Context: an optimization exercise on an open-source flow, tuned for small area, a short achievable clock period and few clock cycles. The choices shown serve that exercise and are no tape-out recipe.
RTL that was checked went through simulation tests only; none was proved equivalent to the original.
Not every run is shown, and edits may drop behaviour that the tests do not exercise.
No functional check of the RTL was part of runs 1 to 11.

[flow/config.mk]
export PLATFORM = sky130hd
export DESIGN_NAME = MandelbrotGen
export DESIGN_NICKNAME = MandelbrotGen
export VERILOG_FILES = /design/flow/design.v
export SDC_FILE = /design/flow/constraint.sdc
export NUM_CORES = 8
export LEC_CHECK = 0
export ABC_CLOCK_PERIOD_IN_PS = 3000
export CAP_MARGIN = 70
export CORE_MARGIN = 2
export CORE_UTILIZATION = 40
export SETUP_SLACK_MARGIN = 5
export SLEW_MARGIN = 70
export SYNTH_HIERARCHICAL = 1
export SYNTH_MINIMUM_KEEP_SIZE = 0
[flow/constraint.sdc]
create_clock -name core_clock -period 11.0 [get_ports {Clk_100M}]
set_input_delay 2.2000 -clock core_clock [delete_from_list [all_inputs] [get_ports {Clk_100M}]]
set_output_delay 2.2000 -clock core_clock [all_outputs]
set_load 0.01 [all_outputs]
[flow/design.v]
module MandelbrotGen(
		input Clk_100M,           
		input  [4:0]BTNS,         
		input  SW0,               
		input  SW15,              
		output reg [18:0] addrA,  
		output reg [11:0] dinA,   
		output reg wea            
    );
reg [4:0] btn_q;
reg sw0_q, rst_q;
always @(posedge Clk_100M) begin
	btn_q <= BTNS;
	sw0_q <= SW0;
	rst_q <= SW15;
end
wire restart     = rst_q | (|btn_q);
wire raw_restart = SW15 | (|BTNS);
reg [17:0] shift, re0, im0;    
reg [17:0] crn, cin;           
reg [9:0] xn;                  
reg [8:0] yn;                  
reg ipar;                      
reg hpar;                      
reg [17:0] zr1, zi1, cr1, ci1;
reg [7:0] n1;
reg v1, d1, t1;
reg [8:0] bone1, btwo1;          
reg [17:0] xh0_q;
reg [17:0] xh1_q;
reg [13:0] xl0_q;
reg [13:0] xl1_q;
reg [17:0] yh0_q;
reg [17:0] yh1_q;
reg [13:0] yl0_q;
reg [13:0] yl1_q;
reg [17:0] zh0_q;
reg [17:0] zh1_q;
reg [12:0] zl0_q;
reg [12:0] zl1_q;
reg [17:0] cr2, ci2;
reg [7:0] n2;
reg v2, d2, t2;
wire p0, p1;
mha u_p0 ((zr1[0] & zr1[4]), (zr1[1] & zr1[3]), p0, p1);
wire p2, p3;
mfa u_p2 ((zr1[0] & zr1[5]), (zr1[1] & zr1[4]), (zr1[3] & ~zr1[2]), p2, p3);
wire p4, p5;
mfa u_p4 ((zr1[0] & zr1[6]), (zr1[1] & zr1[5]), (zr1[2] & zr1[4]), p4, p5);
wire p6, p7;
mha u_p6 ((zr1[2] & zr1[3]), p3, p6, p7);
wire p8, p9;
mfa u_p8 ((zr1[0] & zr1[7]), (zr1[1] & zr1[6]), (zr1[2] & zr1[5]), p8, p9);
wire p10, p11;
mfa u_p10 ((zr1[4] & ~zr1[3]), p5, p8, p10, p11);
wire p12, p13;
mfa u_p12 ((zr1[0] & zr1[8]), (zr1[1] & zr1[7]), (zr1[2] & zr1[6]), p12, p13);
wire p14, p15;
mfa u_p14 ((zr1[3] & zr1[5]), (zr1[3] & zr1[4]), p9, p14, p15);
wire p16, p17;
mha u_p16 (p12, p14, p16, p17);
wire p18, p19;
mfa u_p18 ((zr1[0] & zr1[9]), (zr1[1] & zr1[8]), (zr1[2] & zr1[7]), p18, p19);
wire p20, p21;
mfa u_p20 ((zr1[3] & zr1[6]), (zr1[5] & ~zr1[4]), p13, p20, p21);
wire p22, p23;
mfa u_p22 (p18, p15, p20, p22, p23);
wire p24, p25;
mfa u_p24 ((zr1[0] & zr1[10]), (zr1[1] & zr1[9]), (zr1[2] & zr1[8]), p24, p25);
wire p26, p27;
mfa u_p26 ((zr1[3] & zr1[7]), (zr1[4] & zr1[6]), (zr1[4] & zr1[5]), p26, p27);
wire p28, p29;
mfa u_p28 (p19, p24, p26, p28, p29);
wire p30, p31;
mha u_p30 (p21, p28, p30, p31);
wire p32, p33;
mfa u_p32 ((zr1[0] & zr1[11]), (zr1[1] & zr1[10]), (zr1[2] & zr1[9]), p32, p33);
wire p34, p35;
mfa u_p34 ((zr1[3] & zr1[8]), (zr1[4] & zr1[7]), (zr1[6] & ~zr1[5]), p34, p35);
wire p36, p37;
mfa u_p36 (p25, p27, p32, p36, p37);
wire p38, p39;
mfa u_p38 (p34, p29, p36, p38, p39);
wire p40, p41;
mfa u_p40 ((zr1[0] & zr1[12]), (zr1[1] & zr1[11]), (zr1[2] & zr1[10]), p40, p41);
wire p42, p43;
mfa u_p42 ((zr1[3] & zr1[9]), (zr1[4] & zr1[8]), (zr1[5] & zr1[7]), p42, p43);
wire p44, p45;
mfa u_p44 ((zr1[5] & zr1[6]), p33, p35, p44, p45);
wire p46, p47;
mfa u_p46 (p40, p42, p44, p46, p47);
wire p48, p49;
mha u_p48 (p37, p39, p48, p49);
wire p50, p51;
mfa u_p50 ((zr1[0] & zr1[13]), (zr1[1] & zr1[12]), (zr1[2] & zr1[11]), p50, p51);
wire p52, p53;
mfa u_p52 ((zr1[3] & zr1[10]), (zr1[4] & zr1[9]), (zr1[5] & zr1[8]), p52, p53);
wire p54, p55;
mfa u_p54 ((zr1[7] & ~zr1[6]), p41, p43, p54, p55);
wire p56, p57;
mfa u_p56 (p50, p52, p45, p56, p57);
wire p58, p59;
mfa u_p58 (p54, p47, p56, p58, p59);
wire p60, p61;
mfa u_p60 ((zr1[0] & zr1[14]), (zr1[1] & zr1[13]), (zr1[2] & zr1[12]), p60, p61);
wire p62, p63;
mfa u_p62 ((zr1[3] & zr1[11]), (zr1[4] & zr1[10]), (zr1[5] & zr1[9]), p62, p63);
wire p64, p65;
mfa u_p64 ((zr1[6] & zr1[8]), (zr1[6] & zr1[7]), p51, p64, p65);
wire p66, p67;
mfa u_p66 (p53, p60, p62, p66, p67);
wire p68, p69;
mfa u_p68 (p55, p64, p66, p68, p69);
wire p70, p71;
mha u_p70 (p57, p68, p70, p71);
wire p72, p73;
mfa u_p72 ((zr1[0] & zr1[15]), (zr1[1] & zr1[14]), (zr1[2] & zr1[13]), p72, p73);
wire p74, p75;
mfa u_p74 ((zr1[3] & zr1[12]), (zr1[4] & zr1[11]), (zr1[5] & zr1[10]), p74, p75);
wire p76, p77;
mfa u_p76 ((zr1[6] & zr1[9]), (zr1[8] & ~zr1[7]), p61, p76, p77);
wire p78, p79;
mfa u_p78 (p63, p72, p74, p78, p79);
wire p80, p81;
mfa u_p80 (p65, p76, p67, p80, p81);
wire p82, p83;
mfa u_p82 (p78, p69, p80, p82, p83);
wire p84, p85;
mfa u_p84 ((zr1[0] & zr1[16]), (zr1[1] & zr1[15]), (zr1[2] & zr1[14]), p84, p85);
wire p86, p87;
mfa u_p86 ((zr1[3] & zr1[13]), (zr1[4] & zr1[12]), (zr1[5] & zr1[11]), p86, p87);
wire p88, p89;
mfa u_p88 ((zr1[6] & zr1[10]), (zr1[7] & zr1[9]), (zr1[7] & zr1[8]), p88, p89);
wire p90, p91;
mfa u_p90 (p73, p75, p84, p90, p91);
wire p92, p93;
mfa u_p92 (p86, p88, p77, p92, p93);
wire p94, p95;
mfa u_p94 (p79, p90, p81, p94, p95);
wire p96, p97;
mha u_p96 (p92, p83, p96, p97);
wire p98, p99;
mfa u_p98 (1'b1, ~(zr1[0] & zr1[17]), (zr1[1] & zr1[16]), p98, p99);
wire p100, p101;
mfa u_p100 ((zr1[2] & zr1[15]), (zr1[3] & zr1[14]), (zr1[4] & zr1[13]), p100, p101);
wire p102, p103;
mfa u_p102 ((zr1[5] & zr1[12]), (zr1[6] & zr1[11]), (zr1[7] & zr1[10]), p102, p103);
wire p104, p105;
mfa u_p104 ((zr1[9] & ~zr1[8]), p85, p87, p104, p105);
wire p106, p107;
mfa u_p106 (p89, p98, p100, p106, p107);
wire p108, p109;
mfa u_p108 (p102, p104, p91, p108, p109);
wire p110, p111;
mfa u_p110 (p106, p93, p108, p110, p111);
wire p112, p113;
mha u_p112 (p95, p110, p112, p113);
wire p114, p115;
mfa u_p114 (~(zr1[1] & zr1[17]), (zr1[2] & zr1[16]), (zr1[3] & zr1[15]), p114, p115);
wire p116, p117;
mfa u_p116 ((zr1[4] & zr1[14]), (zr1[5] & zr1[13]), (zr1[6] & zr1[12]), p116, p117);
wire p118, p119;
mfa u_p118 ((zr1[7] & zr1[11]), (zr1[8] & zr1[10]), (zr1[8] & zr1[9]), p118, p119);
wire p120, p121;
mfa u_p120 (p99, p101, p103, p120, p121);
wire p122, p123;
mfa u_p122 (p114, p116, p118, p122, p123);
wire p124, p125;
mfa u_p124 (p105, p120, p107, p124, p125);
wire p126, p127;
mfa u_p126 (p122, p109, p124, p126, p127);
wire p128, p129;
mha u_p128 (p111, p126, p128, p129);
wire p130, p131;
mfa u_p130 (~(zr1[2] & zr1[17]), (zr1[3] & zr1[16]), (zr1[4] & zr1[15]), p130, p131);
wire p132, p133;
mfa u_p132 ((zr1[5] & zr1[14]), (zr1[6] & zr1[13]), (zr1[7] & zr1[12]), p132, p133);
wire p134, p135;
mfa u_p134 ((zr1[8] & zr1[11]), (zr1[10] & ~zr1[9]), p115, p134, p135);
wire p136, p137;
mfa u_p136 (p117, p119, p130, p136, p137);
wire p138, p139;
mfa u_p138 (p132, p121, p134, p138, p139);
wire p140, p141;
mfa u_p140 (p123, p136, p125, p140, p141);
wire p142, p143;
mfa u_p142 (p138, p127, p140, p142, p143);
wire p144, p145;
mfa u_p144 (~(zr1[3] & zr1[17]), (zr1[4] & zr1[16]), (zr1[5] & zr1[15]), p144, p145);
wire p146, p147;
mfa u_p146 ((zr1[6] & zr1[14]), (zr1[7] & zr1[13]), (zr1[8] & zr1[12]), p146, p147);
wire p148, p149;
mfa u_p148 ((zr1[9] & zr1[11]), (zr1[9] & zr1[10]), p131, p148, p149);
wire p150, p151;
mfa u_p150 (p133, p144, p146, p150, p151);
wire p152, p153;
mfa u_p152 (p135, p148, p137, p152, p153);
wire p154, p155;
mfa u_p154 (p150, p139, p152, p154, p155);
wire p156, p157;
mha u_p156 (p141, p154, p156, p157);
wire p158, p159;
mfa u_p158 (~(zr1[4] & zr1[17]), (zr1[5] & zr1[16]), (zr1[6] & zr1[15]), p158, p159);
wire p160, p161;
mfa u_p160 ((zr1[7] & zr1[14]), (zr1[8] & zr1[13]), (zr1[9] & zr1[12]), p160, p161);
wire p162, p163;
mfa u_p162 ((zr1[11] & ~zr1[10]), p145, p147, p162, p163);
wire p164, p165;
mfa u_p164 (p158, p160, p149, p164, p165);
wire p166, p167;
mfa u_p166 (p162, p151, p153, p166, p167);
wire p168, p169;
mfa u_p168 (p164, p155, p166, p168, p169);
wire p170, p171;
mfa u_p170 (~(zr1[5] & zr1[17]), (zr1[6] & zr1[16]), (zr1[7] & zr1[15]), p170, p171);
wire p172, p173;
mfa u_p172 ((zr1[8] & zr1[14]), (zr1[9] & zr1[13]), (zr1[10] & zr1[12]), p172, p173);
wire p174, p175;
mfa u_p174 ((zr1[10] & zr1[11]), p159, p161, p174, p175);
wire p176, p177;
mfa u_p176 (p170, p172, p163, p176, p177);
wire p178, p179;
mfa u_p178 (p174, p165, p176, p178, p179);
wire p180, p181;
mha u_p180 (p167, p178, p180, p181);
wire p182, p183;
mfa u_p182 (~(zr1[6] & zr1[17]), (zr1[7] & zr1[16]), (zr1[8] & zr1[15]), p182, p183);
wire p184, p185;
mfa u_p184 ((zr1[9] & zr1[14]), (zr1[10] & zr1[13]), (zr1[12] & ~zr1[11]), p184, p185);
wire p186, p187;
mfa u_p186 (p171, p173, p182, p186, p187);
wire p188, p189;
mfa u_p188 (p184, p175, p186, p188, p189);
wire p190, p191;
mfa u_p190 (p177, p188, p179, p190, p191);
wire p192, p193;
mfa u_p192 (~(zr1[7] & zr1[17]), (zr1[8] & zr1[16]), (zr1[9] & zr1[15]), p192, p193);
wire p194, p195;
mfa u_p194 ((zr1[10] & zr1[14]), (zr1[11] & zr1[13]), (zr1[11] & zr1[12]), p194, p195);
wire p196, p197;
mfa u_p196 (p183, p185, p192, p196, p197);
wire p198, p199;
mfa u_p198 (p194, p187, p196, p198, p199);
wire p200, p201;
mha u_p200 (p189, p198, p200, p201);
wire p202, p203;
mfa u_p202 (~(zr1[8] & zr1[17]), (zr1[9] & zr1[16]), (zr1[10] & zr1[15]), p202, p203);
wire p204, p205;
mfa u_p204 ((zr1[11] & zr1[14]), (zr1[13] & ~zr1[12]), p193, p204, p205);
wire p206, p207;
mfa u_p206 (p195, p202, p204, p206, p207);
wire p208, p209;
mfa u_p208 (p197, p199, p206, p208, p209);
wire p210, p211;
mfa u_p210 (~(zr1[9] & zr1[17]), (zr1[10] & zr1[16]), (zr1[11] & zr1[15]), p210, p211);
wire p212, p213;
mfa u_p212 ((zr1[12] & zr1[14]), (zr1[12] & zr1[13]), p203, p212, p213);
wire p214, p215;
mfa u_p214 (p210, p205, p212, p214, p215);
wire p216, p217;
mha u_p216 (p207, p214, p216, p217);
wire p218, p219;
mfa u_p218 (~(zr1[10] & zr1[17]), (zr1[11] & zr1[16]), (zr1[12] & zr1[15]), p218, p219);
wire p220, p221;
mfa u_p220 ((zr1[14] & ~zr1[13]), p211, p218, p220, p221);
wire p222, p223;
mfa u_p222 (p213, p220, p215, p222, p223);
wire p224, p225;
mfa u_p224 (~(zr1[11] & zr1[17]), (zr1[12] & zr1[16]), (zr1[13] & zr1[15]), p224, p225);
wire p226, p227;
mfa u_p226 ((zr1[13] & zr1[14]), p219, p224, p226, p227);
wire p228, p229;
mha u_p228 (p221, p226, p228, p229);
wire p230, p231;
mfa u_p230 (~(zr1[12] & zr1[17]), (zr1[13] & zr1[16]), (zr1[15] & ~zr1[14]), p230, p231);
wire p232, p233;
mfa u_p232 (p225, p230, p227, p232, p233);
wire p234, p235;
mfa u_p234 (~(zr1[13] & zr1[17]), (zr1[14] & zr1[16]), (zr1[14] & zr1[15]), p234, p235);
wire p236, p237;
mha u_p236 (p231, p234, p236, p237);
wire p238, p239;
mha u_p238 ((zi1[0] & zi1[4]), (zi1[1] & zi1[3]), p238, p239);
wire p240, p241;
mfa u_p240 ((zi1[0] & zi1[5]), (zi1[1] & zi1[4]), (zi1[3] & ~zi1[2]), p240, p241);
wire p242, p243;
mfa u_p242 ((zi1[0] & zi1[6]), (zi1[1] & zi1[5]), (zi1[2] & zi1[4]), p242, p243);
wire p244, p245;
mha u_p244 ((zi1[2] & zi1[3]), p241, p244, p245);
wire p246, p247;
mfa u_p246 ((zi1[0] & zi1[7]), (zi1[1] & zi1[6]), (zi1[2] & zi1[5]), p246, p247);
wire p248, p249;
mfa u_p248 ((zi1[4] & ~zi1[3]), p243, p246, p248, p249);
wire p250, p251;
mfa u_p250 ((zi1[0] & zi1[8]), (zi1[1] & zi1[7]), (zi1[2] & zi1[6]), p250, p251);
wire p252, p253;
mfa u_p252 ((zi1[3] & zi1[5]), (zi1[3] & zi1[4]), p247, p252, p253);
wire p254, p255;
mha u_p254 (p250, p252, p254, p255);
wire p256, p257;
mfa u_p256 ((zi1[0] & zi1[9]), (zi1[1] & zi1[8]), (zi1[2] & zi1[7]), p256, p257);
wire p258, p259;
mfa u_p258 ((zi1[3] & zi1[6]), (zi1[5] & ~zi1[4]), p251, p258, p259);
wire p260, p261;
mfa u_p260 (p256, p253, p258, p260, p261);
wire p262, p263;
mfa u_p262 ((zi1[0] & zi1[10]), (zi1[1] & zi1[9]), (zi1[2] & zi1[8]), p262, p263);
wire p264, p265;
mfa u_p264 ((zi1[3] & zi1[7]), (zi1[4] & zi1[6]), (zi1[4] & zi1[5]), p264, p265);
wire p266, p267;
mfa u_p266 (p257, p262, p264, p266, p267);
wire p268, p269;
mha u_p268 (p259, p266, p268, p269);
wire p270, p271;
mfa u_p270 ((zi1[0] & zi1[11]), (zi1[1] & zi1[10]), (zi1[2] & zi1[9]), p270, p271);
wire p272, p273;
mfa u_p272 ((zi1[3] & zi1[8]), (zi1[4] & zi1[7]), (zi1[6] & ~zi1[5]), p272, p273);
wire p274, p275;
mfa u_p274 (p263, p265, p270, p274, p275);
wire p276, p277;
mfa u_p276 (p272, p267, p274, p276, p277);
wire p278, p279;
mfa u_p278 ((zi1[0] & zi1[12]), (zi1[1] & zi1[11]), (zi1[2] & zi1[10]), p278, p279);
wire p280, p281;
mfa u_p280 ((zi1[3] & zi1[9]), (zi1[4] & zi1[8]), (zi1[5] & zi1[7]), p280, p281);
wire p282, p283;
mfa u_p282 ((zi1[5] & zi1[6]), p271, p273, p282, p283);
wire p284, p285;
mfa u_p284 (p278, p280, p282, p284, p285);
wire p286, p287;
mha u_p286 (p275, p277, p286, p287);
wire p288, p289;
mfa u_p288 ((zi1[0] & zi1[13]), (zi1[1] & zi1[12]), (zi1[2] & zi1[11]), p288, p289);
wire p290, p291;
mfa u_p290 ((zi1[3] & zi1[10]), (zi1[4] & zi1[9]), (zi1[5] & zi1[8]), p290, p291);
wire p292, p293;
mfa u_p292 ((zi1[7] & ~zi1[6]), p279, p281, p292, p293);
wire p294, p295;
mfa u_p294 (p288, p290, p283, p294, p295);
wire p296, p297;
mfa u_p296 (p292, p285, p294, p296, p297);
wire p298, p299;
mfa u_p298 ((zi1[0] & zi1[14]), (zi1[1] & zi1[13]), (zi1[2] & zi1[12]), p298, p299);
wire p300, p301;
mfa u_p300 ((zi1[3] & zi1[11]), (zi1[4] & zi1[10]), (zi1[5] & zi1[9]), p300, p301);
wire p302, p303;
mfa u_p302 ((zi1[6] & zi1[8]), (zi1[6] & zi1[7]), p289, p302, p303);
wire p304, p305;
mfa u_p304 (p291, p298, p300, p304, p305);
wire p306, p307;
mfa u_p306 (p293, p302, p304, p306, p307);
wire p308, p309;
mha u_p308 (p295, p306, p308, p309);
wire p310, p311;
mfa u_p310 ((zi1[0] & zi1[15]), (zi1[1] & zi1[14]), (zi1[2] & zi1[13]), p310, p311);
wire p312, p313;
mfa u_p312 ((zi1[3] & zi1[12]), (zi1[4] & zi1[11]), (zi1[5] & zi1[10]), p312, p313);
wire p314, p315;
mfa u_p314 ((zi1[6] & zi1[9]), (zi1[8] & ~zi1[7]), p299, p314, p315);
wire p316, p317;
mfa u_p316 (p301, p310, p312, p316, p317);
wire p318, p319;
mfa u_p318 (p303, p314, p305, p318, p319);
wire p320, p321;
mfa u_p320 (p316, p307, p318, p320, p321);
wire p322, p323;
mfa u_p322 ((zi1[0] & zi1[16]), (zi1[1] & zi1[15]), (zi1[2] & zi1[14]), p322, p323);
wire p324, p325;
mfa u_p324 ((zi1[3] & zi1[13]), (zi1[4] & zi1[12]), (zi1[5] & zi1[11]), p324, p325);
wire p326, p327;
mfa u_p326 ((zi1[6] & zi1[10]), (zi1[7] & zi1[9]), (zi1[7] & zi1[8]), p326, p327);
wire p328, p329;
mfa u_p328 (p311, p313, p322, p328, p329);
wire p330, p331;
mfa u_p330 (p324, p326, p315, p330, p331);
wire p332, p333;
mfa u_p332 (p317, p328, p319, p332, p333);
wire p334, p335;
mha u_p334 (p330, p321, p334, p335);
wire p336, p337;
mfa u_p336 (1'b1, ~(zi1[0] & zi1[17]), (zi1[1] & zi1[16]), p336, p337);
wire p338, p339;
mfa u_p338 ((zi1[2] & zi1[15]), (zi1[3] & zi1[14]), (zi1[4] & zi1[13]), p338, p339);
wire p340, p341;
mfa u_p340 ((zi1[5] & zi1[12]), (zi1[6] & zi1[11]), (zi1[7] & zi1[10]), p340, p341);
wire p342, p343;
mfa u_p342 ((zi1[9] & ~zi1[8]), p323, p325, p342, p343);
wire p344, p345;
mfa u_p344 (p327, p336, p338, p344, p345);
wire p346, p347;
mfa u_p346 (p340, p342, p329, p346, p347);
wire p348, p349;
mfa u_p348 (p344, p331, p346, p348, p349);
wire p350, p351;
mha u_p350 (p333, p348, p350, p351);
wire p352, p353;
mfa u_p352 (~(zi1[1] & zi1[17]), (zi1[2] & zi1[16]), (zi1[3] & zi1[15]), p352, p353);
wire p354, p355;
mfa u_p354 ((zi1[4] & zi1[14]), (zi1[5] & zi1[13]), (zi1[6] & zi1[12]), p354, p355);
wire p356, p357;
mfa u_p356 ((zi1[7] & zi1[11]), (zi1[8] & zi1[10]), (zi1[8] & zi1[9]), p356, p357);
wire p358, p359;
mfa u_p358 (p337, p339, p341, p358, p359);
wire p360, p361;
mfa u_p360 (p352, p354, p356, p360, p361);
wire p362, p363;
mfa u_p362 (p343, p358, p345, p362, p363);
wire p364, p365;
mfa u_p364 (p360, p347, p362, p364, p365);
wire p366, p367;
mha u_p366 (p349, p364, p366, p367);
wire p368, p369;
mfa u_p368 (~(zi1[2] & zi1[17]), (zi1[3] & zi1[16]), (zi1[4] & zi1[15]), p368, p369);
wire p370, p371;
mfa u_p370 ((zi1[5] & zi1[14]), (zi1[6] & zi1[13]), (zi1[7] & zi1[12]), p370, p371);
wire p372, p373;
mfa u_p372 ((zi1[8] & zi1[11]), (zi1[10] & ~zi1[9]), p353, p372, p373);
wire p374, p375;
mfa u_p374 (p355, p357, p368, p374, p375);
wire p376, p377;
mfa u_p376 (p370, p359, p372, p376, p377);
wire p378, p379;
mfa u_p378 (p361, p374, p363, p378, p379);
wire p380, p381;
mfa u_p380 (p376, p365, p378, p380, p381);
wire p382, p383;
mfa u_p382 (~(zi1[3] & zi1[17]), (zi1[4] & zi1[16]), (zi1[5] & zi1[15]), p382, p383);
wire p384, p385;
mfa u_p384 ((zi1[6] & zi1[14]), (zi1[7] & zi1[13]), (zi1[8] & zi1[12]), p384, p385);
wire p386, p387;
mfa u_p386 ((zi1[9] & zi1[11]), (zi1[9] & zi1[10]), p369, p386, p387);
wire p388, p389;
mfa u_p388 (p371, p382, p384, p388, p389);
wire p390, p391;
mfa u_p390 (p373, p386, p375, p390, p391);
wire p392, p393;
mfa u_p392 (p388, p377, p390, p392, p393);
wire p394, p395;
mha u_p394 (p379, p392, p394, p395);
wire p396, p397;
mfa u_p396 (~(zi1[4] & zi1[17]), (zi1[5] & zi1[16]), (zi1[6] & zi1[15]), p396, p397);
wire p398, p399;
mfa u_p398 ((zi1[7] & zi1[14]), (zi1[8] & zi1[13]), (zi1[9] & zi1[12]), p398, p399);
wire p400, p401;
mfa u_p400 ((zi1[11] & ~zi1[10]), p383, p385, p400, p401);
wire p402, p403;
mfa u_p402 (p396, p398, p387, p402, p403);
wire p404, p405;
mfa u_p404 (p400, p389, p391, p404, p405);
wire p406, p407;
mfa u_p406 (p402, p393, p404, p406, p407);
wire p408, p409;
mfa u_p408 (~(zi1[5] & zi1[17]), (zi1[6] & zi1[16]), (zi1[7] & zi1[15]), p408, p409);
wire p410, p411;
mfa u_p410 ((zi1[8] & zi1[14]), (zi1[9] & zi1[13]), (zi1[10] & zi1[12]), p410, p411);
wire p412, p413;
mfa u_p412 ((zi1[10] & zi1[11]), p397, p399, p412, p413);
wire p414, p415;
mfa u_p414 (p408, p410, p401, p414, p415);
wire p416, p417;
mfa u_p416 (p412, p403, p414, p416, p417);
wire p418, p419;
mha u_p418 (p405, p416, p418, p419);
wire p420, p421;
mfa u_p420 (~(zi1[6] & zi1[17]), (zi1[7] & zi1[16]), (zi1[8] & zi1[15]), p420, p421);
wire p422, p423;
mfa u_p422 ((zi1[9] & zi1[14]), (zi1[10] & zi1[13]), (zi1[12] & ~zi1[11]), p422, p423);
wire p424, p425;
mfa u_p424 (p409, p411, p420, p424, p425);
wire p426, p427;
mfa u_p426 (p422, p413, p424, p426, p427);
wire p428, p429;
mfa u_p428 (p415, p426, p417, p428, p429);
wire p430, p431;
mfa u_p430 (~(zi1[7] & zi1[17]), (zi1[8] & zi1[16]), (zi1[9] & zi1[15]), p430, p431);
wire p432, p433;
mfa u_p432 ((zi1[10] & zi1[14]), (zi1[11] & zi1[13]), (zi1[11] & zi1[12]), p432, p433);
wire p434, p435;
mfa u_p434 (p421, p423, p430, p434, p435);
wire p436, p437;
mfa u_p436 (p432, p425, p434, p436, p437);
wire p438, p439;
mha u_p438 (p427, p436, p438, p439);
wire p440, p441;
mfa u_p440 (~(zi1[8] & zi1[17]), (zi1[9] & zi1[16]), (zi1[10] & zi1[15]), p440, p441);
wire p442, p443;
mfa u_p442 ((zi1[11] & zi1[14]), (zi1[13] & ~zi1[12]), p431, p442, p443);
wire p444, p445;
mfa u_p444 (p433, p440, p442, p444, p445);
wire p446, p447;
mfa u_p446 (p435, p437, p444, p446, p447);
wire p448, p449;
mfa u_p448 (~(zi1[9] & zi1[17]), (zi1[10] & zi1[16]), (zi1[11] & zi1[15]), p448, p449);
wire p450, p451;
mfa u_p450 ((zi1[12] & zi1[14]), (zi1[12] & zi1[13]), p441, p450, p451);
wire p452, p453;
mfa u_p452 (p448, p443, p450, p452, p453);
wire p454, p455;
mha u_p454 (p445, p452, p454, p455);
wire p456, p457;
mfa u_p456 (~(zi1[10] & zi1[17]), (zi1[11] & zi1[16]), (zi1[12] & zi1[15]), p456, p457);
wire p458, p459;
mfa u_p458 ((zi1[14] & ~zi1[13]), p449, p456, p458, p459);
wire p460, p461;
mfa u_p460 (p451, p458, p453, p460, p461);
wire p462, p463;
mfa u_p462 (~(zi1[11] & zi1[17]), (zi1[12] & zi1[16]), (zi1[13] & zi1[15]), p462, p463);
wire p464, p465;
mfa u_p464 ((zi1[13] & zi1[14]), p457, p462, p464, p465);
wire p466, p467;
mha u_p466 (p459, p464, p466, p467);
wire p468, p469;
mfa u_p468 (~(zi1[12] & zi1[17]), (zi1[13] & zi1[16]), (zi1[15] & ~zi1[14]), p468, p469);
wire p470, p471;
mfa u_p470 (p463, p468, p465, p470, p471);
wire p472, p473;
mfa u_p472 (~(zi1[13] & zi1[17]), (zi1[14] & zi1[16]), (zi1[14] & zi1[15]), p472, p473);
wire p474, p475;
mha u_p474 (p469, p472, p474, p475);
wire p476 = zi1[1] ^ (bone1[0] & zr1[0]);
wire p477 = zi1[1] ^ ((bone1[0] & zr1[1]) | (btwo1[0] & zr1[0]));
wire p478 = zi1[1] ^ ((bone1[0] & zr1[2]) | (btwo1[0] & zr1[1]));
wire p479 = zi1[1] ^ ((bone1[0] & zr1[3]) | (btwo1[0] & zr1[2]));
wire p480 = zi1[1] ^ ((bone1[0] & zr1[4]) | (btwo1[0] & zr1[3]));
wire p481 = zi1[1] ^ ((bone1[0] & zr1[5]) | (btwo1[0] & zr1[4]));
wire p482 = zi1[1] ^ ((bone1[0] & zr1[6]) | (btwo1[0] & zr1[5]));
wire p483 = zi1[1] ^ ((bone1[0] & zr1[7]) | (btwo1[0] & zr1[6]));
wire p484 = zi1[1] ^ ((bone1[0] & zr1[8]) | (btwo1[0] & zr1[7]));
wire p485 = zi1[1] ^ ((bone1[0] & zr1[9]) | (btwo1[0] & zr1[8]));
wire p486 = zi1[1] ^ ((bone1[0] & zr1[10]) | (btwo1[0] & zr1[9]));
wire p487 = zi1[1] ^ ((bone1[0] & zr1[11]) | (btwo1[0] & zr1[10]));
wire p488 = zi1[1] ^ ((bone1[0] & zr1[12]) | (btwo1[0] & zr1[11]));
wire p489 = zi1[1] ^ ((bone1[0] & zr1[13]) | (btwo1[0] & zr1[12]));
wire p490 = zi1[1] ^ ((bone1[0] & zr1[14]) | (btwo1[0] & zr1[13]));
wire p491 = zi1[1] ^ ((bone1[0] & zr1[15]) | (btwo1[0] & zr1[14]));
wire p492 = zi1[1] ^ ((bone1[0] & zr1[16]) | (btwo1[0] & zr1[15]));
wire p493 = zi1[1] ^ ((bone1[0] & zr1[17]) | (btwo1[0] & zr1[16]));
wire p494 = ~(zi1[1] ^ ((bone1[0] | btwo1[0]) & zr1[17]));
wire p495 = zi1[3] ^ (bone1[1] & zr1[0]);
wire p496 = zi1[3] ^ ((bone1[1] & zr1[1]) | (btwo1[1] & zr1[0]));
wire p497 = zi1[3] ^ ((bone1[1] & zr1[2]) | (btwo1[1] & zr1[1]));
wire p498 = zi1[3] ^ ((bone1[1] & zr1[3]) | (btwo1[1] & zr1[2]));
wire p499 = zi1[3] ^ ((bone1[1] & zr1[4]) | (btwo1[1] & zr1[3]));
wire p500 = zi1[3] ^ ((bone1[1] & zr1[5]) | (btwo1[1] & zr1[4]));
wire p501 = zi1[3] ^ ((bone1[1] & zr1[6]) | (btwo1[1] & zr1[5]));
wire p502 = zi1[3] ^ ((bone1[1] & zr1[7]) | (btwo1[1] & zr1[6]));
wire p503 = zi1[3] ^ ((bone1[1] & zr1[8]) | (btwo1[1] & zr1[7]));
wire p504 = zi1[3] ^ ((bone1[1] & zr1[9]) | (btwo1[1] & zr1[8]));
wire p505 = zi1[3] ^ ((bone1[1] & zr1[10]) | (btwo1[1] & zr1[9]));
wire p506 = zi1[3] ^ ((bone1[1] & zr1[11]) | (btwo1[1] & zr1[10]));
wire p507 = zi1[3] ^ ((bone1[1] & zr1[12]) | (btwo1[1] & zr1[11]));
wire p508 = zi1[3] ^ ((bone1[1] & zr1[13]) | (btwo1[1] & zr1[12]));
wire p509 = zi1[3] ^ ((bone1[1] & zr1[14]) | (btwo1[1] & zr1[13]));
wire p510 = zi1[3] ^ ((bone1[1] & zr1[15]) | (btwo1[1] & zr1[14]));
wire p511 = zi1[3] ^ ((bone1[1] & zr1[16]) | (btwo1[1] & zr1[15]));
wire p512 = zi1[3] ^ ((bone1[1] & zr1[17]) | (btwo1[1] & zr1[16]));
wire p513 = ~(zi1[3] ^ ((bone1[1] | btwo1[1]) & zr1[17]));
wire p514 = zi1[5] ^ (bone1[2] & zr1[0]);
wire p515 = zi1[5] ^ ((bone1[2] & zr1[1]) | (btwo1[2] & zr1[0]));
wire p516 = zi1[5] ^ ((bone1[2] & zr1[2]) | (btwo1[2] & zr1[1]));
wire p517 = zi1[5] ^ ((bone1[2] & zr1[3]) | (btwo1[2] & zr1[2]));
wire p518 = zi1[5] ^ ((bone1[2] & zr1[4]) | (btwo1[2] & zr1[3]));
wire p519 = zi1[5] ^ ((bone1[2] & zr1[5]) | (btwo1[2] & zr1[4]));
wire p520 = zi1[5] ^ ((bone1[2] & zr1[6]) | (btwo1[2] & zr1[5]));
wire p521 = zi1[5] ^ ((bone1[2] & zr1[7]) | (btwo1[2] & zr1[6]));
wire p522 = zi1[5] ^ ((bone1[2] & zr1[8]) | (btwo1[2] & zr1[7]));
wire p523 = zi1[5] ^ ((bone1[2] & zr1[9]) | (btwo1[2] & zr1[8]));
wire p524 = zi1[5] ^ ((bone1[2] & zr1[10]) | (btwo1[2] & zr1[9]));
wire p525 = zi1[5] ^ ((bone1[2] & zr1[11]) | (btwo1[2] & zr1[10]));
wire p526 = zi1[5] ^ ((bone1[2] & zr1[12]) | (btwo1[2] & zr1[11]));
wire p527 = zi1[5] ^ ((bone1[2] & zr1[13]) | (btwo1[2] & zr1[12]));
wire p528 = zi1[5] ^ ((bone1[2] & zr1[14]) | (btwo1[2] & zr1[13]));
wire p529 = zi1[5] ^ ((bone1[2] & zr1[15]) | (btwo1[2] & zr1[14]));
wire p530 = zi1[5] ^ ((bone1[2] & zr1[16]) | (btwo1[2] & zr1[15]));
wire p531 = zi1[5] ^ ((bone1[2] & zr1[17]) | (btwo1[2] & zr1[16]));
wire p532 = ~(zi1[5] ^ ((bone1[2] | btwo1[2]) & zr1[17]));
wire p533 = zi1[7] ^ (bone1[3] & zr1[0]);
wire p534 = zi1[7] ^ ((bone1[3] & zr1[1]) | (btwo1[3] & zr1[0]));
wire p535 = zi1[7] ^ ((bone1[3] & zr1[2]) | (btwo1[3] & zr1[1]));
wire p536 = zi1[7] ^ ((bone1[3] & zr1[3]) | (btwo1[3] & zr1[2]));
wire p537 = zi1[7] ^ ((bone1[3] & zr1[4]) | (btwo1[3] & zr1[3]));
wire p538 = zi1[7] ^ ((bone1[3] & zr1[5]) | (btwo1[3] & zr1[4]));
wire p539 = zi1[7] ^ ((bone1[3] & zr1[6]) | (btwo1[3] & zr1[5]));
wire p540 = zi1[7] ^ ((bone1[3] & zr1[7]) | (btwo1[3] & zr1[6]));
wire p541 = zi1[7] ^ ((bone1[3] & zr1[8]) | (btwo1[3] & zr1[7]));
wire p542 = zi1[7] ^ ((bone1[3] & zr1[9]) | (btwo1[3] & zr1[8]));
wire p543 = zi1[7] ^ ((bone1[3] & zr1[10]) | (btwo1[3] & zr1[9]));
wire p544 = zi1[7] ^ ((bone1[3] & zr1[11]) | (btwo1[3] & zr1[10]));
wire p545 = zi1[7] ^ ((bone1[3] & zr1[12]) | (btwo1[3] & zr1[11]));
wire p546 = zi1[7] ^ ((bone1[3] & zr1[13]) | (btwo1[3] & zr1[12]));
wire p547 = zi1[7] ^ ((bone1[3] & zr1[14]) | (btwo1[3] & zr1[13]));
wire p548 = zi1[7] ^ ((bone1[3] & zr1[15]) | (btwo1[3] & zr1[14]));
wire p549 = zi1[7] ^ ((bone1[3] & zr1[16]) | (btwo1[3] & zr1[15]));
wire p550 = zi1[7] ^ ((bone1[3] & zr1[17]) | (btwo1[3] & zr1[16]));
wire p551 = ~(zi1[7] ^ ((bone1[3] | btwo1[3]) & zr1[17]));
wire p552 = zi1[9] ^ (bone1[4] & zr1[0]);
wire p553 = zi1[9] ^ ((bone1[4] & zr1[1]) | (btwo1[4] & zr1[0]));
wire p554 = zi1[9] ^ ((bone1[4] & zr1[2]) | (btwo1[4] & zr1[1]));
wire p555 = zi1[9] ^ ((bone1[4] & zr1[3]) | (btwo1[4] & zr1[2]));
wire p556 = zi1[9] ^ ((bone1[4] & zr1[4]) | (btwo1[4] & zr1[3]));
wire p557 = zi1[9] ^ ((bone1[4] & zr1[5]) | (btwo1[4] & zr1[4]));
wire p558 = zi1[9] ^ ((bone1[4] & zr1[6]) | (btwo1[4] & zr1[5]));
wire p559 = zi1[9] ^ ((bone1[4] & zr1[7]) | (btwo1[4] & zr1[6]));
wire p560 = zi1[9] ^ ((bone1[4] & zr1[8]) | (btwo1[4] & zr1[7]));
wire p561 = zi1[9] ^ ((bone1[4] & zr1[9]) | (btwo1[4] & zr1[8]));
wire p562 = zi1[9] ^ ((bone1[4] & zr1[10]) | (btwo1[4] & zr1[9]));
wire p563 = zi1[9] ^ ((bone1[4] & zr1[11]) | (btwo1[4] & zr1[10]));
wire p564 = zi1[9] ^ ((bone1[4] & zr1[12]) | (btwo1[4] & zr1[11]));
wire p565 = zi1[9] ^ ((bone1[4] & zr1[13]) | (btwo1[4] & zr1[12]));
wire p566 = zi1[9] ^ ((bone1[4] & zr1[14]) | (btwo1[4] & zr1[13]));
wire p567 = zi1[9] ^ ((bone1[4] & zr1[15]) | (btwo1[4] & zr1[14]));
wire p568 = zi1[9] ^ ((bone1[4] & zr1[16]) | (btwo1[4] & zr1[15]));
wire p569 = zi1[9] ^ ((bone1[4] & zr1[17]) | (btwo1[4] & zr1[16]));
wire p570 = ~(zi1[9] ^ ((bone1[4] | btwo1[4]) & zr1[17]));
wire p571 = zi1[11] ^ (bone1[5] & zr1[0]);
wire p572 = zi1[11] ^ ((bone1[5] & zr1[1]) | (btwo1[5] & zr1[0]));
wire p573 = zi1[11] ^ ((bone1[5] & zr1[2]) | (btwo1[5] & zr1[1]));
wire p574 = zi1[11] ^ ((bone1[5] & zr1[3]) | (btwo1[5] & zr1[2]));
wire p575 = zi1[11] ^ ((bone1[5] & zr1[4]) | (btwo1[5] & zr1[3]));
wire p576 = zi1[11] ^ ((bone1[5] & zr1[5]) | (btwo1[5] & zr1[4]));
wire p577 = zi1[11] ^ ((bone1[5] & zr1[6]) | (btwo1[5] & zr1[5]));
wire p578 = zi1[11] ^ ((bone1[5] & zr1[7]) | (btwo1[5] & zr1[6]));
wire p579 = zi1[11] ^ ((bone1[5] & zr1[8]) | (btwo1[5] & zr1[7]));
wire p580 = zi1[11] ^ ((bone1[5] & zr1[9]) | (btwo1[5] & zr1[8]));
wire p581 = zi1[11] ^ ((bone1[5] & zr1[10]) | (btwo1[5] & zr1[9]));
wire p582 = zi1[11] ^ ((bone1[5] & zr1[11]) | (btwo1[5] & zr1[10]));
wire p583 = zi1[11] ^ ((bone1[5] & zr1[12]) | (btwo1[5] & zr1[11]));
wire p584 = zi1[11] ^ ((bone1[5] & zr1[13]) | (btwo1[5] & zr1[12]));
wire p585 = zi1[11] ^ ((bone1[5] & zr1[14]) | (btwo1[5] & zr1[13]));
wire p586 = zi1[11] ^ ((bone1[5] & zr1[15]) | (btwo1[5] & zr1[14]));
wire p587 = zi1[11] ^ ((bone1[5] & zr1[16]) | (btwo1[5] & zr1[15]));
wire p588 = zi1[11] ^ ((bone1[5] & zr1[17]) | (btwo1[5] & zr1[16]));
wire p589 = ~(zi1[11] ^ ((bone1[5] | btwo1[5]) & zr1[17]));
wire p590 = zi1[13] ^ (bone1[6] & zr1[0]);
wire p591 = zi1[13] ^ ((bone1[6] & zr1[1]) | (btwo1[6] & zr1[0]));
wire p592 = zi1[13] ^ ((bone1[6] & zr1[2]) | (btwo1[6] & zr1[1]));
wire p593 = zi1[13] ^ ((bone1[6] & zr1[3]) | (btwo1[6] & zr1[2]));
wire p594 = zi1[13] ^ ((bone1[6] & zr1[4]) | (btwo1[6] & zr1[3]));
wire p595 = zi1[13] ^ ((bone1[6] & zr1[5]) | (btwo1[6] & zr1[4]));
wire p596 = zi1[13] ^ ((bone1[6] & zr1[6]) | (btwo1[6] & zr1[5]));
wire p597 = zi1[13] ^ ((bone1[6] & zr1[7]) | (btwo1[6] & zr1[6]));
wire p598 = zi1[13] ^ ((bone1[6] & zr1[8]) | (btwo1[6] & zr1[7]));
wire p599 = zi1[13] ^ ((bone1[6] & zr1[9]) | (btwo1[6] & zr1[8]));
wire p600 = zi1[13] ^ ((bone1[6] & zr1[10]) | (btwo1[6] & zr1[9]));
wire p601 = zi1[13] ^ ((bone1[6] & zr1[11]) | (btwo1[6] & zr1[10]));
wire p602 = zi1[13] ^ ((bone1[6] & zr1[12]) | (btwo1[6] & zr1[11]));
wire p603 = zi1[13] ^ ((bone1[6] & zr1[13]) | (btwo1[6] & zr1[12]));
wire p604 = zi1[13] ^ ((bone1[6] & zr1[14]) | (btwo1[6] & zr1[13]));
wire p605 = zi1[13] ^ ((bone1[6] & zr1[15]) | (btwo1[6] & zr1[14]));
wire p606 = zi1[13] ^ ((bone1[6] & zr1[16]) | (btwo1[6] & zr1[15]));
wire p607 = zi1[13] ^ ((bone1[6] & zr1[17]) | (btwo1[6] & zr1[16]));
wire p608 = ~(zi1[13] ^ ((bone1[6] | btwo1[6]) & zr1[17]));
wire p609 = zi1[15] ^ (bone1[7] & zr1[0]);
wire p610 = zi1[15] ^ ((bone1[7] & zr1[1]) | (btwo1[7] & zr1[0]));
wire p611 = zi1[15] ^ ((bone1[7] & zr1[2]) | (btwo1[7] & zr1[1]));
wire p612 = zi1[15] ^ ((bone1[7] & zr1[3]) | (btwo1[7] & zr1[2]));
wire p613 = zi1[15] ^ ((bone1[7] & zr1[4]) | (btwo1[7] & zr1[3]));
wire p614 = zi1[15] ^ ((bone1[7] & zr1[5]) | (btwo1[7] & zr1[4]));
wire p615 = zi1[15] ^ ((bone1[7] & zr1[6]) | (btwo1[7] & zr1[5]));
wire p616 = zi1[15] ^ ((bone1[7] & zr1[7]) | (btwo1[7] & zr1[6]));
wire p617 = zi1[15] ^ ((bone1[7] & zr1[8]) | (btwo1[7] & zr1[7]));
wire p618 = zi1[15] ^ ((bone1[7] & zr1[9]) | (btwo1[7] & zr1[8]));
wire p619 = zi1[15] ^ ((bone1[7] & zr1[10]) | (btwo1[7] & zr1[9]));
wire p620 = zi1[15] ^ ((bone1[7] & zr1[11]) | (btwo1[7] & zr1[10]));
wire p621 = zi1[15] ^ ((bone1[7] & zr1[12]) | (btwo1[7] & zr1[11]));
wire p622 = zi1[15] ^ ((bone1[7] & zr1[13]) | (btwo1[7] & zr1[12]));
wire p623 = zi1[15] ^ ((bone1[7] & zr1[14]) | (btwo1[7] & zr1[13]));
wire p624 = zi1[15] ^ ((bone1[7] & zr1[15]) | (btwo1[7] & zr1[14]));
wire p625 = zi1[15] ^ ((bone1[7] & zr1[16]) | (btwo1[7] & zr1[15]));
wire p626 = zi1[17] ^ (bone1[8] & zr1[0]);
wire p627 = zi1[17] ^ ((bone1[8] & zr1[1]) | (btwo1[8] & zr1[0]));
wire p628 = zi1[17] ^ ((bone1[8] & zr1[2]) | (btwo1[8] & zr1[1]));
wire p629 = zi1[17] ^ ((bone1[8] & zr1[3]) | (btwo1[8] & zr1[2]));
wire p630 = zi1[17] ^ ((bone1[8] & zr1[4]) | (btwo1[8] & zr1[3]));
wire p631 = zi1[17] ^ ((bone1[8] & zr1[5]) | (btwo1[8] & zr1[4]));
wire p632 = zi1[17] ^ ((bone1[8] & zr1[6]) | (btwo1[8] & zr1[5]));
wire p633 = zi1[17] ^ ((bone1[8] & zr1[7]) | (btwo1[8] & zr1[6]));
wire p634 = zi1[17] ^ ((bone1[8] & zr1[8]) | (btwo1[8] & zr1[7]));
wire p635 = zi1[17] ^ ((bone1[8] & zr1[9]) | (btwo1[8] & zr1[8]));
wire p636 = zi1[17] ^ ((bone1[8] & zr1[10]) | (btwo1[8] & zr1[9]));
wire p637 = zi1[17] ^ ((bone1[8] & zr1[11]) | (btwo1[8] & zr1[10]));
wire p638 = zi1[17] ^ ((bone1[8] & zr1[12]) | (btwo1[8] & zr1[11]));
wire p639 = zi1[17] ^ ((bone1[8] & zr1[13]) | (btwo1[8] & zr1[12]));
wire p640 = zi1[17] ^ ((bone1[8] & zr1[14]) | (btwo1[8] & zr1[13]));
wire p641, p642;
mha u_p641 (zi1[3], p478, p641, p642);
wire p643, p644;
mha u_p643 (p479, p496, p643, p644);
wire p645, p646;
mfa u_p645 (zi1[5], p480, p497, p645, p646);
wire p647, p648;
mha u_p647 (p514, p644, p647, p648);
wire p649, p650;
mfa u_p649 (p481, p498, p515, p649, p650);
wire p651, p652;
mha u_p651 (p646, p648, p651, p652);
wire p653, p654;
mfa u_p653 (zi1[7], p482, p499, p653, p654);
wire p655, p656;
mfa u_p655 (p516, p533, p650, p655, p656);
wire p657, p658;
mha u_p657 (p653, p652, p657, p658);
wire p659, p660;
mfa u_p659 (p483, p500, p517, p659, p660);
wire p661, p662;
mfa u_p661 (p534, p654, p659, p661, p662);
wire p663, p664;
mha u_p663 (p656, p658, p663, p664);
wire p665, p666;
mfa u_p665 (zi1[9], p484, p501, p665, p666);
wire p667, p668;
mfa u_p667 (p518, p535, p552, p667, p668);
wire p669, p670;
mfa u_p669 (p660, p665, p667, p669, p670);
wire p671, p672;
mha u_p671 (p662, p669, p671, p672);
wire p673, p674;
mfa u_p673 (p485, p502, p519, p673, p674);
wire p675, p676;
mfa u_p675 (p536, p553, p666, p675, p676);
wire p677, p678;
mfa u_p677 (p668, p673, p675, p677, p678);
wire p679, p680;
mha u_p679 (p670, p672, p679, p680);
wire p681, p682;
mfa u_p681 (zi1[11], p486, p503, p681, p682);
wire p683, p684;
mfa u_p683 (p520, p537, p554, p683, p684);
wire p685, p686;
mfa u_p685 (p571, p674, p681, p685, p686);
wire p687, p688;
mfa u_p687 (p683, p676, p685, p687, p688);
wire p689, p690;
mha u_p689 (p678, p680, p689, p690);
wire p691, p692;
mfa u_p691 (p487, p504, p521, p691, p692);
wire p693, p694;
mfa u_p693 (p538, p555, p572, p693, p694);
wire p695, p696;
mfa u_p695 (p682, p684, p691, p695, p696);
wire p697, p698;
mfa u_p697 (p693, p686, p695, p697, p698);
wire p699, p700;
mha u_p699 (p688, p697, p699, p700);
wire p701, p702;
mfa u_p701 (zi1[13], p488, p505, p701, p702);
wire p703, p704;
mfa u_p703 (p522, p539, p556, p703, p704);
wire p705, p706;
mfa u_p705 (p573, p590, p692, p705, p706);
wire p707, p708;
mfa u_p707 (p694, p701, p703, p707, p708);
wire p709, p710;
mfa u_p709 (p705, p696, p707, p709, p710);
wire p711, p712;
mha u_p711 (p698, p709, p711, p712);
wire p713, p714;
mfa u_p713 (p489, p506, p523, p713, p714);
wire p715, p716;
mfa u_p715 (p540, p557, p574, p715, p716);
wire p717, p718;
mfa u_p717 (p591, p702, p704, p717, p718);
wire p719, p720;
mfa u_p719 (p713, p715, p706, p719, p720);
wire p721, p722;
mfa u_p721 (p717, p708, p719, p721, p722);
wire p723, p724;
mha u_p723 (p710, p712, p723, p724);
wire p725, p726;
mfa u_p725 (zi1[15], p490, p507, p725, p726);
wire p727, p728;
mfa u_p727 (p524, p541, p558, p727, p728);
wire p729, p730;
mfa u_p729 (p575, p592, p609, p729, p730);
wire p731, p732;
mfa u_p731 (p714, p716, p725, p731, p732);
wire p733, p734;
mfa u_p733 (p727, p729, p718, p733, p734);
wire p735, p736;
mfa u_p735 (p731, p720, p733, p735, p736);
wire p737, p738;
mha u_p737 (p722, p735, p737, p738);
wire p739, p740;
mfa u_p739 (p491, p508, p525, p739, p740);
wire p741, p742;
mfa u_p741 (p542, p559, p576, p741, p742);
wire p743, p744;
mfa u_p743 (p593, p610, p726, p743, p744);
wire p745, p746;
mfa u_p745 (p728, p730, p739, p745, p746);
wire p747, p748;
mfa u_p747 (p741, p743, p732, p747, p748);
wire p749, p750;
mfa u_p749 (p745, p734, p747, p749, p750);
wire p751, p752;
mha u_p751 (p736, p749, p751, p752);
wire p753, p754;
mfa u_p753 (zi1[17], p492, p509, p753, p754);
wire p755, p756;
mfa u_p755 (p526, p543, p560, p755, p756);
wire p757, p758;
mfa u_p757 (p577, p594, p611, p757, p758);
wire p759, p760;
mfa u_p759 (p626, p740, p742, p759, p760);
wire p761, p762;
mfa u_p761 (p753, p755, p757, p761, p762);
wire p763, p764;
mfa u_p763 (p744, p759, p746, p763, p764);
wire p765, p766;
mfa u_p765 (p761, p748, p763, p765, p766);
wire p767, p768;
mha u_p767 (p750, p765, p767, p768);
wire p769, p770;
mfa u_p769 (p493, p510, p527, p769, p770);
wire p771, p772;
mfa u_p771 (p544, p561, p578, p771, p772);
wire p773, p774;
mfa u_p773 (p595, p612, p627, p773, p774);
wire p775, p776;
mfa u_p775 (p754, p756, p758, p775, p776);
wire p777, p778;
mfa u_p777 (p769, p771, p773, p777, p778);
wire p779, p780;
mfa u_p779 (p760, p775, p762, p779, p780);
wire p781, p782;
mfa u_p781 (p777, p764, p779, p781, p782);
wire p783, p784;
mha u_p783 (p766, p781, p783, p784);
wire p785, p786;
mfa u_p785 (1'b1, p494, p511, p785, p786);
wire p787, p788;
mfa u_p787 (p528, p545, p562, p787, p788);
wire p789, p790;
mfa u_p789 (p579, p596, p613, p789, p790);
wire p791, p792;
mfa u_p791 (p628, p770, p772, p791, p792);
wire p793, p794;
mfa u_p793 (p774, p785, p787, p793, p794);
wire p795, p796;
mfa u_p795 (p789, p776, p791, p795, p796);
wire p797, p798;
mfa u_p797 (p778, p793, p780, p797, p798);
wire p799, p800;
mfa u_p799 (p795, p782, p797, p799, p800);
wire p801, p802;
mfa u_p801 (1'b1, p512, p529, p801, p802);
wire p803, p804;
mfa u_p803 (p546, p563, p580, p803, p804);
wire p805, p806;
mfa u_p805 (p597, p614, p629, p805, p806);
wire p807, p808;
mfa u_p807 (p786, p788, p790, p807, p808);
wire p809, p810;
mfa u_p809 (p801, p803, p805, p809, p810);
wire p811, p812;
mfa u_p811 (p792, p807, p794, p811, p812);
wire p813, p814;
mfa u_p813 (p809, p796, p811, p813, p814);
wire p815, p816;
mha u_p815 (p798, p813, p815, p816);
wire p817, p818;
mfa u_p817 (p513, p530, p547, p817, p818);
wire p819, p820;
mfa u_p819 (p564, p581, p598, p819, p820);
wire p821, p822;
mfa u_p821 (p615, p630, p802, p821, p822);
wire p823, p824;
mfa u_p823 (p804, p806, p817, p823, p824);
wire p825, p826;
mfa u_p825 (p819, p808, p821, p825, p826);
wire p827, p828;
mfa u_p827 (p810, p823, p812, p827, p828);
wire p829, p830;
mfa u_p829 (p825, p814, p827, p829, p830);
wire p831, p832;
mfa u_p831 (1'b1, p531, p548, p831, p832);
wire p833, p834;
mfa u_p833 (p565, p582, p599, p833, p834);
wire p835, p836;
mfa u_p835 (p616, p631, p818, p835, p836);
wire p837, p838;
mfa u_p837 (p820, p831, p833, p837, p838);
wire p839, p840;
mfa u_p839 (p822, p835, p824, p839, p840);
wire p841, p842;
mfa u_p841 (p837, p826, p839, p841, p842);
wire p843, p844;
mha u_p843 (p828, p841, p843, p844);
wire p845, p846;
mfa u_p845 (p532, p549, p566, p845, p846);
wire p847, p848;
mfa u_p847 (p583, p600, p617, p847, p848);
wire p849, p850;
mfa u_p849 (p632, p832, p834, p849, p850);
wire p851, p852;
mfa u_p851 (p845, p847, p836, p851, p852);
wire p853, p854;
mfa u_p853 (p849, p838, p840, p853, p854);
wire p855, p856;
mfa u_p855 (p851, p842, p853, p855, p856);
wire p857, p858;
mfa u_p857 (1'b1, p550, p567, p857, p858);
wire p859, p860;
mfa u_p859 (p584, p601, p618, p859, p860);
wire p861, p862;
mfa u_p861 (p633, p846, p848, p861, p862);
wire p863, p864;
mfa u_p863 (p857, p859, p850, p863, p864);
wire p865, p866;
mfa u_p865 (p861, p852, p863, p865, p866);
wire p867, p868;
mha u_p867 (p854, p865, p867, p868);
wire p869, p870;
mfa u_p869 (p551, p568, p585, p869, p870);
wire p871, p872;
mfa u_p871 (p602, p619, p634, p871, p872);
wire p873, p874;
mfa u_p873 (p858, p860, p869, p873, p874);
wire p875, p876;
mfa u_p875 (p871, p862, p873, p875, p876);
wire p877, p878;
mfa u_p877 (p864, p875, p866, p877, p878);
wire p879, p880;
mfa u_p879 (1'b1, p569, p586, p879, p880);
wire p881, p882;
mfa u_p881 (p603, p620, p635, p881, p882);
wire p883, p884;
mfa u_p883 (p870, p872, p879, p883, p884);
wire p885, p886;
mfa u_p885 (p881, p874, p883, p885, p886);
wire p887, p888;
mha u_p887 (p876, p885, p887, p888);
wire p889, p890;
mfa u_p889 (p570, p587, p604, p889, p890);
wire p891, p892;
mfa u_p891 (p621, p636, p880, p891, p892);
wire p893, p894;
mfa u_p893 (p882, p889, p891, p893, p894);
wire p895, p896;
mfa u_p895 (p884, p886, p893, p895, p896);
wire p897, p898;
mfa u_p897 (1'b1, p588, p605, p897, p898);
wire p899, p900;
mfa u_p899 (p622, p637, p890, p899, p900);
wire p901, p902;
mfa u_p901 (p897, p892, p899, p901, p902);
wire p903, p904;
mha u_p903 (p894, p901, p903, p904);
wire p905, p906;
mfa u_p905 (p589, p606, p623, p905, p906);
wire p907, p908;
mfa u_p907 (p638, p898, p905, p907, p908);
wire p909, p910;
mfa u_p909 (p900, p907, p902, p909, p910);
wire p911, p912;
mfa u_p911 (1'b1, p607, p624, p911, p912);
wire p913, p914;
mfa u_p913 (p639, p906, p911, p913, p914);
wire p915, p916;
mha u_p915 (p908, p913, p915, p916);
wire p917, p918;
mfa u_p917 (p608, p625, p640, p917, p918);
wire p919, p920;
mfa u_p919 (p912, p917, p914, p919, p920);
wire [17:0] xh0_w = {p236, p229, p228, p217, p216, p201, p200, p181, p180, p157, p156, p129, p113, p97, p94, p71, p59, p49};
wire [17:0] xh1_w = {p233, p232, p223, p222, p209, p208, p191, p190, p169, p168, p143, p142, p128, p112, p96, p82, p70, p58};
wire [13:0] xl0_w = {p46, p31, p30, p17, p11, p7, p4, p1, (zr1[1] & zr1[2]), (zr1[0] & zr1[3]), (zr1[0] & zr1[2]), (zr1[1] & ~zr1[0]), 1'b0, zr1[0]};
wire [13:0] xl1_w = {p48, p38, p23, p22, p16, p10, p6, p2, p0, (zr1[2] & ~zr1[1]), (zr1[0] & zr1[1]), 1'b0, 1'b0, 1'b0};
wire [17:0] yh0_w = {p474, p467, p466, p455, p454, p439, p438, p419, p418, p395, p394, p367, p351, p335, p332, p309, p297, p287};
wire [17:0] yh1_w = {p471, p470, p461, p460, p447, p446, p429, p428, p407, p406, p381, p380, p366, p350, p334, p320, p308, p296};
wire [13:0] yl0_w = {p284, p269, p268, p255, p249, p245, p242, p239, (zi1[1] & zi1[2]), (zi1[0] & zi1[3]), (zi1[0] & zi1[2]), (zi1[1] & ~zi1[0]), 1'b0, zi1[0]};
wire [13:0] yl1_w = {p286, p276, p261, p260, p254, p248, p244, p240, p238, (zi1[2] & ~zi1[1]), (zi1[0] & zi1[1]), 1'b0, 1'b0, 1'b0};
wire [17:0] zh0_w = {p916, p915, p904, p903, p888, p887, p868, p867, p844, p843, p816, p815, p784, p768, p752, p738, p724, p721};
wire [17:0] zh1_w = {p919, p910, p909, p896, p895, p878, p877, p856, p855, p830, p829, p800, p799, p783, p767, p751, p737, p723};
wire [12:0] zl0_w = {p700, p690, p687, p677, p664, p661, p655, p649, p645, p642, p495, p477, zi1[1]};
wire [12:0] zl1_w = {p711, p699, p689, p679, p671, p663, p657, p651, p647, p643, p641, 1'b0, p476};
wire [14:0] x_lo = {1'b0, xl0_q} + {1'b0, xl1_q};
wire [14:0] y_lo = {1'b0, yl0_q} + {1'b0, yl1_q};
wire [13:0] z_lo = {1'b0, zl0_q} + {1'b0, zl1_q};
wire q0, q1;
mfa u_q0 (xh0_q[0], xh1_q[0], yh0_q[0], q0, q1);
wire q2, q3;
mfa u_q2 (xh0_q[1], xh1_q[1], yh0_q[1], q2, q3);
wire q4, q5;
mfa u_q4 (xh0_q[2], xh1_q[2], yh0_q[2], q4, q5);
wire q6, q7;
mfa u_q6 (xh0_q[3], xh1_q[3], yh0_q[3], q6, q7);
wire q8, q9;
mfa u_q8 (xh0_q[4], xh1_q[4], yh0_q[4], q8, q9);
wire q10, q11;
mfa u_q10 (xh0_q[5], xh1_q[5], yh0_q[5], q10, q11);
wire q12, q13;
mfa u_q12 (xh0_q[6], xh1_q[6], yh0_q[6], q12, q13);
wire q14, q15;
mfa u_q14 (xh0_q[7], xh1_q[7], yh0_q[7], q14, q15);
wire q16, q17;
mfa u_q16 (xh0_q[8], xh1_q[8], yh0_q[8], q16, q17);
wire q18, q19;
mfa u_q18 (xh0_q[9], xh1_q[9], yh0_q[9], q18, q19);
wire q20, q21;
mfa u_q20 (xh0_q[10], xh1_q[10], yh0_q[10], q20, q21);
wire q22, q23;
mfa u_q22 (xh0_q[11], xh1_q[11], yh0_q[11], q22, q23);
wire q24, q25;
mfa u_q24 (xh0_q[12], xh1_q[12], yh0_q[12], q24, q25);
wire q26, q27;
mfa u_q26 (xh0_q[13], xh1_q[13], yh0_q[13], q26, q27);
wire q28, q29;
mfa u_q28 (xh0_q[14], xh1_q[14], yh0_q[14], q28, q29);
wire q30, q31;
mfa u_q30 (xh0_q[15], xh1_q[15], yh0_q[15], q30, q31);
wire q32, q33;
mfa u_q32 (xh0_q[16], xh1_q[16], yh0_q[16], q32, q33);
wire q34, q35;
mfa u_q34 (xh0_q[17], xh1_q[17], yh0_q[17], q34, q35);
wire q36, q37;
mha u_q36 (q0, yh1_q[0], q36, q37);
wire q38, q39;
mfa u_q38 (q2, q1, yh1_q[1], q38, q39);
wire q40, q41;
mfa u_q40 (q4, q3, yh1_q[2], q40, q41);
wire q42, q43;
mfa u_q42 (q6, q5, yh1_q[3], q42, q43);
wire q44, q45;
mfa u_q44 (q8, q7, yh1_q[4], q44, q45);
wire q46, q47;
mfa u_q46 (q10, q9, yh1_q[5], q46, q47);
wire q48, q49;
mfa u_q48 (q12, q11, yh1_q[6], q48, q49);
wire q50, q51;
mfa u_q50 (q14, q13, yh1_q[7], q50, q51);
wire q52, q53;
mfa u_q52 (q16, q15, yh1_q[8], q52, q53);
wire q54, q55;
mfa u_q54 (q18, q17, yh1_q[9], q54, q55);
wire q56, q57;
mfa u_q56 (q20, q19, yh1_q[10], q56, q57);
wire q58, q59;
mfa u_q58 (q22, q21, yh1_q[11], q58, q59);
wire q60, q61;
mfa u_q60 (q24, q23, yh1_q[12], q60, q61);
wire q62, q63;
mfa u_q62 (q26, q25, yh1_q[13], q62, q63);
wire q64, q65;
mfa u_q64 (q28, q27, yh1_q[14], q64, q65);
wire q66, q67;
mfa u_q66 (q30, q29, yh1_q[15], q66, q67);
wire q68, q69;
mfa u_q68 (q32, q31, yh1_q[16], q68, q69);
wire q70, q71;
mfa u_q70 (q34, q33, yh1_q[17], q70, q71);
wire q72, q73;
mfa u_q72 (xh0_q[0], xh1_q[0], ~yh0_q[0], q72, q73);
wire q74, q75;
mfa u_q74 (xh0_q[1], xh1_q[1], ~yh0_q[1], q74, q75);
wire q76, q77;
mfa u_q76 (xh0_q[2], xh1_q[2], ~yh0_q[2], q76, q77);
wire q78, q79;
mfa u_q78 (xh0_q[3], xh1_q[3], ~yh0_q[3], q78, q79);
wire q80, q81;
mfa u_q80 (xh0_q[4], xh1_q[4], ~yh0_q[4], q80, q81);
wire q82, q83;
mfa u_q82 (xh0_q[5], xh1_q[5], ~yh0_q[5], q82, q83);
wire q84, q85;
mfa u_q84 (xh0_q[6], xh1_q[6], ~yh0_q[6], q84, q85);
wire q86, q87;
mfa u_q86 (xh0_q[7], xh1_q[7], ~yh0_q[7], q86, q87);
wire q88, q89;
mfa u_q88 (xh0_q[8], xh1_q[8], ~yh0_q[8], q88, q89);
wire q90, q91;
mfa u_q90 (xh0_q[9], xh1_q[9], ~yh0_q[9], q90, q91);
wire q92, q93;
mfa u_q92 (xh0_q[10], xh1_q[10], ~yh0_q[10], q92, q93);
wire q94, q95;
mfa u_q94 (xh0_q[11], xh1_q[11], ~yh0_q[11], q94, q95);
wire q96, q97;
mfa u_q96 (xh0_q[12], xh1_q[12], ~yh0_q[12], q96, q97);
wire q98, q99;
mfa u_q98 (xh0_q[13], xh1_q[13], ~yh0_q[13], q98, q99);
wire q100, q101;
mfa u_q100 (xh0_q[14], xh1_q[14], ~yh0_q[14], q100, q101);
wire q102, q103;
mfa u_q102 (xh0_q[15], xh1_q[15], ~yh0_q[15], q102, q103);
wire q104, q105;
mfa u_q104 (xh0_q[16], xh1_q[16], ~yh0_q[16], q104, q105);
wire q106, q107;
mfa u_q106 (xh0_q[17], xh1_q[17], ~yh0_q[17], q106, q107);
wire q108, q109;
mfa u_q108 (q72, 1'b1, ~yh1_q[0], q108, q109);
wire q110, q111;
mfa u_q110 (q74, q73, ~yh1_q[1], q110, q111);
wire q112, q113;
mfa u_q112 (q76, q75, ~yh1_q[2], q112, q113);
wire q114, q115;
mfa u_q114 (q78, q77, ~yh1_q[3], q114, q115);
wire q116, q117;
mfa u_q116 (q80, q79, ~yh1_q[4], q116, q117);
wire q118, q119;
mfa u_q118 (q82, q81, ~yh1_q[5], q118, q119);
wire q120, q121;
mfa u_q120 (q84, q83, ~yh1_q[6], q120, q121);
wire q122, q123;
mfa u_q122 (q86, q85, ~yh1_q[7], q122, q123);
wire q124, q125;
mfa u_q124 (q88, q87, ~yh1_q[8], q124, q125);
wire q126, q127;
mfa u_q126 (q90, q89, ~yh1_q[9], q126, q127);
wire q128, q129;
mfa u_q128 (q92, q91, ~yh1_q[10], q128, q129);
wire q130, q131;
mfa u_q130 (q94, q93, ~yh1_q[11], q130, q131);
wire q132, q133;
mfa u_q132 (q96, q95, ~yh1_q[12], q132, q133);
wire q134, q135;
mfa u_q134 (q98, q97, ~yh1_q[13], q134, q135);
wire q136, q137;
mfa u_q136 (q100, q99, ~yh1_q[14], q136, q137);
wire q138, q139;
mfa u_q138 (q102, q101, ~yh1_q[15], q138, q139);
wire q140, q141;
mfa u_q140 (q104, q103, ~yh1_q[16], q140, q141);
wire q142, q143;
mfa u_q142 (q106, q105, ~yh1_q[17], q142, q143);
wire q144, q145;
mfa u_q144 (q108, x_lo[14], cr2[0], q144, q145);
wire q146, q147;
mfa u_q146 (q110, q109, cr2[1], q146, q147);
wire q148, q149;
mfa u_q148 (q112, q111, cr2[2], q148, q149);
wire q150, q151;
mfa u_q150 (q114, q113, cr2[3], q150, q151);
wire q152, q153;
mfa u_q152 (q116, q115, cr2[4], q152, q153);
wire q154, q155;
mfa u_q154 (q118, q117, cr2[5], q154, q155);
wire q156, q157;
mfa u_q156 (q120, q119, cr2[6], q156, q157);
wire q158, q159;
mfa u_q158 (q122, q121, cr2[7], q158, q159);
wire q160, q161;
mfa u_q160 (q124, q123, cr2[8], q160, q161);
wire q162, q163;
mfa u_q162 (q126, q125, cr2[9], q162, q163);
wire q164, q165;
mfa u_q164 (q128, q127, cr2[10], q164, q165);
wire q166, q167;
mfa u_q166 (q130, q129, cr2[11], q166, q167);
wire q168, q169;
mfa u_q168 (q132, q131, cr2[12], q168, q169);
wire q170, q171;
mfa u_q170 (q134, q133, cr2[13], q170, q171);
wire q172, q173;
mfa u_q172 (q136, q135, cr2[14], q172, q173);
wire q174, q175;
mfa u_q174 (q138, q137, cr2[15], q174, q175);
wire q176, q177;
mfa u_q176 (q140, q139, cr2[16], q176, q177);
wire q178, q179;
mfa u_q178 (q142, q141, cr2[17], q178, q179);
wire q180, q181;
mfa u_q180 (zh0_q[0], zh1_q[0], ci2[0], q180, q181);
wire q182, q183;
mfa u_q182 (zh0_q[1], zh1_q[1], ci2[1], q182, q183);
wire q184, q185;
mfa u_q184 (zh0_q[2], zh1_q[2], ci2[2], q184, q185);
wire q186, q187;
mfa u_q186 (zh0_q[3], zh1_q[3], ci2[3], q186, q187);
wire q188, q189;
mfa u_q188 (zh0_q[4], zh1_q[4], ci2[4], q188, q189);
wire q190, q191;
mfa u_q190 (zh0_q[5], zh1_q[5], ci2[5], q190, q191);
wire q192, q193;
mfa u_q192 (zh0_q[6], zh1_q[6], ci2[6], q192, q193);
wire q194, q195;
mfa u_q194 (zh0_q[7], zh1_q[7], ci2[7], q194, q195);
wire q196, q197;
mfa u_q196 (zh0_q[8], zh1_q[8], ci2[8], q196, q197);
wire q198, q199;
mfa u_q198 (zh0_q[9], zh1_q[9], ci2[9], q198, q199);
wire q200, q201;
mfa u_q200 (zh0_q[10], zh1_q[10], ci2[10], q200, q201);
wire q202, q203;
mfa u_q202 (zh0_q[11], zh1_q[11], ci2[11], q202, q203);
wire q204, q205;
mfa u_q204 (zh0_q[12], zh1_q[12], ci2[12], q204, q205);
wire q206, q207;
mfa u_q206 (zh0_q[13], zh1_q[13], ci2[13], q206, q207);
wire q208, q209;
mfa u_q208 (zh0_q[14], zh1_q[14], ci2[14], q208, q209);
wire q210, q211;
mfa u_q210 (zh0_q[15], zh1_q[15], ci2[15], q210, q211);
wire q212, q213;
mfa u_q212 (zh0_q[16], zh1_q[16], ci2[16], q212, q213);
wire q214, q215;
mfa u_q214 (zh0_q[17], zh1_q[17], ci2[17], q214, q215);
wire [18:0] s_sum_t = {{q70, q68, q66, q64, q62, q60, q58, q56, q54, q52, q50, q48, q46, q44, q42, q40, q38, q36}, y_lo[14]} + {{q69, q67, q65, q63, q61, q59, q57, q55, q53, q51, q49, q47, q45, q43, q41, q39, q37, x_lo[14]}, y_lo[14]};
wire [17:0] s_sum = s_sum_t[18:1];
wire [18:0] nzr_t = {{q178, q176, q174, q172, q170, q168, q166, q164, q162, q160, q158, q156, q154, q152, q150, q148, q146, q144}, 1'b0} + {{q177, q175, q173, q171, q169, q167, q165, q163, q161, q159, q157, q155, q153, q151, q149, q147, q145, ~y_lo[14]}, 1'b0};
wire [17:0] nzr = nzr_t[18:1];
wire [18:0] nzi_t = {{q214, q212, q210, q208, q206, q204, q202, q200, q198, q196, q194, q192, q190, q188, q186, q184, q182, q180}, 1'b0} + {{q213, q211, q209, q207, q205, q203, q201, q199, q197, q195, q193, q191, q189, q187, q185, q183, q181, z_lo[13]}, 1'b0};
wire [17:0] nzi = nzi_t[18:1];
wire esc_s  = ~s_sum[17] & s_sum[16] & (|s_sum[15:0]);
wire fin    = v2 & (d2 | esc_s | (n2 == 8'd150));
wire retire = fin & (t2 == hpar) & ~restart;
wire take   = (~v2 | retire) & ~restart;
wire pan_im  = ~rst_q & (btn_q[0] | btn_q[1]);
wire pan_re  = ~rst_q & ~btn_q[0] & ~btn_q[1] & (btn_q[3] | btn_q[4]);
wire row_end = (xn == 10'd639);
wire [17:0] add_a = restart ? (pan_im ? im0 : re0) : (row_end ? cin : crn);
wire [17:0] add_b = restart ? {shift[12:0], 5'b0} : shift;
wire add_sub = restart ? (btn_q[0] | (~btn_q[1] & btn_q[3])) : row_end;
wire [17:0] add_r = add_a + (add_b ^ {18{add_sub}}) + {17'b0, add_sub};
wire [17:0] pre0 = pan_re ? add_r : re0;
wire [17:0] pim0 = pan_im ? add_r : im0;
reg [17:0] nshift, nre0, nim0;
always @* begin
	nshift = shift; nre0 = pre0; nim0 = pim0;
	if (btn_q[2]) begin
		if (!sw0_q) begin
			nshift = {shift[16:0], 1'b0};
			nre0   = {pre0[16:0], 1'b0};
			nim0   = {pim0[16:0], 1'b0};
		end else begin
			nshift = {1'b0, shift[17:1]};
			nre0   = {pre0[17], pre0[17:1]};
			nim0   = {pim0[17], pim0[17:1]};
		end
	end
	if (rst_q) begin
		nshift = 18'd64;
		nre0   = 18'h3B000;    
		nim0   = 18'h03C00;    
	end
end
wire [17:0] zr_nx = take ? crn : nzr;
wire [17:0] zi_nx = take ? cin : nzi;
wire [18:0] zi_nx_e = {zi_nx, 1'b0};
wire [8:0] bone_nx, btwo_nx;
genvar gk;
generate for (gk = 0; gk < 9; gk = gk + 1) begin : g_benc
	assign bone_nx[gk] = zi_nx_e[2*gk+1] ^ zi_nx_e[2*gk];
	assign btwo_nx[gk] = (zi_nx_e[2*gk+2] & ~zi_nx_e[2*gk+1] & ~zi_nx_e[2*gk]) | (~zi_nx_e[2*gk+2] & zi_nx_e[2*gk+1] & zi_nx_e[2*gk]);
end endgenerate
always @(posedge Clk_100M) begin
	xh0_q <= xh0_w;
	xh1_q <= xh1_w;
	xl0_q <= xl0_w;
	xl1_q <= xl1_w;
	yh0_q <= yh0_w;
	yh1_q <= yh1_w;
	yl0_q <= yl0_w;
	yl1_q <= yl1_w;
	zh0_q <= zh0_w;
	zh1_q <= zh1_w;
	zl0_q <= zl0_w;
	zl1_q <= zl1_w;
	cr2 <= cr1; ci2 <= ci1; n2 <= n1; d2 <= d1; t2 <= t1;
	v2 <= v1 & ~restart;
	zr1 <= zr_nx;
	zi1 <= zi_nx;
	bone1 <= bone_nx; btwo1 <= btwo_nx;
	if (take) begin
		cr1 <= crn; ci1 <= cin;
		n1 <= 8'd1; d1 <= 1'b0; t1 <= ipar;
	end else begin
		cr1 <= cr2; ci1 <= ci2;
		n1 <= fin ? n2 : n2 + 8'd1;
		d1 <= fin; t1 <= t2;
	end
	v1 <= ~restart & (v2 | take);
	if (restart) begin
		shift <= nshift; re0 <= nre0; im0 <= nim0;
		crn <= nre0; cin <= nim0; xn <= 10'd0; yn <= 9'd0; ipar <= 1'b0;
	end else if (take) begin
		ipar <= ~ipar;
		if (row_end) begin
			xn  <= 10'd0;
			crn <= re0;
			if (yn == 9'd479) begin
				yn  <= 9'd0;
				cin <= im0;
			end else begin
				yn  <= yn + 9'd1;
				cin <= add_r;
			end
		end else begin
			xn  <= xn + 10'd1;
			crn <= add_r;
		end
	end
	wea <= retire & ~raw_restart;
	if (restart) begin
		addrA <= 19'd307199;
		hpar  <= 1'b0;
	end else if (retire) begin
		addrA <= (addrA == 19'd307199) ? 19'd0 : addrA + 19'd1;
		dinA  <= (n2 == 8'd150) ? 12'h000 : {4'b0100, n2};
		hpar  <= ~hpar;
	end
end
endmodule
module mfa(input a, input b, input c, output s, output co);
	assign s  = a ^ b ^ c;
	assign co = (a & b) | (a & c) | (b & c);
endmodule
module mha(input a, input b, output s, output co);
	assign s  = a ^ b;
	assign co = a & b;
endmodule
[flow/run.sh]
#!/bin/bash
# synth_recipe.tcl (not shown) runs the flow's synth.tcl, then flattens the netlist and writes it again
# the make line also repeats each setting of config.mk as NAME=value (left out here)
make -C /OpenROAD-flow-scripts/flow DESIGN_CONFIG=/design/flow/config.mk WORK_HOME=/design/flow/orfs CLKGATE_MAP_FILE= SYNTH_SCRIPT=/design/flow/synth_recipe.tcl finish
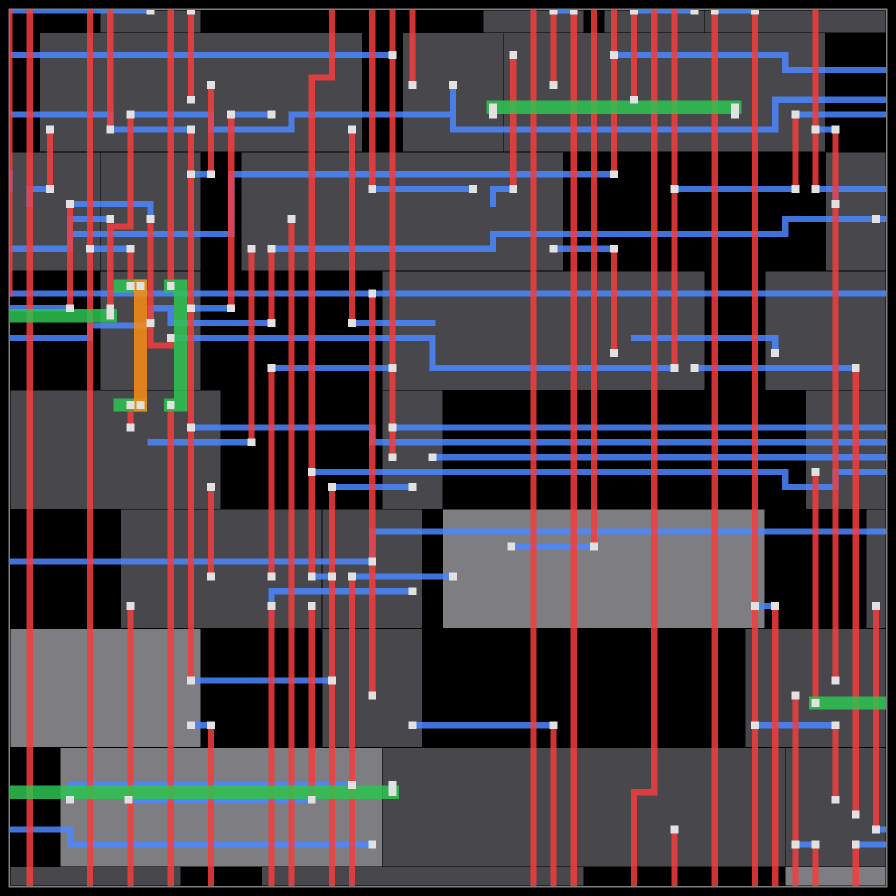
(run_1/detail.png)
Region (141, 141) to (161, 161) um. Cells in gray, sequential cells in the stronger gray; small squares are vias.
- red: metal 2
- orange: metal 4
- blue: metal 1
- green: metal 3
- most frequent: and2_1 (5), fa_1 (5), dfxtp_1 (3)
- cells with their middle in the window: 17
- sequential cells in the window: 3

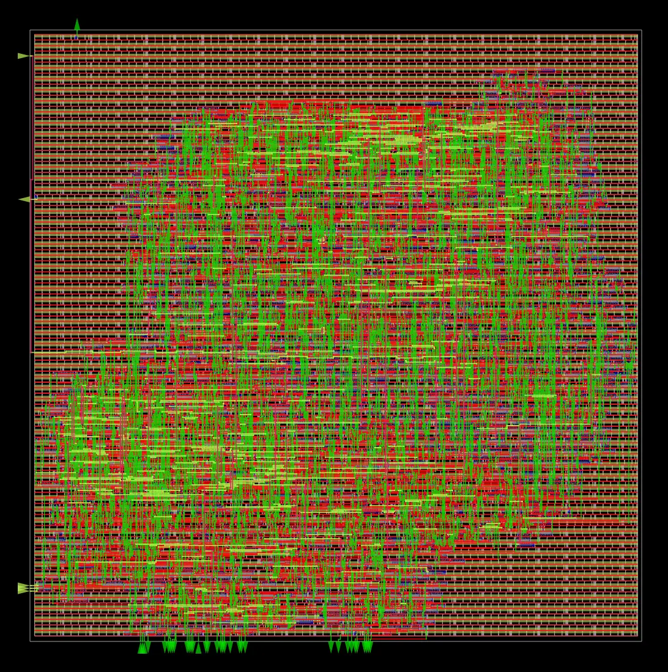
(run_1/routing.png)
max layer used: met4
total global-route track usage: 0.207
Met3 Routed Length: 6020 um
wire per inst: 20.3 um

==> out/results.txt, run 1 <==
The flow ran to the end and the layout has no timing, DRC or antenna violations. The standard cell with the maximum stage delay on the critical path was sky130_fd_sc_hd__or4b_4. For the final routed database, the setup TNS stands at 0 ns. The depth of the worst register-to-register path came out at 28. Setup slack closes at 5.34 ns.

The tools report the total inserted antenna cells as 0. Counting stages on the worst path, the most repeated cell is sky130_fd_sc_hd__a21oi_1. For this run, the slowest stage of the critical path takes 0.57 ns. The most common cell after layout, fill and taps aside is sky130_fd_sc_hd__fa_1. The logs give 2002 for the initial DRC count and 3 for the maximum buffer depth of the clock tree.

Once placement completed, the tool counted placed cells totaling 4470. Counting the inverters off the clock network in the layout gives 103. The synthesis-to-finish area growth is 12.0%, and the number of buffers added on ports is 36. The library cells used most frequently in the layout, excluding fill and tap cells, are sky130_fd_sc_hd__fa_1 (437), sky130_fd_sc_hd__dfxtp_1 (339), sky130_fd_sc_hd__and2_1 (288).

At the placement stage, the worst setup path has a slack of 4.74 ns. The tools report the source of the worst register-to-register timing path as xl0_q[4].

For the total number of clock tree sinks, the log shows 471. The initial antenna violation count is 1. The startpoint-to-endpoint class of the critical path is flip-flop to flip-flop.

Proportion of synthesized area in mux cells: 0.0268. The most critical setup path has its startpoint at xl0_q[4]. The number of logic stages on the critical path including buffering was 28. The post-synthesis compound-gate area fraction was 0.130; the met2 global-route usage was 0.329. The layout cell share with drive strength beyond 1 is 0.0992. The fraction of area in clock buffers and inverters works out to 0.0511. The combinational family with the most area after synthesis is adder cells. The share of the cycle needed by the critical path after routing was 0.514. The area of the placeable core is 88100 sq um.

The area share of xor/xnor cells in the synthesized design is 0.0658, and the count of nets left with antenna violations after detail routing is 0. The register with the most flip-flops in the layout has 19 of them. sky130_fd_sc_hd__fa_1 takes more of the synthesized area than any other cell.
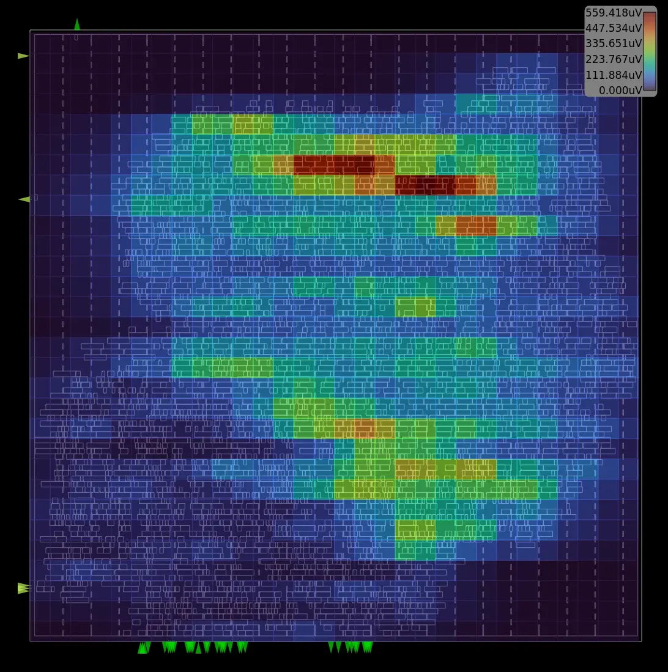
(run_1/ir_drop.png)

==> run_1/placement_by_type.png <==
Drawn at 2 px/um.
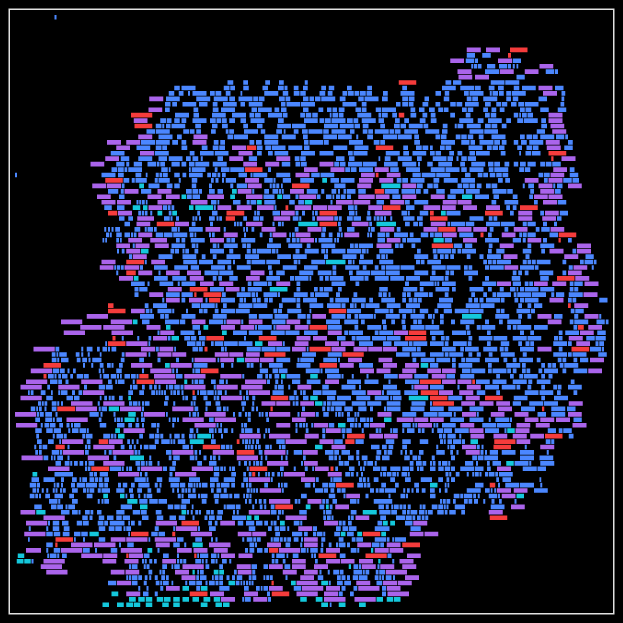

==> run 2: changes to the inputs <==
--- a/flow/design.v
+++ b/flow/design.v
@@ -7,20 +7,29 @@
 		output reg [11:0] dinA,   
 		output reg wea            
     );
-reg [4:0] btn_q;
-reg sw0_q, rst_q;
+reg rst_q;        
+reg restart;      
+reg pan_im;       
+reg pan_re;       
+reg pan_sub;      
+reg zoom;         
+reg sw0_q;        
+wire raw_restart = SW15 | (|BTNS);
 always @(posedge Clk_100M) begin
-	btn_q <= BTNS;
-	sw0_q <= SW0;
-	rst_q <= SW15;
+	rst_q   <= SW15;
+	restart <= raw_restart;
+	pan_im  <= ~SW15 & (BTNS[0] | BTNS[1]);
+	pan_re  <= ~SW15 & ~BTNS[0] & ~BTNS[1] & (BTNS[3] | BTNS[4]);
+	pan_sub <= BTNS[0] | (~BTNS[1] & BTNS[3]);
+	zoom    <= BTNS[2];
+	sw0_q   <= SW0;
 end
-wire restart     = rst_q | (|btn_q);
-wire raw_restart = SW15 | (|BTNS);
 reg [17:0] shift, re0, im0;    
 reg [17:0] crn, cin;           
 reg [9:0] xn;                  
 reg [8:0] yn;                  
 reg ipar;                      
+reg row_end;                   
 reg hpar;                      
 reg [17:0] zr1, zi1, cr1, ci1;
 reg [7:0] n1;
@@ -28,12 +37,10 @@
 reg [8:0] bone1, btwo1;          
 reg [17:0] xh0_q;
 reg [17:0] xh1_q;
-reg [13:0] xl0_q;
-reg [13:0] xl1_q;
+reg [0:0] xc_q;
 reg [17:0] yh0_q;
 reg [17:0] yh1_q;
-reg [13:0] yl0_q;
-reg [13:0] yl1_q;
+reg [0:0] yc_q;
 reg [17:0] zh0_q;
 reg [17:0] zh1_q;
 reg [12:0] zl0_q;
@@ -279,6 +286,7 @@
 mfa u_p234 (~(zr1[13] & zr1[17]), (zr1[14] & zr1[16]), (zr1[14] & zr1[15]), p234, p235);
 wire p236, p237;
 mha u_p236 (p231, p234, p236, p237);
+wire [14:0] x_lo = {1'b0, {p46, p31, p30, p17, p11, p7, p4, p1, (zr1[1] & zr1[2]), (zr1[0] & zr1[3]), (zr1[0] & zr1[2]), (zr1[1] & ~zr1[0]), 1'b0, zr1[0]}} + {1'b0, {p48, p38, p23, p22, p16, p10, p6, p2, p0, (zr1[2] & ~zr1[1]), (zr1[0] & zr1[1]), 1'b0, 1'b0, 1'b0}};
 wire p238, p239;
 mha u_p238 ((zi1[0] & zi1[4]), (zi1[1] & zi1[3]), p238, p239);
 wire p240, p241;
@@ -517,6 +525,7 @@
 mfa u_p472 (~(zi1[13] & zi1[17]), (zi1[14] & zi1[16]), (zi1[14] & zi1[15]), p472, p473);
 wire p474, p475;
 mha u_p474 (p469, p472, p474, p475);
+wire [14:0] y_lo = {1'b0, {p284, p269, p268, p255, p249, p245, p242, p239, (zi1[1] & zi1[2]), (zi1[0] & zi1[3]), (zi1[0] & zi1[2]), (zi1[1] & ~zi1[0]), 1'b0, zi1[0]}} + {1'b0, {p286, p276, p261, p260, p254, p248, p244, p240, p238, (zi1[2] & ~zi1[1]), (zi1[0] & zi1[1]), 1'b0, 1'b0, 1'b0}};
 wire p476 = zi1[1] ^ (bone1[0] & zr1[0]);
 wire p477 = zi1[1] ^ ((bone1[0] & zr1[1]) | (btwo1[0] & zr1[0]));
 wire p478 = zi1[1] ^ ((bone1[0] & zr1[2]) | (btwo1[0] & zr1[1]));
@@ -964,18 +973,14 @@
 mfa u_p919 (p912, p917, p914, p919, p920);
 wire [17:0] xh0_w = {p236, p229, p228, p217, p216, p201, p200, p181, p180, p157, p156, p129, p113, p97, p94, p71, p59, p49};
 wire [17:0] xh1_w = {p233, p232, p223, p222, p209, p208, p191, p190, p169, p168, p143, p142, p128, p112, p96, p82, p70, p58};
-wire [13:0] xl0_w = {p46, p31, p30, p17, p11, p7, p4, p1, (zr1[1] & zr1[2]), (zr1[0] & zr1[3]), (zr1[0] & zr1[2]), (zr1[1] & ~zr1[0]), 1'b0, zr1[0]};
-wire [13:0] xl1_w = {p48, p38, p23, p22, p16, p10, p6, p2, p0, (zr1[2] & ~zr1[1]), (zr1[0] & zr1[1]), 1'b0, 1'b0, 1'b0};
+wire [0:0] xc_w = {x_lo[14]};
 wire [17:0] yh0_w = {p474, p467, p466, p455, p454, p439, p438, p419, p418, p395, p394, p367, p351, p335, p332, p309, p297, p287};
 wire [17:0] yh1_w = {p471, p470, p461, p460, p447, p446, p429, p428, p407, p406, p381, p380, p366, p350, p334, p320, p308, p296};
-wire [13:0] yl0_w = {p284, p269, p268, p255, p249, p245, p242, p239, (zi1[1] & zi1[2]), (zi1[0] & zi1[3]), (zi1[0] & zi1[2]), (zi1[1] & ~zi1[0]), 1'b0, zi1[0]};
-wire [13:0] yl1_w = {p286, p276, p261, p260, p254, p248, p244, p240, p238, (zi1[2] & ~zi1[1]), (zi1[0] & zi1[1]), 1'b0, 1'b0, 1'b0};
+wire [0:0] yc_w = {y_lo[14]};
 wire [17:0] zh0_w = {p916, p915, p904, p903, p888, p887, p868, p867, p844, p843, p816, p815, p784, p768, p752, p738, p724, p721};
 wire [17:0] zh1_w = {p919, p910, p909, p896, p895, p878, p877, p856, p855, p830, p829, p800, p799, p783, p767, p751, p737, p723};
 wire [12:0] zl0_w = {p700, p690, p687, p677, p664, p661, p655, p649, p645, p642, p495, p477, zi1[1]};
 wire [12:0] zl1_w = {p711, p699, p689, p679, p671, p663, p657, p651, p647, p643, p641, 1'b0, p476};
-wire [14:0] x_lo = {1'b0, xl0_q} + {1'b0, xl1_q};
-wire [14:0] y_lo = {1'b0, yl0_q} + {1'b0, yl1_q};
 wire [13:0] z_lo = {1'b0, zl0_q} + {1'b0, zl1_q};
 wire q0, q1;
 mfa u_q0 (xh0_q[0], xh1_q[0], yh0_q[0], q0, q1);
@@ -1122,7 +1127,7 @@
 wire q142, q143;
 mfa u_q142 (q106, q105, ~yh1_q[17], q142, q143);
 wire q144, q145;
-mfa u_q144 (q108, x_lo[14], cr2[0], q144, q145);
+mfa u_q144 (q108, xc_q[0], cr2[0], q144, q145);
 wire q146, q147;
 mfa u_q146 (q110, q109, cr2[1], q146, q147);
 wire q148, q149;
@@ -1193,29 +1198,26 @@
 mfa u_q212 (zh0_q[16], zh1_q[16], ci2[16], q212, q213);
 wire q214, q215;
 mfa u_q214 (zh0_q[17], zh1_q[17], ci2[17], q214, q215);
-wire [18:0] s_sum_t = {{q70, q68, q66, q64, q62, q60, q58, q56, q54, q52, q50, q48, q46, q44, q42, q40, q38, q36}, y_lo[14]} + {{q69, q67, q65, q63, q61, q59, q57, q55, q53, q51, q49, q47, q45, q43, q41, q39, q37, x_lo[14]}, y_lo[14]};
+wire [18:0] s_sum_t = {{q70, q68, q66, q64, q62, q60, q58, q56, q54, q52, q50, q48, q46, q44, q42, q40, q38, q36}, yc_q[0]} + {{q69, q67, q65, q63, q61, q59, q57, q55, q53, q51, q49, q47, q45, q43, q41, q39, q37, xc_q[0]}, yc_q[0]};
 wire [17:0] s_sum = s_sum_t[18:1];
-wire [18:0] nzr_t = {{q178, q176, q174, q172, q170, q168, q166, q164, q162, q160, q158, q156, q154, q152, q150, q148, q146, q144}, 1'b0} + {{q177, q175, q173, q171, q169, q167, q165, q163, q161, q159, q157, q155, q153, q151, q149, q147, q145, ~y_lo[14]}, 1'b0};
+wire [18:0] nzr_t = {{q178, q176, q174, q172, q170, q168, q166, q164, q162, q160, q158, q156, q154, q152, q150, q148, q146, q144}, 1'b0} + {{q177, q175, q173, q171, q169, q167, q165, q163, q161, q159, q157, q155, q153, q151, q149, q147, q145, ~yc_q[0]}, 1'b0};
 wire [17:0] nzr = nzr_t[18:1];
 wire [18:0] nzi_t = {{q214, q212, q210, q208, q206, q204, q202, q200, q198, q196, q194, q192, q190, q188, q186, q184, q182, q180}, 1'b0} + {{q213, q211, q209, q207, q205, q203, q201, q199, q197, q195, q193, q191, q189, q187, q185, q183, q181, z_lo[13]}, 1'b0};
 wire [17:0] nzi = nzi_t[18:1];
 wire esc_s  = ~s_sum[17] & s_sum[16] & (|s_sum[15:0]);
-wire fin    = v2 & (d2 | esc_s | (n2 == 8'd150));
-wire retire = fin & (t2 == hpar) & ~restart;
+wire stop   = d2 | esc_s | (n2 == 8'd150);
+wire retire = v2 & d2 & (t2 == hpar) & ~restart;
 wire take   = (~v2 | retire) & ~restart;
-wire pan_im  = ~rst_q & (btn_q[0] | btn_q[1]);
-wire pan_re  = ~rst_q & ~btn_q[0] & ~btn_q[1] & (btn_q[3] | btn_q[4]);
-wire row_end = (xn == 10'd639);
 wire [17:0] add_a = restart ? (pan_im ? im0 : re0) : (row_end ? cin : crn);
 wire [17:0] add_b = restart ? {shift[12:0], 5'b0} : shift;
-wire add_sub = restart ? (btn_q[0] | (~btn_q[1] & btn_q[3])) : row_end;
+wire add_sub = restart ? pan_sub : row_end;
 wire [17:0] add_r = add_a + (add_b ^ {18{add_sub}}) + {17'b0, add_sub};
 wire [17:0] pre0 = pan_re ? add_r : re0;
 wire [17:0] pim0 = pan_im ? add_r : im0;
 reg [17:0] nshift, nre0, nim0;
 always @* begin
 	nshift = shift; nre0 = pre0; nim0 = pim0;
-	if (btn_q[2]) begin
+	if (zoom) begin
 		if (!sw0_q) begin
 			nshift = {shift[16:0], 1'b0};
 			nre0   = {pre0[16:0], 1'b0};
@@ -1244,12 +1246,10 @@
 always @(posedge Clk_100M) begin
 	xh0_q <= xh0_w;
 	xh1_q <= xh1_w;
-	xl0_q <= xl0_w;
-	xl1_q <= xl1_w;
+	xc_q <= xc_w;
 	yh0_q <= yh0_w;
 	yh1_q <= yh1_w;
-	yl0_q <= yl0_w;
-	yl1_q <= yl1_w;
+	yc_q <= yc_w;
 	zh0_q <= zh0_w;
 	zh1_q <= zh1_w;
 	zl0_q <= zl0_w;
@@ -1264,15 +1264,17 @@
 		n1 <= 8'd1; d1 <= 1'b0; t1 <= ipar;
 	end else begin
 		cr1 <= cr2; ci1 <= ci2;
-		n1 <= fin ? n2 : n2 + 8'd1;
-		d1 <= fin; t1 <= t2;
+		n1 <= stop ? n2 : n2 + 8'd1;
+		d1 <= stop; t1 <= t2;
 	end
 	v1 <= ~restart & (v2 | take);
 	if (restart) begin
 		shift <= nshift; re0 <= nre0; im0 <= nim0;
 		crn <= nre0; cin <= nim0; xn <= 10'd0; yn <= 9'd0; ipar <= 1'b0;
+		row_end <= 1'b0;
 	end else if (take) begin
 		ipar <= ~ipar;
+		row_end <= (xn == 10'd638);
 		if (row_end) begin
 			xn  <= 10'd0;
 			crn <= re0;
--- a/flow/config.mk
+++ b/flow/config.mk
@@ -5,7 +5,6 @@
 export SDC_FILE = /design/flow/constraint.sdc
 export NUM_CORES = 8
 export LEC_CHECK = 0
-export ABC_CLOCK_PERIOD_IN_PS = 3000
 export CAP_MARGIN = 70
 export CORE_MARGIN = 2
 export CORE_UTILIZATION = 40
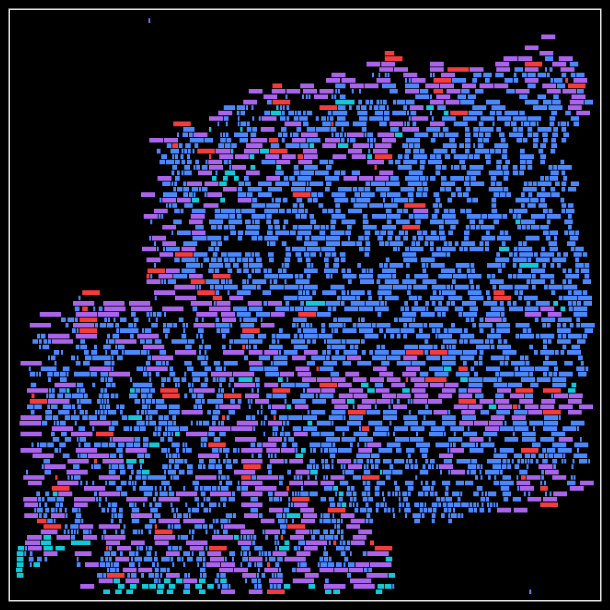
(run_2/placement_by_type.png)
Drawn at 2 px/um.
- red: clock drivers and dummy loads (cells 92)
- cyan: other buffers and delay cells (cells 103)
- blue: combinational and other logic (cells 2580)
- purple: flops (cells 430)
register fraction of the total cell area: 0.257
Core Area: 83700 sq um
final cell utilization of the core: 0.449
std cell rows: 106

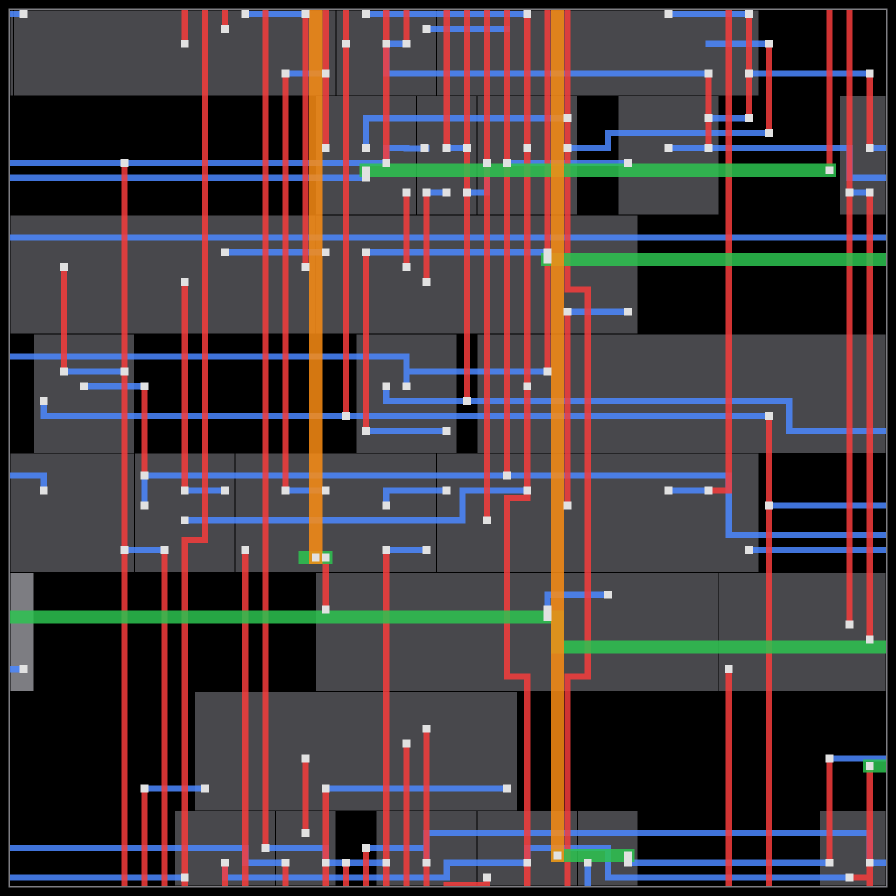
(run_2/detail.png)
Region (137, 137) to (157, 157) um. Cells in gray, sequential cells in the stronger gray; small squares are vias.
- green: metal 3
- red: metal 2
- orange: metal 4
- blue: metal 1
- most frequent: and2_1 (11), fa_1 (7), nand2_1 (3)
- cells with their middle in the window: 24
- sequential cells in the window: 0

==> out/results.txt, run 2 <==
The run finished with no timing, DRC or antenna violations. The standard cell with the maximum stage delay on the critical path is sky130_fd_sc_hd__fa_1. The share of the cycle needed by the critical path after routing is 0.432 (-0.0824). The initial antenna violation count was 0 (-1). The largest total area in the synthesized netlist belongs to sky130_fd_sc_hd__fa_1. The flip-flop count of the largest register after layout was 19 (unchanged); the worst setup slack before clock tree synthesis was 6.04 ns (+1.31 ns).

The tools report the met2 global-route usage as 0.341 (+0.0126). The fraction of area in clock buffers and inverters was 0.0450 (-0.00611); the number of logic stages on the critical path including buffering was 21 (-25%). The tools report the total global-route track usage as 0.204 (-0.00252).

Combinational family with the most area after synthesis: adder cells. The tools report the total number of clock tree sinks as 430 (-8.7%). The layout cell share with drive strength beyond 1 is 0.0855 (-0.0137).

The detailed router used layers up to and including met4. By instance count, the cell type seen most on the critical path is sky130_fd_sc_hd__a21o_1. In the layout the commonest cells are sky130_fd_sc_hd__fa_1 (437), sky130_fd_sc_hd__dfxtp_1 (303), sky130_fd_sc_hd__and2_1 (282). Start point of the critical path: zl0_q[2].

For the total inserted antenna cells, the log shows 0 (unchanged). The count of non-CTS inverters in the layout is 79 (-23%). The synthesis-to-finish area growth is 11.0%. The number of buffers added on ports is 36 (unchanged). The area share of xor/xnor cells in the synthesized design was 0.0703 (+0.00452); the setup TNS was 0 ns (unchanged). The count of nets left with antenna violations after detail routing is 0 (unchanged).
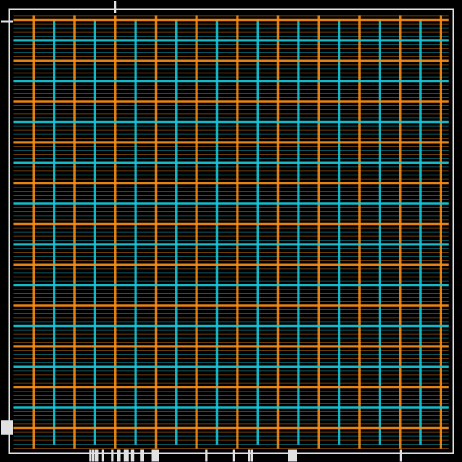
(run_2/power_grid.png)
Drawn at 1.5 px/um. Pins as bars on the die edge.
- cyan: VDD
- orange: VSS
- met5 straps: 21
- rows: 106
- met1 rails: 107
- signal pins: 40
die outline height: 295 um
width of the chip: 295 um

==> run_2/routing.png <==
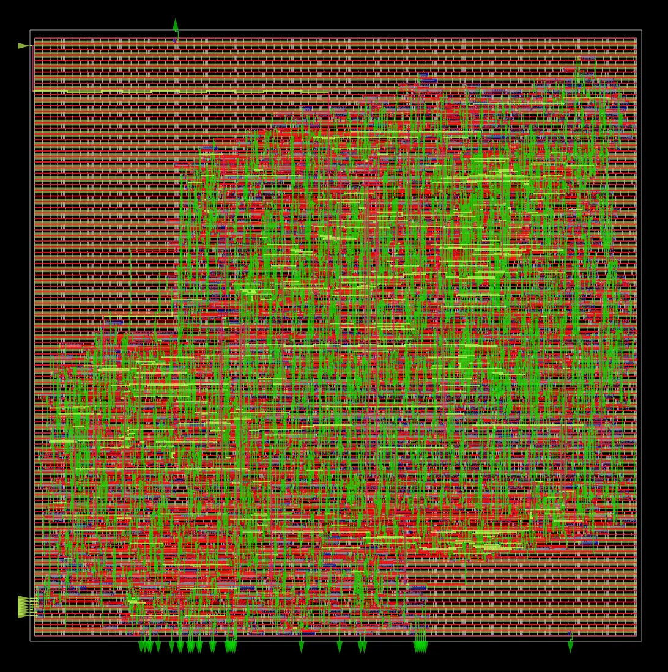

==> run 3: changes to the inputs <==
--- a/flow/design.v
+++ b/flow/design.v
@@ -28,12 +28,13 @@
 reg [17:0] crn, cin;           
 reg [9:0] xn;                  
 reg [8:0] yn;                  
-reg ipar;                      
 reg row_end;                   
-reg hpar;                      
+reg [1:0] ipar;                
+reg [1:0] hpar;                
 reg [17:0] zr1, zi1, cr1, ci1;
-reg [7:0] n1;
-reg v1, d1, t1;
+reg [7:0] n1;                  
+reg v1, d1;                    
+reg [1:0] t1;                  
 reg [8:0] bone1, btwo1;          
 reg [17:0] xh0_q;
 reg [17:0] xh1_q;
@@ -47,7 +48,12 @@
 reg [12:0] zl1_q;
 reg [17:0] cr2, ci2;
 reg [7:0] n2;
-reg v2, d2, t2;
+reg v2, d2;
+reg [1:0] t2;
+reg [17:0] zr3, zi3, cr3, ci3;
+reg [7:0] n3;
+reg v3, d3, e3;                
+reg [1:0] t3;
 wire p0, p1;
 mha u_p0 ((zr1[0] & zr1[4]), (zr1[1] & zr1[3]), p0, p1);
 wire p2, p3;
@@ -1204,13 +1210,13 @@
 wire [17:0] nzr = nzr_t[18:1];
 wire [18:0] nzi_t = {{q214, q212, q210, q208, q206, q204, q202, q200, q198, q196, q194, q192, q190, q188, q186, q184, q182, q180}, 1'b0} + {{q213, q211, q209, q207, q205, q203, q201, q199, q197, q195, q193, q191, q189, q187, q185, q183, q181, z_lo[13]}, 1'b0};
 wire [17:0] nzi = nzi_t[18:1];
-wire esc_s  = ~s_sum[17] & s_sum[16] & (|s_sum[15:0]);
-wire stop   = d2 | esc_s | (n2 == 8'd150);
-wire retire = v2 & d2 & (t2 == hpar) & ~restart;
-wire take   = (~v2 | retire) & ~restart;
-wire [17:0] add_a = restart ? (pan_im ? im0 : re0) : (row_end ? cin : crn);
-wire [17:0] add_b = restart ? {shift[12:0], 5'b0} : shift;
-wire add_sub = restart ? pan_sub : row_end;
+wire esc_s = ~s_sum[17] & s_sum[16] & (|s_sum[15:0]);
+wire retire = v3 & d3 & (t3 == hpar) & ~restart;
+wire take   = (~v3 | retire) & ~restart;
+wire pan = pan_im | pan_re;
+wire [17:0] add_a = pan_im ? im0 : pan_re ? re0 : row_end ? cin : crn;
+wire [17:0] add_b = pan ? {shift[12:0], 5'b0} : shift;
+wire add_sub = pan ? pan_sub : row_end;
 wire [17:0] add_r = add_a + (add_b ^ {18{add_sub}}) + {17'b0, add_sub};
 wire [17:0] pre0 = pan_re ? add_r : re0;
 wire [17:0] pim0 = pan_im ? add_r : im0;
@@ -1234,8 +1240,8 @@
 		nim0   = 18'h03C00;    
 	end
 end
-wire [17:0] zr_nx = take ? crn : nzr;
-wire [17:0] zi_nx = take ? cin : nzi;
+wire [17:0] zr_nx = take ? crn : zr3;
+wire [17:0] zi_nx = take ? cin : zi3;
 wire [18:0] zi_nx_e = {zi_nx, 1'b0};
 wire [8:0] bone_nx, btwo_nx;
 genvar gk;
@@ -1256,24 +1262,27 @@
 	zl1_q <= zl1_w;
 	cr2 <= cr1; ci2 <= ci1; n2 <= n1; d2 <= d1; t2 <= t1;
 	v2 <= v1 & ~restart;
+	zr3 <= nzr; zi3 <= nzi; cr3 <= cr2; ci3 <= ci2; n3 <= n2; d3 <= d2; t3 <= t2;
+	e3 <= esc_s | (n2 == 8'd149);
+	v3 <= v2 & ~restart;
 	zr1 <= zr_nx;
 	zi1 <= zi_nx;
 	bone1 <= bone_nx; btwo1 <= btwo_nx;
 	if (take) begin
 		cr1 <= crn; ci1 <= cin;
-		n1 <= 8'd1; d1 <= 1'b0; t1 <= ipar;
+		n1 <= 8'd0; d1 <= 1'b0; t1 <= ipar;
 	end else begin
-		cr1 <= cr2; ci1 <= ci2;
-		n1 <= stop ? n2 : n2 + 8'd1;
-		d1 <= stop; t1 <= t2;
+		cr1 <= cr3; ci1 <= ci3;
+		n1 <= d3 ? n3 : n3 + 8'd1;
+		d1 <= d3 | e3; t1 <= t3;
 	end
-	v1 <= ~restart & (v2 | take);
+	v1 <= ~restart & (v3 | take);
 	if (restart) begin
 		shift <= nshift; re0 <= nre0; im0 <= nim0;
-		crn <= nre0; cin <= nim0; xn <= 10'd0; yn <= 9'd0; ipar <= 1'b0;
-		row_end <= 1'b0;
+		crn <= nre0; cin <= nim0; xn <= 10'd0; yn <= 9'd0;
+		row_end <= 1'b0; ipar <= 2'd0;
 	end else if (take) begin
-		ipar <= ~ipar;
+		ipar <= ipar + 2'd1;
 		row_end <= (xn == 10'd638);
 		if (row_end) begin
 			xn  <= 10'd0;
@@ -1293,12 +1302,12 @@
 	wea <= retire & ~raw_restart;
 	if (restart) begin
 		addrA <= 19'd307199;
-		hpar  <= 1'b0;
+		hpar  <= 2'd0;
 	end else if (retire) begin
 		addrA <= (addrA == 19'd307199) ? 19'd0 : addrA + 19'd1;
-		dinA  <= (n2 == 8'd150) ? 12'h000 : {4'b0100, n2};
-		hpar  <= ~hpar;
+		hpar  <= hpar + 2'd1;
 	end
+	dinA <= (n3 == 8'd150) ? 12'h000 : {4'b0100, n3};
 end
 endmodule
 module mfa(input a, input b, input c, output s, output co);
==> flow/flow/run.sh (new file) <==
#!/bin/bash
# Layout flow: the standard synthesis, then the standard ORFS layout steps
# with the resizer's timing repair aiming for a larger setup slack margin, so
# that it shortens the critical paths below the clock period. Each tool's
# output goes to a log here.
set -euo pipefail
MARGIN=7.6
bash standard.sh synth > synth.log 2>&1
sed -e "s/SETUP_SLACK_MARGIN=[0-9.]*/SETUP_SLACK_MARGIN=$MARGIN/" standard.sh > layout.sh
bash layout.sh > layout.log 2>&1
==> flow/standard.sh (new file) <==
#!/bin/bash
# synth_recipe.tcl (not shown) runs the flow's synth.tcl, then flattens the netlist and writes it again
# the make line also repeats each setting of config.mk as NAME=value (left out here)
make -C /OpenROAD-flow-scripts/flow DESIGN_CONFIG=/design/flow/config.mk WORK_HOME=/design/flow/orfs CLKGATE_MAP_FILE= SYNTH_SCRIPT=/design/flow/synth_recipe.tcl "${@:-finish}"
--- a/flow/config.mk
+++ b/flow/config.mk
@@ -12,3 +12,4 @@
 export SLEW_MARGIN = 70
 export SYNTH_HIERARCHICAL = 1
 export SYNTH_MINIMUM_KEEP_SIZE = 0
+export TNS_END_PERCENT = 0
removed: flow/run.sh
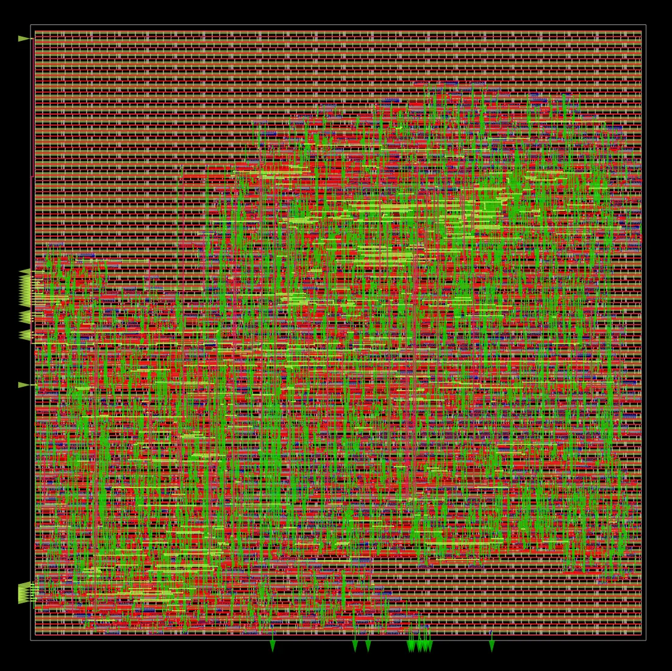
(run_3/routing.png)
final routed wirelength across all metal layers: 88200 um
wire per inst: 19.5 um

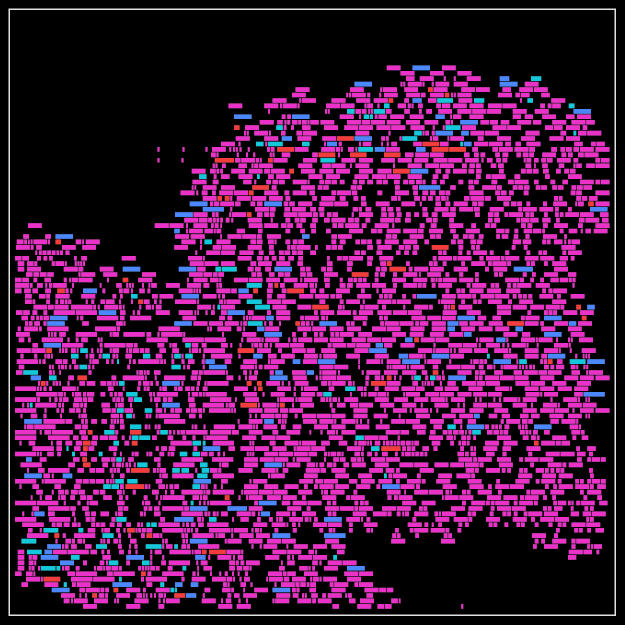
(run_3/sizes.png)
Drawn at 2 px/um.
- blue: _6 and larger (cells 113)
- magenta: _0 and _1 cells (cells 3055)
- cyan: _2 cells (cells 113)
- red: _3 and _4 cells (cells 75)
min setup slack post-route: 6.86 ns
area delta synth->final: 11.5%

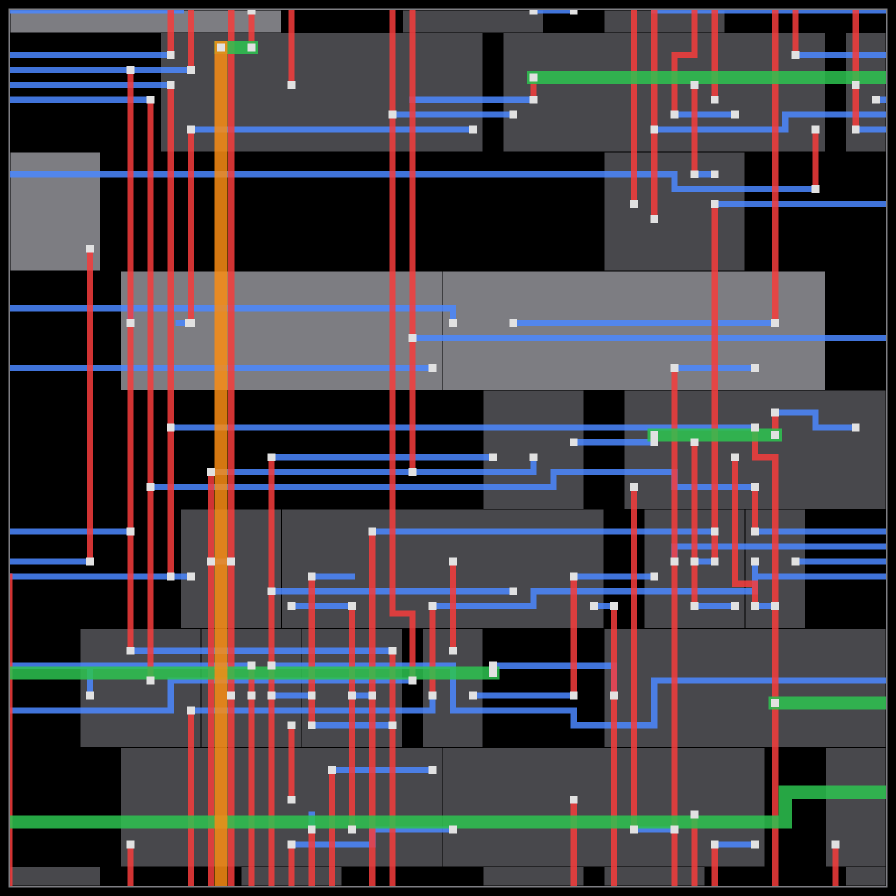
(run_3/detail.png)
Region (141, 141) to (161, 161) um. Cells in gray, sequential cells in the stronger gray; small squares are vias.
- blue: metal 1
- red: metal 2
- green: metal 3
- orange: metal 4
- netlist names of flops here include: zh1_q (1), zi1 (1)
- sequential cells in the window: 2
- cells with their middle in the window: 18
- most frequent: fa_1 (6), and2_1 (5), nand2_1 (2)

==> out/results.txt, run 3 <==
The run finished with no timing, DRC or antenna violations. The start point of the critical path is pan_im. Horizontal extent of the die: 302 um (+2.5%). The initial cell density of the core came out at 0.403.

Total global-route track usage: 0.198 (-0.00602). By area, the combinational part of the netlist is dominated by adder cells. Number of logic stages on the critical path including buffering: 16 (-24%). The count of nets left with antenna violations after detail routing was 0 (unchanged). The worst path in the final design needs a cycle of 4.14 ns, including I/O delays and setup.

Share of the final layout cell area in sequential cells: 0.287 (+0.0296). The vertical die dimension works out to 302 um (+2.5%). The library cells used most frequently in the layout, excluding fill and tap cells, are sky130_fd_sc_hd__fa_1 (435), sky130_fd_sc_hd__dfxtp_1 (394), sky130_fd_sc_hd__nand2_1 (317).

The critical path goes through buf_12 > nor2_4 > buf_4 > mux2i_1 > buf_4 > xor2_1 > ha_1 > nor3_2 > or2b_1 > o2111ai_2 > a21boi_2 > or3_4 > and2_4 > mux4_2 > a21bo_1 > o21a_1. Yosys instantiated no cell more often than sky130_fd_sc_hd__fa_1.

The flip-flop count of the largest register after layout is 19 (unchanged). The run gives 0 (unchanged) as the initial antenna violation count. The run gives 0.0275 as the met3 layer usage reported by global route. The count of non-CTS inverters in the layout works out to 85 (+7.6%). The slowest stage of the critical path is the sky130_fd_sc_hd__mux4_2 cell. The area of the placeable core is 88200 sq um (+5.4%), and the vias after detailed routing is 23900.

The highest layer touched by signal routing is met4. The tools report the total number of clock tree sinks as 519 (+21%). The fraction of met1 tracks used by global routing is 0.274. Capturing element type of the critical path: a flip-flop. Counting flops and latches in the post-synthesis netlist gives 519. The layout cell share with drive strength beyond 1 works out to 0.0897 (+0.00420).

Fraction of area in clock buffers and inverters: 0.0492 (+0.00422). The area share of xor/xnor cells in the synthesized design came out at 0.0701 (-0.000239).

The die outline area is 91400 sq um. Share of the cycle needed by the critical path after routing: 0.377 (-0.0552). Summing all placed instances gives a cell area of 37500 sq um. For the total inserted antenna cells, the log shows 0 (unchanged). Core occupancy in the finished layout: 0.450 (+0.000500). During tapcell insertion the tool placed 1165 well taps.

Routability-driven placement finished with a final weighted congestion of 0.844. The library cell appearing most often on the critical path was sky130_fd_sc_hd__buf_4. The logs give 109 (+2.8%) for the cell row count and 6.51 ns (+0.471 ns) for the worst setup slack before clock tree synthesis.

The number of buffers added on ports was 36 (unchanged); the setup TNS was 0 ns (unchanged). Number of hold-slack violations in the final timing report: 0. Of all cell types, the one taking the most synthesized area is sky130_fd_sc_hd__fa_1.

After detailed routing, the met2 layer carries 41400 um of wire. For this run, the slowest stage of the critical path takes 0.46 ns. The post-synthesis async set-or-reset flop share works out to 0. In the synthesized netlist, the cells that appear most often are sky130_fd_sc_hd__fa_1 (437), sky130_fd_sc_hd__dfxtp_1 (429), sky130_fd_sc_hd__nand2_1 (320). The met2 global-route usage came out at 0.318 (-0.0232).
==> run_3/power_grid.png <==
Drawn at 1.5 px/um. Pins as bars on the die edge.
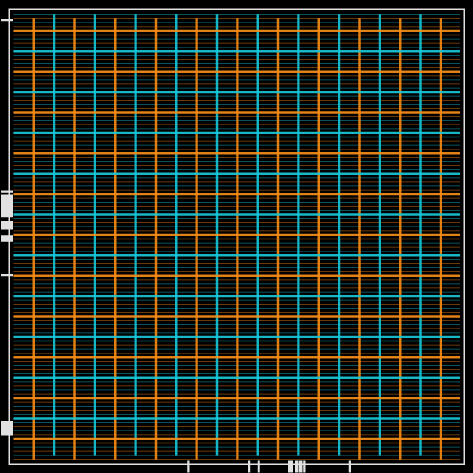

==> run 4: changes to the inputs <==
--- a/flow/design.v
+++ b/flow/design.v
@@ -1211,8 +1211,10 @@
 wire [18:0] nzi_t = {{q214, q212, q210, q208, q206, q204, q202, q200, q198, q196, q194, q192, q190, q188, q186, q184, q182, q180}, 1'b0} + {{q213, q211, q209, q207, q205, q203, q201, q199, q197, q195, q193, q191, q189, q187, q185, q183, q181, z_lo[13]}, 1'b0};
 wire [17:0] nzi = nzi_t[18:1];
 wire esc_s = ~s_sum[17] & s_sum[16] & (|s_sum[15:0]);
-wire retire = v3 & d3 & (t3 == hpar) & ~restart;
+wire fin    = v3 & (d3 | e3);
+wire retire = fin & (t3 == hpar) & ~restart;
 wire take   = (~v3 | retire) & ~restart;
+wire [7:0] n_fin = d3 ? n3 : n3 + 8'd1;    
 wire pan = pan_im | pan_re;
 wire [17:0] add_a = pan_im ? im0 : pan_re ? re0 : row_end ? cin : crn;
 wire [17:0] add_b = pan ? {shift[12:0], 5'b0} : shift;
@@ -1273,7 +1275,7 @@
 		n1 <= 8'd0; d1 <= 1'b0; t1 <= ipar;
 	end else begin
 		cr1 <= cr3; ci1 <= ci3;
-		n1 <= d3 ? n3 : n3 + 8'd1;
+		n1 <= n_fin;
 		d1 <= d3 | e3; t1 <= t3;
 	end
 	v1 <= ~restart & (v3 | take);
@@ -1307,7 +1309,7 @@
 		addrA <= (addrA == 19'd307199) ? 19'd0 : addrA + 19'd1;
 		hpar  <= hpar + 2'd1;
 	end
-	dinA <= (n3 == 8'd150) ? 12'h000 : {4'b0100, n3};
+	dinA <= (n_fin == 8'd150) ? 12'h000 : {4'b0100, n_fin};
 end
 endmodule
 module mfa(input a, input b, input c, output s, output co);
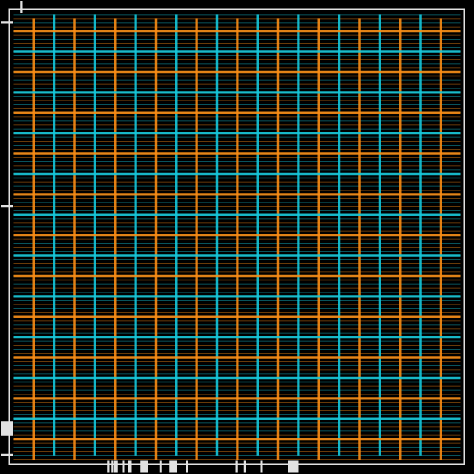
(run_4/power_grid.png)
Drawn at 1.5 px/um. Pins as bars on the die edge.
- cyan: VDD
- orange: VSS
- met4 straps: 21
- rows: 109
width of the chip: 302 um

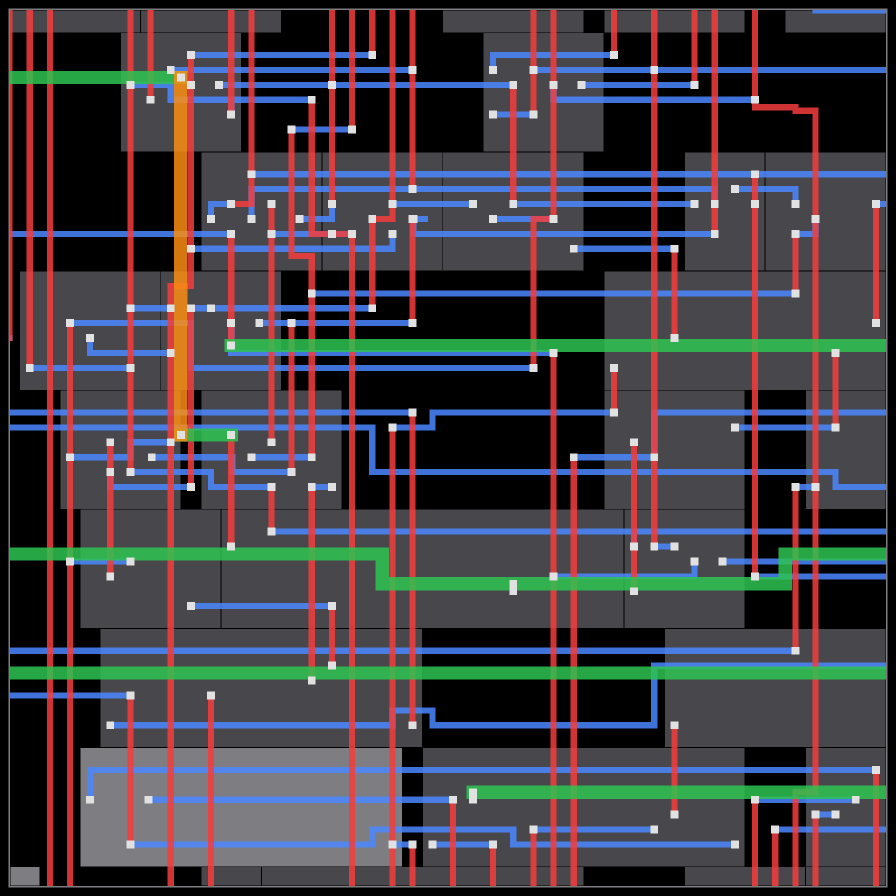
(run_4/detail.png)
Region (141, 141) to (161, 161) um. Cells in gray, sequential cells in the stronger gray; small squares are vias.
- blue: metal 1
- orange: metal 4
- red: metal 2
- green: metal 3
- most frequent: a22oi_1 (7), xnor2_1 (6), fa_1 (4)
- sequential cells in the window: 1
- netlist names of flops here include: zh1_q (1)
- cells with their middle in the window: 21

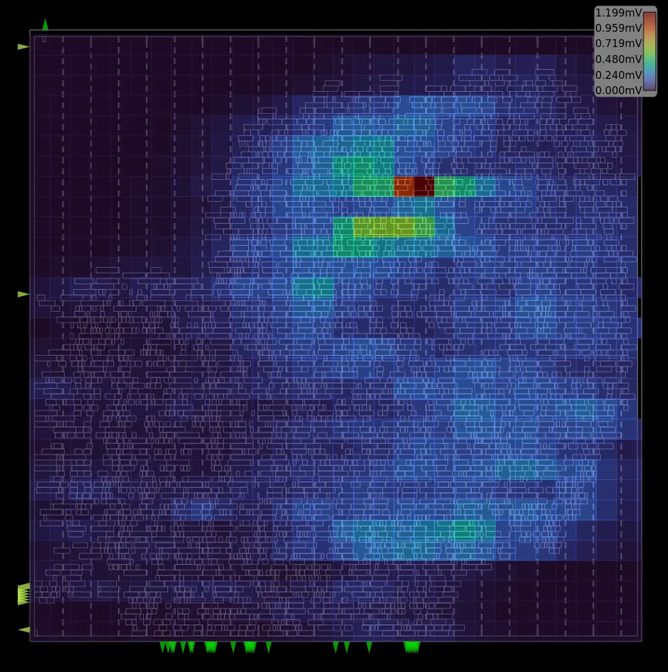
(run_4/ir_drop.png)

==> out/results.txt, run 4 <==
The synthesized design spends more area on one cell type than any other, namely sky130_fd_sc_hd__fa_1. Number of buffers added on ports: 36 (unchanged). The top cell types in the final layout, fill and taps aside, are sky130_fd_sc_hd__fa_1 (434), sky130_fd_sc_hd__dfxtp_1 (389), sky130_fd_sc_hd__nand2_1 (329).

The highest metal layer with signal wires was met4. The tools report the die outline area as 91400 sq um (about the same). The number of hold-slack violations in the final timing report was 0 (unchanged); the share of the final layout cell area in sequential cells was 0.285 (-0.00227). The placed instance area was 37500 sq um (about the same). The min-delay analysis places its worst path in the category flip-flop to flip-flop. The stage delay of the slowest cell on the critical path is 0.49 ns (+0.03 ns).

Among all cell types in the netlist, the one instantiated most often is sky130_fd_sc_hd__fa_1. The share of the cycle needed by the critical path after routing is 0.367 (-0.00978).

The fraction of area in clock buffers and inverters came out at 0.0512 (+0.00200). The run gives 0.452 (+0.00253) as the core occupancy in the finished layout. The final setup slack of the worst path is 6.96 ns (+0.108 ns). The synthesis-to-finish area growth works out to 12.2%.

The total global-route track usage is 0.200 (+0.00172). The post-synthesis async set-or-reset flop share works out to 0 (unchanged). The tools report the met3 layer usage reported by global route as 0.0301 (+0.00259). The flip-flop and latch count after synthesis works out to 519 (unchanged). The routed wire length per instance works out to 19.7 um (+0.82%).

The flow ran to the end and the layout has no timing, DRC or antenna violations. For the total number of clock tree sinks, the log shows 519 (unchanged). The layout cell share with drive strength beyond 1 works out to 0.0945 (+0.00483).

The standard cell with the maximum stage delay on the critical path was sky130_fd_sc_hd__a2111o_1. The vias after detailed routing came out at 24100 (+0.74%). The number of logic stages on the critical path including buffering was 15 (-1). The tools report the start point of the critical path as pan_im. In the synthesized netlist, the cells that appear most often are sky130_fd_sc_hd__fa_1 (437), sky130_fd_sc_hd__dfxtp_1 (429), sky130_fd_sc_hd__nand2_1 (335).

For the setup TNS, the log shows 0 ns (unchanged). The area share of xor/xnor cells in the synthesized design works out to 0.0701 (about the same). The worst setup path is captured at a flip-flop. The count of non-CTS inverters in the layout works out to 84 (-1.2%). The logs give 1165 (unchanged) for the well-tap cell count and 109 (unchanged) for the cell row count.

For the count of nets left with antenna violations after detail routing, the log shows 0 (unchanged). Flip-flop count of the largest register after layout: 19 (unchanged). The run gives 0.326 (+0.00828) as the met2 global-route usage. The area of the placeable core was 88400 sq um (+0.15%). Traced cell by cell, the critical path runs through buf_12 > or2_4 > mux2i_4 > buf_4 > xor2_1 > ha_1 > a21oi_4 > o211ai_2 > o21ai_2 > o21ai_4 > a2111o_1 > nand2_1 > a21oi_2 > o211a_1 > mux2_2.

After synthesis, the largest family of logic cells by area is adder cells. The worst setup slack before clock tree synthesis is 6.44 ns (-0.0724 ns).
==> run_4/sizes.png <==
Drawn at 2 px/um.
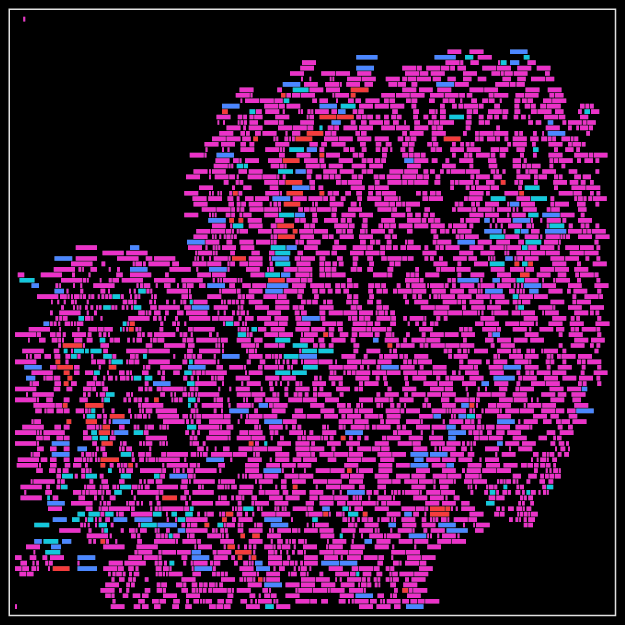

==> run 5: changes to the inputs <==
--- a/flow/design.v
+++ b/flow/design.v
@@ -38,10 +38,12 @@
 reg [8:0] bone1, btwo1;          
 reg [17:0] xh0_q;
 reg [17:0] xh1_q;
-reg [0:0] xc_q;
+reg [13:0] xl0_q;
+reg [13:0] xl1_q;
 reg [17:0] yh0_q;
 reg [17:0] yh1_q;
-reg [0:0] yc_q;
+reg [13:0] yl0_q;
+reg [13:0] yl1_q;
 reg [17:0] zh0_q;
 reg [17:0] zh1_q;
 reg [12:0] zl0_q;
@@ -292,7 +294,6 @@
 mfa u_p234 (~(zr1[13] & zr1[17]), (zr1[14] & zr1[16]), (zr1[14] & zr1[15]), p234, p235);
 wire p236, p237;
 mha u_p236 (p231, p234, p236, p237);
-wire [14:0] x_lo = {1'b0, {p46, p31, p30, p17, p11, p7, p4, p1, (zr1[1] & zr1[2]), (zr1[0] & zr1[3]), (zr1[0] & zr1[2]), (zr1[1] & ~zr1[0]), 1'b0, zr1[0]}} + {1'b0, {p48, p38, p23, p22, p16, p10, p6, p2, p0, (zr1[2] & ~zr1[1]), (zr1[0] & zr1[1]), 1'b0, 1'b0, 1'b0}};
 wire p238, p239;
 mha u_p238 ((zi1[0] & zi1[4]), (zi1[1] & zi1[3]), p238, p239);
 wire p240, p241;
@@ -531,7 +532,6 @@
 mfa u_p472 (~(zi1[13] & zi1[17]), (zi1[14] & zi1[16]), (zi1[14] & zi1[15]), p472, p473);
 wire p474, p475;
 mha u_p474 (p469, p472, p474, p475);
-wire [14:0] y_lo = {1'b0, {p284, p269, p268, p255, p249, p245, p242, p239, (zi1[1] & zi1[2]), (zi1[0] & zi1[3]), (zi1[0] & zi1[2]), (zi1[1] & ~zi1[0]), 1'b0, zi1[0]}} + {1'b0, {p286, p276, p261, p260, p254, p248, p244, p240, p238, (zi1[2] & ~zi1[1]), (zi1[0] & zi1[1]), 1'b0, 1'b0, 1'b0}};
 wire p476 = zi1[1] ^ (bone1[0] & zr1[0]);
 wire p477 = zi1[1] ^ ((bone1[0] & zr1[1]) | (btwo1[0] & zr1[0]));
 wire p478 = zi1[1] ^ ((bone1[0] & zr1[2]) | (btwo1[0] & zr1[1]));
@@ -979,14 +979,18 @@
 mfa u_p919 (p912, p917, p914, p919, p920);
 wire [17:0] xh0_w = {p236, p229, p228, p217, p216, p201, p200, p181, p180, p157, p156, p129, p113, p97, p94, p71, p59, p49};
 wire [17:0] xh1_w = {p233, p232, p223, p222, p209, p208, p191, p190, p169, p168, p143, p142, p128, p112, p96, p82, p70, p58};
-wire [0:0] xc_w = {x_lo[14]};
+wire [13:0] xl0_w = {p46, p31, p30, p17, p11, p7, p4, p1, (zr1[1] & zr1[2]), (zr1[0] & zr1[3]), (zr1[0] & zr1[2]), (zr1[1] & ~zr1[0]), 1'b0, zr1[0]};
+wire [13:0] xl1_w = {p48, p38, p23, p22, p16, p10, p6, p2, p0, (zr1[2] & ~zr1[1]), (zr1[0] & zr1[1]), 1'b0, 1'b0, 1'b0};
 wire [17:0] yh0_w = {p474, p467, p466, p455, p454, p439, p438, p419, p418, p395, p394, p367, p351, p335, p332, p309, p297, p287};
 wire [17:0] yh1_w = {p471, p470, p461, p460, p447, p446, p429, p428, p407, p406, p381, p380, p366, p350, p334, p320, p308, p296};
-wire [0:0] yc_w = {y_lo[14]};
+wire [13:0] yl0_w = {p284, p269, p268, p255, p249, p245, p242, p239, (zi1[1] & zi1[2]), (zi1[0] & zi1[3]), (zi1[0] & zi1[2]), (zi1[1] & ~zi1[0]), 1'b0, zi1[0]};
+wire [13:0] yl1_w = {p286, p276, p261, p260, p254, p248, p244, p240, p238, (zi1[2] & ~zi1[1]), (zi1[0] & zi1[1]), 1'b0, 1'b0, 1'b0};
 wire [17:0] zh0_w = {p916, p915, p904, p903, p888, p887, p868, p867, p844, p843, p816, p815, p784, p768, p752, p738, p724, p721};
 wire [17:0] zh1_w = {p919, p910, p909, p896, p895, p878, p877, p856, p855, p830, p829, p800, p799, p783, p767, p751, p737, p723};
 wire [12:0] zl0_w = {p700, p690, p687, p677, p664, p661, p655, p649, p645, p642, p495, p477, zi1[1]};
 wire [12:0] zl1_w = {p711, p699, p689, p679, p671, p663, p657, p651, p647, p643, p641, 1'b0, p476};
+wire [14:0] x_lo = {1'b0, xl0_q} + {1'b0, xl1_q};
+wire [14:0] y_lo = {1'b0, yl0_q} + {1'b0, yl1_q};
 wire [13:0] z_lo = {1'b0, zl0_q} + {1'b0, zl1_q};
 wire q0, q1;
 mfa u_q0 (xh0_q[0], xh1_q[0], yh0_q[0], q0, q1);
@@ -1133,7 +1137,7 @@
 wire q142, q143;
 mfa u_q142 (q106, q105, ~yh1_q[17], q142, q143);
 wire q144, q145;
-mfa u_q144 (q108, xc_q[0], cr2[0], q144, q145);
+mfa u_q144 (q108, x_lo[14], cr2[0], q144, q145);
 wire q146, q147;
 mfa u_q146 (q110, q109, cr2[1], q146, q147);
 wire q148, q149;
@@ -1204,17 +1208,15 @@
 mfa u_q212 (zh0_q[16], zh1_q[16], ci2[16], q212, q213);
 wire q214, q215;
 mfa u_q214 (zh0_q[17], zh1_q[17], ci2[17], q214, q215);
-wire [18:0] s_sum_t = {{q70, q68, q66, q64, q62, q60, q58, q56, q54, q52, q50, q48, q46, q44, q42, q40, q38, q36}, yc_q[0]} + {{q69, q67, q65, q63, q61, q59, q57, q55, q53, q51, q49, q47, q45, q43, q41, q39, q37, xc_q[0]}, yc_q[0]};
+wire [18:0] s_sum_t = {{q70, q68, q66, q64, q62, q60, q58, q56, q54, q52, q50, q48, q46, q44, q42, q40, q38, q36}, y_lo[14]} + {{q69, q67, q65, q63, q61, q59, q57, q55, q53, q51, q49, q47, q45, q43, q41, q39, q37, x_lo[14]}, y_lo[14]};
 wire [17:0] s_sum = s_sum_t[18:1];
-wire [18:0] nzr_t = {{q178, q176, q174, q172, q170, q168, q166, q164, q162, q160, q158, q156, q154, q152, q150, q148, q146, q144}, 1'b0} + {{q177, q175, q173, q171, q169, q167, q165, q163, q161, q159, q157, q155, q153, q151, q149, q147, q145, ~yc_q[0]}, 1'b0};
+wire [18:0] nzr_t = {{q178, q176, q174, q172, q170, q168, q166, q164, q162, q160, q158, q156, q154, q152, q150, q148, q146, q144}, 1'b0} + {{q177, q175, q173, q171, q169, q167, q165, q163, q161, q159, q157, q155, q153, q151, q149, q147, q145, ~y_lo[14]}, 1'b0};
 wire [17:0] nzr = nzr_t[18:1];
 wire [18:0] nzi_t = {{q214, q212, q210, q208, q206, q204, q202, q200, q198, q196, q194, q192, q190, q188, q186, q184, q182, q180}, 1'b0} + {{q213, q211, q209, q207, q205, q203, q201, q199, q197, q195, q193, q191, q189, q187, q185, q183, q181, z_lo[13]}, 1'b0};
 wire [17:0] nzi = nzi_t[18:1];
 wire esc_s = ~s_sum[17] & s_sum[16] & (|s_sum[15:0]);
-wire fin    = v3 & (d3 | e3);
-wire retire = fin & (t3 == hpar) & ~restart;
+wire retire = v3 & d3 & (t3 == hpar) & ~restart;
 wire take   = (~v3 | retire) & ~restart;
-wire [7:0] n_fin = d3 ? n3 : n3 + 8'd1;    
 wire pan = pan_im | pan_re;
 wire [17:0] add_a = pan_im ? im0 : pan_re ? re0 : row_end ? cin : crn;
 wire [17:0] add_b = pan ? {shift[12:0], 5'b0} : shift;
@@ -1254,10 +1256,12 @@
 always @(posedge Clk_100M) begin
 	xh0_q <= xh0_w;
 	xh1_q <= xh1_w;
-	xc_q <= xc_w;
+	xl0_q <= xl0_w;
+	xl1_q <= xl1_w;
 	yh0_q <= yh0_w;
 	yh1_q <= yh1_w;
-	yc_q <= yc_w;
+	yl0_q <= yl0_w;
+	yl1_q <= yl1_w;
 	zh0_q <= zh0_w;
 	zh1_q <= zh1_w;
 	zl0_q <= zl0_w;
@@ -1275,7 +1279,7 @@
 		n1 <= 8'd0; d1 <= 1'b0; t1 <= ipar;
 	end else begin
 		cr1 <= cr3; ci1 <= ci3;
-		n1 <= n_fin;
+		n1 <= d3 ? n3 : n3 + 8'd1;
 		d1 <= d3 | e3; t1 <= t3;
 	end
 	v1 <= ~restart & (v3 | take);
@@ -1309,7 +1313,7 @@
 		addrA <= (addrA == 19'd307199) ? 19'd0 : addrA + 19'd1;
 		hpar  <= hpar + 2'd1;
 	end
-	dinA <= (n_fin == 8'd150) ? 12'h000 : {4'b0100, n_fin};
+	dinA <= (n3 == 8'd150) ? 12'h000 : {4'b0100, n3};
 end
 endmodule
 module mfa(input a, input b, input c, output s, output co);
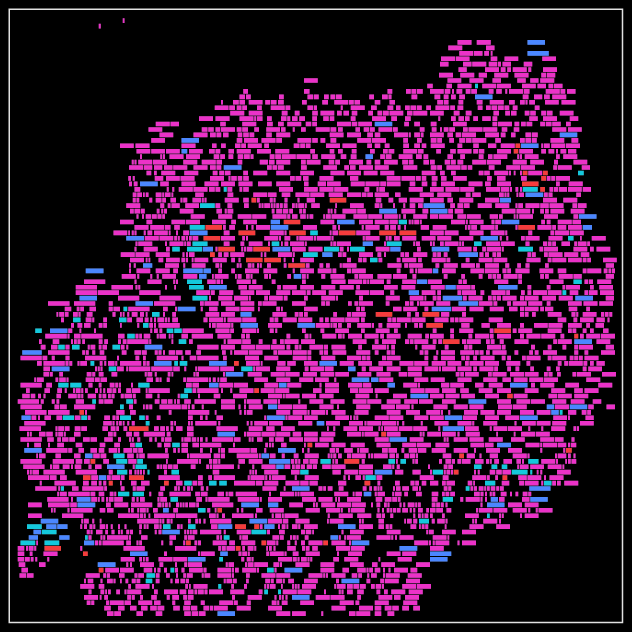
(run_5/sizes.png)
Drawn at 2 px/um.
- cyan: _2 cells (cells 109)
- magenta: _0 and _1 cells (cells 3153)
- blue: _6 and larger (cells 130)
- red: _3 and _4 cells (cells 58)

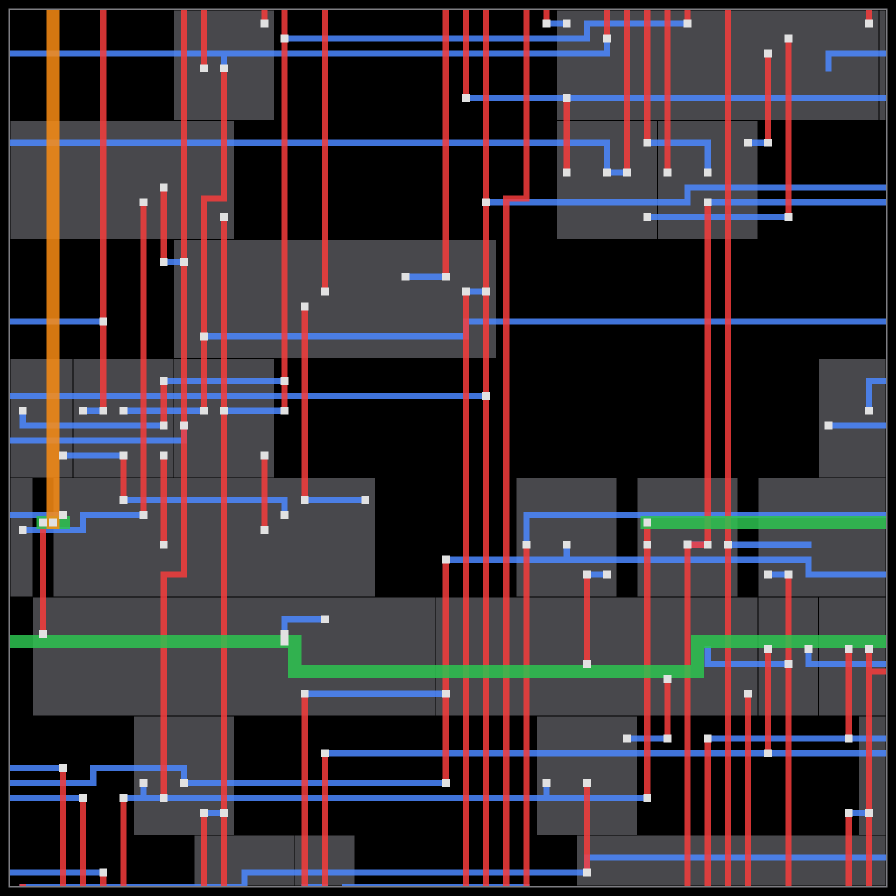
(run_5/detail.png)
Region (143, 143) to (163, 163) um. Cells in gray, sequential cells in the stronger gray; small squares are vias.
- red: metal 2
- orange: metal 4
- blue: metal 1
- green: metal 3
- cells with their middle in the window: 19
- most frequent: and2_1 (12), fa_1 (5)
- sequential cells in the window: 0

==> out/results.txt, run 5 <==
The run finished with no timing, DRC or antenna violations. The number of buffers added on ports works out to 36 (unchanged). The start point of the critical path was xl1_q[4]. The well-tap cell count came out at 1176 (+0.94%). The number of hold-slack violations in the final timing report is 0 (unchanged). The flip-flop count of the largest register after layout is 19 (unchanged), and the met2 global-route usage is 0.323 (-0.00321). The logs give 0 ns (unchanged) for the setup TNS and 0.0299 (-0.000233) for the met3 layer usage reported by global route. The class of the tightest hold or removal check was flip-flop to flip-flop. The run gives 0 (unchanged) as the count of nets left with antenna violations after detail routing. The post-synthesis async set-or-reset flop share works out to 0 (unchanged).

The routed wire length per instance works out to 19.8 um (+0.85%). For the total global-route track usage, the log shows 0.198 (-0.00208). At the end of routability-driven placement, the weighted congestion stood at 0.911. The post-synthesis compound-gate area fraction was 0.106; the final setup slack of the worst path was 6.47 ns (-0.489 ns). sky130_fd_sc_hd__dfxtp_1 is the most common cell in the netlist. The logs give 110 (+0.92%) for the cell row count and 38400 sq um (+2.5%) for the placed instance area. The layout cell share with drive strength beyond 1 is 0.0861 (-0.00844), and the die outline area is 93600 sq um (+2.3%). The fraction of area in clock buffers and inverters was 0.0547 (+0.00351); the stage delay of the slowest cell on the critical path was 0.49 ns (about the same).

The standard cell with the maximum stage delay on the critical path is sky130_fd_sc_hd__fa_1. The tools report the area of the placeable core as 90100 sq um (+2.0%). The flip-flop and latch count after synthesis was 561 (+8.1%). The worst setup slack before clock tree synthesis is 6.18 ns (-0.257 ns), and the total number of clock tree sinks is 561 (+8.1%). By count the netlist is led by sky130_fd_sc_hd__dfxtp_1 (471), sky130_fd_sc_hd__fa_1 (437), sky130_fd_sc_hd__nand2_1 (335). In the layout the commonest cells are sky130_fd_sc_hd__fa_1 (436), sky130_fd_sc_hd__dfxtp_1 (431), sky130_fd_sc_hd__nand2_1 (332). The detailed router used layers up to and including met4.

The core occupancy in the finished layout is 0.454 (+0.00174). The count of non-CTS inverters in the layout was 100 (+19%). The biggest area contributor in the post-synthesis netlist is sky130_fd_sc_hd__dfxtp_1.

The share of the cycle needed by the critical path after routing came out at 0.411 (+0.0445). After synthesis, the largest family of logic cells by area is adder cells.

The synthesis-to-finish area growth is 12.3% (about the same). The area share of xor/xnor cells in the synthesized design was 0.0656 (-0.00449); the number of logic stages on the critical path including buffering was 23 (+8). The minimum clock period after layout was 4.53 ns.
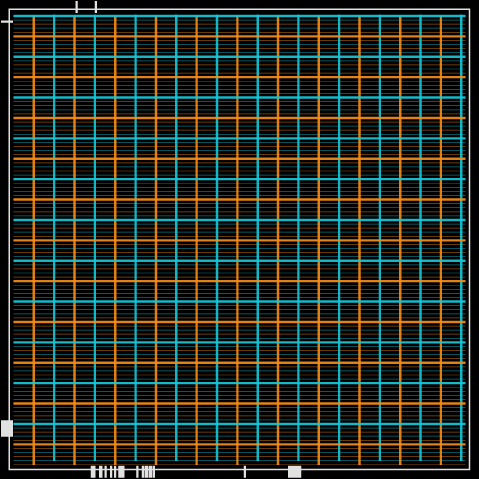
(run_5/power_grid.png)
Drawn at 1.5 px/um. Pins as bars on the die edge.
- cyan: VDD
- orange: VSS
- met5 straps: 22
- rows: 110
- signal pins: 40
- met1 rails: 111
- met4 straps: 22
die outline height: 306 um
width of the chip: 306 um

==> run_5/placement_by_type.png <==
Drawn at 2 px/um.
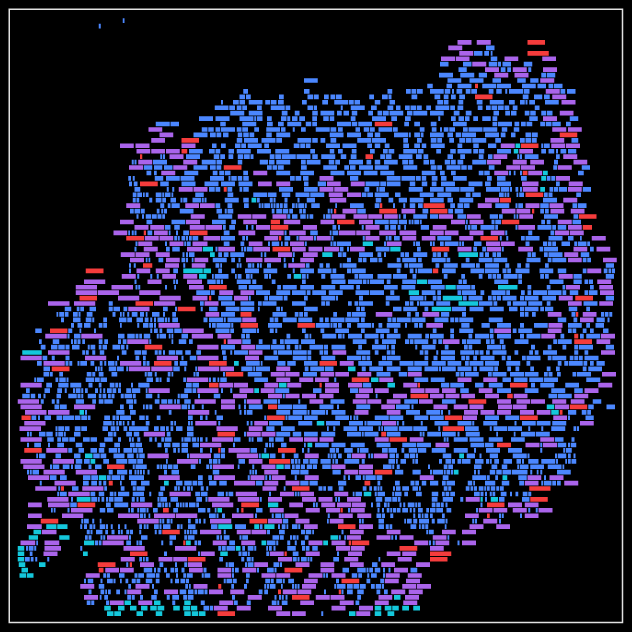

==> run 6: too many edits to list; what changed since run 5 <==
flow/design.v: 1326 -> 1324 lines; modules unchanged: 2
  MandelbrotGen: edited, 1318 -> 1316 lines
==> flow/run.sh (new file) <==
#!/bin/bash
# synth_recipe.tcl (not shown) runs the flow's synth.tcl, then flattens the netlist and writes it again
# the make line also repeats each setting of config.mk as NAME=value (left out here)
make -C /OpenROAD-flow-scripts/flow DESIGN_CONFIG=/design/flow/config.mk WORK_HOME=/design/flow/orfs CLKGATE_MAP_FILE= SYNTH_SCRIPT=/design/flow/synth_recipe.tcl finish
--- a/flow/config.mk
+++ b/flow/config.mk
@@ -13,3 +13,2 @@
 export SYNTH_HIERARCHICAL = 1
 export SYNTH_MINIMUM_KEEP_SIZE = 0
-export TNS_END_PERCENT = 0
removed: flow/flow/run.sh
removed: flow/standard.sh
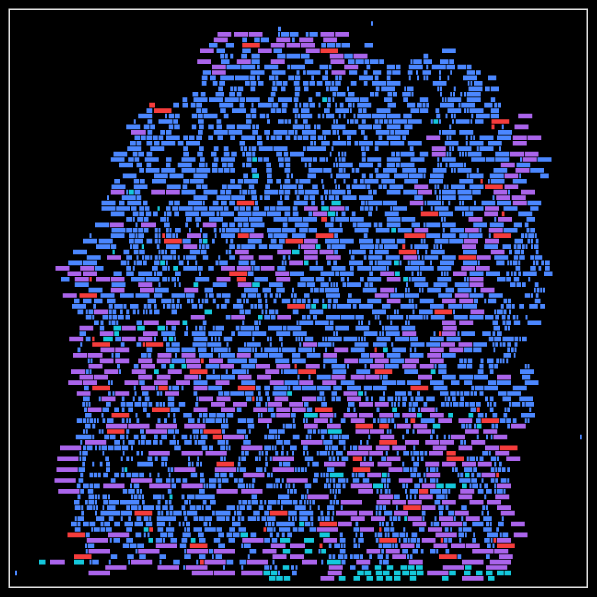
(run_6/placement_by_type.png)
Drawn at 2 px/um.
- red: clock drivers and dummy loads (cells 81)
- purple: flops (cells 394)
- blue: combinational and other logic (cells 2626)
- cyan: other buffers and delay cells (cells 108)

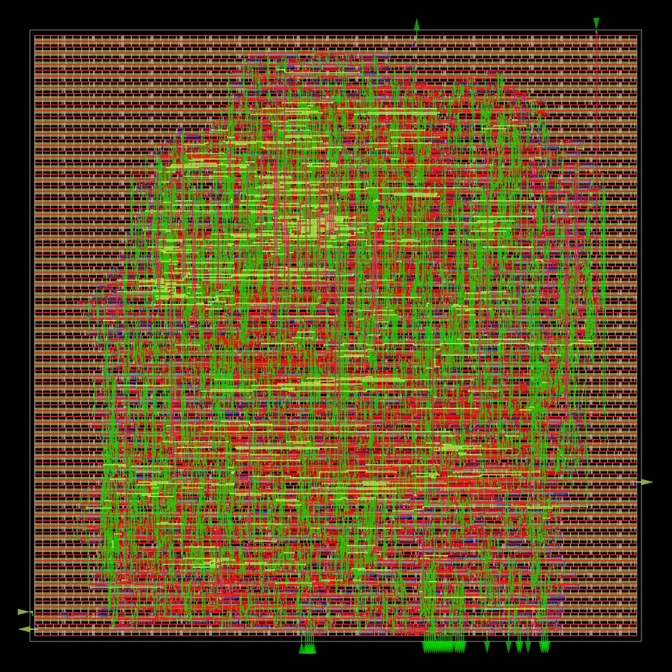
(run_6/routing.png)
total global-route track usage: 0.221
routed metal-1 wire length: 40600 um

==> out/results.txt, run 6 <==
The worst setup slack before clock tree synthesis is 6.37 ns (+0.183 ns). In this run the worst setup path begins at zi1[15]. The flow ran to the end and the layout has no timing, DRC or antenna violations. The number of buffers added on ports came out at 36 (unchanged).

The setup path with the least slack is of type flip-flop to flip-flop. The flip-flop and latch count after synthesis is 394 (-30%). The class of the tightest hold or removal check was flip-flop to flip-flop.

Relative to the synthesized area, the layout overhead comes to 10.7%. The top cell types in the final layout, fill and taps aside, are sky130_fd_sc_hd__fa_1 (438), sky130_fd_sc_hd__nor2_1 (386), sky130_fd_sc_hd__dfxtp_1 (318).

The die outline area was 83100 sq um (-11%). The most common cell in the synthesized netlist is sky130_fd_sc_hd__fa_1. The final setup slack of the worst path came out at 6.36 ns (-0.116 ns). The tools report the well-tap cell count as 1060 (-9.9%).

Number of hold-slack violations in the final timing report: 0 (unchanged). The synthesized design spends more area on one cell type than any other, namely sky130_fd_sc_hd__fa_1. The fraction of area in clock buffers and inverters is 0.0403 (-0.0144), and the horizontal extent of the die is 288 um (-5.8%). The share of the cycle needed by the critical path after routing is 0.422 (+0.0105). The most flop-heavy register is addrA.

The number of distinct library cell variants in the gate-level netlist after synthesis came out at 85. The setup TNS is 0 ns (unchanged), and the count of buffers not belonging to the clock network in the layout is 108. The area of the placeable core is 80300 sq um (-11%), and the stage delay of the slowest cell on the critical path is 0.60 ns (+0.11 ns). Combinational family with the most area after synthesis: adder cells. The met3 layer usage reported by global route came out at 0.0410 (+0.0111). Flip-flop count of the largest register after layout: 19 (unchanged). The count of non-CTS inverters in the layout works out to 111 (+11%). The post-synthesis compound-gate area fraction came out at 0.130 (+0.0245). The count of nets left with antenna violations after detail routing is 0 (unchanged). The final RePlAce weighted congestion is 0.866 (-4.9%).

TritonCTS built the clock tree. Placed instance area: 34200 sq um (-11%). The area share of xor/xnor cells in the synthesized design was 0.0694 (+0.00377). Number of logic stages on the critical path including buffering: 12 (-48%). The most critical setup path has its endpoint at zh1_q[9].

The highest metal layer with signal wires is met4. The simple logic cell fraction of the synthesized area came out at 0.128. Walking the worst path, the cells encountered are clkbuf_8 > nand2_2 > buf_4 > a211oi_1 > nor2_1 > a221oi_1 > clkdlybuf4s50_1 > fa_1 > fa_1 > fa_1 > fa_1 > fa_1. The layout cell share with drive strength beyond 1 works out to 0.0863 (+0.000233). The slowest stage of the critical path is the sky130_fd_sc_hd__clkdlybuf4s50_1 cell.

The core occupancy in the finished layout was 0.446 (-0.00819); the cell area after synthesis was 32300 sq um. The routed wire length per instance was 21.3 um (+7.4%); the minimum clock period after layout was 4.64 ns (+0.116 ns). The logs give 0.60 ns for the clock insertion delay at the later pin of the skew report and 0.348 (+0.0253) for the met2 global-route usage. The tools report the total number of clock tree sinks as 394 (-30%). The vertical die dimension was 288 um (-5.8%); the post-synthesis async set-or-reset flop share was 0 (unchanged). After synthesis, the most frequently instantiated cells are sky130_fd_sc_hd__fa_1 (438), sky130_fd_sc_hd__nor2_1 (388), sky130_fd_sc_hd__dfxtp_1 (331).
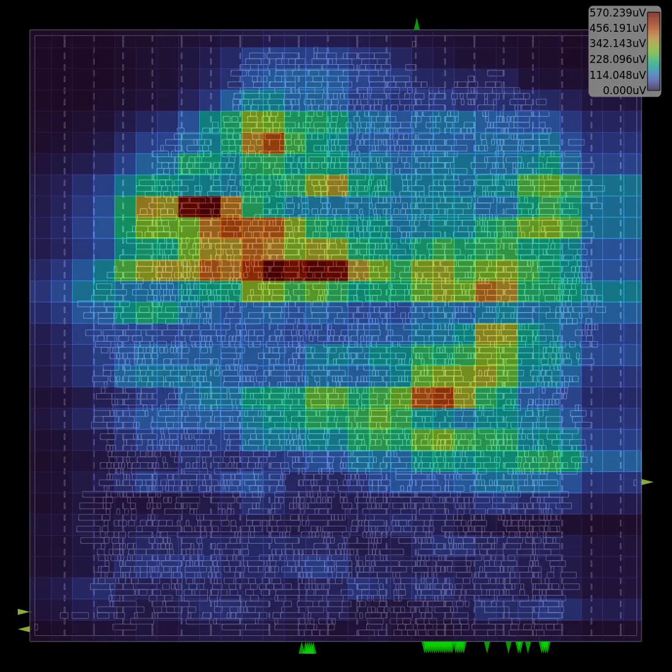
(run_6/ir_drop.png)

==> run 7: changes to the inputs <==
==> flow/flow/run.sh (new file) <==
#!/bin/bash
# Standard synthesis, then the standard layout steps with a larger setup
# margin for the resizer's timing repair.
set -euo pipefail
MARGIN=6
bash standard.sh synth > synth.log 2>&1
sed "s/SETUP_SLACK_MARGIN=[0-9.]*/SETUP_SLACK_MARGIN=$MARGIN/" standard.sh > layout.sh
bash layout.sh > layout.log 2>&1
==> flow/standard.sh (new file) <==
#!/bin/bash
# synth_recipe.tcl (not shown) runs the flow's synth.tcl, then flattens the netlist and writes it again
# the make line also repeats each setting of config.mk as NAME=value (left out here)
make -C /OpenROAD-flow-scripts/flow DESIGN_CONFIG=/design/flow/config.mk WORK_HOME=/design/flow/orfs CLKGATE_MAP_FILE= SYNTH_SCRIPT=/design/flow/synth_recipe.tcl "${@:-finish}"
removed: flow/run.sh
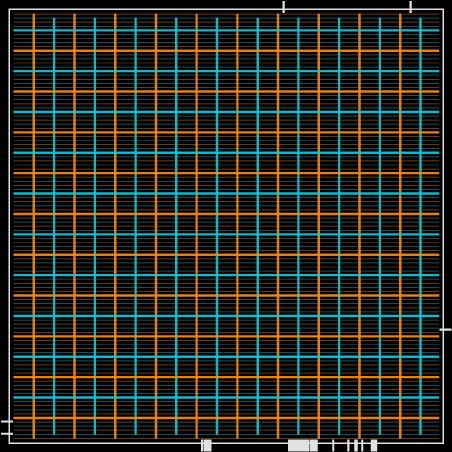
(run_7/power_grid.png)
Drawn at 1.5 px/um. Pins as bars on the die edge.
- orange: VSS
- cyan: VDD
- met4 straps: 20
- met1 rails: 105

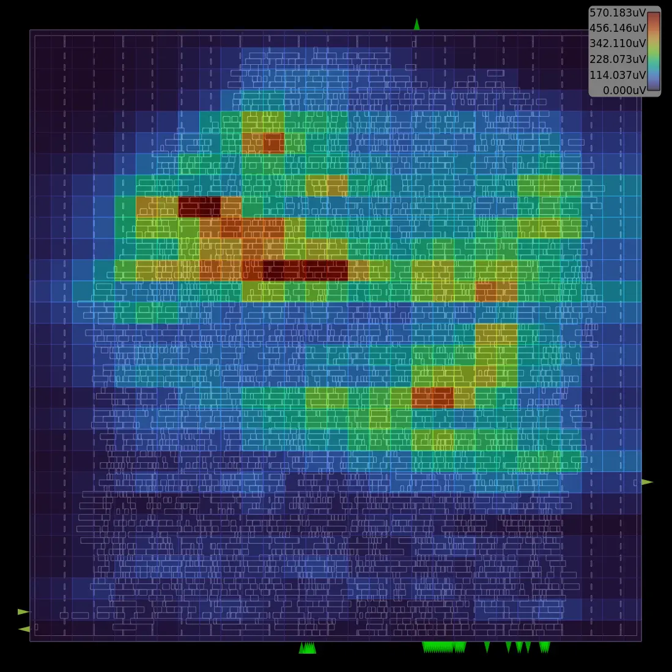
(run_7/ir_drop.png)

==> out/results.txt, run 7 <==
The area of the placeable core came out at 80300 sq um (unchanged). The post-synthesis async set-or-reset flop share is 0 (unchanged). Counting instances in the post-synthesis netlist gives the leading cell types as sky130_fd_sc_hd__fa_1 (438), sky130_fd_sc_hd__nor2_1 (388), sky130_fd_sc_hd__dfxtp_1 (331). The count of non-CTS inverters in the layout came out at 111 (unchanged). The combinational family with the most area after synthesis was adder cells. The number of distinct library cell variants in the gate-level netlist after synthesis was 85 (unchanged). For the met3 layer usage reported by global route, the log shows 0.0410 (unchanged). The critical path starts at zi1[15]. For the final setup slack of the worst path, the log shows 6.36 ns (+0.000320 ns). The area share of xor/xnor cells in the synthesized design came out at 0.0694 (unchanged). Flip-flop count of the largest register after layout: 19 (unchanged). The simple logic cell fraction of the synthesized area is 0.128 (unchanged).

The cell type with the largest total area after synthesis is sky130_fd_sc_hd__fa_1. Final RePlAce weighted congestion: 0.866 (unchanged). The count of buffers not belonging to the clock network in the layout is 108 (unchanged), and the well-tap cell count is 1060 (unchanged).

The run finished with no timing, DRC or antenna violations. The vertical die dimension works out to 288 um (unchanged). The horizontal extent of the die is 288 um (unchanged). The synthesis-to-finish area growth was 10.7% (unchanged). The top cell types in the final layout, fill and taps aside, are sky130_fd_sc_hd__fa_1 (438), sky130_fd_sc_hd__nor2_1 (386), sky130_fd_sc_hd__dfxtp_1 (318).

The critical path goes through clkbuf_8 > nand2_2 > buf_4 > a211oi_1 > nor2_1 > a221oi_1 > clkdlybuf4s50_1 > fa_1 > fa_1 > fa_1 > fa_1 > fa_1. Setup TNS: 0 ns (unchanged). The run gives 0.446 (unchanged) as the core occupancy in the finished layout. The critical path in this run is classified as flip-flop to flip-flop. The detailed router used layers up to and including met4. The placed instance area is 34200 sq um (unchanged). TritonCTS built the clock tree. The worst setup slack before clock tree synthesis is 6.37 ns (unchanged), and the met2 global-route usage is 0.348 (unchanged).

The minimum clock period after layout came out at 4.64 ns (-0.000320 ns). The fraction of area in clock buffers and inverters came out at 0.0403 (unchanged). The routed wire length per instance is 21.3 um (about the same), and the share of the cycle needed by the critical path after routing is 0.422 (about the same). The critical path ends at zh1_q[9]. The count of nets left with antenna violations after detail routing was 0 (unchanged). The largest individual stage delay along the critical path comes from the cell sky130_fd_sc_hd__clkdlybuf4s50_1. The number of buffers added on ports is 36 (unchanged).

The tools report the total global-route track usage as 0.221 (unchanged).
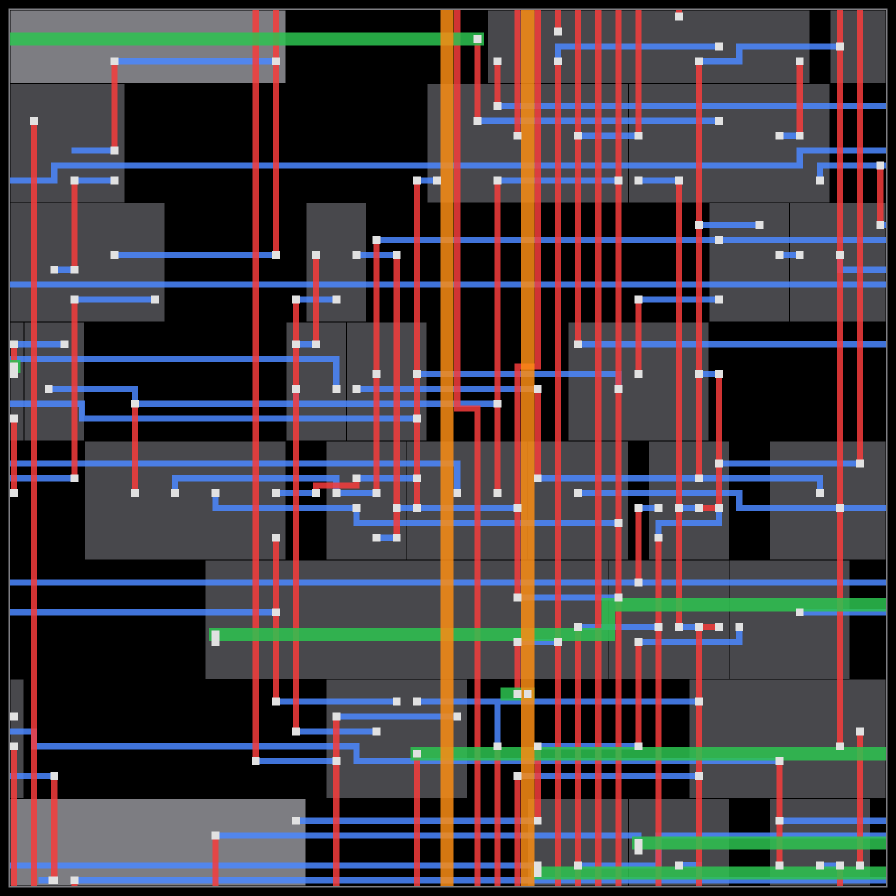
(run_7/detail.png)
Region (134, 134) to (154, 154) um. Cells in gray, sequential cells in the stronger gray; small squares are vias.
- orange: metal 4
- blue: metal 1
- green: metal 3
- red: metal 2
- sequential cells in the window: 2
- most frequent: o21ai_0 (3), and2_1 (3), ha_1 (3)
- cells with their middle in the window: 27
- netlist names of flops here include: zh0_q (1), zi1 (1)

==> run_7/routing.png <==
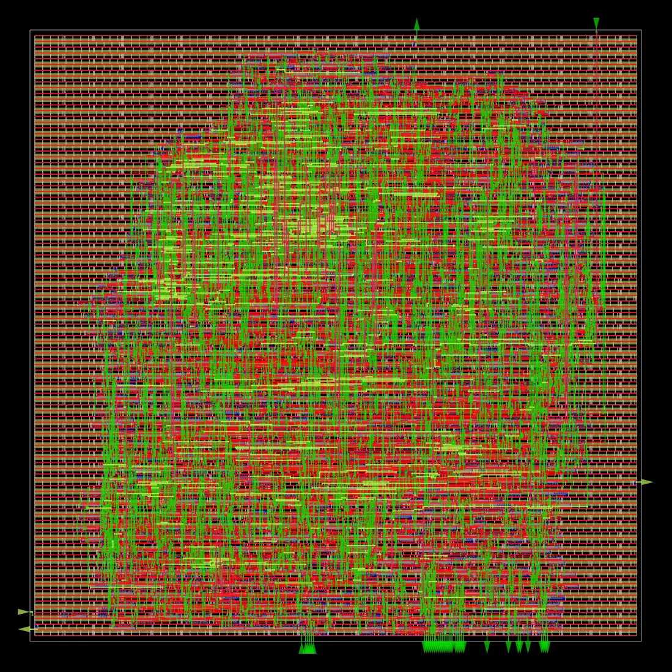

==> run 8: changes to the inputs <==
==> flow/flow/run.sh (replaced) <==
#!/bin/bash
# Standard synthesis, then the standard layout steps with a larger setup
# margin for the resizer's timing repair.
set -euo pipefail
MARGIN=7
bash standard.sh synth > synth.log 2>&1
sed "s/SETUP_SLACK_MARGIN=[0-9.]*/SETUP_SLACK_MARGIN=$MARGIN/" standard.sh > layout.sh
bash layout.sh > layout.log 2>&1
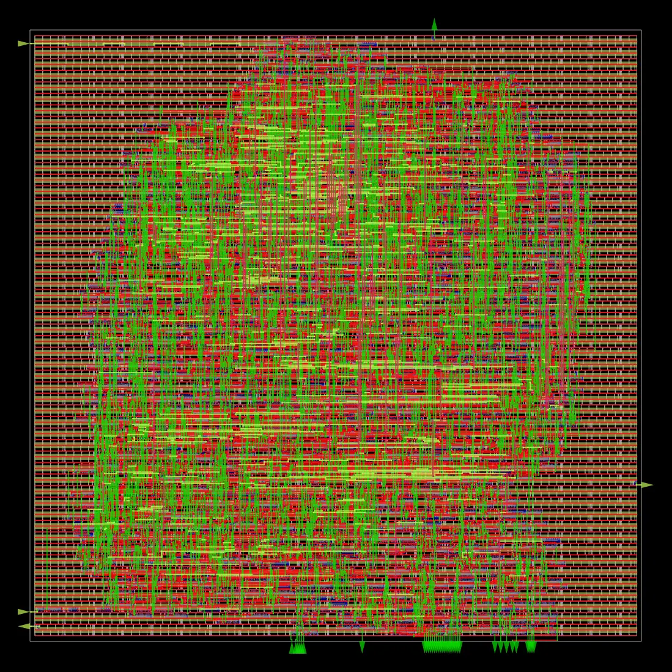
(run_8/routing.png)
Met3 Routed Length: 7100 um
final routed wirelength across all metal layers: 95700 um

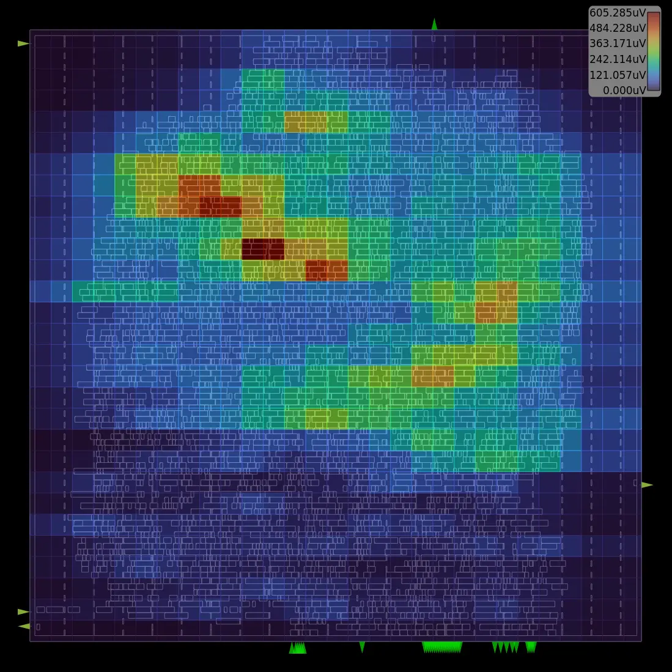
(run_8/ir_drop.png)

==> out/results.txt, run 8 <==
After synthesis, the most frequently instantiated cells are sky130_fd_sc_hd__fa_1 (438), sky130_fd_sc_hd__nor2_1 (388), sky130_fd_sc_hd__dfxtp_1 (331). The largest total area in the synthesized netlist belongs to sky130_fd_sc_hd__fa_1. The count of non-CTS inverters in the layout was 111 (unchanged); the total number of clock tree sinks was 394. After synthesis, the largest family of logic cells by area is adder cells.

The routed wire length per instance was 21.9 um (+3.0%). The minimum clock period after layout came out at 4.02 ns (-0.617 ns). Area of the placeable core: 80300 sq um (unchanged).

The flip-flop count of the largest register after layout is 19 (unchanged). For the final RePlAce weighted congestion, the log shows 0.874 (+0.97%). The tightest min-delay check is of the flip-flop to flip-flop type. In this design, the stage delay of the slowest critical-path cell is 0.52 ns.

Area share of xor/xnor cells in the synthesized design: 0.0694 (unchanged). The run gives 6.34 ns (-0.0230 ns) as the worst setup slack before clock tree synthesis. For the placed instance area, the log shows 34200 sq um (+0.18%).

Ranked by total area, the top cell class in this layout is multi-input combinational cells. The met2 global-route usage is 0.358 (+0.00965). The met3 layer usage reported by global route is 0.0475 (+0.00648), and the setup TNS is 0 ns (unchanged). The number of setup buffers added after CTS is 52. Across all hold checks on the routed design, the worst slack comes to 0.326 ns. In the layout the commonest cells are sky130_fd_sc_hd__fa_1 (419), sky130_fd_sc_hd__nor2_1 (380), sky130_fd_sc_hd__dfxtp_1 (306). The fraction of area in clock buffers and inverters works out to 0.0429 (+0.00254). The highest metal layer with signal wires was met4.

The simple logic cell fraction of the synthesized area came out at 0.128 (unchanged). The tools report the number of cells in the design after placement as 4185. The start point of the critical path was zi1[3].

The post-synthesis async set-or-reset flop share was 0 (unchanged). The clock arrives with 0.0207 ns of skew. Vertical die dimension: 288 um (unchanged). Walking the worst path, the cells encountered are buf_12 > clkinvlp_4 > or3_4 > o21ai_2 > buf_6 > o21ai_0 > xnor2_1 > fa_1 > fa_2 > fa_1 > fa_1 > fa_1. The horizontal extent of the die is 288 um (unchanged). The source of the worst register-to-register timing path was zi1[3]. For the number of max-slew violations in the final report, the log shows 0.

The tools report the number of nets at the end of the flow as 3881. Standard cell with the maximum stage delay on the critical path: sky130_fd_sc_hd__fa_1. TritonCTS built the clock tree. The share of the final layout cell area in sequential cells was 0.227; the core occupancy in the finished layout was 0.471 (+0.0252).

The tools report the number of hold-slack violations in the final timing report as 0. Counting instances, the worst hold path has a depth of 0.

The share of the cycle needed by the critical path after routing came out at 0.366 (-0.0561). The number of distinct library cell variants in the gate-level netlist after synthesis was 85 (unchanged). The flow ran to the end and the layout has no timing, DRC or antenna violations. The number of buffers added on ports is 36 (unchanged). The run gives 0 as the initial antenna violation count.

Count of nets left with antenna violations after detail routing: 0 (unchanged). The well-tap cell count was 1060 (unchanged).
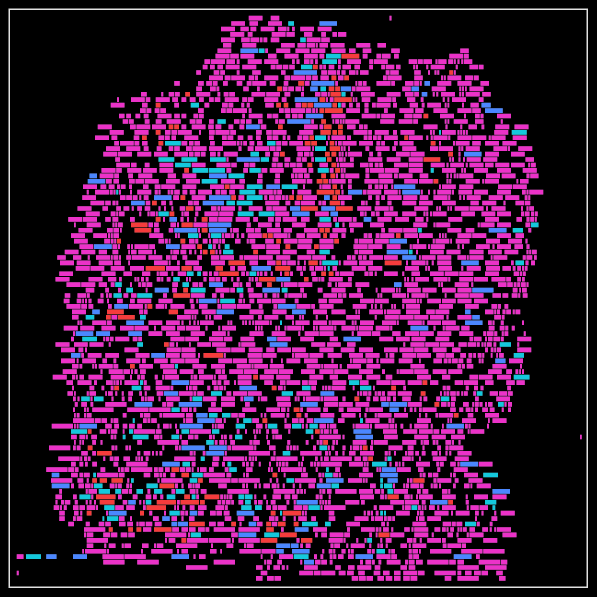
(run_8/sizes.png)
Drawn at 2 px/um.
- cyan: _2 cells (cells 168)
- red: _3 and _4 cells (cells 175)
- blue: _6 and larger (cells 127)
- magenta: _0 and _1 cells (cells 2832)
min setup slack post-route: 6.98 ns
area delta synth->final: 17.0%
buffer count excluding the clock tree in the final layout: 197

==> run_8/detail.png <==
Region (134, 134) to (154, 154) um. Cells in gray, sequential cells in the stronger gray; small squares are vias.
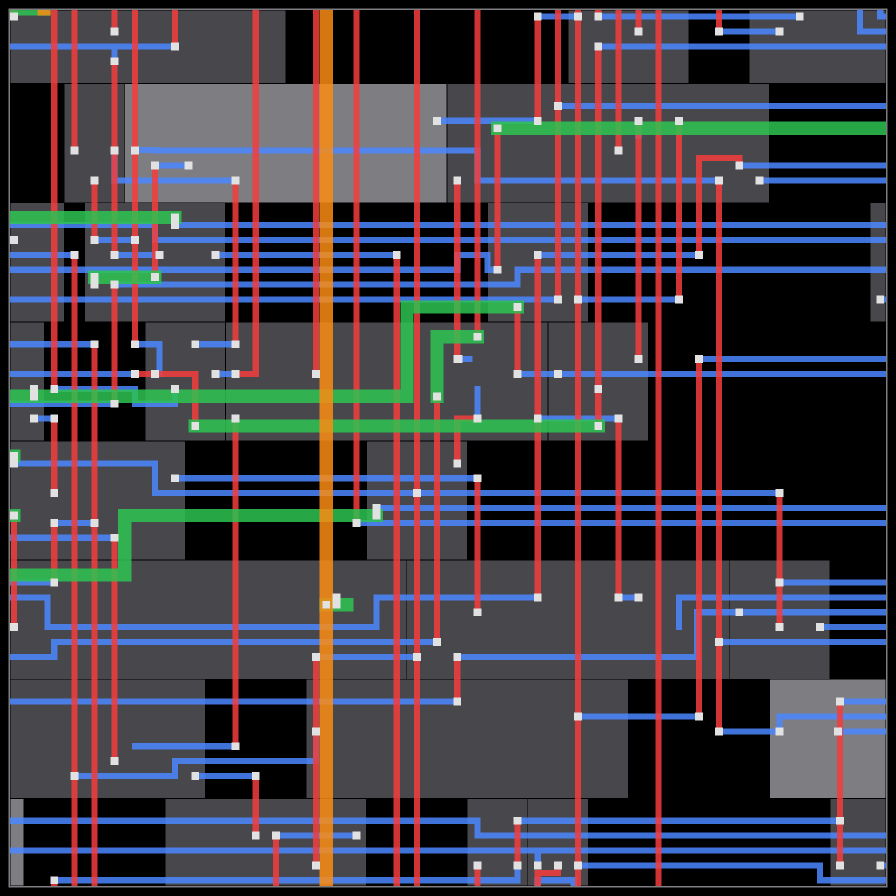

==> run 9: changes to the inputs <==
==> flow/flow/run.sh (replaced) <==
#!/bin/bash
# Standard synthesis, then the standard layout steps with a larger setup
# margin for the resizer's timing repair.
set -euo pipefail
MARGIN=6.8
bash standard.sh synth > synth.log 2>&1
sed "s/SETUP_SLACK_MARGIN=[0-9.]*/SETUP_SLACK_MARGIN=$MARGIN/" standard.sh > layout.sh
bash layout.sh > layout.log 2>&1
--- a/flow/config.mk
+++ b/flow/config.mk
@@ -12,3 +12,4 @@
 export SLEW_MARGIN = 70
 export SYNTH_HIERARCHICAL = 1
 export SYNTH_MINIMUM_KEEP_SIZE = 0
+export TNS_END_PERCENT = 0
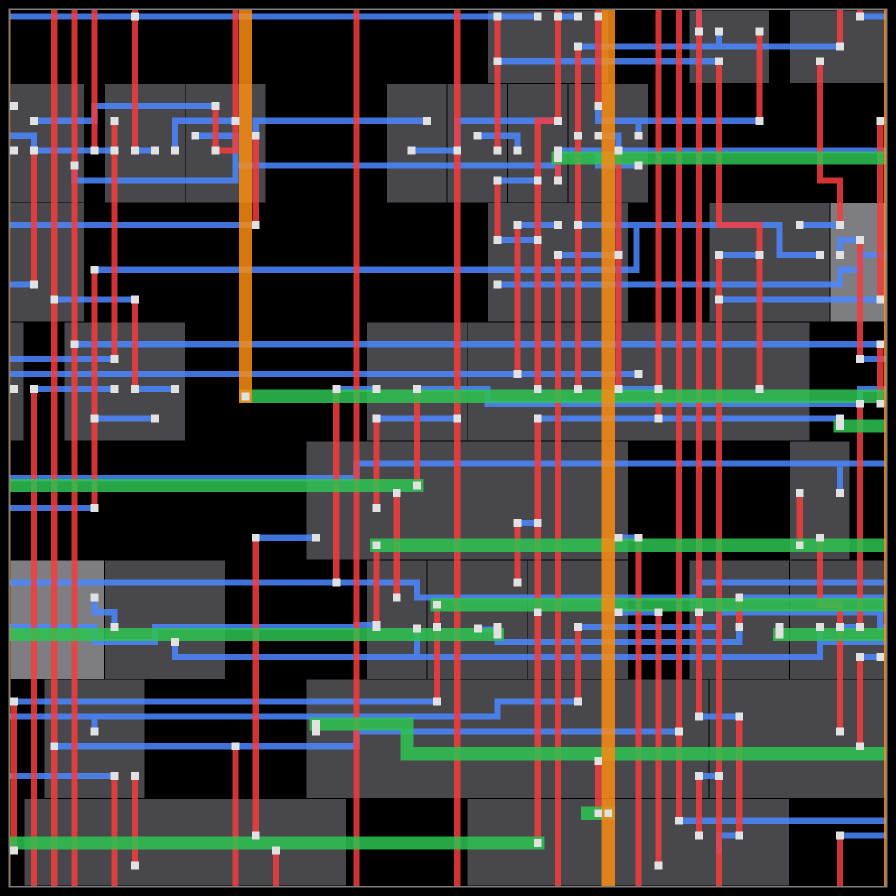
(run_9/detail.png)
Region (134, 134) to (154, 154) um. Cells in gray, sequential cells in the stronger gray; small squares are vias.
- red: metal 2
- green: metal 3
- blue: metal 1
- orange: metal 4
- sequential cells in the window: 0
- most frequent: and2_1 (6), fa_1 (4)
- cells with their middle in the window: 28

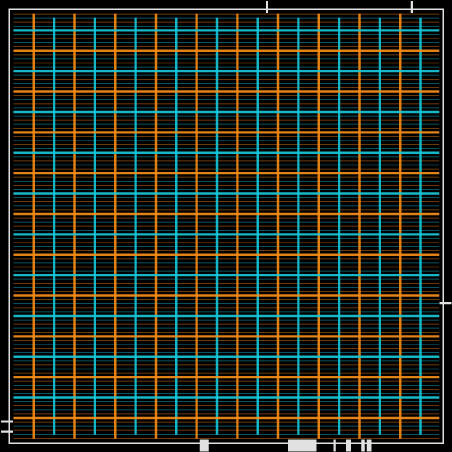
(run_9/power_grid.png)
Drawn at 1.5 px/um. Pins as bars on the die edge.
- orange: VSS
- cyan: VDD
- signal pins: 40
- met4 straps: 20
- met5 straps: 20
- rows: 104

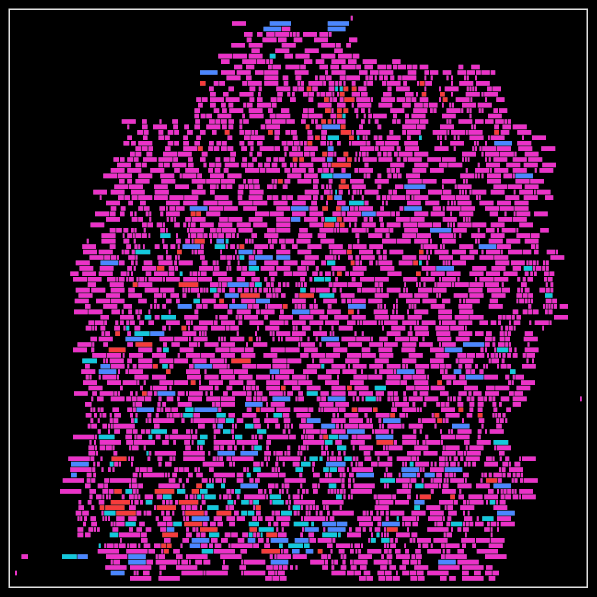
(run_9/sizes.png)
Drawn at 2 px/um.
- blue: _6 and larger (cells 96)
- red: _3 and _4 cells (cells 112)
- cyan: _2 cells (cells 125)
- magenta: _0 and _1 cells (cells 2905)
buffer count excluding the clock tree in the final layout: 137
area delta synth->final: 13.3%
post-route standard cell area excluding fillers: 36600 sq um
min setup slack post-route: 6.78 ns

==> out/results.txt, run 9 <==
After synthesis, the largest family of logic cells by area is adder cells. The number of buffers added on ports was 36 (unchanged). TritonCTS built the clock tree. The total number of clock tree sinks is 394 (unchanged).

The run gives 80300 sq um (unchanged) as the area of the placeable core. The core occupancy in the finished layout was 0.456 (-0.0147); the area share of xor/xnor cells in the synthesized design was 0.0694 (unchanged). The critical path goes through buf_4 > clkinv_2 > nor2_1 > fa_1 > fa_1 > fa_1 > fa_1 > fa_1 > fa_1. The count of non-CTS inverters in the layout was 111 (unchanged); the simple logic cell fraction of the synthesized area was 0.128 (unchanged). The hold path depth is 0 (unchanged).

Flip-flop count of the largest register after layout: 19 (unchanged). The number of nets at the end of the flow is 3820 (-1.6%), and the sum of routed wire length over all layers is 92100 um (-3.7%). The start point of the critical path was zr1[1]. By count the netlist is led by sky130_fd_sc_hd__fa_1 (438), sky130_fd_sc_hd__nor2_1 (388), sky130_fd_sc_hd__dfxtp_1 (331). The minimum clock period after layout is 4.22 ns (+0.196 ns). The number of max-slew violations in the final report is 0 (unchanged). The placed instance area was 34200 sq um (-0.12%); the share of the cycle needed by the critical path after routing was 0.384 (+0.0178). The flow ran to the end and the layout has no timing, DRC or antenna violations.

By area, multi-input combinational cells come first. The slowest stage of the critical path is the sky130_fd_sc_hd__fa_1 cell. Worst setup slack before clock tree synthesis: 6.24 ns (-0.106 ns).

The tools report the met3 layer usage reported by global route as 0.0325 (-0.0150). Leaving out fill and tap cells, the most frequent cells in the layout are sky130_fd_sc_hd__fa_1 (438), sky130_fd_sc_hd__nor2_1 (385), sky130_fd_sc_hd__dfxtp_1 (315).

Post-synthesis async set-or-reset flop share: 0 (unchanged). The count of nets left with antenna violations after detail routing came out at 0 (unchanged). The run gives 0.350 (-0.00827) as the met2 global-route usage. The clock skew after layout came out at 0.0321 ns (+0.0114 ns).

The cell type with the largest total area after synthesis was sky130_fd_sc_hd__fa_1. Vertical die dimension: 288 um (unchanged). The setup TNS was 0 ns (unchanged).
==> run_9/placement_by_type.png <==
Drawn at 2 px/um.
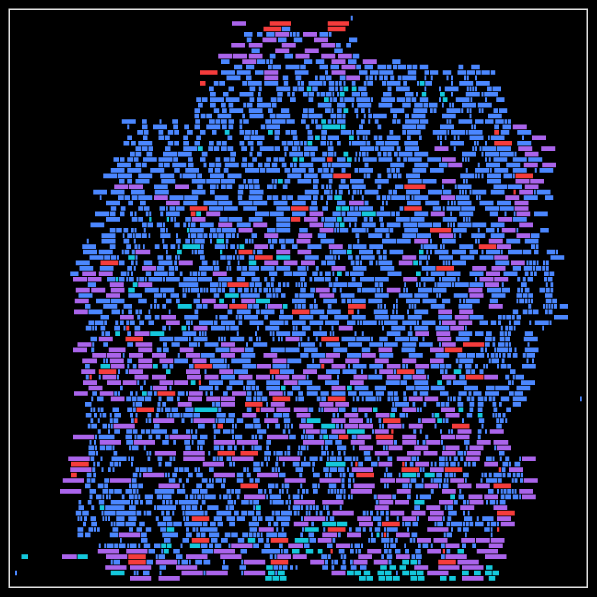

==> run 10: changes to the inputs <==
==> flow/flow/run.sh (replaced) <==
#!/bin/bash
# Standard synthesis, then the standard layout steps with a larger setup
# margin for the resizer's timing repair.
set -euo pipefail
MARGIN=7.2
bash standard.sh synth > synth.log 2>&1
sed "s/SETUP_SLACK_MARGIN=[0-9.]*/SETUP_SLACK_MARGIN=$MARGIN/" standard.sh > layout.sh
bash layout.sh > layout.log 2>&1
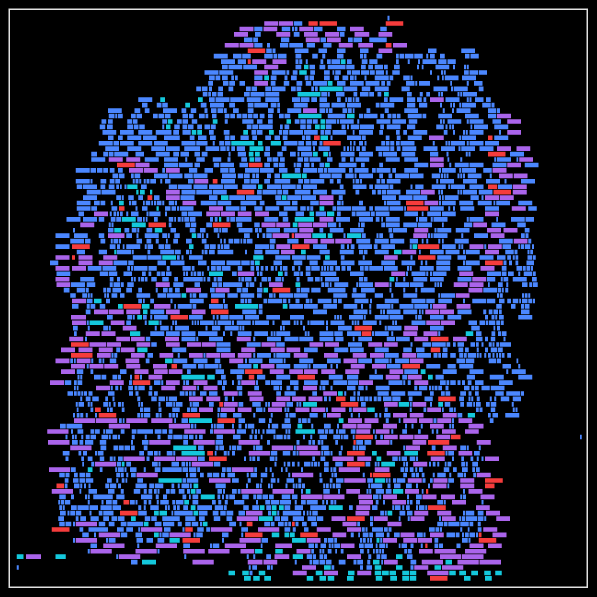
(run_10/placement_by_type.png)
Drawn at 2 px/um.
- cyan: other buffers and delay cells (cells 181)
- blue: combinational and other logic (cells 2627)
- red: clock drivers and dummy loads (cells 85)
- purple: flops (cells 394)
final cell utilization of the core: 0.468
std cell rows: 104
post-route standard cell area excluding fillers: 37500 sq um
register fraction of the total cell area: 0.228
Core Area: 80300 sq um

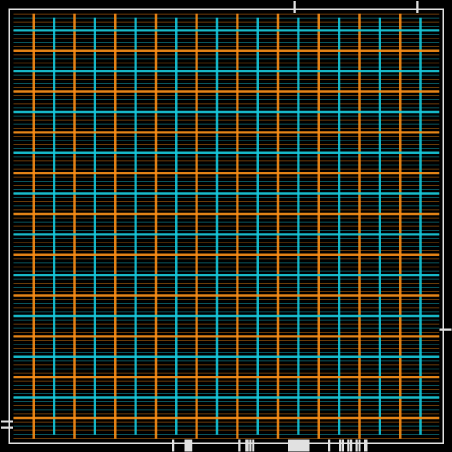
(run_10/power_grid.png)
Drawn at 1.5 px/um. Pins as bars on the die edge.
- cyan: VDD
- orange: VSS
- rows: 104
- met5 straps: 20

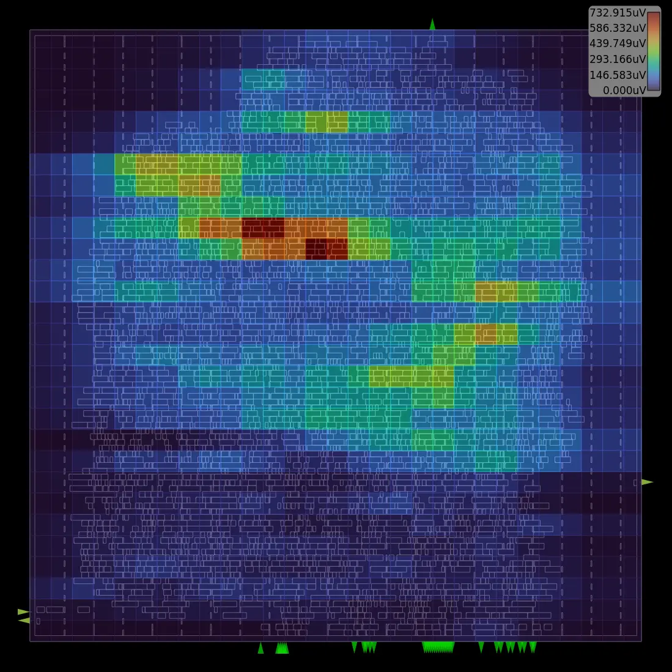
(run_10/ir_drop.png)

==> out/results.txt, run 10 <==
Broken down by cell family, the worst path's largest delay share belongs to adder cells. The number of warning messages in the yosys log is 7. Compared with the post-synthesis result, the final layout area differs by 16.1%. The tools report the met2 global-route usage as 0.362 (+0.0120). Cell type with the largest total area after synthesis: sky130_fd_sc_hd__fa_1.

The number of max-slew violations in the final report is 0 (unchanged). The flip-flop count of the largest register after layout works out to 19 (unchanged). For the total number of clock tree sinks, the log shows 394 (unchanged).

The count of buffers not belonging to the clock network in the layout is 181 (+32%), and the worst setup slack before clock tree synthesis is 6.37 ns (+0.138 ns). TritonCTS built the clock tree. Counting the clock-network buffers in the layout gives 59. For the via count of the first global-routing pass, the log shows 24600. The run finished with no timing, DRC or antenna violations. The share of the cycle needed by the critical path after routing was 0.361 (-0.0229); the final-report setup violation count was 0. The minimum clock period after layout works out to 3.97 ns (-0.252 ns). In the synthesized netlist, the cells that appear most often are sky130_fd_sc_hd__fa_1 (438), sky130_fd_sc_hd__nor2_1 (388), sky130_fd_sc_hd__dfxtp_1 (331).

The congestion estimate from routability-driven global placement came to 0.857. The area share of xor/xnor cells in the synthesized design came out at 0.0694 (unchanged). In the final layout, flip-flops and latches occupy 8570 sq um. The number of buffers added on ports was 36 (unchanged); the arrival time of the worst setup path was 4.46 ns. In the final design, more cell area goes to multi-input combinational cells than to any other class. Entering global routing, the biggest net connects 64 pins. The fraction of area in clock buffers and inverters came out at 0.0426. The start point of the critical path was zi1[7]. The clock skew after layout was 0.0400 ns (+0.00790 ns). Leaving out fill and tap cells, the most frequent cells in the layout are sky130_fd_sc_hd__fa_1 (424), sky130_fd_sc_hd__nor2_1 (383), sky130_fd_sc_hd__dfxtp_1 (311). In the detailed route, the total length drawn on met2 is 42900 um.

The signal on the critical path passes through buf_8 > buf_12 > clkinvlp_4 > nor2_1 > a21o_4 > buf_4 > o21ai_1 > xnor2_2 > fa_1 > fa_1 > fa_1 > fa_1. The number of placed instances, taps included, is 4186. The tools report the final setup slack of the worst path as 7.03 ns (+0.252 ns). For the number of nets at the end of the flow, the log shows 3866 (+1.2%). The combinational family with the most area after synthesis is adder cells.

The count of non-CTS inverters in the layout is 111 (unchanged). Standard cell with the maximum stage delay on the critical path: sky130_fd_sc_hd__fa_1. The run gives 94400 um (+2.5%) as the sum of routed wire length over all layers.

The setup TNS was 0 ns (unchanged). The simple logic cell fraction of the synthesized area is 0.128 (unchanged). Hold path depth: 0 (unchanged).

The tools report the count of nets left with antenna violations after detail routing as 0 (unchanged). The longest clock path from root to sink contains 3 buffers. The met3 layer usage reported by global route is 0.0400 (+0.00750). For the worst-skew pair, the clock arrives at the later sink with an insertion delay of 0.62 ns.

The vertical die dimension came out at 288 um (unchanged). The post-synthesis async set-or-reset flop share works out to 0 (unchanged).

The placed instance area is 34300 sq um (+0.29%).
==> run_10/routing.png <==
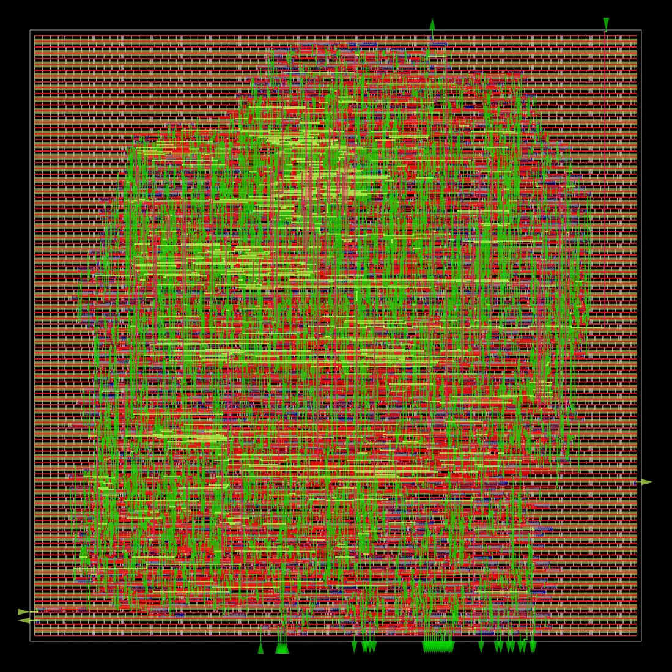

==> run 11: changes to the inputs <==
==> flow/flow/run.sh (replaced) <==
#!/bin/bash
# Standard synthesis, then the standard layout steps with a larger setup
# margin for the resizer's timing repair.
set -euo pipefail
MARGIN=7.5
bash standard.sh synth > synth.log 2>&1
sed "s/SETUP_SLACK_MARGIN=[0-9.]*/SETUP_SLACK_MARGIN=$MARGIN/" standard.sh > layout.sh
bash layout.sh > layout.log 2>&1
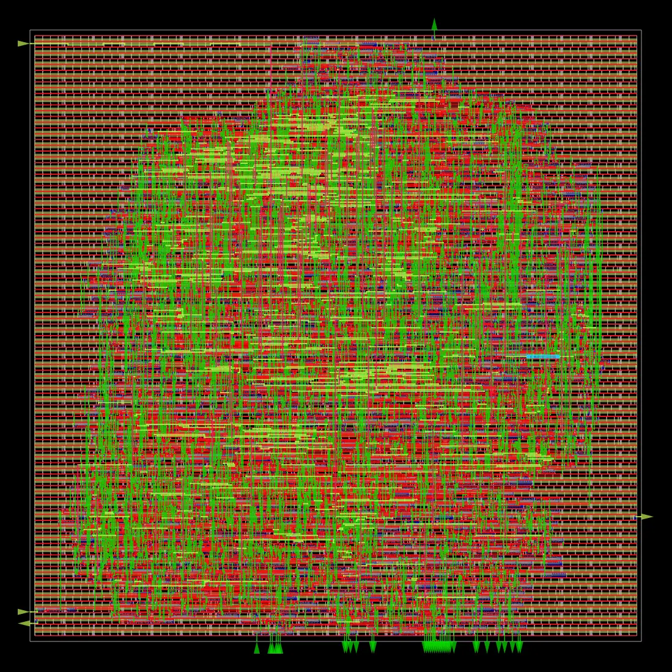
(run_11/routing.png)
routed metal-1 wire length: 42200 um
vias: 24400
final routed wirelength across all metal layers: 95500 um
wire per inst: 22.1 um

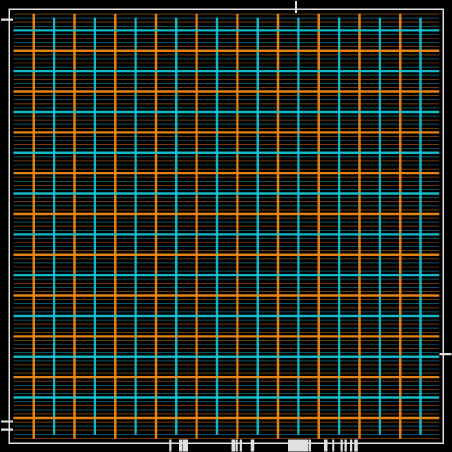
(run_11/power_grid.png)
Drawn at 1.5 px/um. Pins as bars on the die edge.
- orange: VSS
- cyan: VDD
- signal pins: 40
- met1 rails: 105
- rows: 104

==> out/results.txt, run 11 <==
The run finished with no timing, DRC or antenna violations. The run gives 3 (unchanged) as the maximum buffer depth of the clock tree. The flip-flop and latch area was 8560 sq um (about the same). For the count of clock-net buffers in the final layout, the log shows 61 (+3.4%). The count of buffers not belonging to the clock network in the layout was 163 (-9.9%); the synthesis-to-finish area growth was 16.2% (about the same). The run gives 80300 sq um (unchanged) as the area of the placeable core. On the critical path, the stage with the largest delay is an instance of sky130_fd_sc_hd__fa_1. The fraction of area in clock buffers and inverters was 0.0435 (+0.000904).

The final setup slack of the worst path was 6.96 ns (-0.0719 ns); the count of nets left with antenna violations after detail routing was 0 (unchanged).

Share of the cycle needed by the critical path after routing: 0.367 (+0.00654). The cell family contributing the most delay on the critical path is adder cells. The met3 layer usage reported by global route is 0.0416 (+0.00166). Maximum number of pins on one net before global-route repair: 58 (-9.4%). The share of the final layout cell area in sequential cells is 0.228 (-0.000285). TritonCTS built the clock tree.

The minimum clock period after layout came out at 4.04 ns (+0.0719 ns). The critical path goes through buf_12 > clkinvlp_4 > nor2_1 > a21o_4 > a22oi_1 > xnor2_1 > fa_2 > fa_2 > fa_1 > fa_1 > fa_1. The total number of clock tree sinks is 394 (unchanged). The hold path depth was 0 (unchanged); the number of max-slew violations in the final report was 0 (unchanged). The core occupancy in the finished layout is 0.468 (about the same). The tools report the number of warning messages in the yosys log as 7 (unchanged). The clock skew after layout is 0.0258 ns (-0.0141 ns), and the simple logic cell fraction of the synthesized area is 0.128 (unchanged). The number of nets at the end of the flow was 3848 (-0.47%); the number of cells in the design after placement was 4186 (unchanged).

Ranked by total area, the top cell class in this layout is multi-input combinational cells.
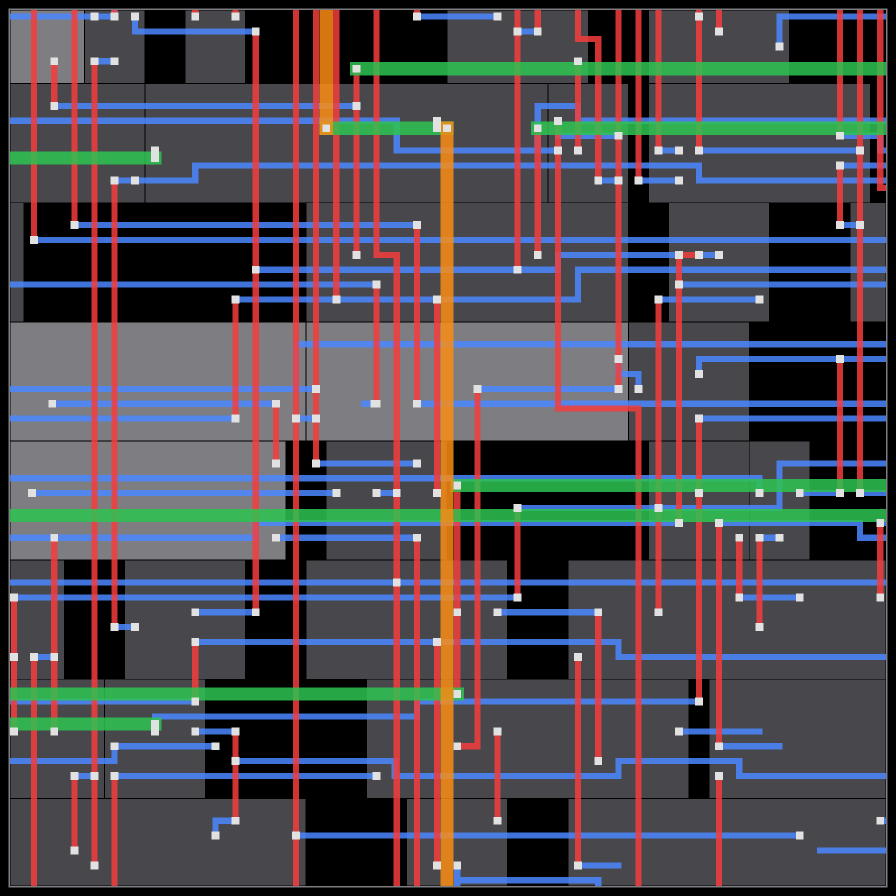
(run_11/detail.png)
Region (134, 134) to (154, 154) um. Cells in gray, sequential cells in the stronger gray; small squares are vias.
- green: metal 3
- orange: metal 4
- blue: metal 1
- red: metal 2
- sequential cells in the window: 3
- cells with their middle in the window: 26
- most frequent: and2_1 (5), fa_1 (5)

==> run_11/ir_drop.png <==
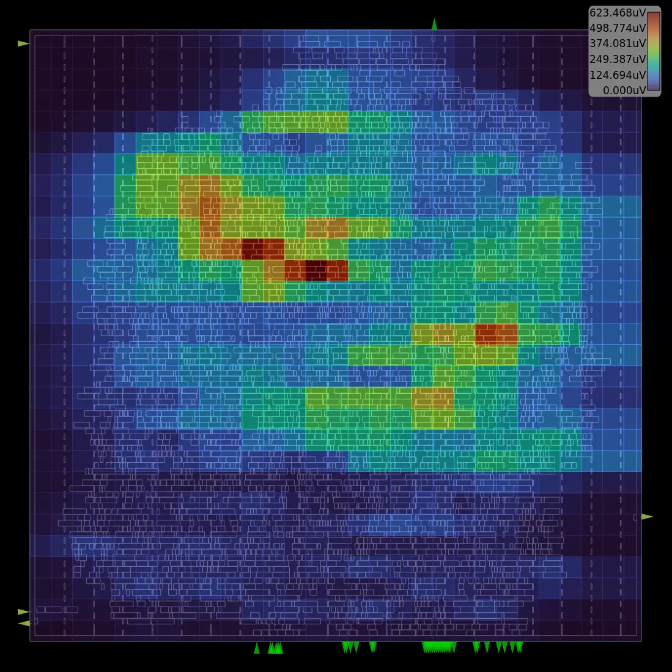

==> run 12: changes to the inputs <==
--- a/flow/design.v
+++ b/flow/design.v
@@ -1309,9 +1309,9 @@
 		hpar  <= 1'b0;
 	end else if (retire) begin
 		addrA <= (addrA == 19'd307199) ? 19'd0 : addrA + 19'd1;
-		dinA  <= (n2 == 8'd150) ? 12'h000 : {4'b0100, n2};
 		hpar  <= ~hpar;
 	end
+	dinA <= (n2 == 8'd150) ? 12'h000 : {4'b0100, n2};
 end
 endmodule
 module mfa(input a, input b, input c, output s, output co);
==> flow/flow/run.sh (replaced) <==
#!/bin/bash
# Layout flow: the standard synthesis, then the standard ORFS layout steps
# with the resizer's timing repair aiming for a larger setup slack margin, so
# that it shortens the critical paths below the clock period. Each tool's
# output goes to a log here.
set -euo pipefail
MARGIN=7.2
bash standard.sh synth > synth.log 2>&1
sed -e "s/SETUP_SLACK_MARGIN=[0-9.]*/SETUP_SLACK_MARGIN=$MARGIN/" standard.sh > layout.sh
bash layout.sh > layout.log 2>&1
--- a/flow/config.mk
+++ b/flow/config.mk
@@ -7,7 +7,8 @@
 export LEC_CHECK = 0
 export CAP_MARGIN = 70
 export CORE_MARGIN = 2
-export CORE_UTILIZATION = 40
+export CORE_UTILIZATION = 55
+export PLACE_DENSITY = 0.7
 export SETUP_SLACK_MARGIN = 5
 export SLEW_MARGIN = 70
 export SYNTH_HIERARCHICAL = 1
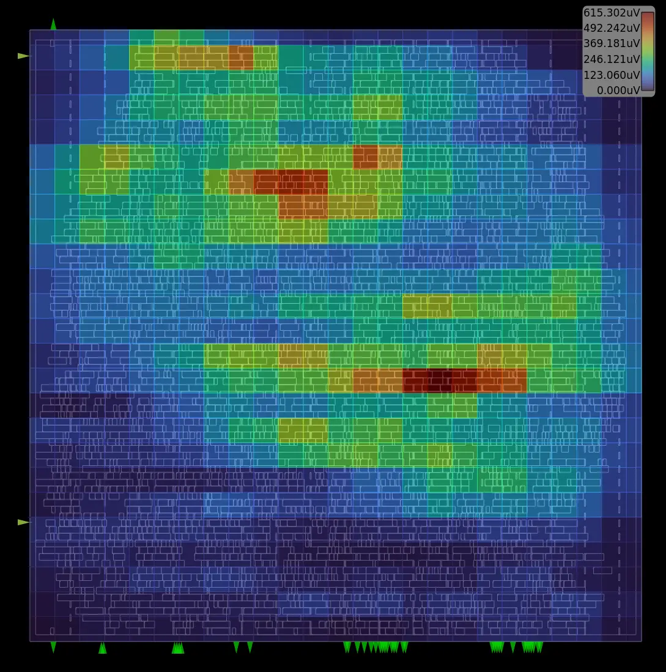
(run_12/ir_drop.png)

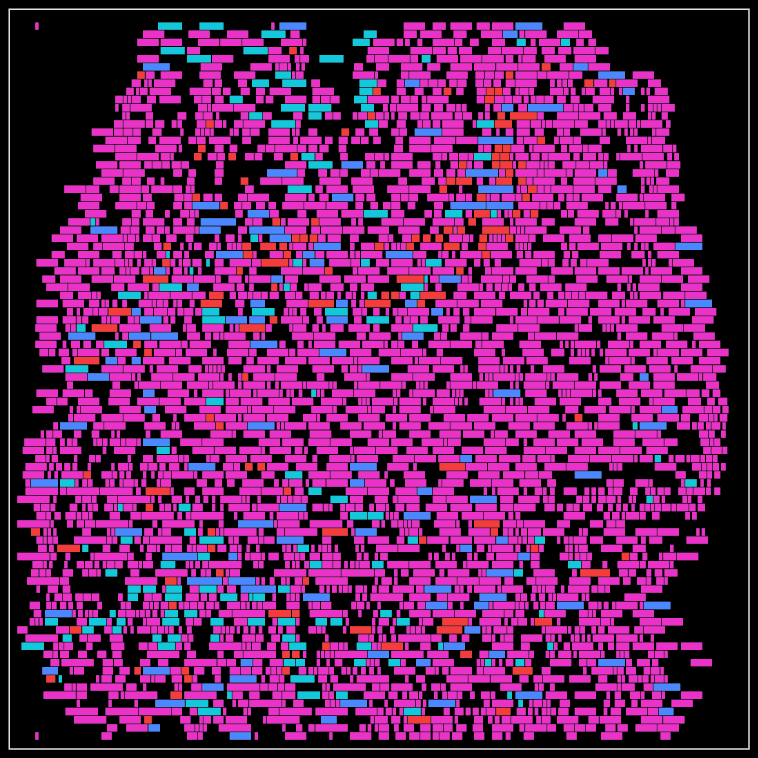
(run_12/sizes.png)
Drawn at 3 px/um.
- red: _3 and _4 cells (cells 141)
- cyan: _2 cells (cells 141)
- magenta: _0 and _1 cells (cells 2875)
- blue: _6 and larger (cells 118)

==> out/results.txt, run 12 <==
Number of warning messages in the yosys log: 7 (unchanged). The maximum buffer depth of the clock tree is 3 (unchanged), and the count of buffers not belonging to the clock network in the layout is 168 (+3.1%). The count of nets left with antenna violations after detail routing is 0 (unchanged), and the sum of routed wire length over all layers is 95700 um (+0.21%). The routed wire length per instance works out to 23.7 um (+7.3%). The standard cell with the maximum stage delay on the critical path is sky130_fd_sc_hd__fa_1.

The simple logic cell fraction of the synthesized area was 0.130 (+0.00212); the number of nets at the end of the flow was 3857 (+0.23%). TritonCTS built the clock tree.

The count of clock-net buffers in the final layout came out at 65 (+6.6%). The clock skew after layout is 0.0267 ns (+0.000843 ns). The clock slew at the register clock pins of the worst setup and hold paths works out to 0.06 ns.

The maximum number of pins on one net before global-route repair was 56 (-3.4%); the hold path depth was 0 (unchanged). The signal on the critical path passes through buf_12 > clkinvlp_4 > buf_4 > and3_1 > a21o_4 > buf_4 > o21ai_0 > xnor2_2 > fa_1 > fa_1 > fa_1 > fa_1. The final setup slack of the worst path was 7.03 ns (+0.0713 ns); the met3 layer usage reported by global route was 0.0634 (+0.0218). The flip-flop and latch area was 8490 sq um (-0.82%). The share of the cycle needed by the critical path after routing was 0.361 (-0.00649); the number of max-slew violations in the final report was 0 (unchanged). Cell group occupying the most layout area: multi-input combinational cells.

The number of cells in the design after placement was 3879 (-7.3%). Synthesis-to-finish area growth: 13.8%. The fraction of area in clock buffers and inverters works out to 0.0399 (-0.00365).

The flow ran to the end and the layout has no timing, DRC or antenna violations. For the total routed wire length on the met1 layer, the log shows 38600 um (-8.7%).
Testbench counts for the RTL of run 12, summed over its fixed seeds: cycles 10,830,570.
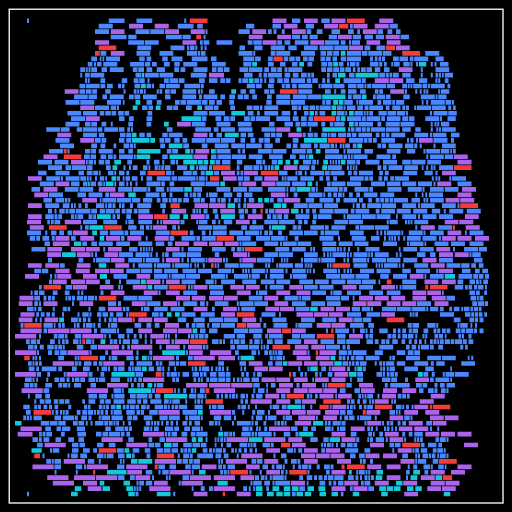
(run_12/placement_by_type.png)
Drawn at 2 px/um.
- blue: combinational and other logic (cells 2632)
- purple: flops (cells 394)
- red: clock drivers and dummy loads (cells 81)
- cyan: other buffers and delay cells (cells 168)
Core Area: 57800 sq um
post-route standard cell area excluding fillers: 36700 sq um
register fraction of the total cell area: 0.232
final cell utilization of the core: 0.634

==> run_12/detail.png <==
Region (113, 113) to (133, 133) um. Cells in gray, sequential cells in the stronger gray; small squares are vias.
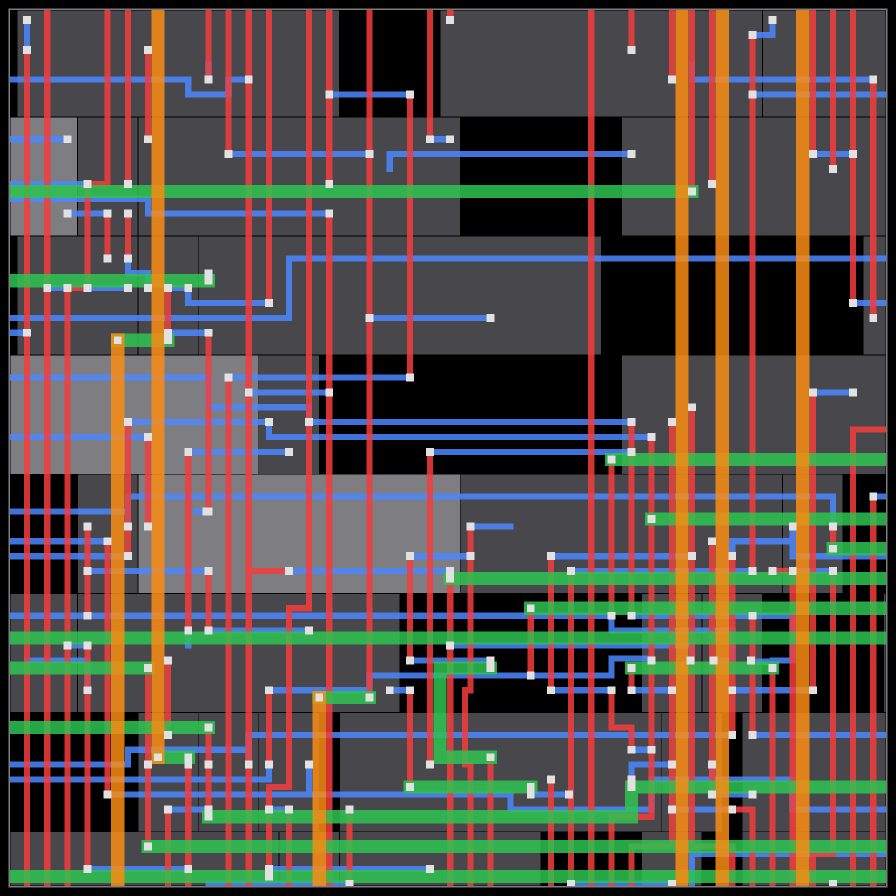

==> run 13: changes to the inputs <==
--- a/flow/config.mk
+++ b/flow/config.mk
@@ -5,10 +5,10 @@
 export SDC_FILE = /design/flow/constraint.sdc
 export NUM_CORES = 8
 export LEC_CHECK = 0
+export ABC_AREA = 1
 export CAP_MARGIN = 70
 export CORE_MARGIN = 2
-export CORE_UTILIZATION = 55
-export PLACE_DENSITY = 0.7
+export CORE_UTILIZATION = 40
 export SETUP_SLACK_MARGIN = 5
 export SLEW_MARGIN = 70
 export SYNTH_HIERARCHICAL = 1
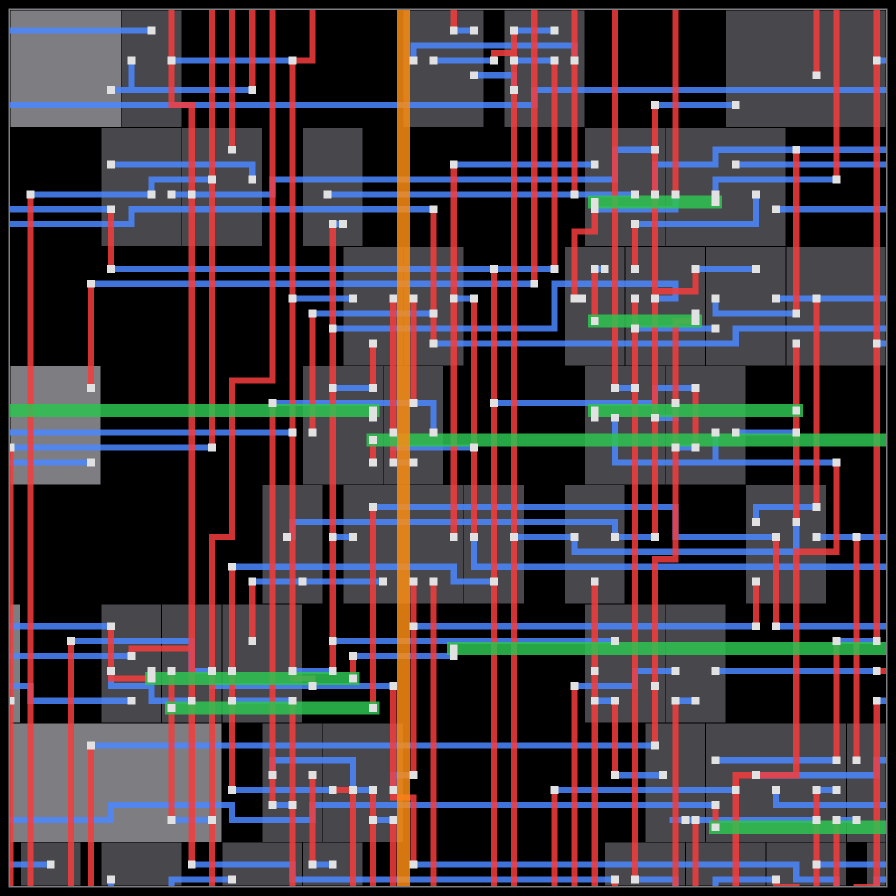
(run_13/detail.png)
Region (135, 135) to (155, 155) um. Cells in gray, sequential cells in the stronger gray; small squares are vias.
- orange: metal 4
- red: metal 2
- blue: metal 1
- green: metal 3
- cells with their middle in the window: 33
- sequential cells in the window: 1
- most frequent: nand2_1 (9), a21oi_1 (6)
- netlist names of flops here include: cr2 (1)

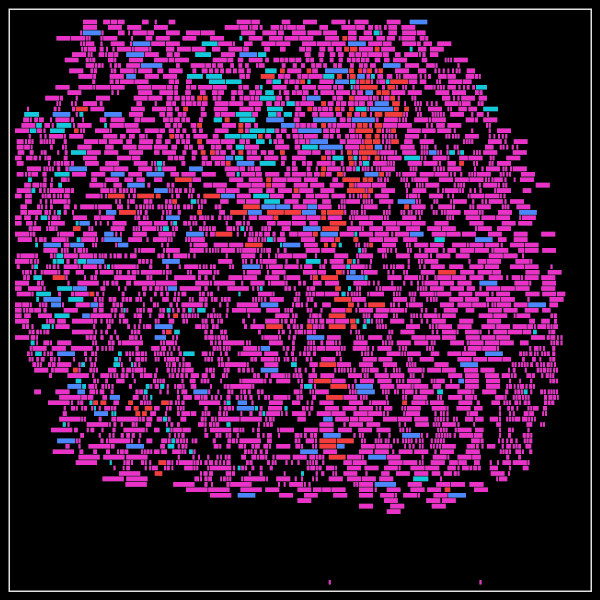
(run_13/sizes.png)
Drawn at 2 px/um.
- blue: _6 and larger (cells 101)
- red: _3 and _4 cells (cells 156)
- magenta: _0 and _1 cells (cells 3450)
- cyan: _2 cells (cells 148)
post-route standard cell area excluding fillers: 37300 sq um
area delta synth->final: 13.8%
min setup slack post-route: 7.13 ns
buffer count excluding the clock tree in the final layout: 157

==> out/results.txt, run 13 <==
The met3 layer usage reported by global route came out at 0.0408 (-0.0226). Worst hold path endpoint: d2. The number of nets at the end of the flow was 4435 (+15%). Clock slew at the register clock pins of the worst setup and hold paths: 0.06 ns (about the same).

The sum of routed wire length over all layers was 96400 um (+0.73%). The startpoint of the worst hold path is d1. After clock tree synthesis, the flow added hold-fix buffers numbering 0. The share of the final layout cell area in sequential cells is 0.229 (-0.00231). Setup slack on the worst reg-to-reg path comes out at 7.13 ns.

The flip-flop and latch area came out at 8540 sq um (+0.63%). The run finished with no timing, DRC or antenna violations. The simple logic cell fraction of the synthesized area was 0.153 (+0.0227); the number of violations of the max-capacitance limit was 0. Share of the cycle needed by the critical path after routing: 0.352 (-0.00867).

The logs give 60 (+7.1%) for the maximum number of pins on one net before global-route repair and 7 for the number of detailed-route iterations in the first pass. The signal on the critical path passes through buf_12 > clkinvlp_4 > buf_4 > ha_4 > o22ai_1 > xor2_1 > fa_1 > fa_1 > fa_2 > fa_2 > fa_1. The fraction of area in clock buffers and inverters came out at 0.0396 (-0.000244). Routed signal wires occupy layers up through met5. The hold path depth came out at 0 (unchanged). Number of warning messages in the yosys log: 7 (unchanged).

The core occupancy in the finished layout came out at 0.461 (-0.173). The tools report the worst setup path endpoint as zh1_q[5]. The number of cells in the design after placement came out at 4746 (+22%). The logs give 4915 for the post-route non-filler standard cell count and 41500 um (+7.6%) for the total routed wire length on the met1 layer. Routed wire length per instance: 19.6 um (-17%). TritonCTS built the clock tree.

The setup path with the least slack is of type flip-flop to flip-flop. Standard cell with the maximum stage delay on the critical path: sky130_fd_sc_hd__fa_1. The logs give 80800 sq um (+40%) for the area of the placeable core and 0 (unchanged) for the count of nets left with antenna violations after detail routing. The count of clock-net buffers in the final layout came out at 60 (-7.7%). The run gives 0 (unchanged) as the number of max-slew violations in the final report. By area, the class that comes first in the final layout consists of multi-input combinational cells. The tools report the initial cell density of the core as 0.406. In this run the clock root is driven by a sky130_fd_sc_hd__clkbuf_16. The tools report the maximum buffer depth of the clock tree as 3 (unchanged). For the number of setup buffers added after CTS, the log shows 22.
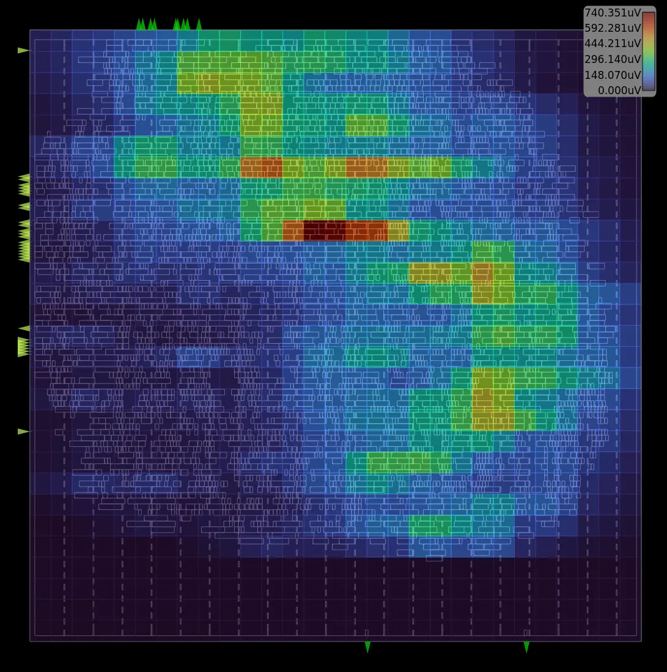
(run_13/ir_drop.png)

==> run_13/power_grid.png <==
Drawn at 1.5 px/um. Pins as bars on the die edge.
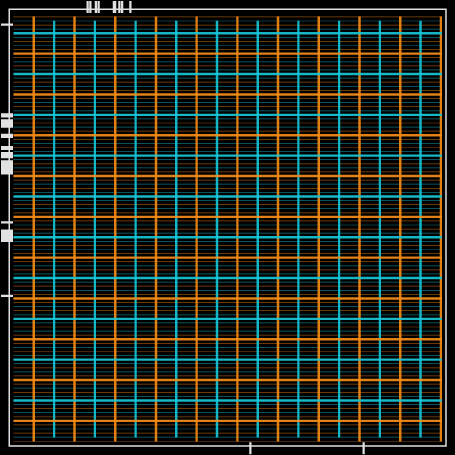

==> run 14: changes to the inputs <==
--- a/flow/config.mk
+++ b/flow/config.mk
@@ -5,7 +5,6 @@
 export SDC_FILE = /design/flow/constraint.sdc
 export NUM_CORES = 8
 export LEC_CHECK = 0
-export ABC_AREA = 1
 export CAP_MARGIN = 70
 export CORE_MARGIN = 2
 export CORE_UTILIZATION = 40
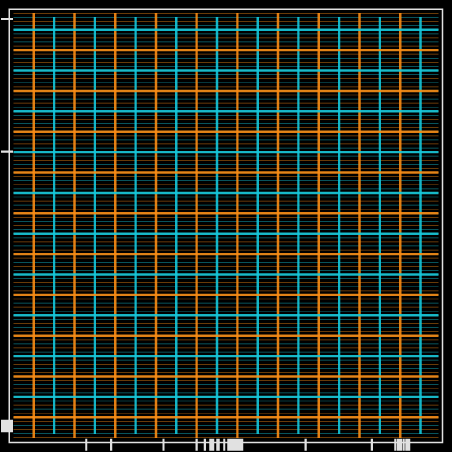
(run_14/power_grid.png)
Drawn at 1.5 px/um. Pins as bars on the die edge.
- orange: VSS
- cyan: VDD
- signal pins: 40
- rows: 104
- met1 rails: 105
- met4 straps: 20

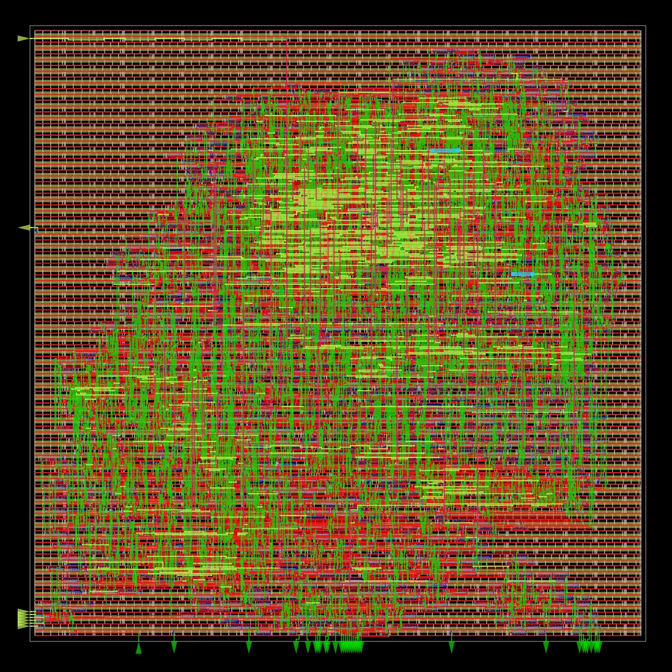
(run_14/routing.png)
met2 wire length: 43700 um
total global-route track usage: 0.234
final routed wirelength across all metal layers: 95900 um
wire per inst: 22.1 um

==> out/results.txt, run 14 <==
The number of cells in the design after placement was 4183 (-12%). The startpoint-to-endpoint class of the critical path was flip-flop to flip-flop. The simple logic cell fraction of the synthesized area is 0.130 (-0.0227). The initial cell density of the core is 0.402 (-0.00339), and the fraction of area in clock buffers and inverters is 0.0401 (+0.000424). The met3 layer usage reported by global route was 0.0482 (+0.00742).

The highest metal layer with signal wires is met5. The count of buffers not belonging to the clock network in the layout works out to 166 (+5.7%). The critical path goes through clkinv_2 > nor2_1 > fa_1 > fa_1 > fa_1 > fa_1 > fa_1 > fa_1. The flow ran to the end and the layout has no timing, DRC or antenna violations. Post-route cell area: 36900 sq um (-1.1%). For hold timing, the worst endpoint is n2[5]. The maximum buffer depth of the clock tree came out at 3 (unchanged). The post-route non-filler standard cell count was 4335 (-12%).

The maximum number of pins on one net before global-route repair is 67 (+12%). Number of setup buffers added after CTS: 49 (+120%). The logs give 8500 sq um (-0.54%) for the flip-flop and latch area and 7.02 ns (-0.11 ns) for the reg-to-reg setup timing slack. The number of nets at the end of the flow was 3856 (-13%); the number of max-slew violations in the final report was 0 (unchanged).

The count of clock-net buffers in the final layout was 65 (+8.3%). The critical path ends at t0_q[6]. The share of the final layout cell area in sequential cells is 0.230 (+0.00119), and the number of detailed-route iterations in the first pass is 6 (-1). The hold path depth is 0 (unchanged). The share of the cycle needed by the critical path after routing works out to 0.362 (+0.0101).

The synthesis-to-finish area growth was 14.4%. The logs give 40900 um (-1.5%) for the total routed wire length on the met1 layer and 7.02 ns (-0.111 ns) for the final setup slack of the worst path. The tree is rooted in a sky130_fd_sc_hd__clkbuf_16. The clock slew at the register clock pins of the worst setup and hold paths came out at 0.06 ns (about the same). The biggest slice of the area belongs to multi-input combinational cells. The area of the placeable core was 80200 sq um (-0.81%). Number of violations of the max-capacitance limit: 0 (unchanged). The worst hold path begins at n1[5].
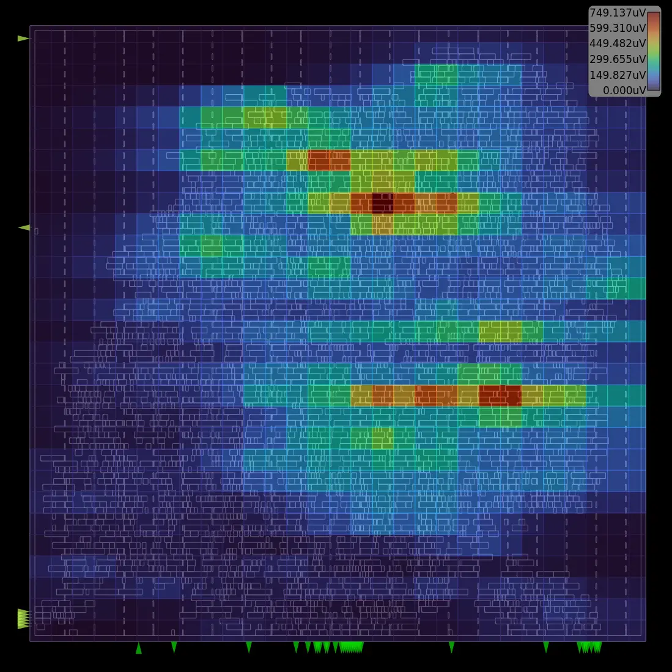
(run_14/ir_drop.png)

==> run_14/sizes.png <==
Drawn at 2 px/um.
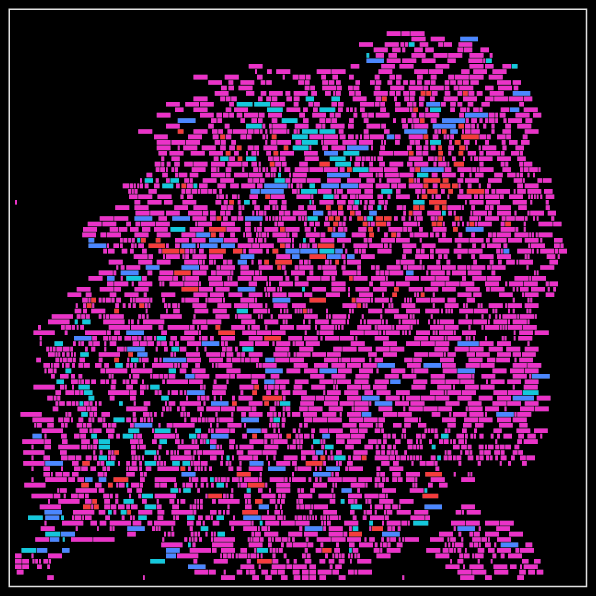

==> run 15: changes to the inputs <==
--- a/flow/config.mk
+++ b/flow/config.mk
@@ -8,6 +8,8 @@
 export CAP_MARGIN = 70
 export CORE_MARGIN = 2
 export CORE_UTILIZATION = 40
+export CTS_CLUSTER_DIAMETER = 60
+export CTS_CLUSTER_SIZE = 30
 export SETUP_SLACK_MARGIN = 5
 export SLEW_MARGIN = 70
 export SYNTH_HIERARCHICAL = 1
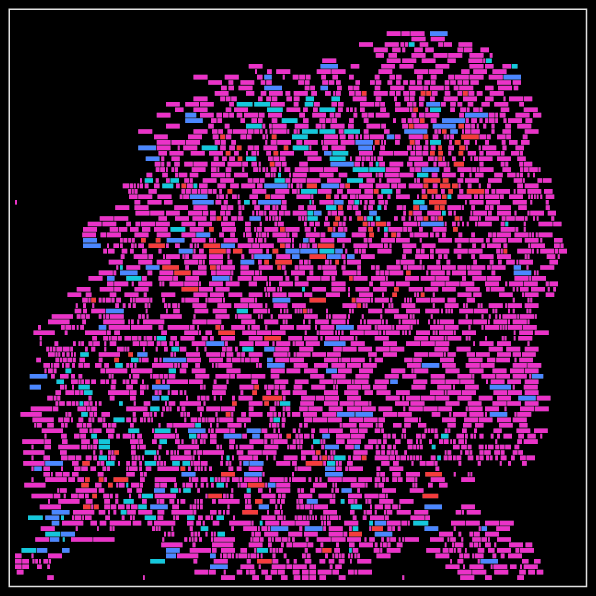
(run_15/sizes.png)
Drawn at 2 px/um.
- red: _3 and _4 cells (cells 136)
- cyan: _2 cells (cells 125)
- blue: _6 and larger (cells 119)
- magenta: _0 and _1 cells (cells 2887)
area delta synth->final: 14.3%
min setup slack post-route: 6.98 ns
buffer count excluding the clock tree in the final layout: 161

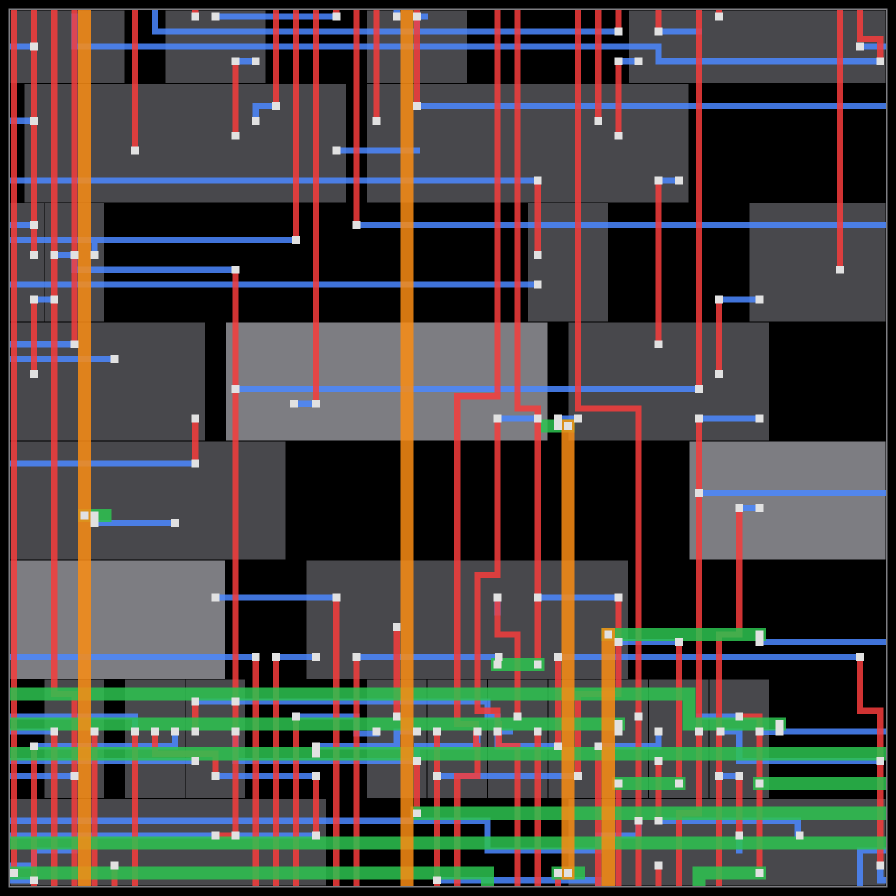
(run_15/detail.png)
Region (134, 134) to (154, 154) um. Cells in gray, sequential cells in the stronger gray; small squares are vias.
- green: metal 3
- red: metal 2
- blue: metal 1
- orange: metal 4
- sequential cells in the window: 3
- cells with their middle in the window: 26
- most frequent: nor2_1 (8), fa_1 (7)
- netlist names of flops here include: yh1_q (2), zr1 (1)

==> out/results.txt, run 15 <==
The highest metal layer with signal wires was met5. The number of setup buffers added after CTS came out at 47 (-4.1%). The worst hold path terminates at n2[7].

The initial cell density of the core was 0.402 (unchanged). The maximum number of pins on one net before global-route repair came out at 67 (unchanged).

The routed wire length per instance was 22.2 um (+0.32%); the reg-to-reg setup timing slack was 6.98 ns (-0.03 ns). The simple logic cell fraction of the synthesized area works out to 0.130 (unchanged). For the post-route non-filler standard cell count, the log shows 4328 (-0.16%).

Startpoint of the worst hold path: n1[7]. The number of violations of the max-capacitance limit is 0 (unchanged). The area of the placeable core is 80200 sq um (unchanged).

The number of ports placed on the die boundary was 40; the clock slew at the register clock pins of the worst setup and hold paths was 0.09 ns (+0.03 ns). The post-route cell area is 36900 sq um (about the same). In this run the mean area of a mapped cell was 9.97 sq um. For the met2 global-route usage, the log shows 0.363. The fraction of area in clock buffers and inverters was 0.0424 (+0.00237); the maximum buffer depth of the clock tree was 3 (unchanged). The number of buffers added on ports came out at 36. The total routed wire length on the met1 layer was 41000 um (+0.38%); the number of max-slew violations in the final report was 0 (unchanged).

For the total global-route track usage, the log shows 0.235 (+0.000732). The number of cells in the design after placement came out at 4183 (unchanged). Following the worst setup path forward leads to its endpoint at zh1_q[11]. Before CTS, the worst setup slack after placement is 6.32 ns. The flip-flop and latch area is 8500 sq um (unchanged). The met3 layer usage reported by global route came out at 0.0514 (+0.00325). The hold path depth is 0 (unchanged). The startpoint-to-endpoint class of the critical path is flip-flop to flip-flop.

The number of detailed-route iterations in the first pass was 9 (+3); the count of clock-net buffers in the final layout was 44 (-32%). The run finished with no timing, DRC or antenna violations. The cell sitting at the root of the clock tree is a sky130_fd_sc_hd__clkbuf_16. The share of the final layout cell area in sequential cells was 0.231 (about the same).

The met2 wire length was 43200 um (-1.2%).
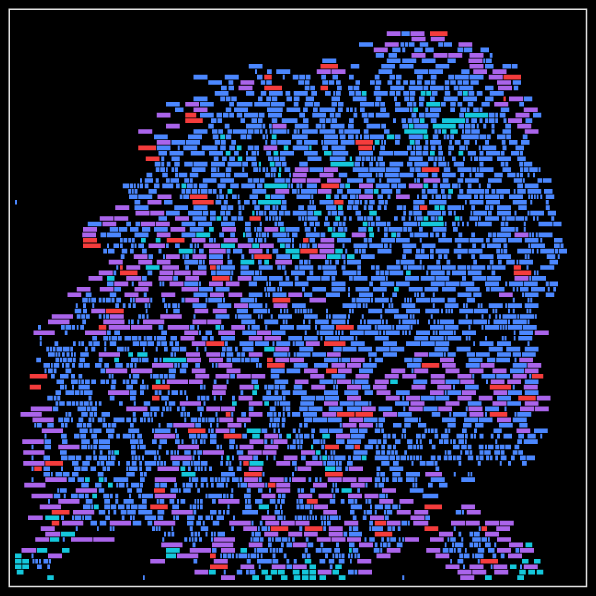
(run_15/placement_by_type.png)
Drawn at 2 px/um.
- cyan: other buffers and delay cells (cells 161)
- purple: flops (cells 394)
- blue: combinational and other logic (cells 2634)
- red: clock drivers and dummy loads (cells 78)

==> run_15/routing.png <==
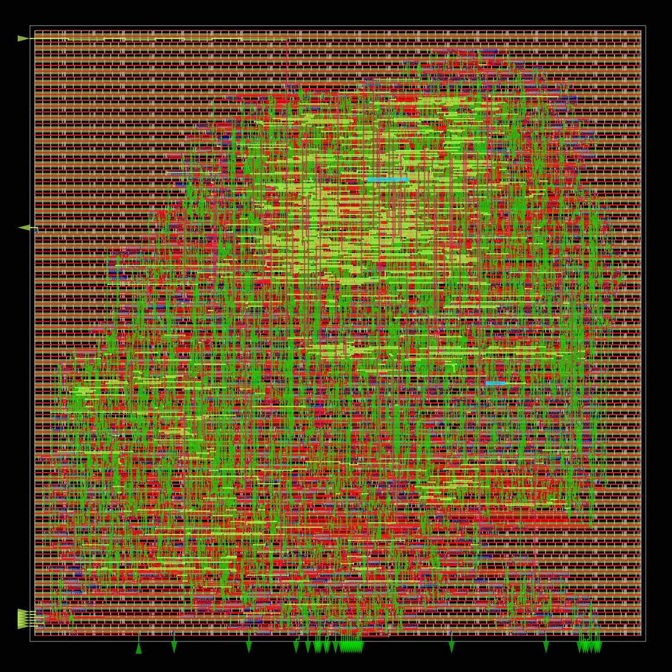

==> run 16: changes to the inputs <==
==> flow/config.mk (replaced) <==
export PLATFORM = sky130hd
export DESIGN_NAME = MandelbrotGen
export DESIGN_NICKNAME = MandelbrotGen
export VERILOG_FILES = /design/flow/design.v
export SDC_FILE = /design/flow/constraint.sdc
export NUM_CORES = 8
export LEC_CHECK = 0
export CAP_MARGIN = 20
export CORE_MARGIN = 2
export CORE_UTILIZATION = 40
export SETUP_SLACK_MARGIN = 5
export SLEW_MARGIN = 20
export SYNTH_HIERARCHICAL = 1
export SYNTH_MINIMUM_KEEP_SIZE = 0
export TNS_END_PERCENT = 0
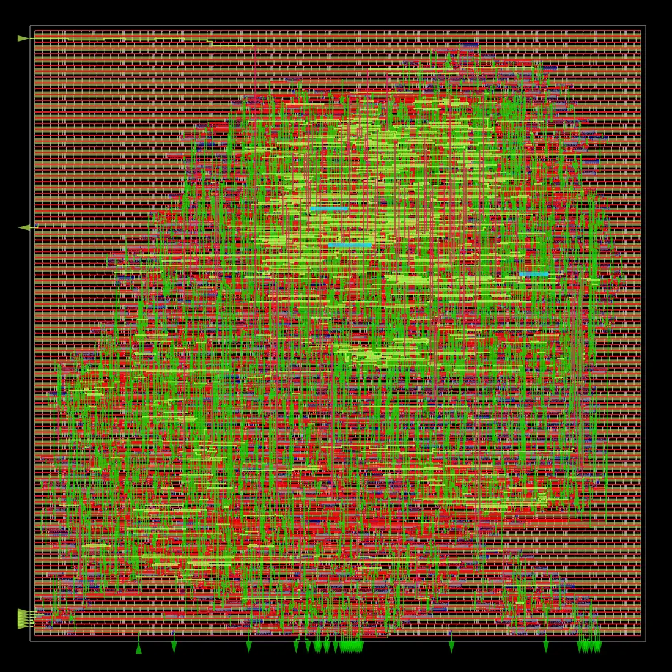
(run_16/routing.png)
total global-route track usage: 0.242
met2 wire length: 44500 um
wire per inst: 22.6 um

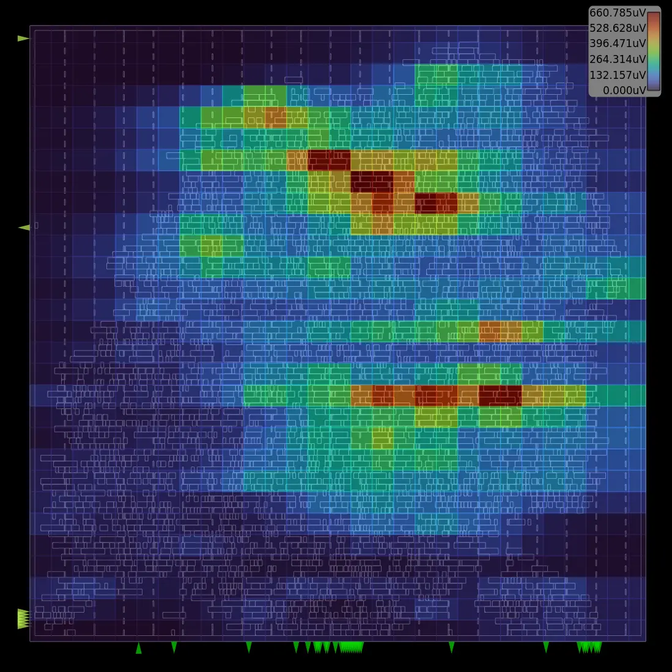
(run_16/ir_drop.png)

==> out/results.txt, run 16 <==
The run finished with no timing, DRC or antenna violations. The post-route non-filler standard cell count is 4366 (+0.88%). The count of buffers not belonging to the clock network in the layout works out to 177 (+9.9%). The total routed wire length on the met1 layer was 41700 um (+1.7%); the simple logic cell fraction of the synthesized area was 0.130 (unchanged). The tools report the cell at the root of the clock tree as sky130_fd_sc_hd__clkbuf_16. The worst hold path terminates at n2[0].

The number of violations of the max-capacitance limit is 0 (unchanged). Number of setup buffers added after CTS: 70 (+49%). The synthesis-to-finish area growth works out to 14.4% (about the same).

Met2 global-route usage: 0.371 (+0.00841). The post-route cell area was 36900 sq um (about the same). In this run the most critical hold path is launched from n1[0]. The fraction of area in clock buffers and inverters works out to 0.0435 (+0.00109). The clock slew at the register clock pins of the worst setup and hold paths was 0.06 ns (-0.03 ns). The share of the final layout cell area in sequential cells was 0.230 (-0.000639); the reg-to-reg setup timing slack was 6.90 ns (-0.09 ns).

The tools report the number of ports placed on the die boundary as 40 (unchanged). The critical path in this run is classified as flip-flop to flip-flop. Count of clock-net buffers in the final layout: 65 (+48%). The highest metal layer with signal wires is met5.

The flip-flop and latch area was 8480 sq um (-0.21%). The number of max-slew violations in the final report came out at 0 (unchanged). The hold path depth is 0 (unchanged).
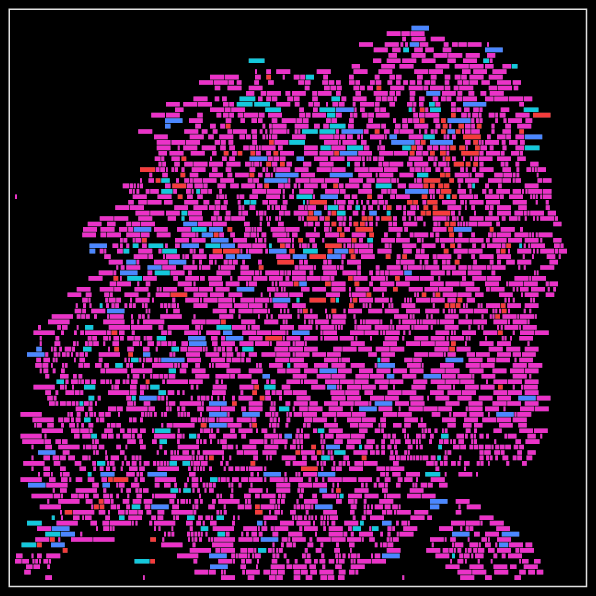
(run_16/sizes.png)
Drawn at 2 px/um.
- magenta: _0 and _1 cells (cells 2915)
- blue: _6 and larger (cells 101)
- cyan: _2 cells (cells 115)
- red: _3 and _4 cells (cells 173)

==> run_16/detail.png <==
Region (134, 134) to (154, 154) um. Cells in gray, sequential cells in the stronger gray; small squares are vias.
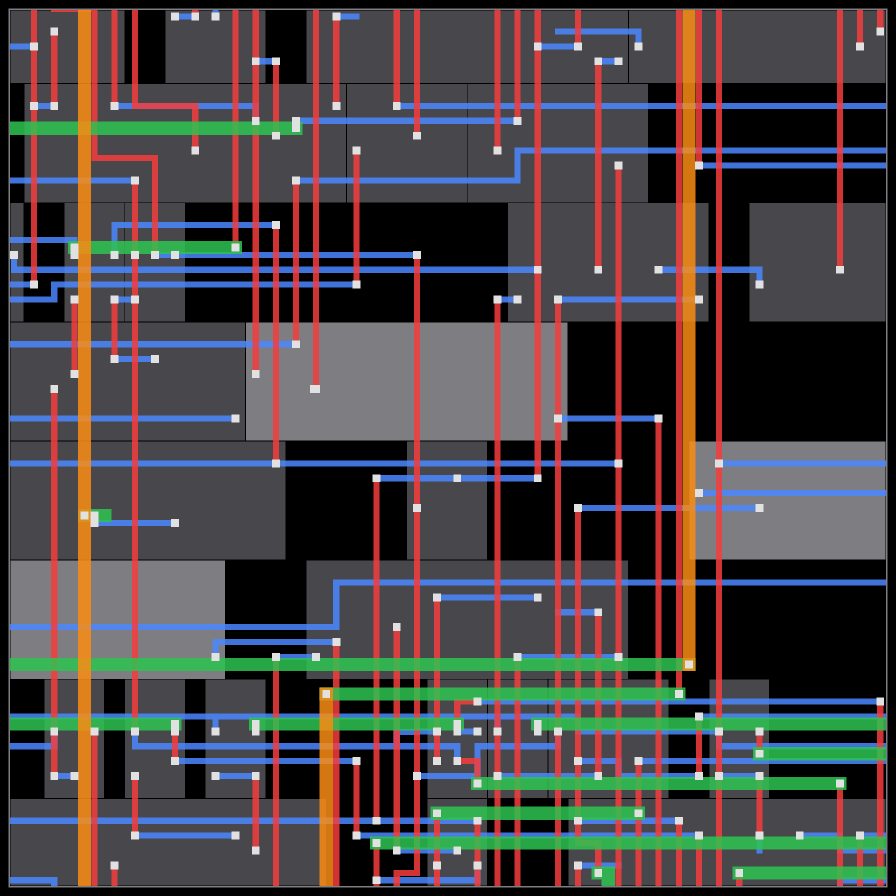

==> run 17: changes to the inputs <==
==> flow/flow/run.sh (replaced) <==
#!/bin/bash
# Layout flow: the standard synthesis, then the standard ORFS layout steps
# with two changes: the resizer's timing repair aims for a larger setup slack
# margin (so that it shortens the critical paths below the clock period), and
# the port buffers are plain buffers. Each tool's output goes to a log here.
set -euo pipefail
MARGIN=${MARGIN:-7.2}
PORTBUF=sky130_fd_sc_hd__buf_2
bash standard.sh synth > synth.log 2>&1
sed -e "s/SETUP_SLACK_MARGIN=[0-9.]*/SETUP_SLACK_MARGIN=$MARGIN/" \
    -e "s/\"\${@:-finish}\"/BUFFER_PORTS_ARGS=\"-buffer_cell $PORTBUF\" \"\${@:-finish}\"/" standard.sh > layout.sh
bash layout.sh > layout.log 2>&1
--- a/flow/config.mk
+++ b/flow/config.mk
@@ -5,11 +5,11 @@
 export SDC_FILE = /design/flow/constraint.sdc
 export NUM_CORES = 8
 export LEC_CHECK = 0
-export CAP_MARGIN = 20
+export CAP_MARGIN = 70
 export CORE_MARGIN = 2
 export CORE_UTILIZATION = 40
 export SETUP_SLACK_MARGIN = 5
-export SLEW_MARGIN = 20
+export SLEW_MARGIN = 70
 export SYNTH_HIERARCHICAL = 1
 export SYNTH_MINIMUM_KEEP_SIZE = 0
 export TNS_END_PERCENT = 0
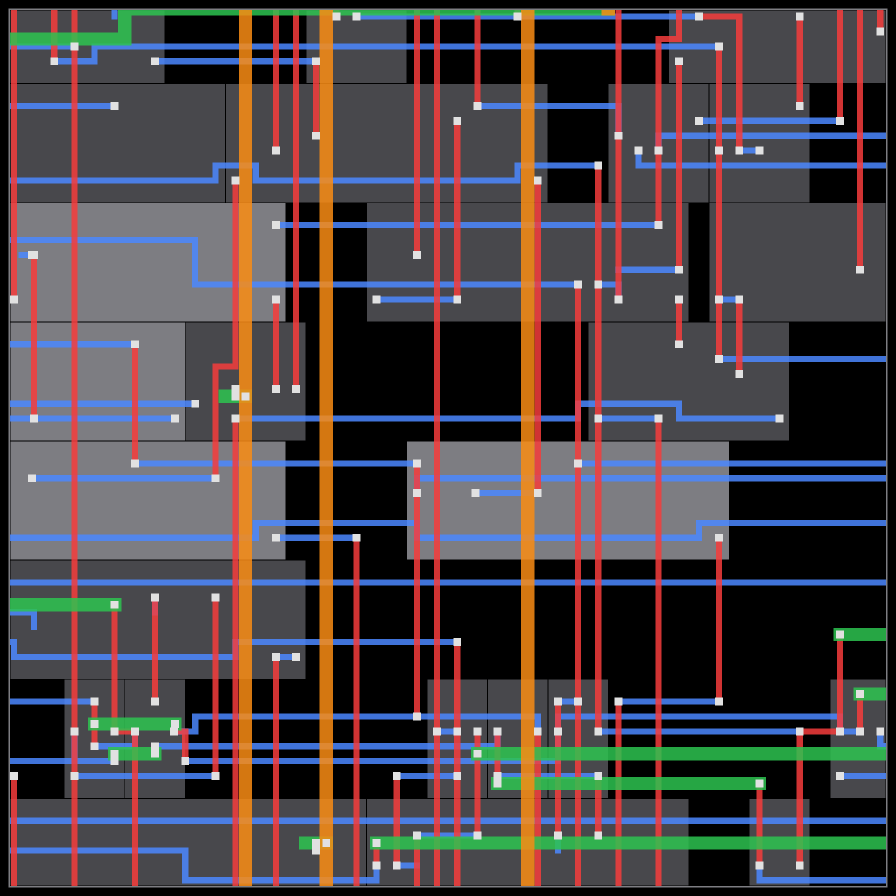
(run_17/detail.png)
Region (134, 134) to (154, 154) um. Cells in gray, sequential cells in the stronger gray; small squares are vias.
- green: metal 3
- orange: metal 4
- blue: metal 1
- red: metal 2
- most frequent: nor2_1 (6), fa_1 (6), dfxtp_1 (4)
- cells with their middle in the window: 24
- netlist names of flops here include: yh1_q (2)
- sequential cells in the window: 4

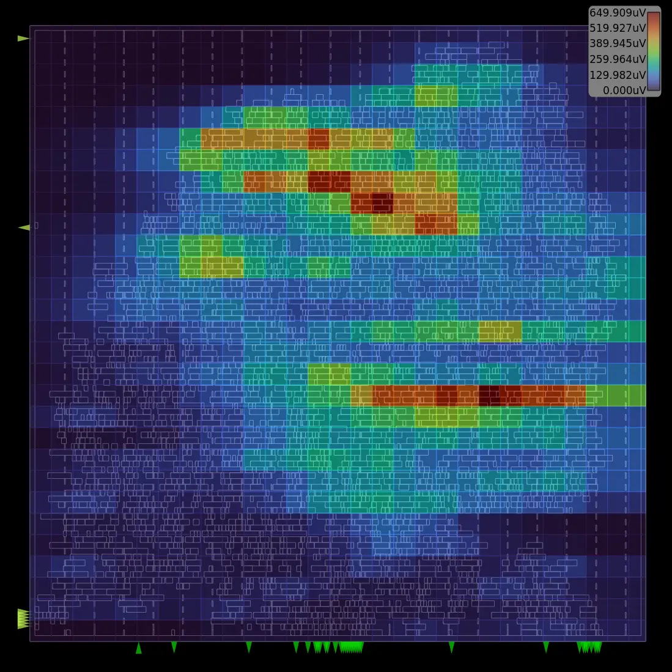
(run_17/ir_drop.png)

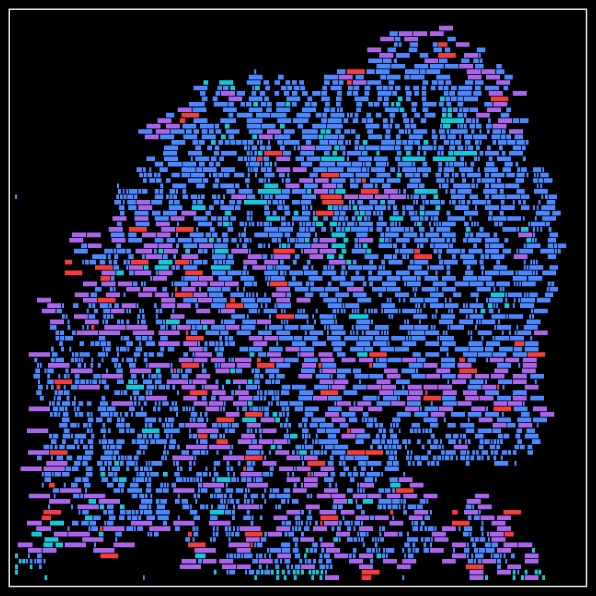
(run_17/placement_by_type.png)
Drawn at 2 px/um.
- cyan: other buffers and delay cells (cells 168)
- blue: combinational and other logic (cells 2633)
- purple: flops (cells 394)
- red: clock drivers and dummy loads (cells 88)
Core Area: 80200 sq um
register fraction of the total cell area: 0.230
final cell utilization of the core: 0.461
post-route standard cell area excluding fillers: 36900 sq um

==> out/results.txt, run 17 <==
After synthesis the netlist holds a flip-flop and latch count of 394. The most used flip-flop cell after synthesis is sky130_fd_sc_hd__dfxtp_1. The most critical setup path has its endpoint at zh1_q[5]. The hold path depth came out at 0 (unchanged).

The vias after detailed routing came out at 24500. The proportion of synthesized area in mux cells works out to 0.0329. The routed wire length per instance is 22.2 um (-1.9%). Total global-route track usage: 0.233 (-0.00820). The clock skew after layout came out at 0.0391 ns. The logs give 96400 um for the sum of routed wire length over all layers and 0.356 (-0.0156) for the met2 global-route usage. The count of buffers not belonging to the clock network in the layout is 168 (-5.1%), and the number of ports placed on the die boundary is 40 (unchanged). In the final layout, the multi-input gates occupy 23300 sq um. The simple logic cell fraction of the synthesized area works out to 0.130 (unchanged). The tree is rooted in a sky130_fd_sc_hd__clkbuf_16.

The logs give 0.261 for the fraction of the yosys area taken by sequential cells and 41400 um (-0.70%) for the total routed wire length on the met1 layer. The count of clock-net buffers in the final layout was 62 (-4.6%). The number of violations of the max-capacitance limit is 0 (unchanged).

The reg-to-reg setup timing slack is 6.96 ns (+0.06 ns). The post-route non-filler standard cell count was 4343 (-0.53%); the post-synthesis compound-gate area fraction was 0.129. The flow ran to the end and the layout has no timing, DRC or antenna violations. The flip-flop and latch area was 8500 sq um (+0.18%).

The clock slew at the register clock pins of the worst setup and hold paths came out at 0.06 ns (about the same). The critical path in this run is classified as flip-flop to flip-flop. The synthesis-to-finish area growth is 14.6%.

Highest metal layer with signal wires: met4. The fraction of area in clock buffers and inverters is 0.0431 (-0.000377), and the number of setup buffers added after CTS is 44 (-37%). The tools report the worst hold path endpoint as n2[2].
==> run_17/routing.png <==
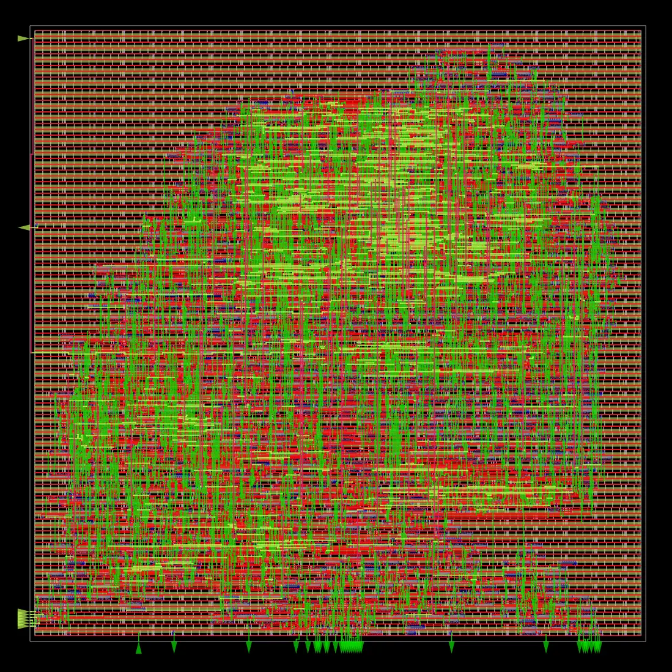

==> run 18: changes to the inputs <==
==> flow/flow/run.sh (replaced) <==
#!/bin/bash
# Layout flow: the standard synthesis (standard.sh synth), then the
# standard ORFS layout steps (standard.sh's make command) with these changes:
#  - the resizer's timing repair aims for a larger setup slack margin, so that
#    it shortens the critical paths below the clock period;
#  - extra ORFS variables given in EXTRA below.
# Each tool's output goes to a log file in this folder.
set -euo pipefail
MARGIN=7.2
EXTRA='RECOVER_POWER=100'
bash standard.sh synth > synth.log 2>&1
sed -e "s/SETUP_SLACK_MARGIN=[0-9.]*/SETUP_SLACK_MARGIN=$MARGIN/" \
    -e "s|\"\${@:-finish}\"|$EXTRA \"\${@:-finish}\"|" standard.sh > layout.sh
bash layout.sh > layout.log 2>&1
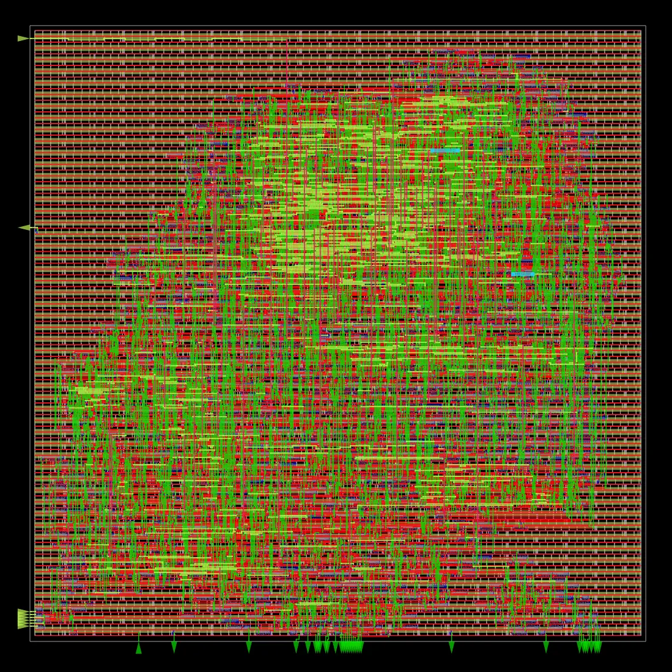
(run_18/routing.png)
total global-route track usage: 0.234
routed metal-1 wire length: 40900 um
vias: 24200
met2 wire length: 43700 um
max layer used: met5

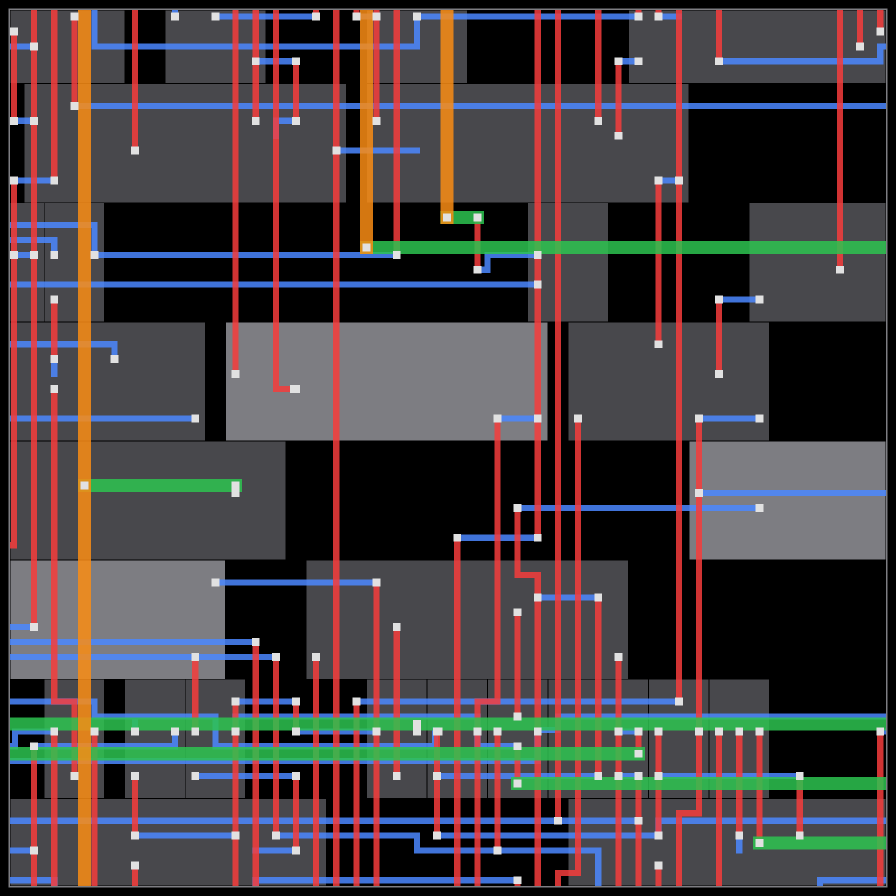
(run_18/detail.png)
Region (134, 134) to (154, 154) um. Cells in gray, sequential cells in the stronger gray; small squares are vias.
- red: metal 2
- blue: metal 1
- green: metal 3
- orange: metal 4
- netlist names of flops here include: yh1_q (2), zr1 (1)
- most frequent: nor2_1 (8), fa_1 (7)
- cells with their middle in the window: 26
- sequential cells in the window: 3

==> out/results.txt, run 18 <==
The run gives 8490 sq um (about the same) as the flip-flop and latch area. During placement, the flow inserted port buffers numbering 36. The logs give 65 (+4.8%) for the count of clock-net buffers in the final layout and 0.261 (unchanged) for the fraction of the yosys area taken by sequential cells.

The area of the placeable core was 80200 sq um (unchanged). The number of max-slew violations in the final report was 181; the number of setup buffers added after CTS was 49 (+11%). The fraction of standard cell area in multi-input logic is 0.630, and the sum of routed wire length over all layers is 95900 um (-0.47%).

The worst setup path endpoint was t0_q[6]. Simple logic cell fraction of the synthesized area: 0.130 (unchanged). The flow ran to the end, but the layout failed its checks. The reg-to-reg setup timing slack came out at 4.92 ns (-2.04 ns).

The share of the final layout cell area in sequential cells was 0.233 (+0.00297). Tracing the worst setup path back leads to its startpoint at zr1[12]. Startpoint-to-endpoint class of the critical path: flip-flop to flip-flop. The core occupancy in the finished layout is 0.455 (-0.00627), and the flip-flop and latch count after synthesis is 394 (unchanged). On the worst path, the slowest cell contributes a delay of 1.45 ns. The tools report the number of violations of the max-capacitance limit as 5 (+5). The cell at the root of the clock tree was sky130_fd_sc_hd__clkbuf_16. For hold timing, the worst endpoint is n2[5].

The clock skew after layout is 0.0226 ns (-0.0165 ns), and the routed wire length per instance is 22.1 um (-0.29%). In this run the deepest clock path goes through 3 buffers. Most frequently used flop master after synthesis: sky130_fd_sc_hd__dfxtp_1. The fraction of area in clock buffers and inverters came out at 0.0405 (-0.00260). The checks that failed: capacitance limit, slew limit. The area occupied by multi-input gates is 23000 sq um (-1.3%), and the proportion of synthesized area in mux cells is 0.0329 (unchanged). The post-synthesis compound-gate area fraction was 0.129 (unchanged). The register with the most flip-flops in the final layout is addrA.
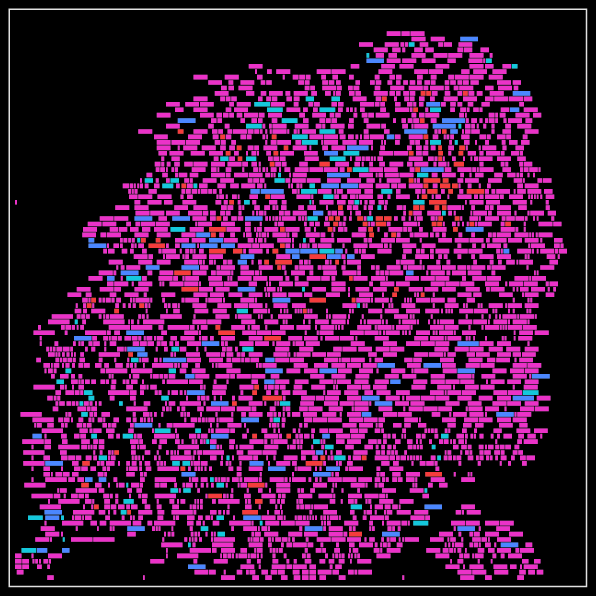
(run_18/sizes.png)
Drawn at 2 px/um.
- magenta: _0 and _1 cells (cells 2956)
- cyan: _2 cells (cells 100)
- red: _3 and _4 cells (cells 120)
- blue: _6 and larger (cells 98)
area delta synth->final: 13.1%
min setup slack post-route: 4.92 ns
post-route standard cell area excluding fillers: 36400 sq um
buffer count excluding the clock tree in the final layout: 166


==> gallery <==
Power grid.
panel A
Drawn at 2 px/um. Pins as bars on the die edge.
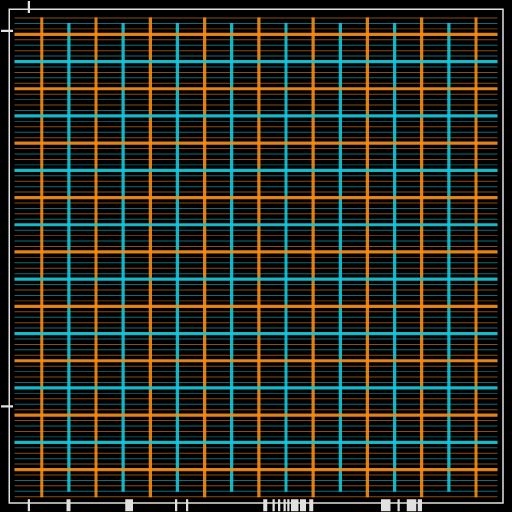
panel B
Drawn at 1.5 px/um. Pins as bars on the die edge.
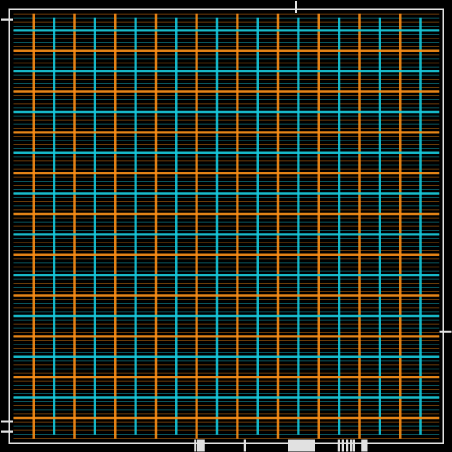
panel C
Drawn at 1.5 px/um. Pins as bars on the die edge.
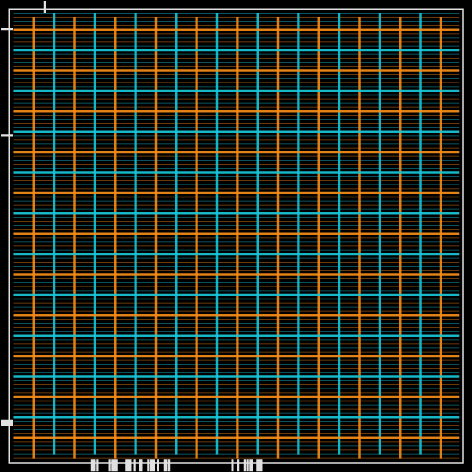
run 12 -> panel A
run 8 -> panel B
run 1 -> panel C
- smallest die: panel A


==> screenshots <==
Supply voltage drop heat map.
image #1
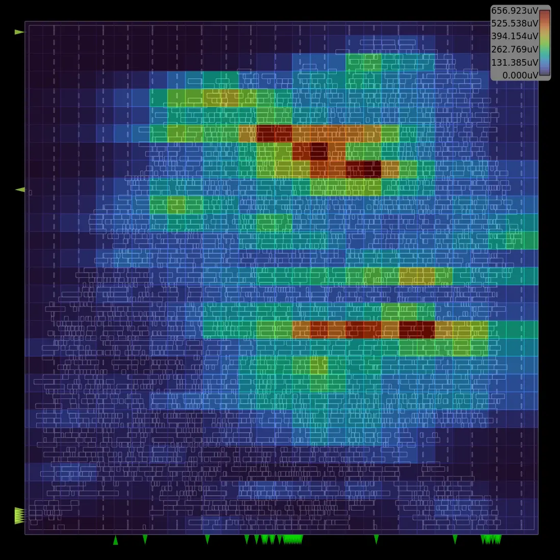
image #2
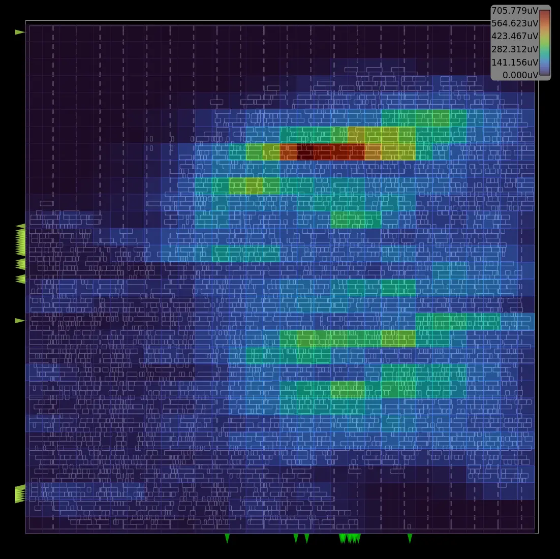
image #2: run 3
image #1: run 15

## static timing again, ports no longer ideal
The results above use ideal ports. As a check the final layouts listed here were re-extracted and re-timed, cells and wires unchanged. Step 1 assumes that a clkbuf_16 drives the clock port and a buf_2 every other input. Step 2 times the ports against the registers' clock, not the clock port: input delays grow and output delays shrink by t, the midpoint of the rising clock arrivals with the driver on. a / b / c = no drivers / after step 1 / after step 2; a / b = the first two.
| run | t (ns) | setup slack, ns | worst setup path at the end | worst slew at a driven data input, ns |
|---|---|---|---|---|
| run 1 | 0.698 | 5.343 / 5.343 / 5.343 | register to register | 0.03 |
| run 2 | 0.670 | 6.249 / 6.249 / 6.249 | register to register | 0.03 |
| run 3 | 0.692 | 6.856 / 6.856 / 6.856 | register to register | 0.03 |
| run 4 | 0.682 | 6.964 / 6.964 / 6.964 | register to register | 0.03 |
| run 5 | 0.671 | 6.474 / 6.474 / 6.474 | register to register | 0.03 |
| run 6 | 0.651 | 6.359 / 6.359 / 6.359 | register to register | 0.03 |
| run 7 | 0.651 | 6.359 / 6.359 / 6.359 | register to register | 0.03 |
| run 8 | 0.675 | 6.976 / 6.976 / 6.976 | register to register | 0.03 |
| run 9 | 0.663 | 6.780 / 6.780 / 6.780 | register to register | 0.03 |
| run 10 | 0.669 | 7.032 / 7.032 / 7.032 | register to register | 0.03 |
| run 11 | 0.667 | 6.960 / 6.960 / 6.960 | register to register | 0.03 |
| run 12 | 0.661 | 7.031 / 7.031 / 7.031 | register to register | 0.04 |
| run 13 | 0.662 | 7.127 / 7.127 / 7.127 | register to register | 0.03 |
| run 14 | 0.653 | 7.015 / 7.015 / 7.015 | register to register | 0.04 |
| run 15 | 0.664 | 6.984 / 6.984 / 6.984 | register to register | 0.04 |
| run 16 | 0.666 | 6.899 / 6.899 / 6.899 | register to register | 0.04 |
| run 17 | 0.653 | 6.959 / 6.959 / 6.959 | register to register | 0.04 |
| run 18 | 0.654 | 4.919 / 4.919 / 4.919 | register to register | 0.04 |
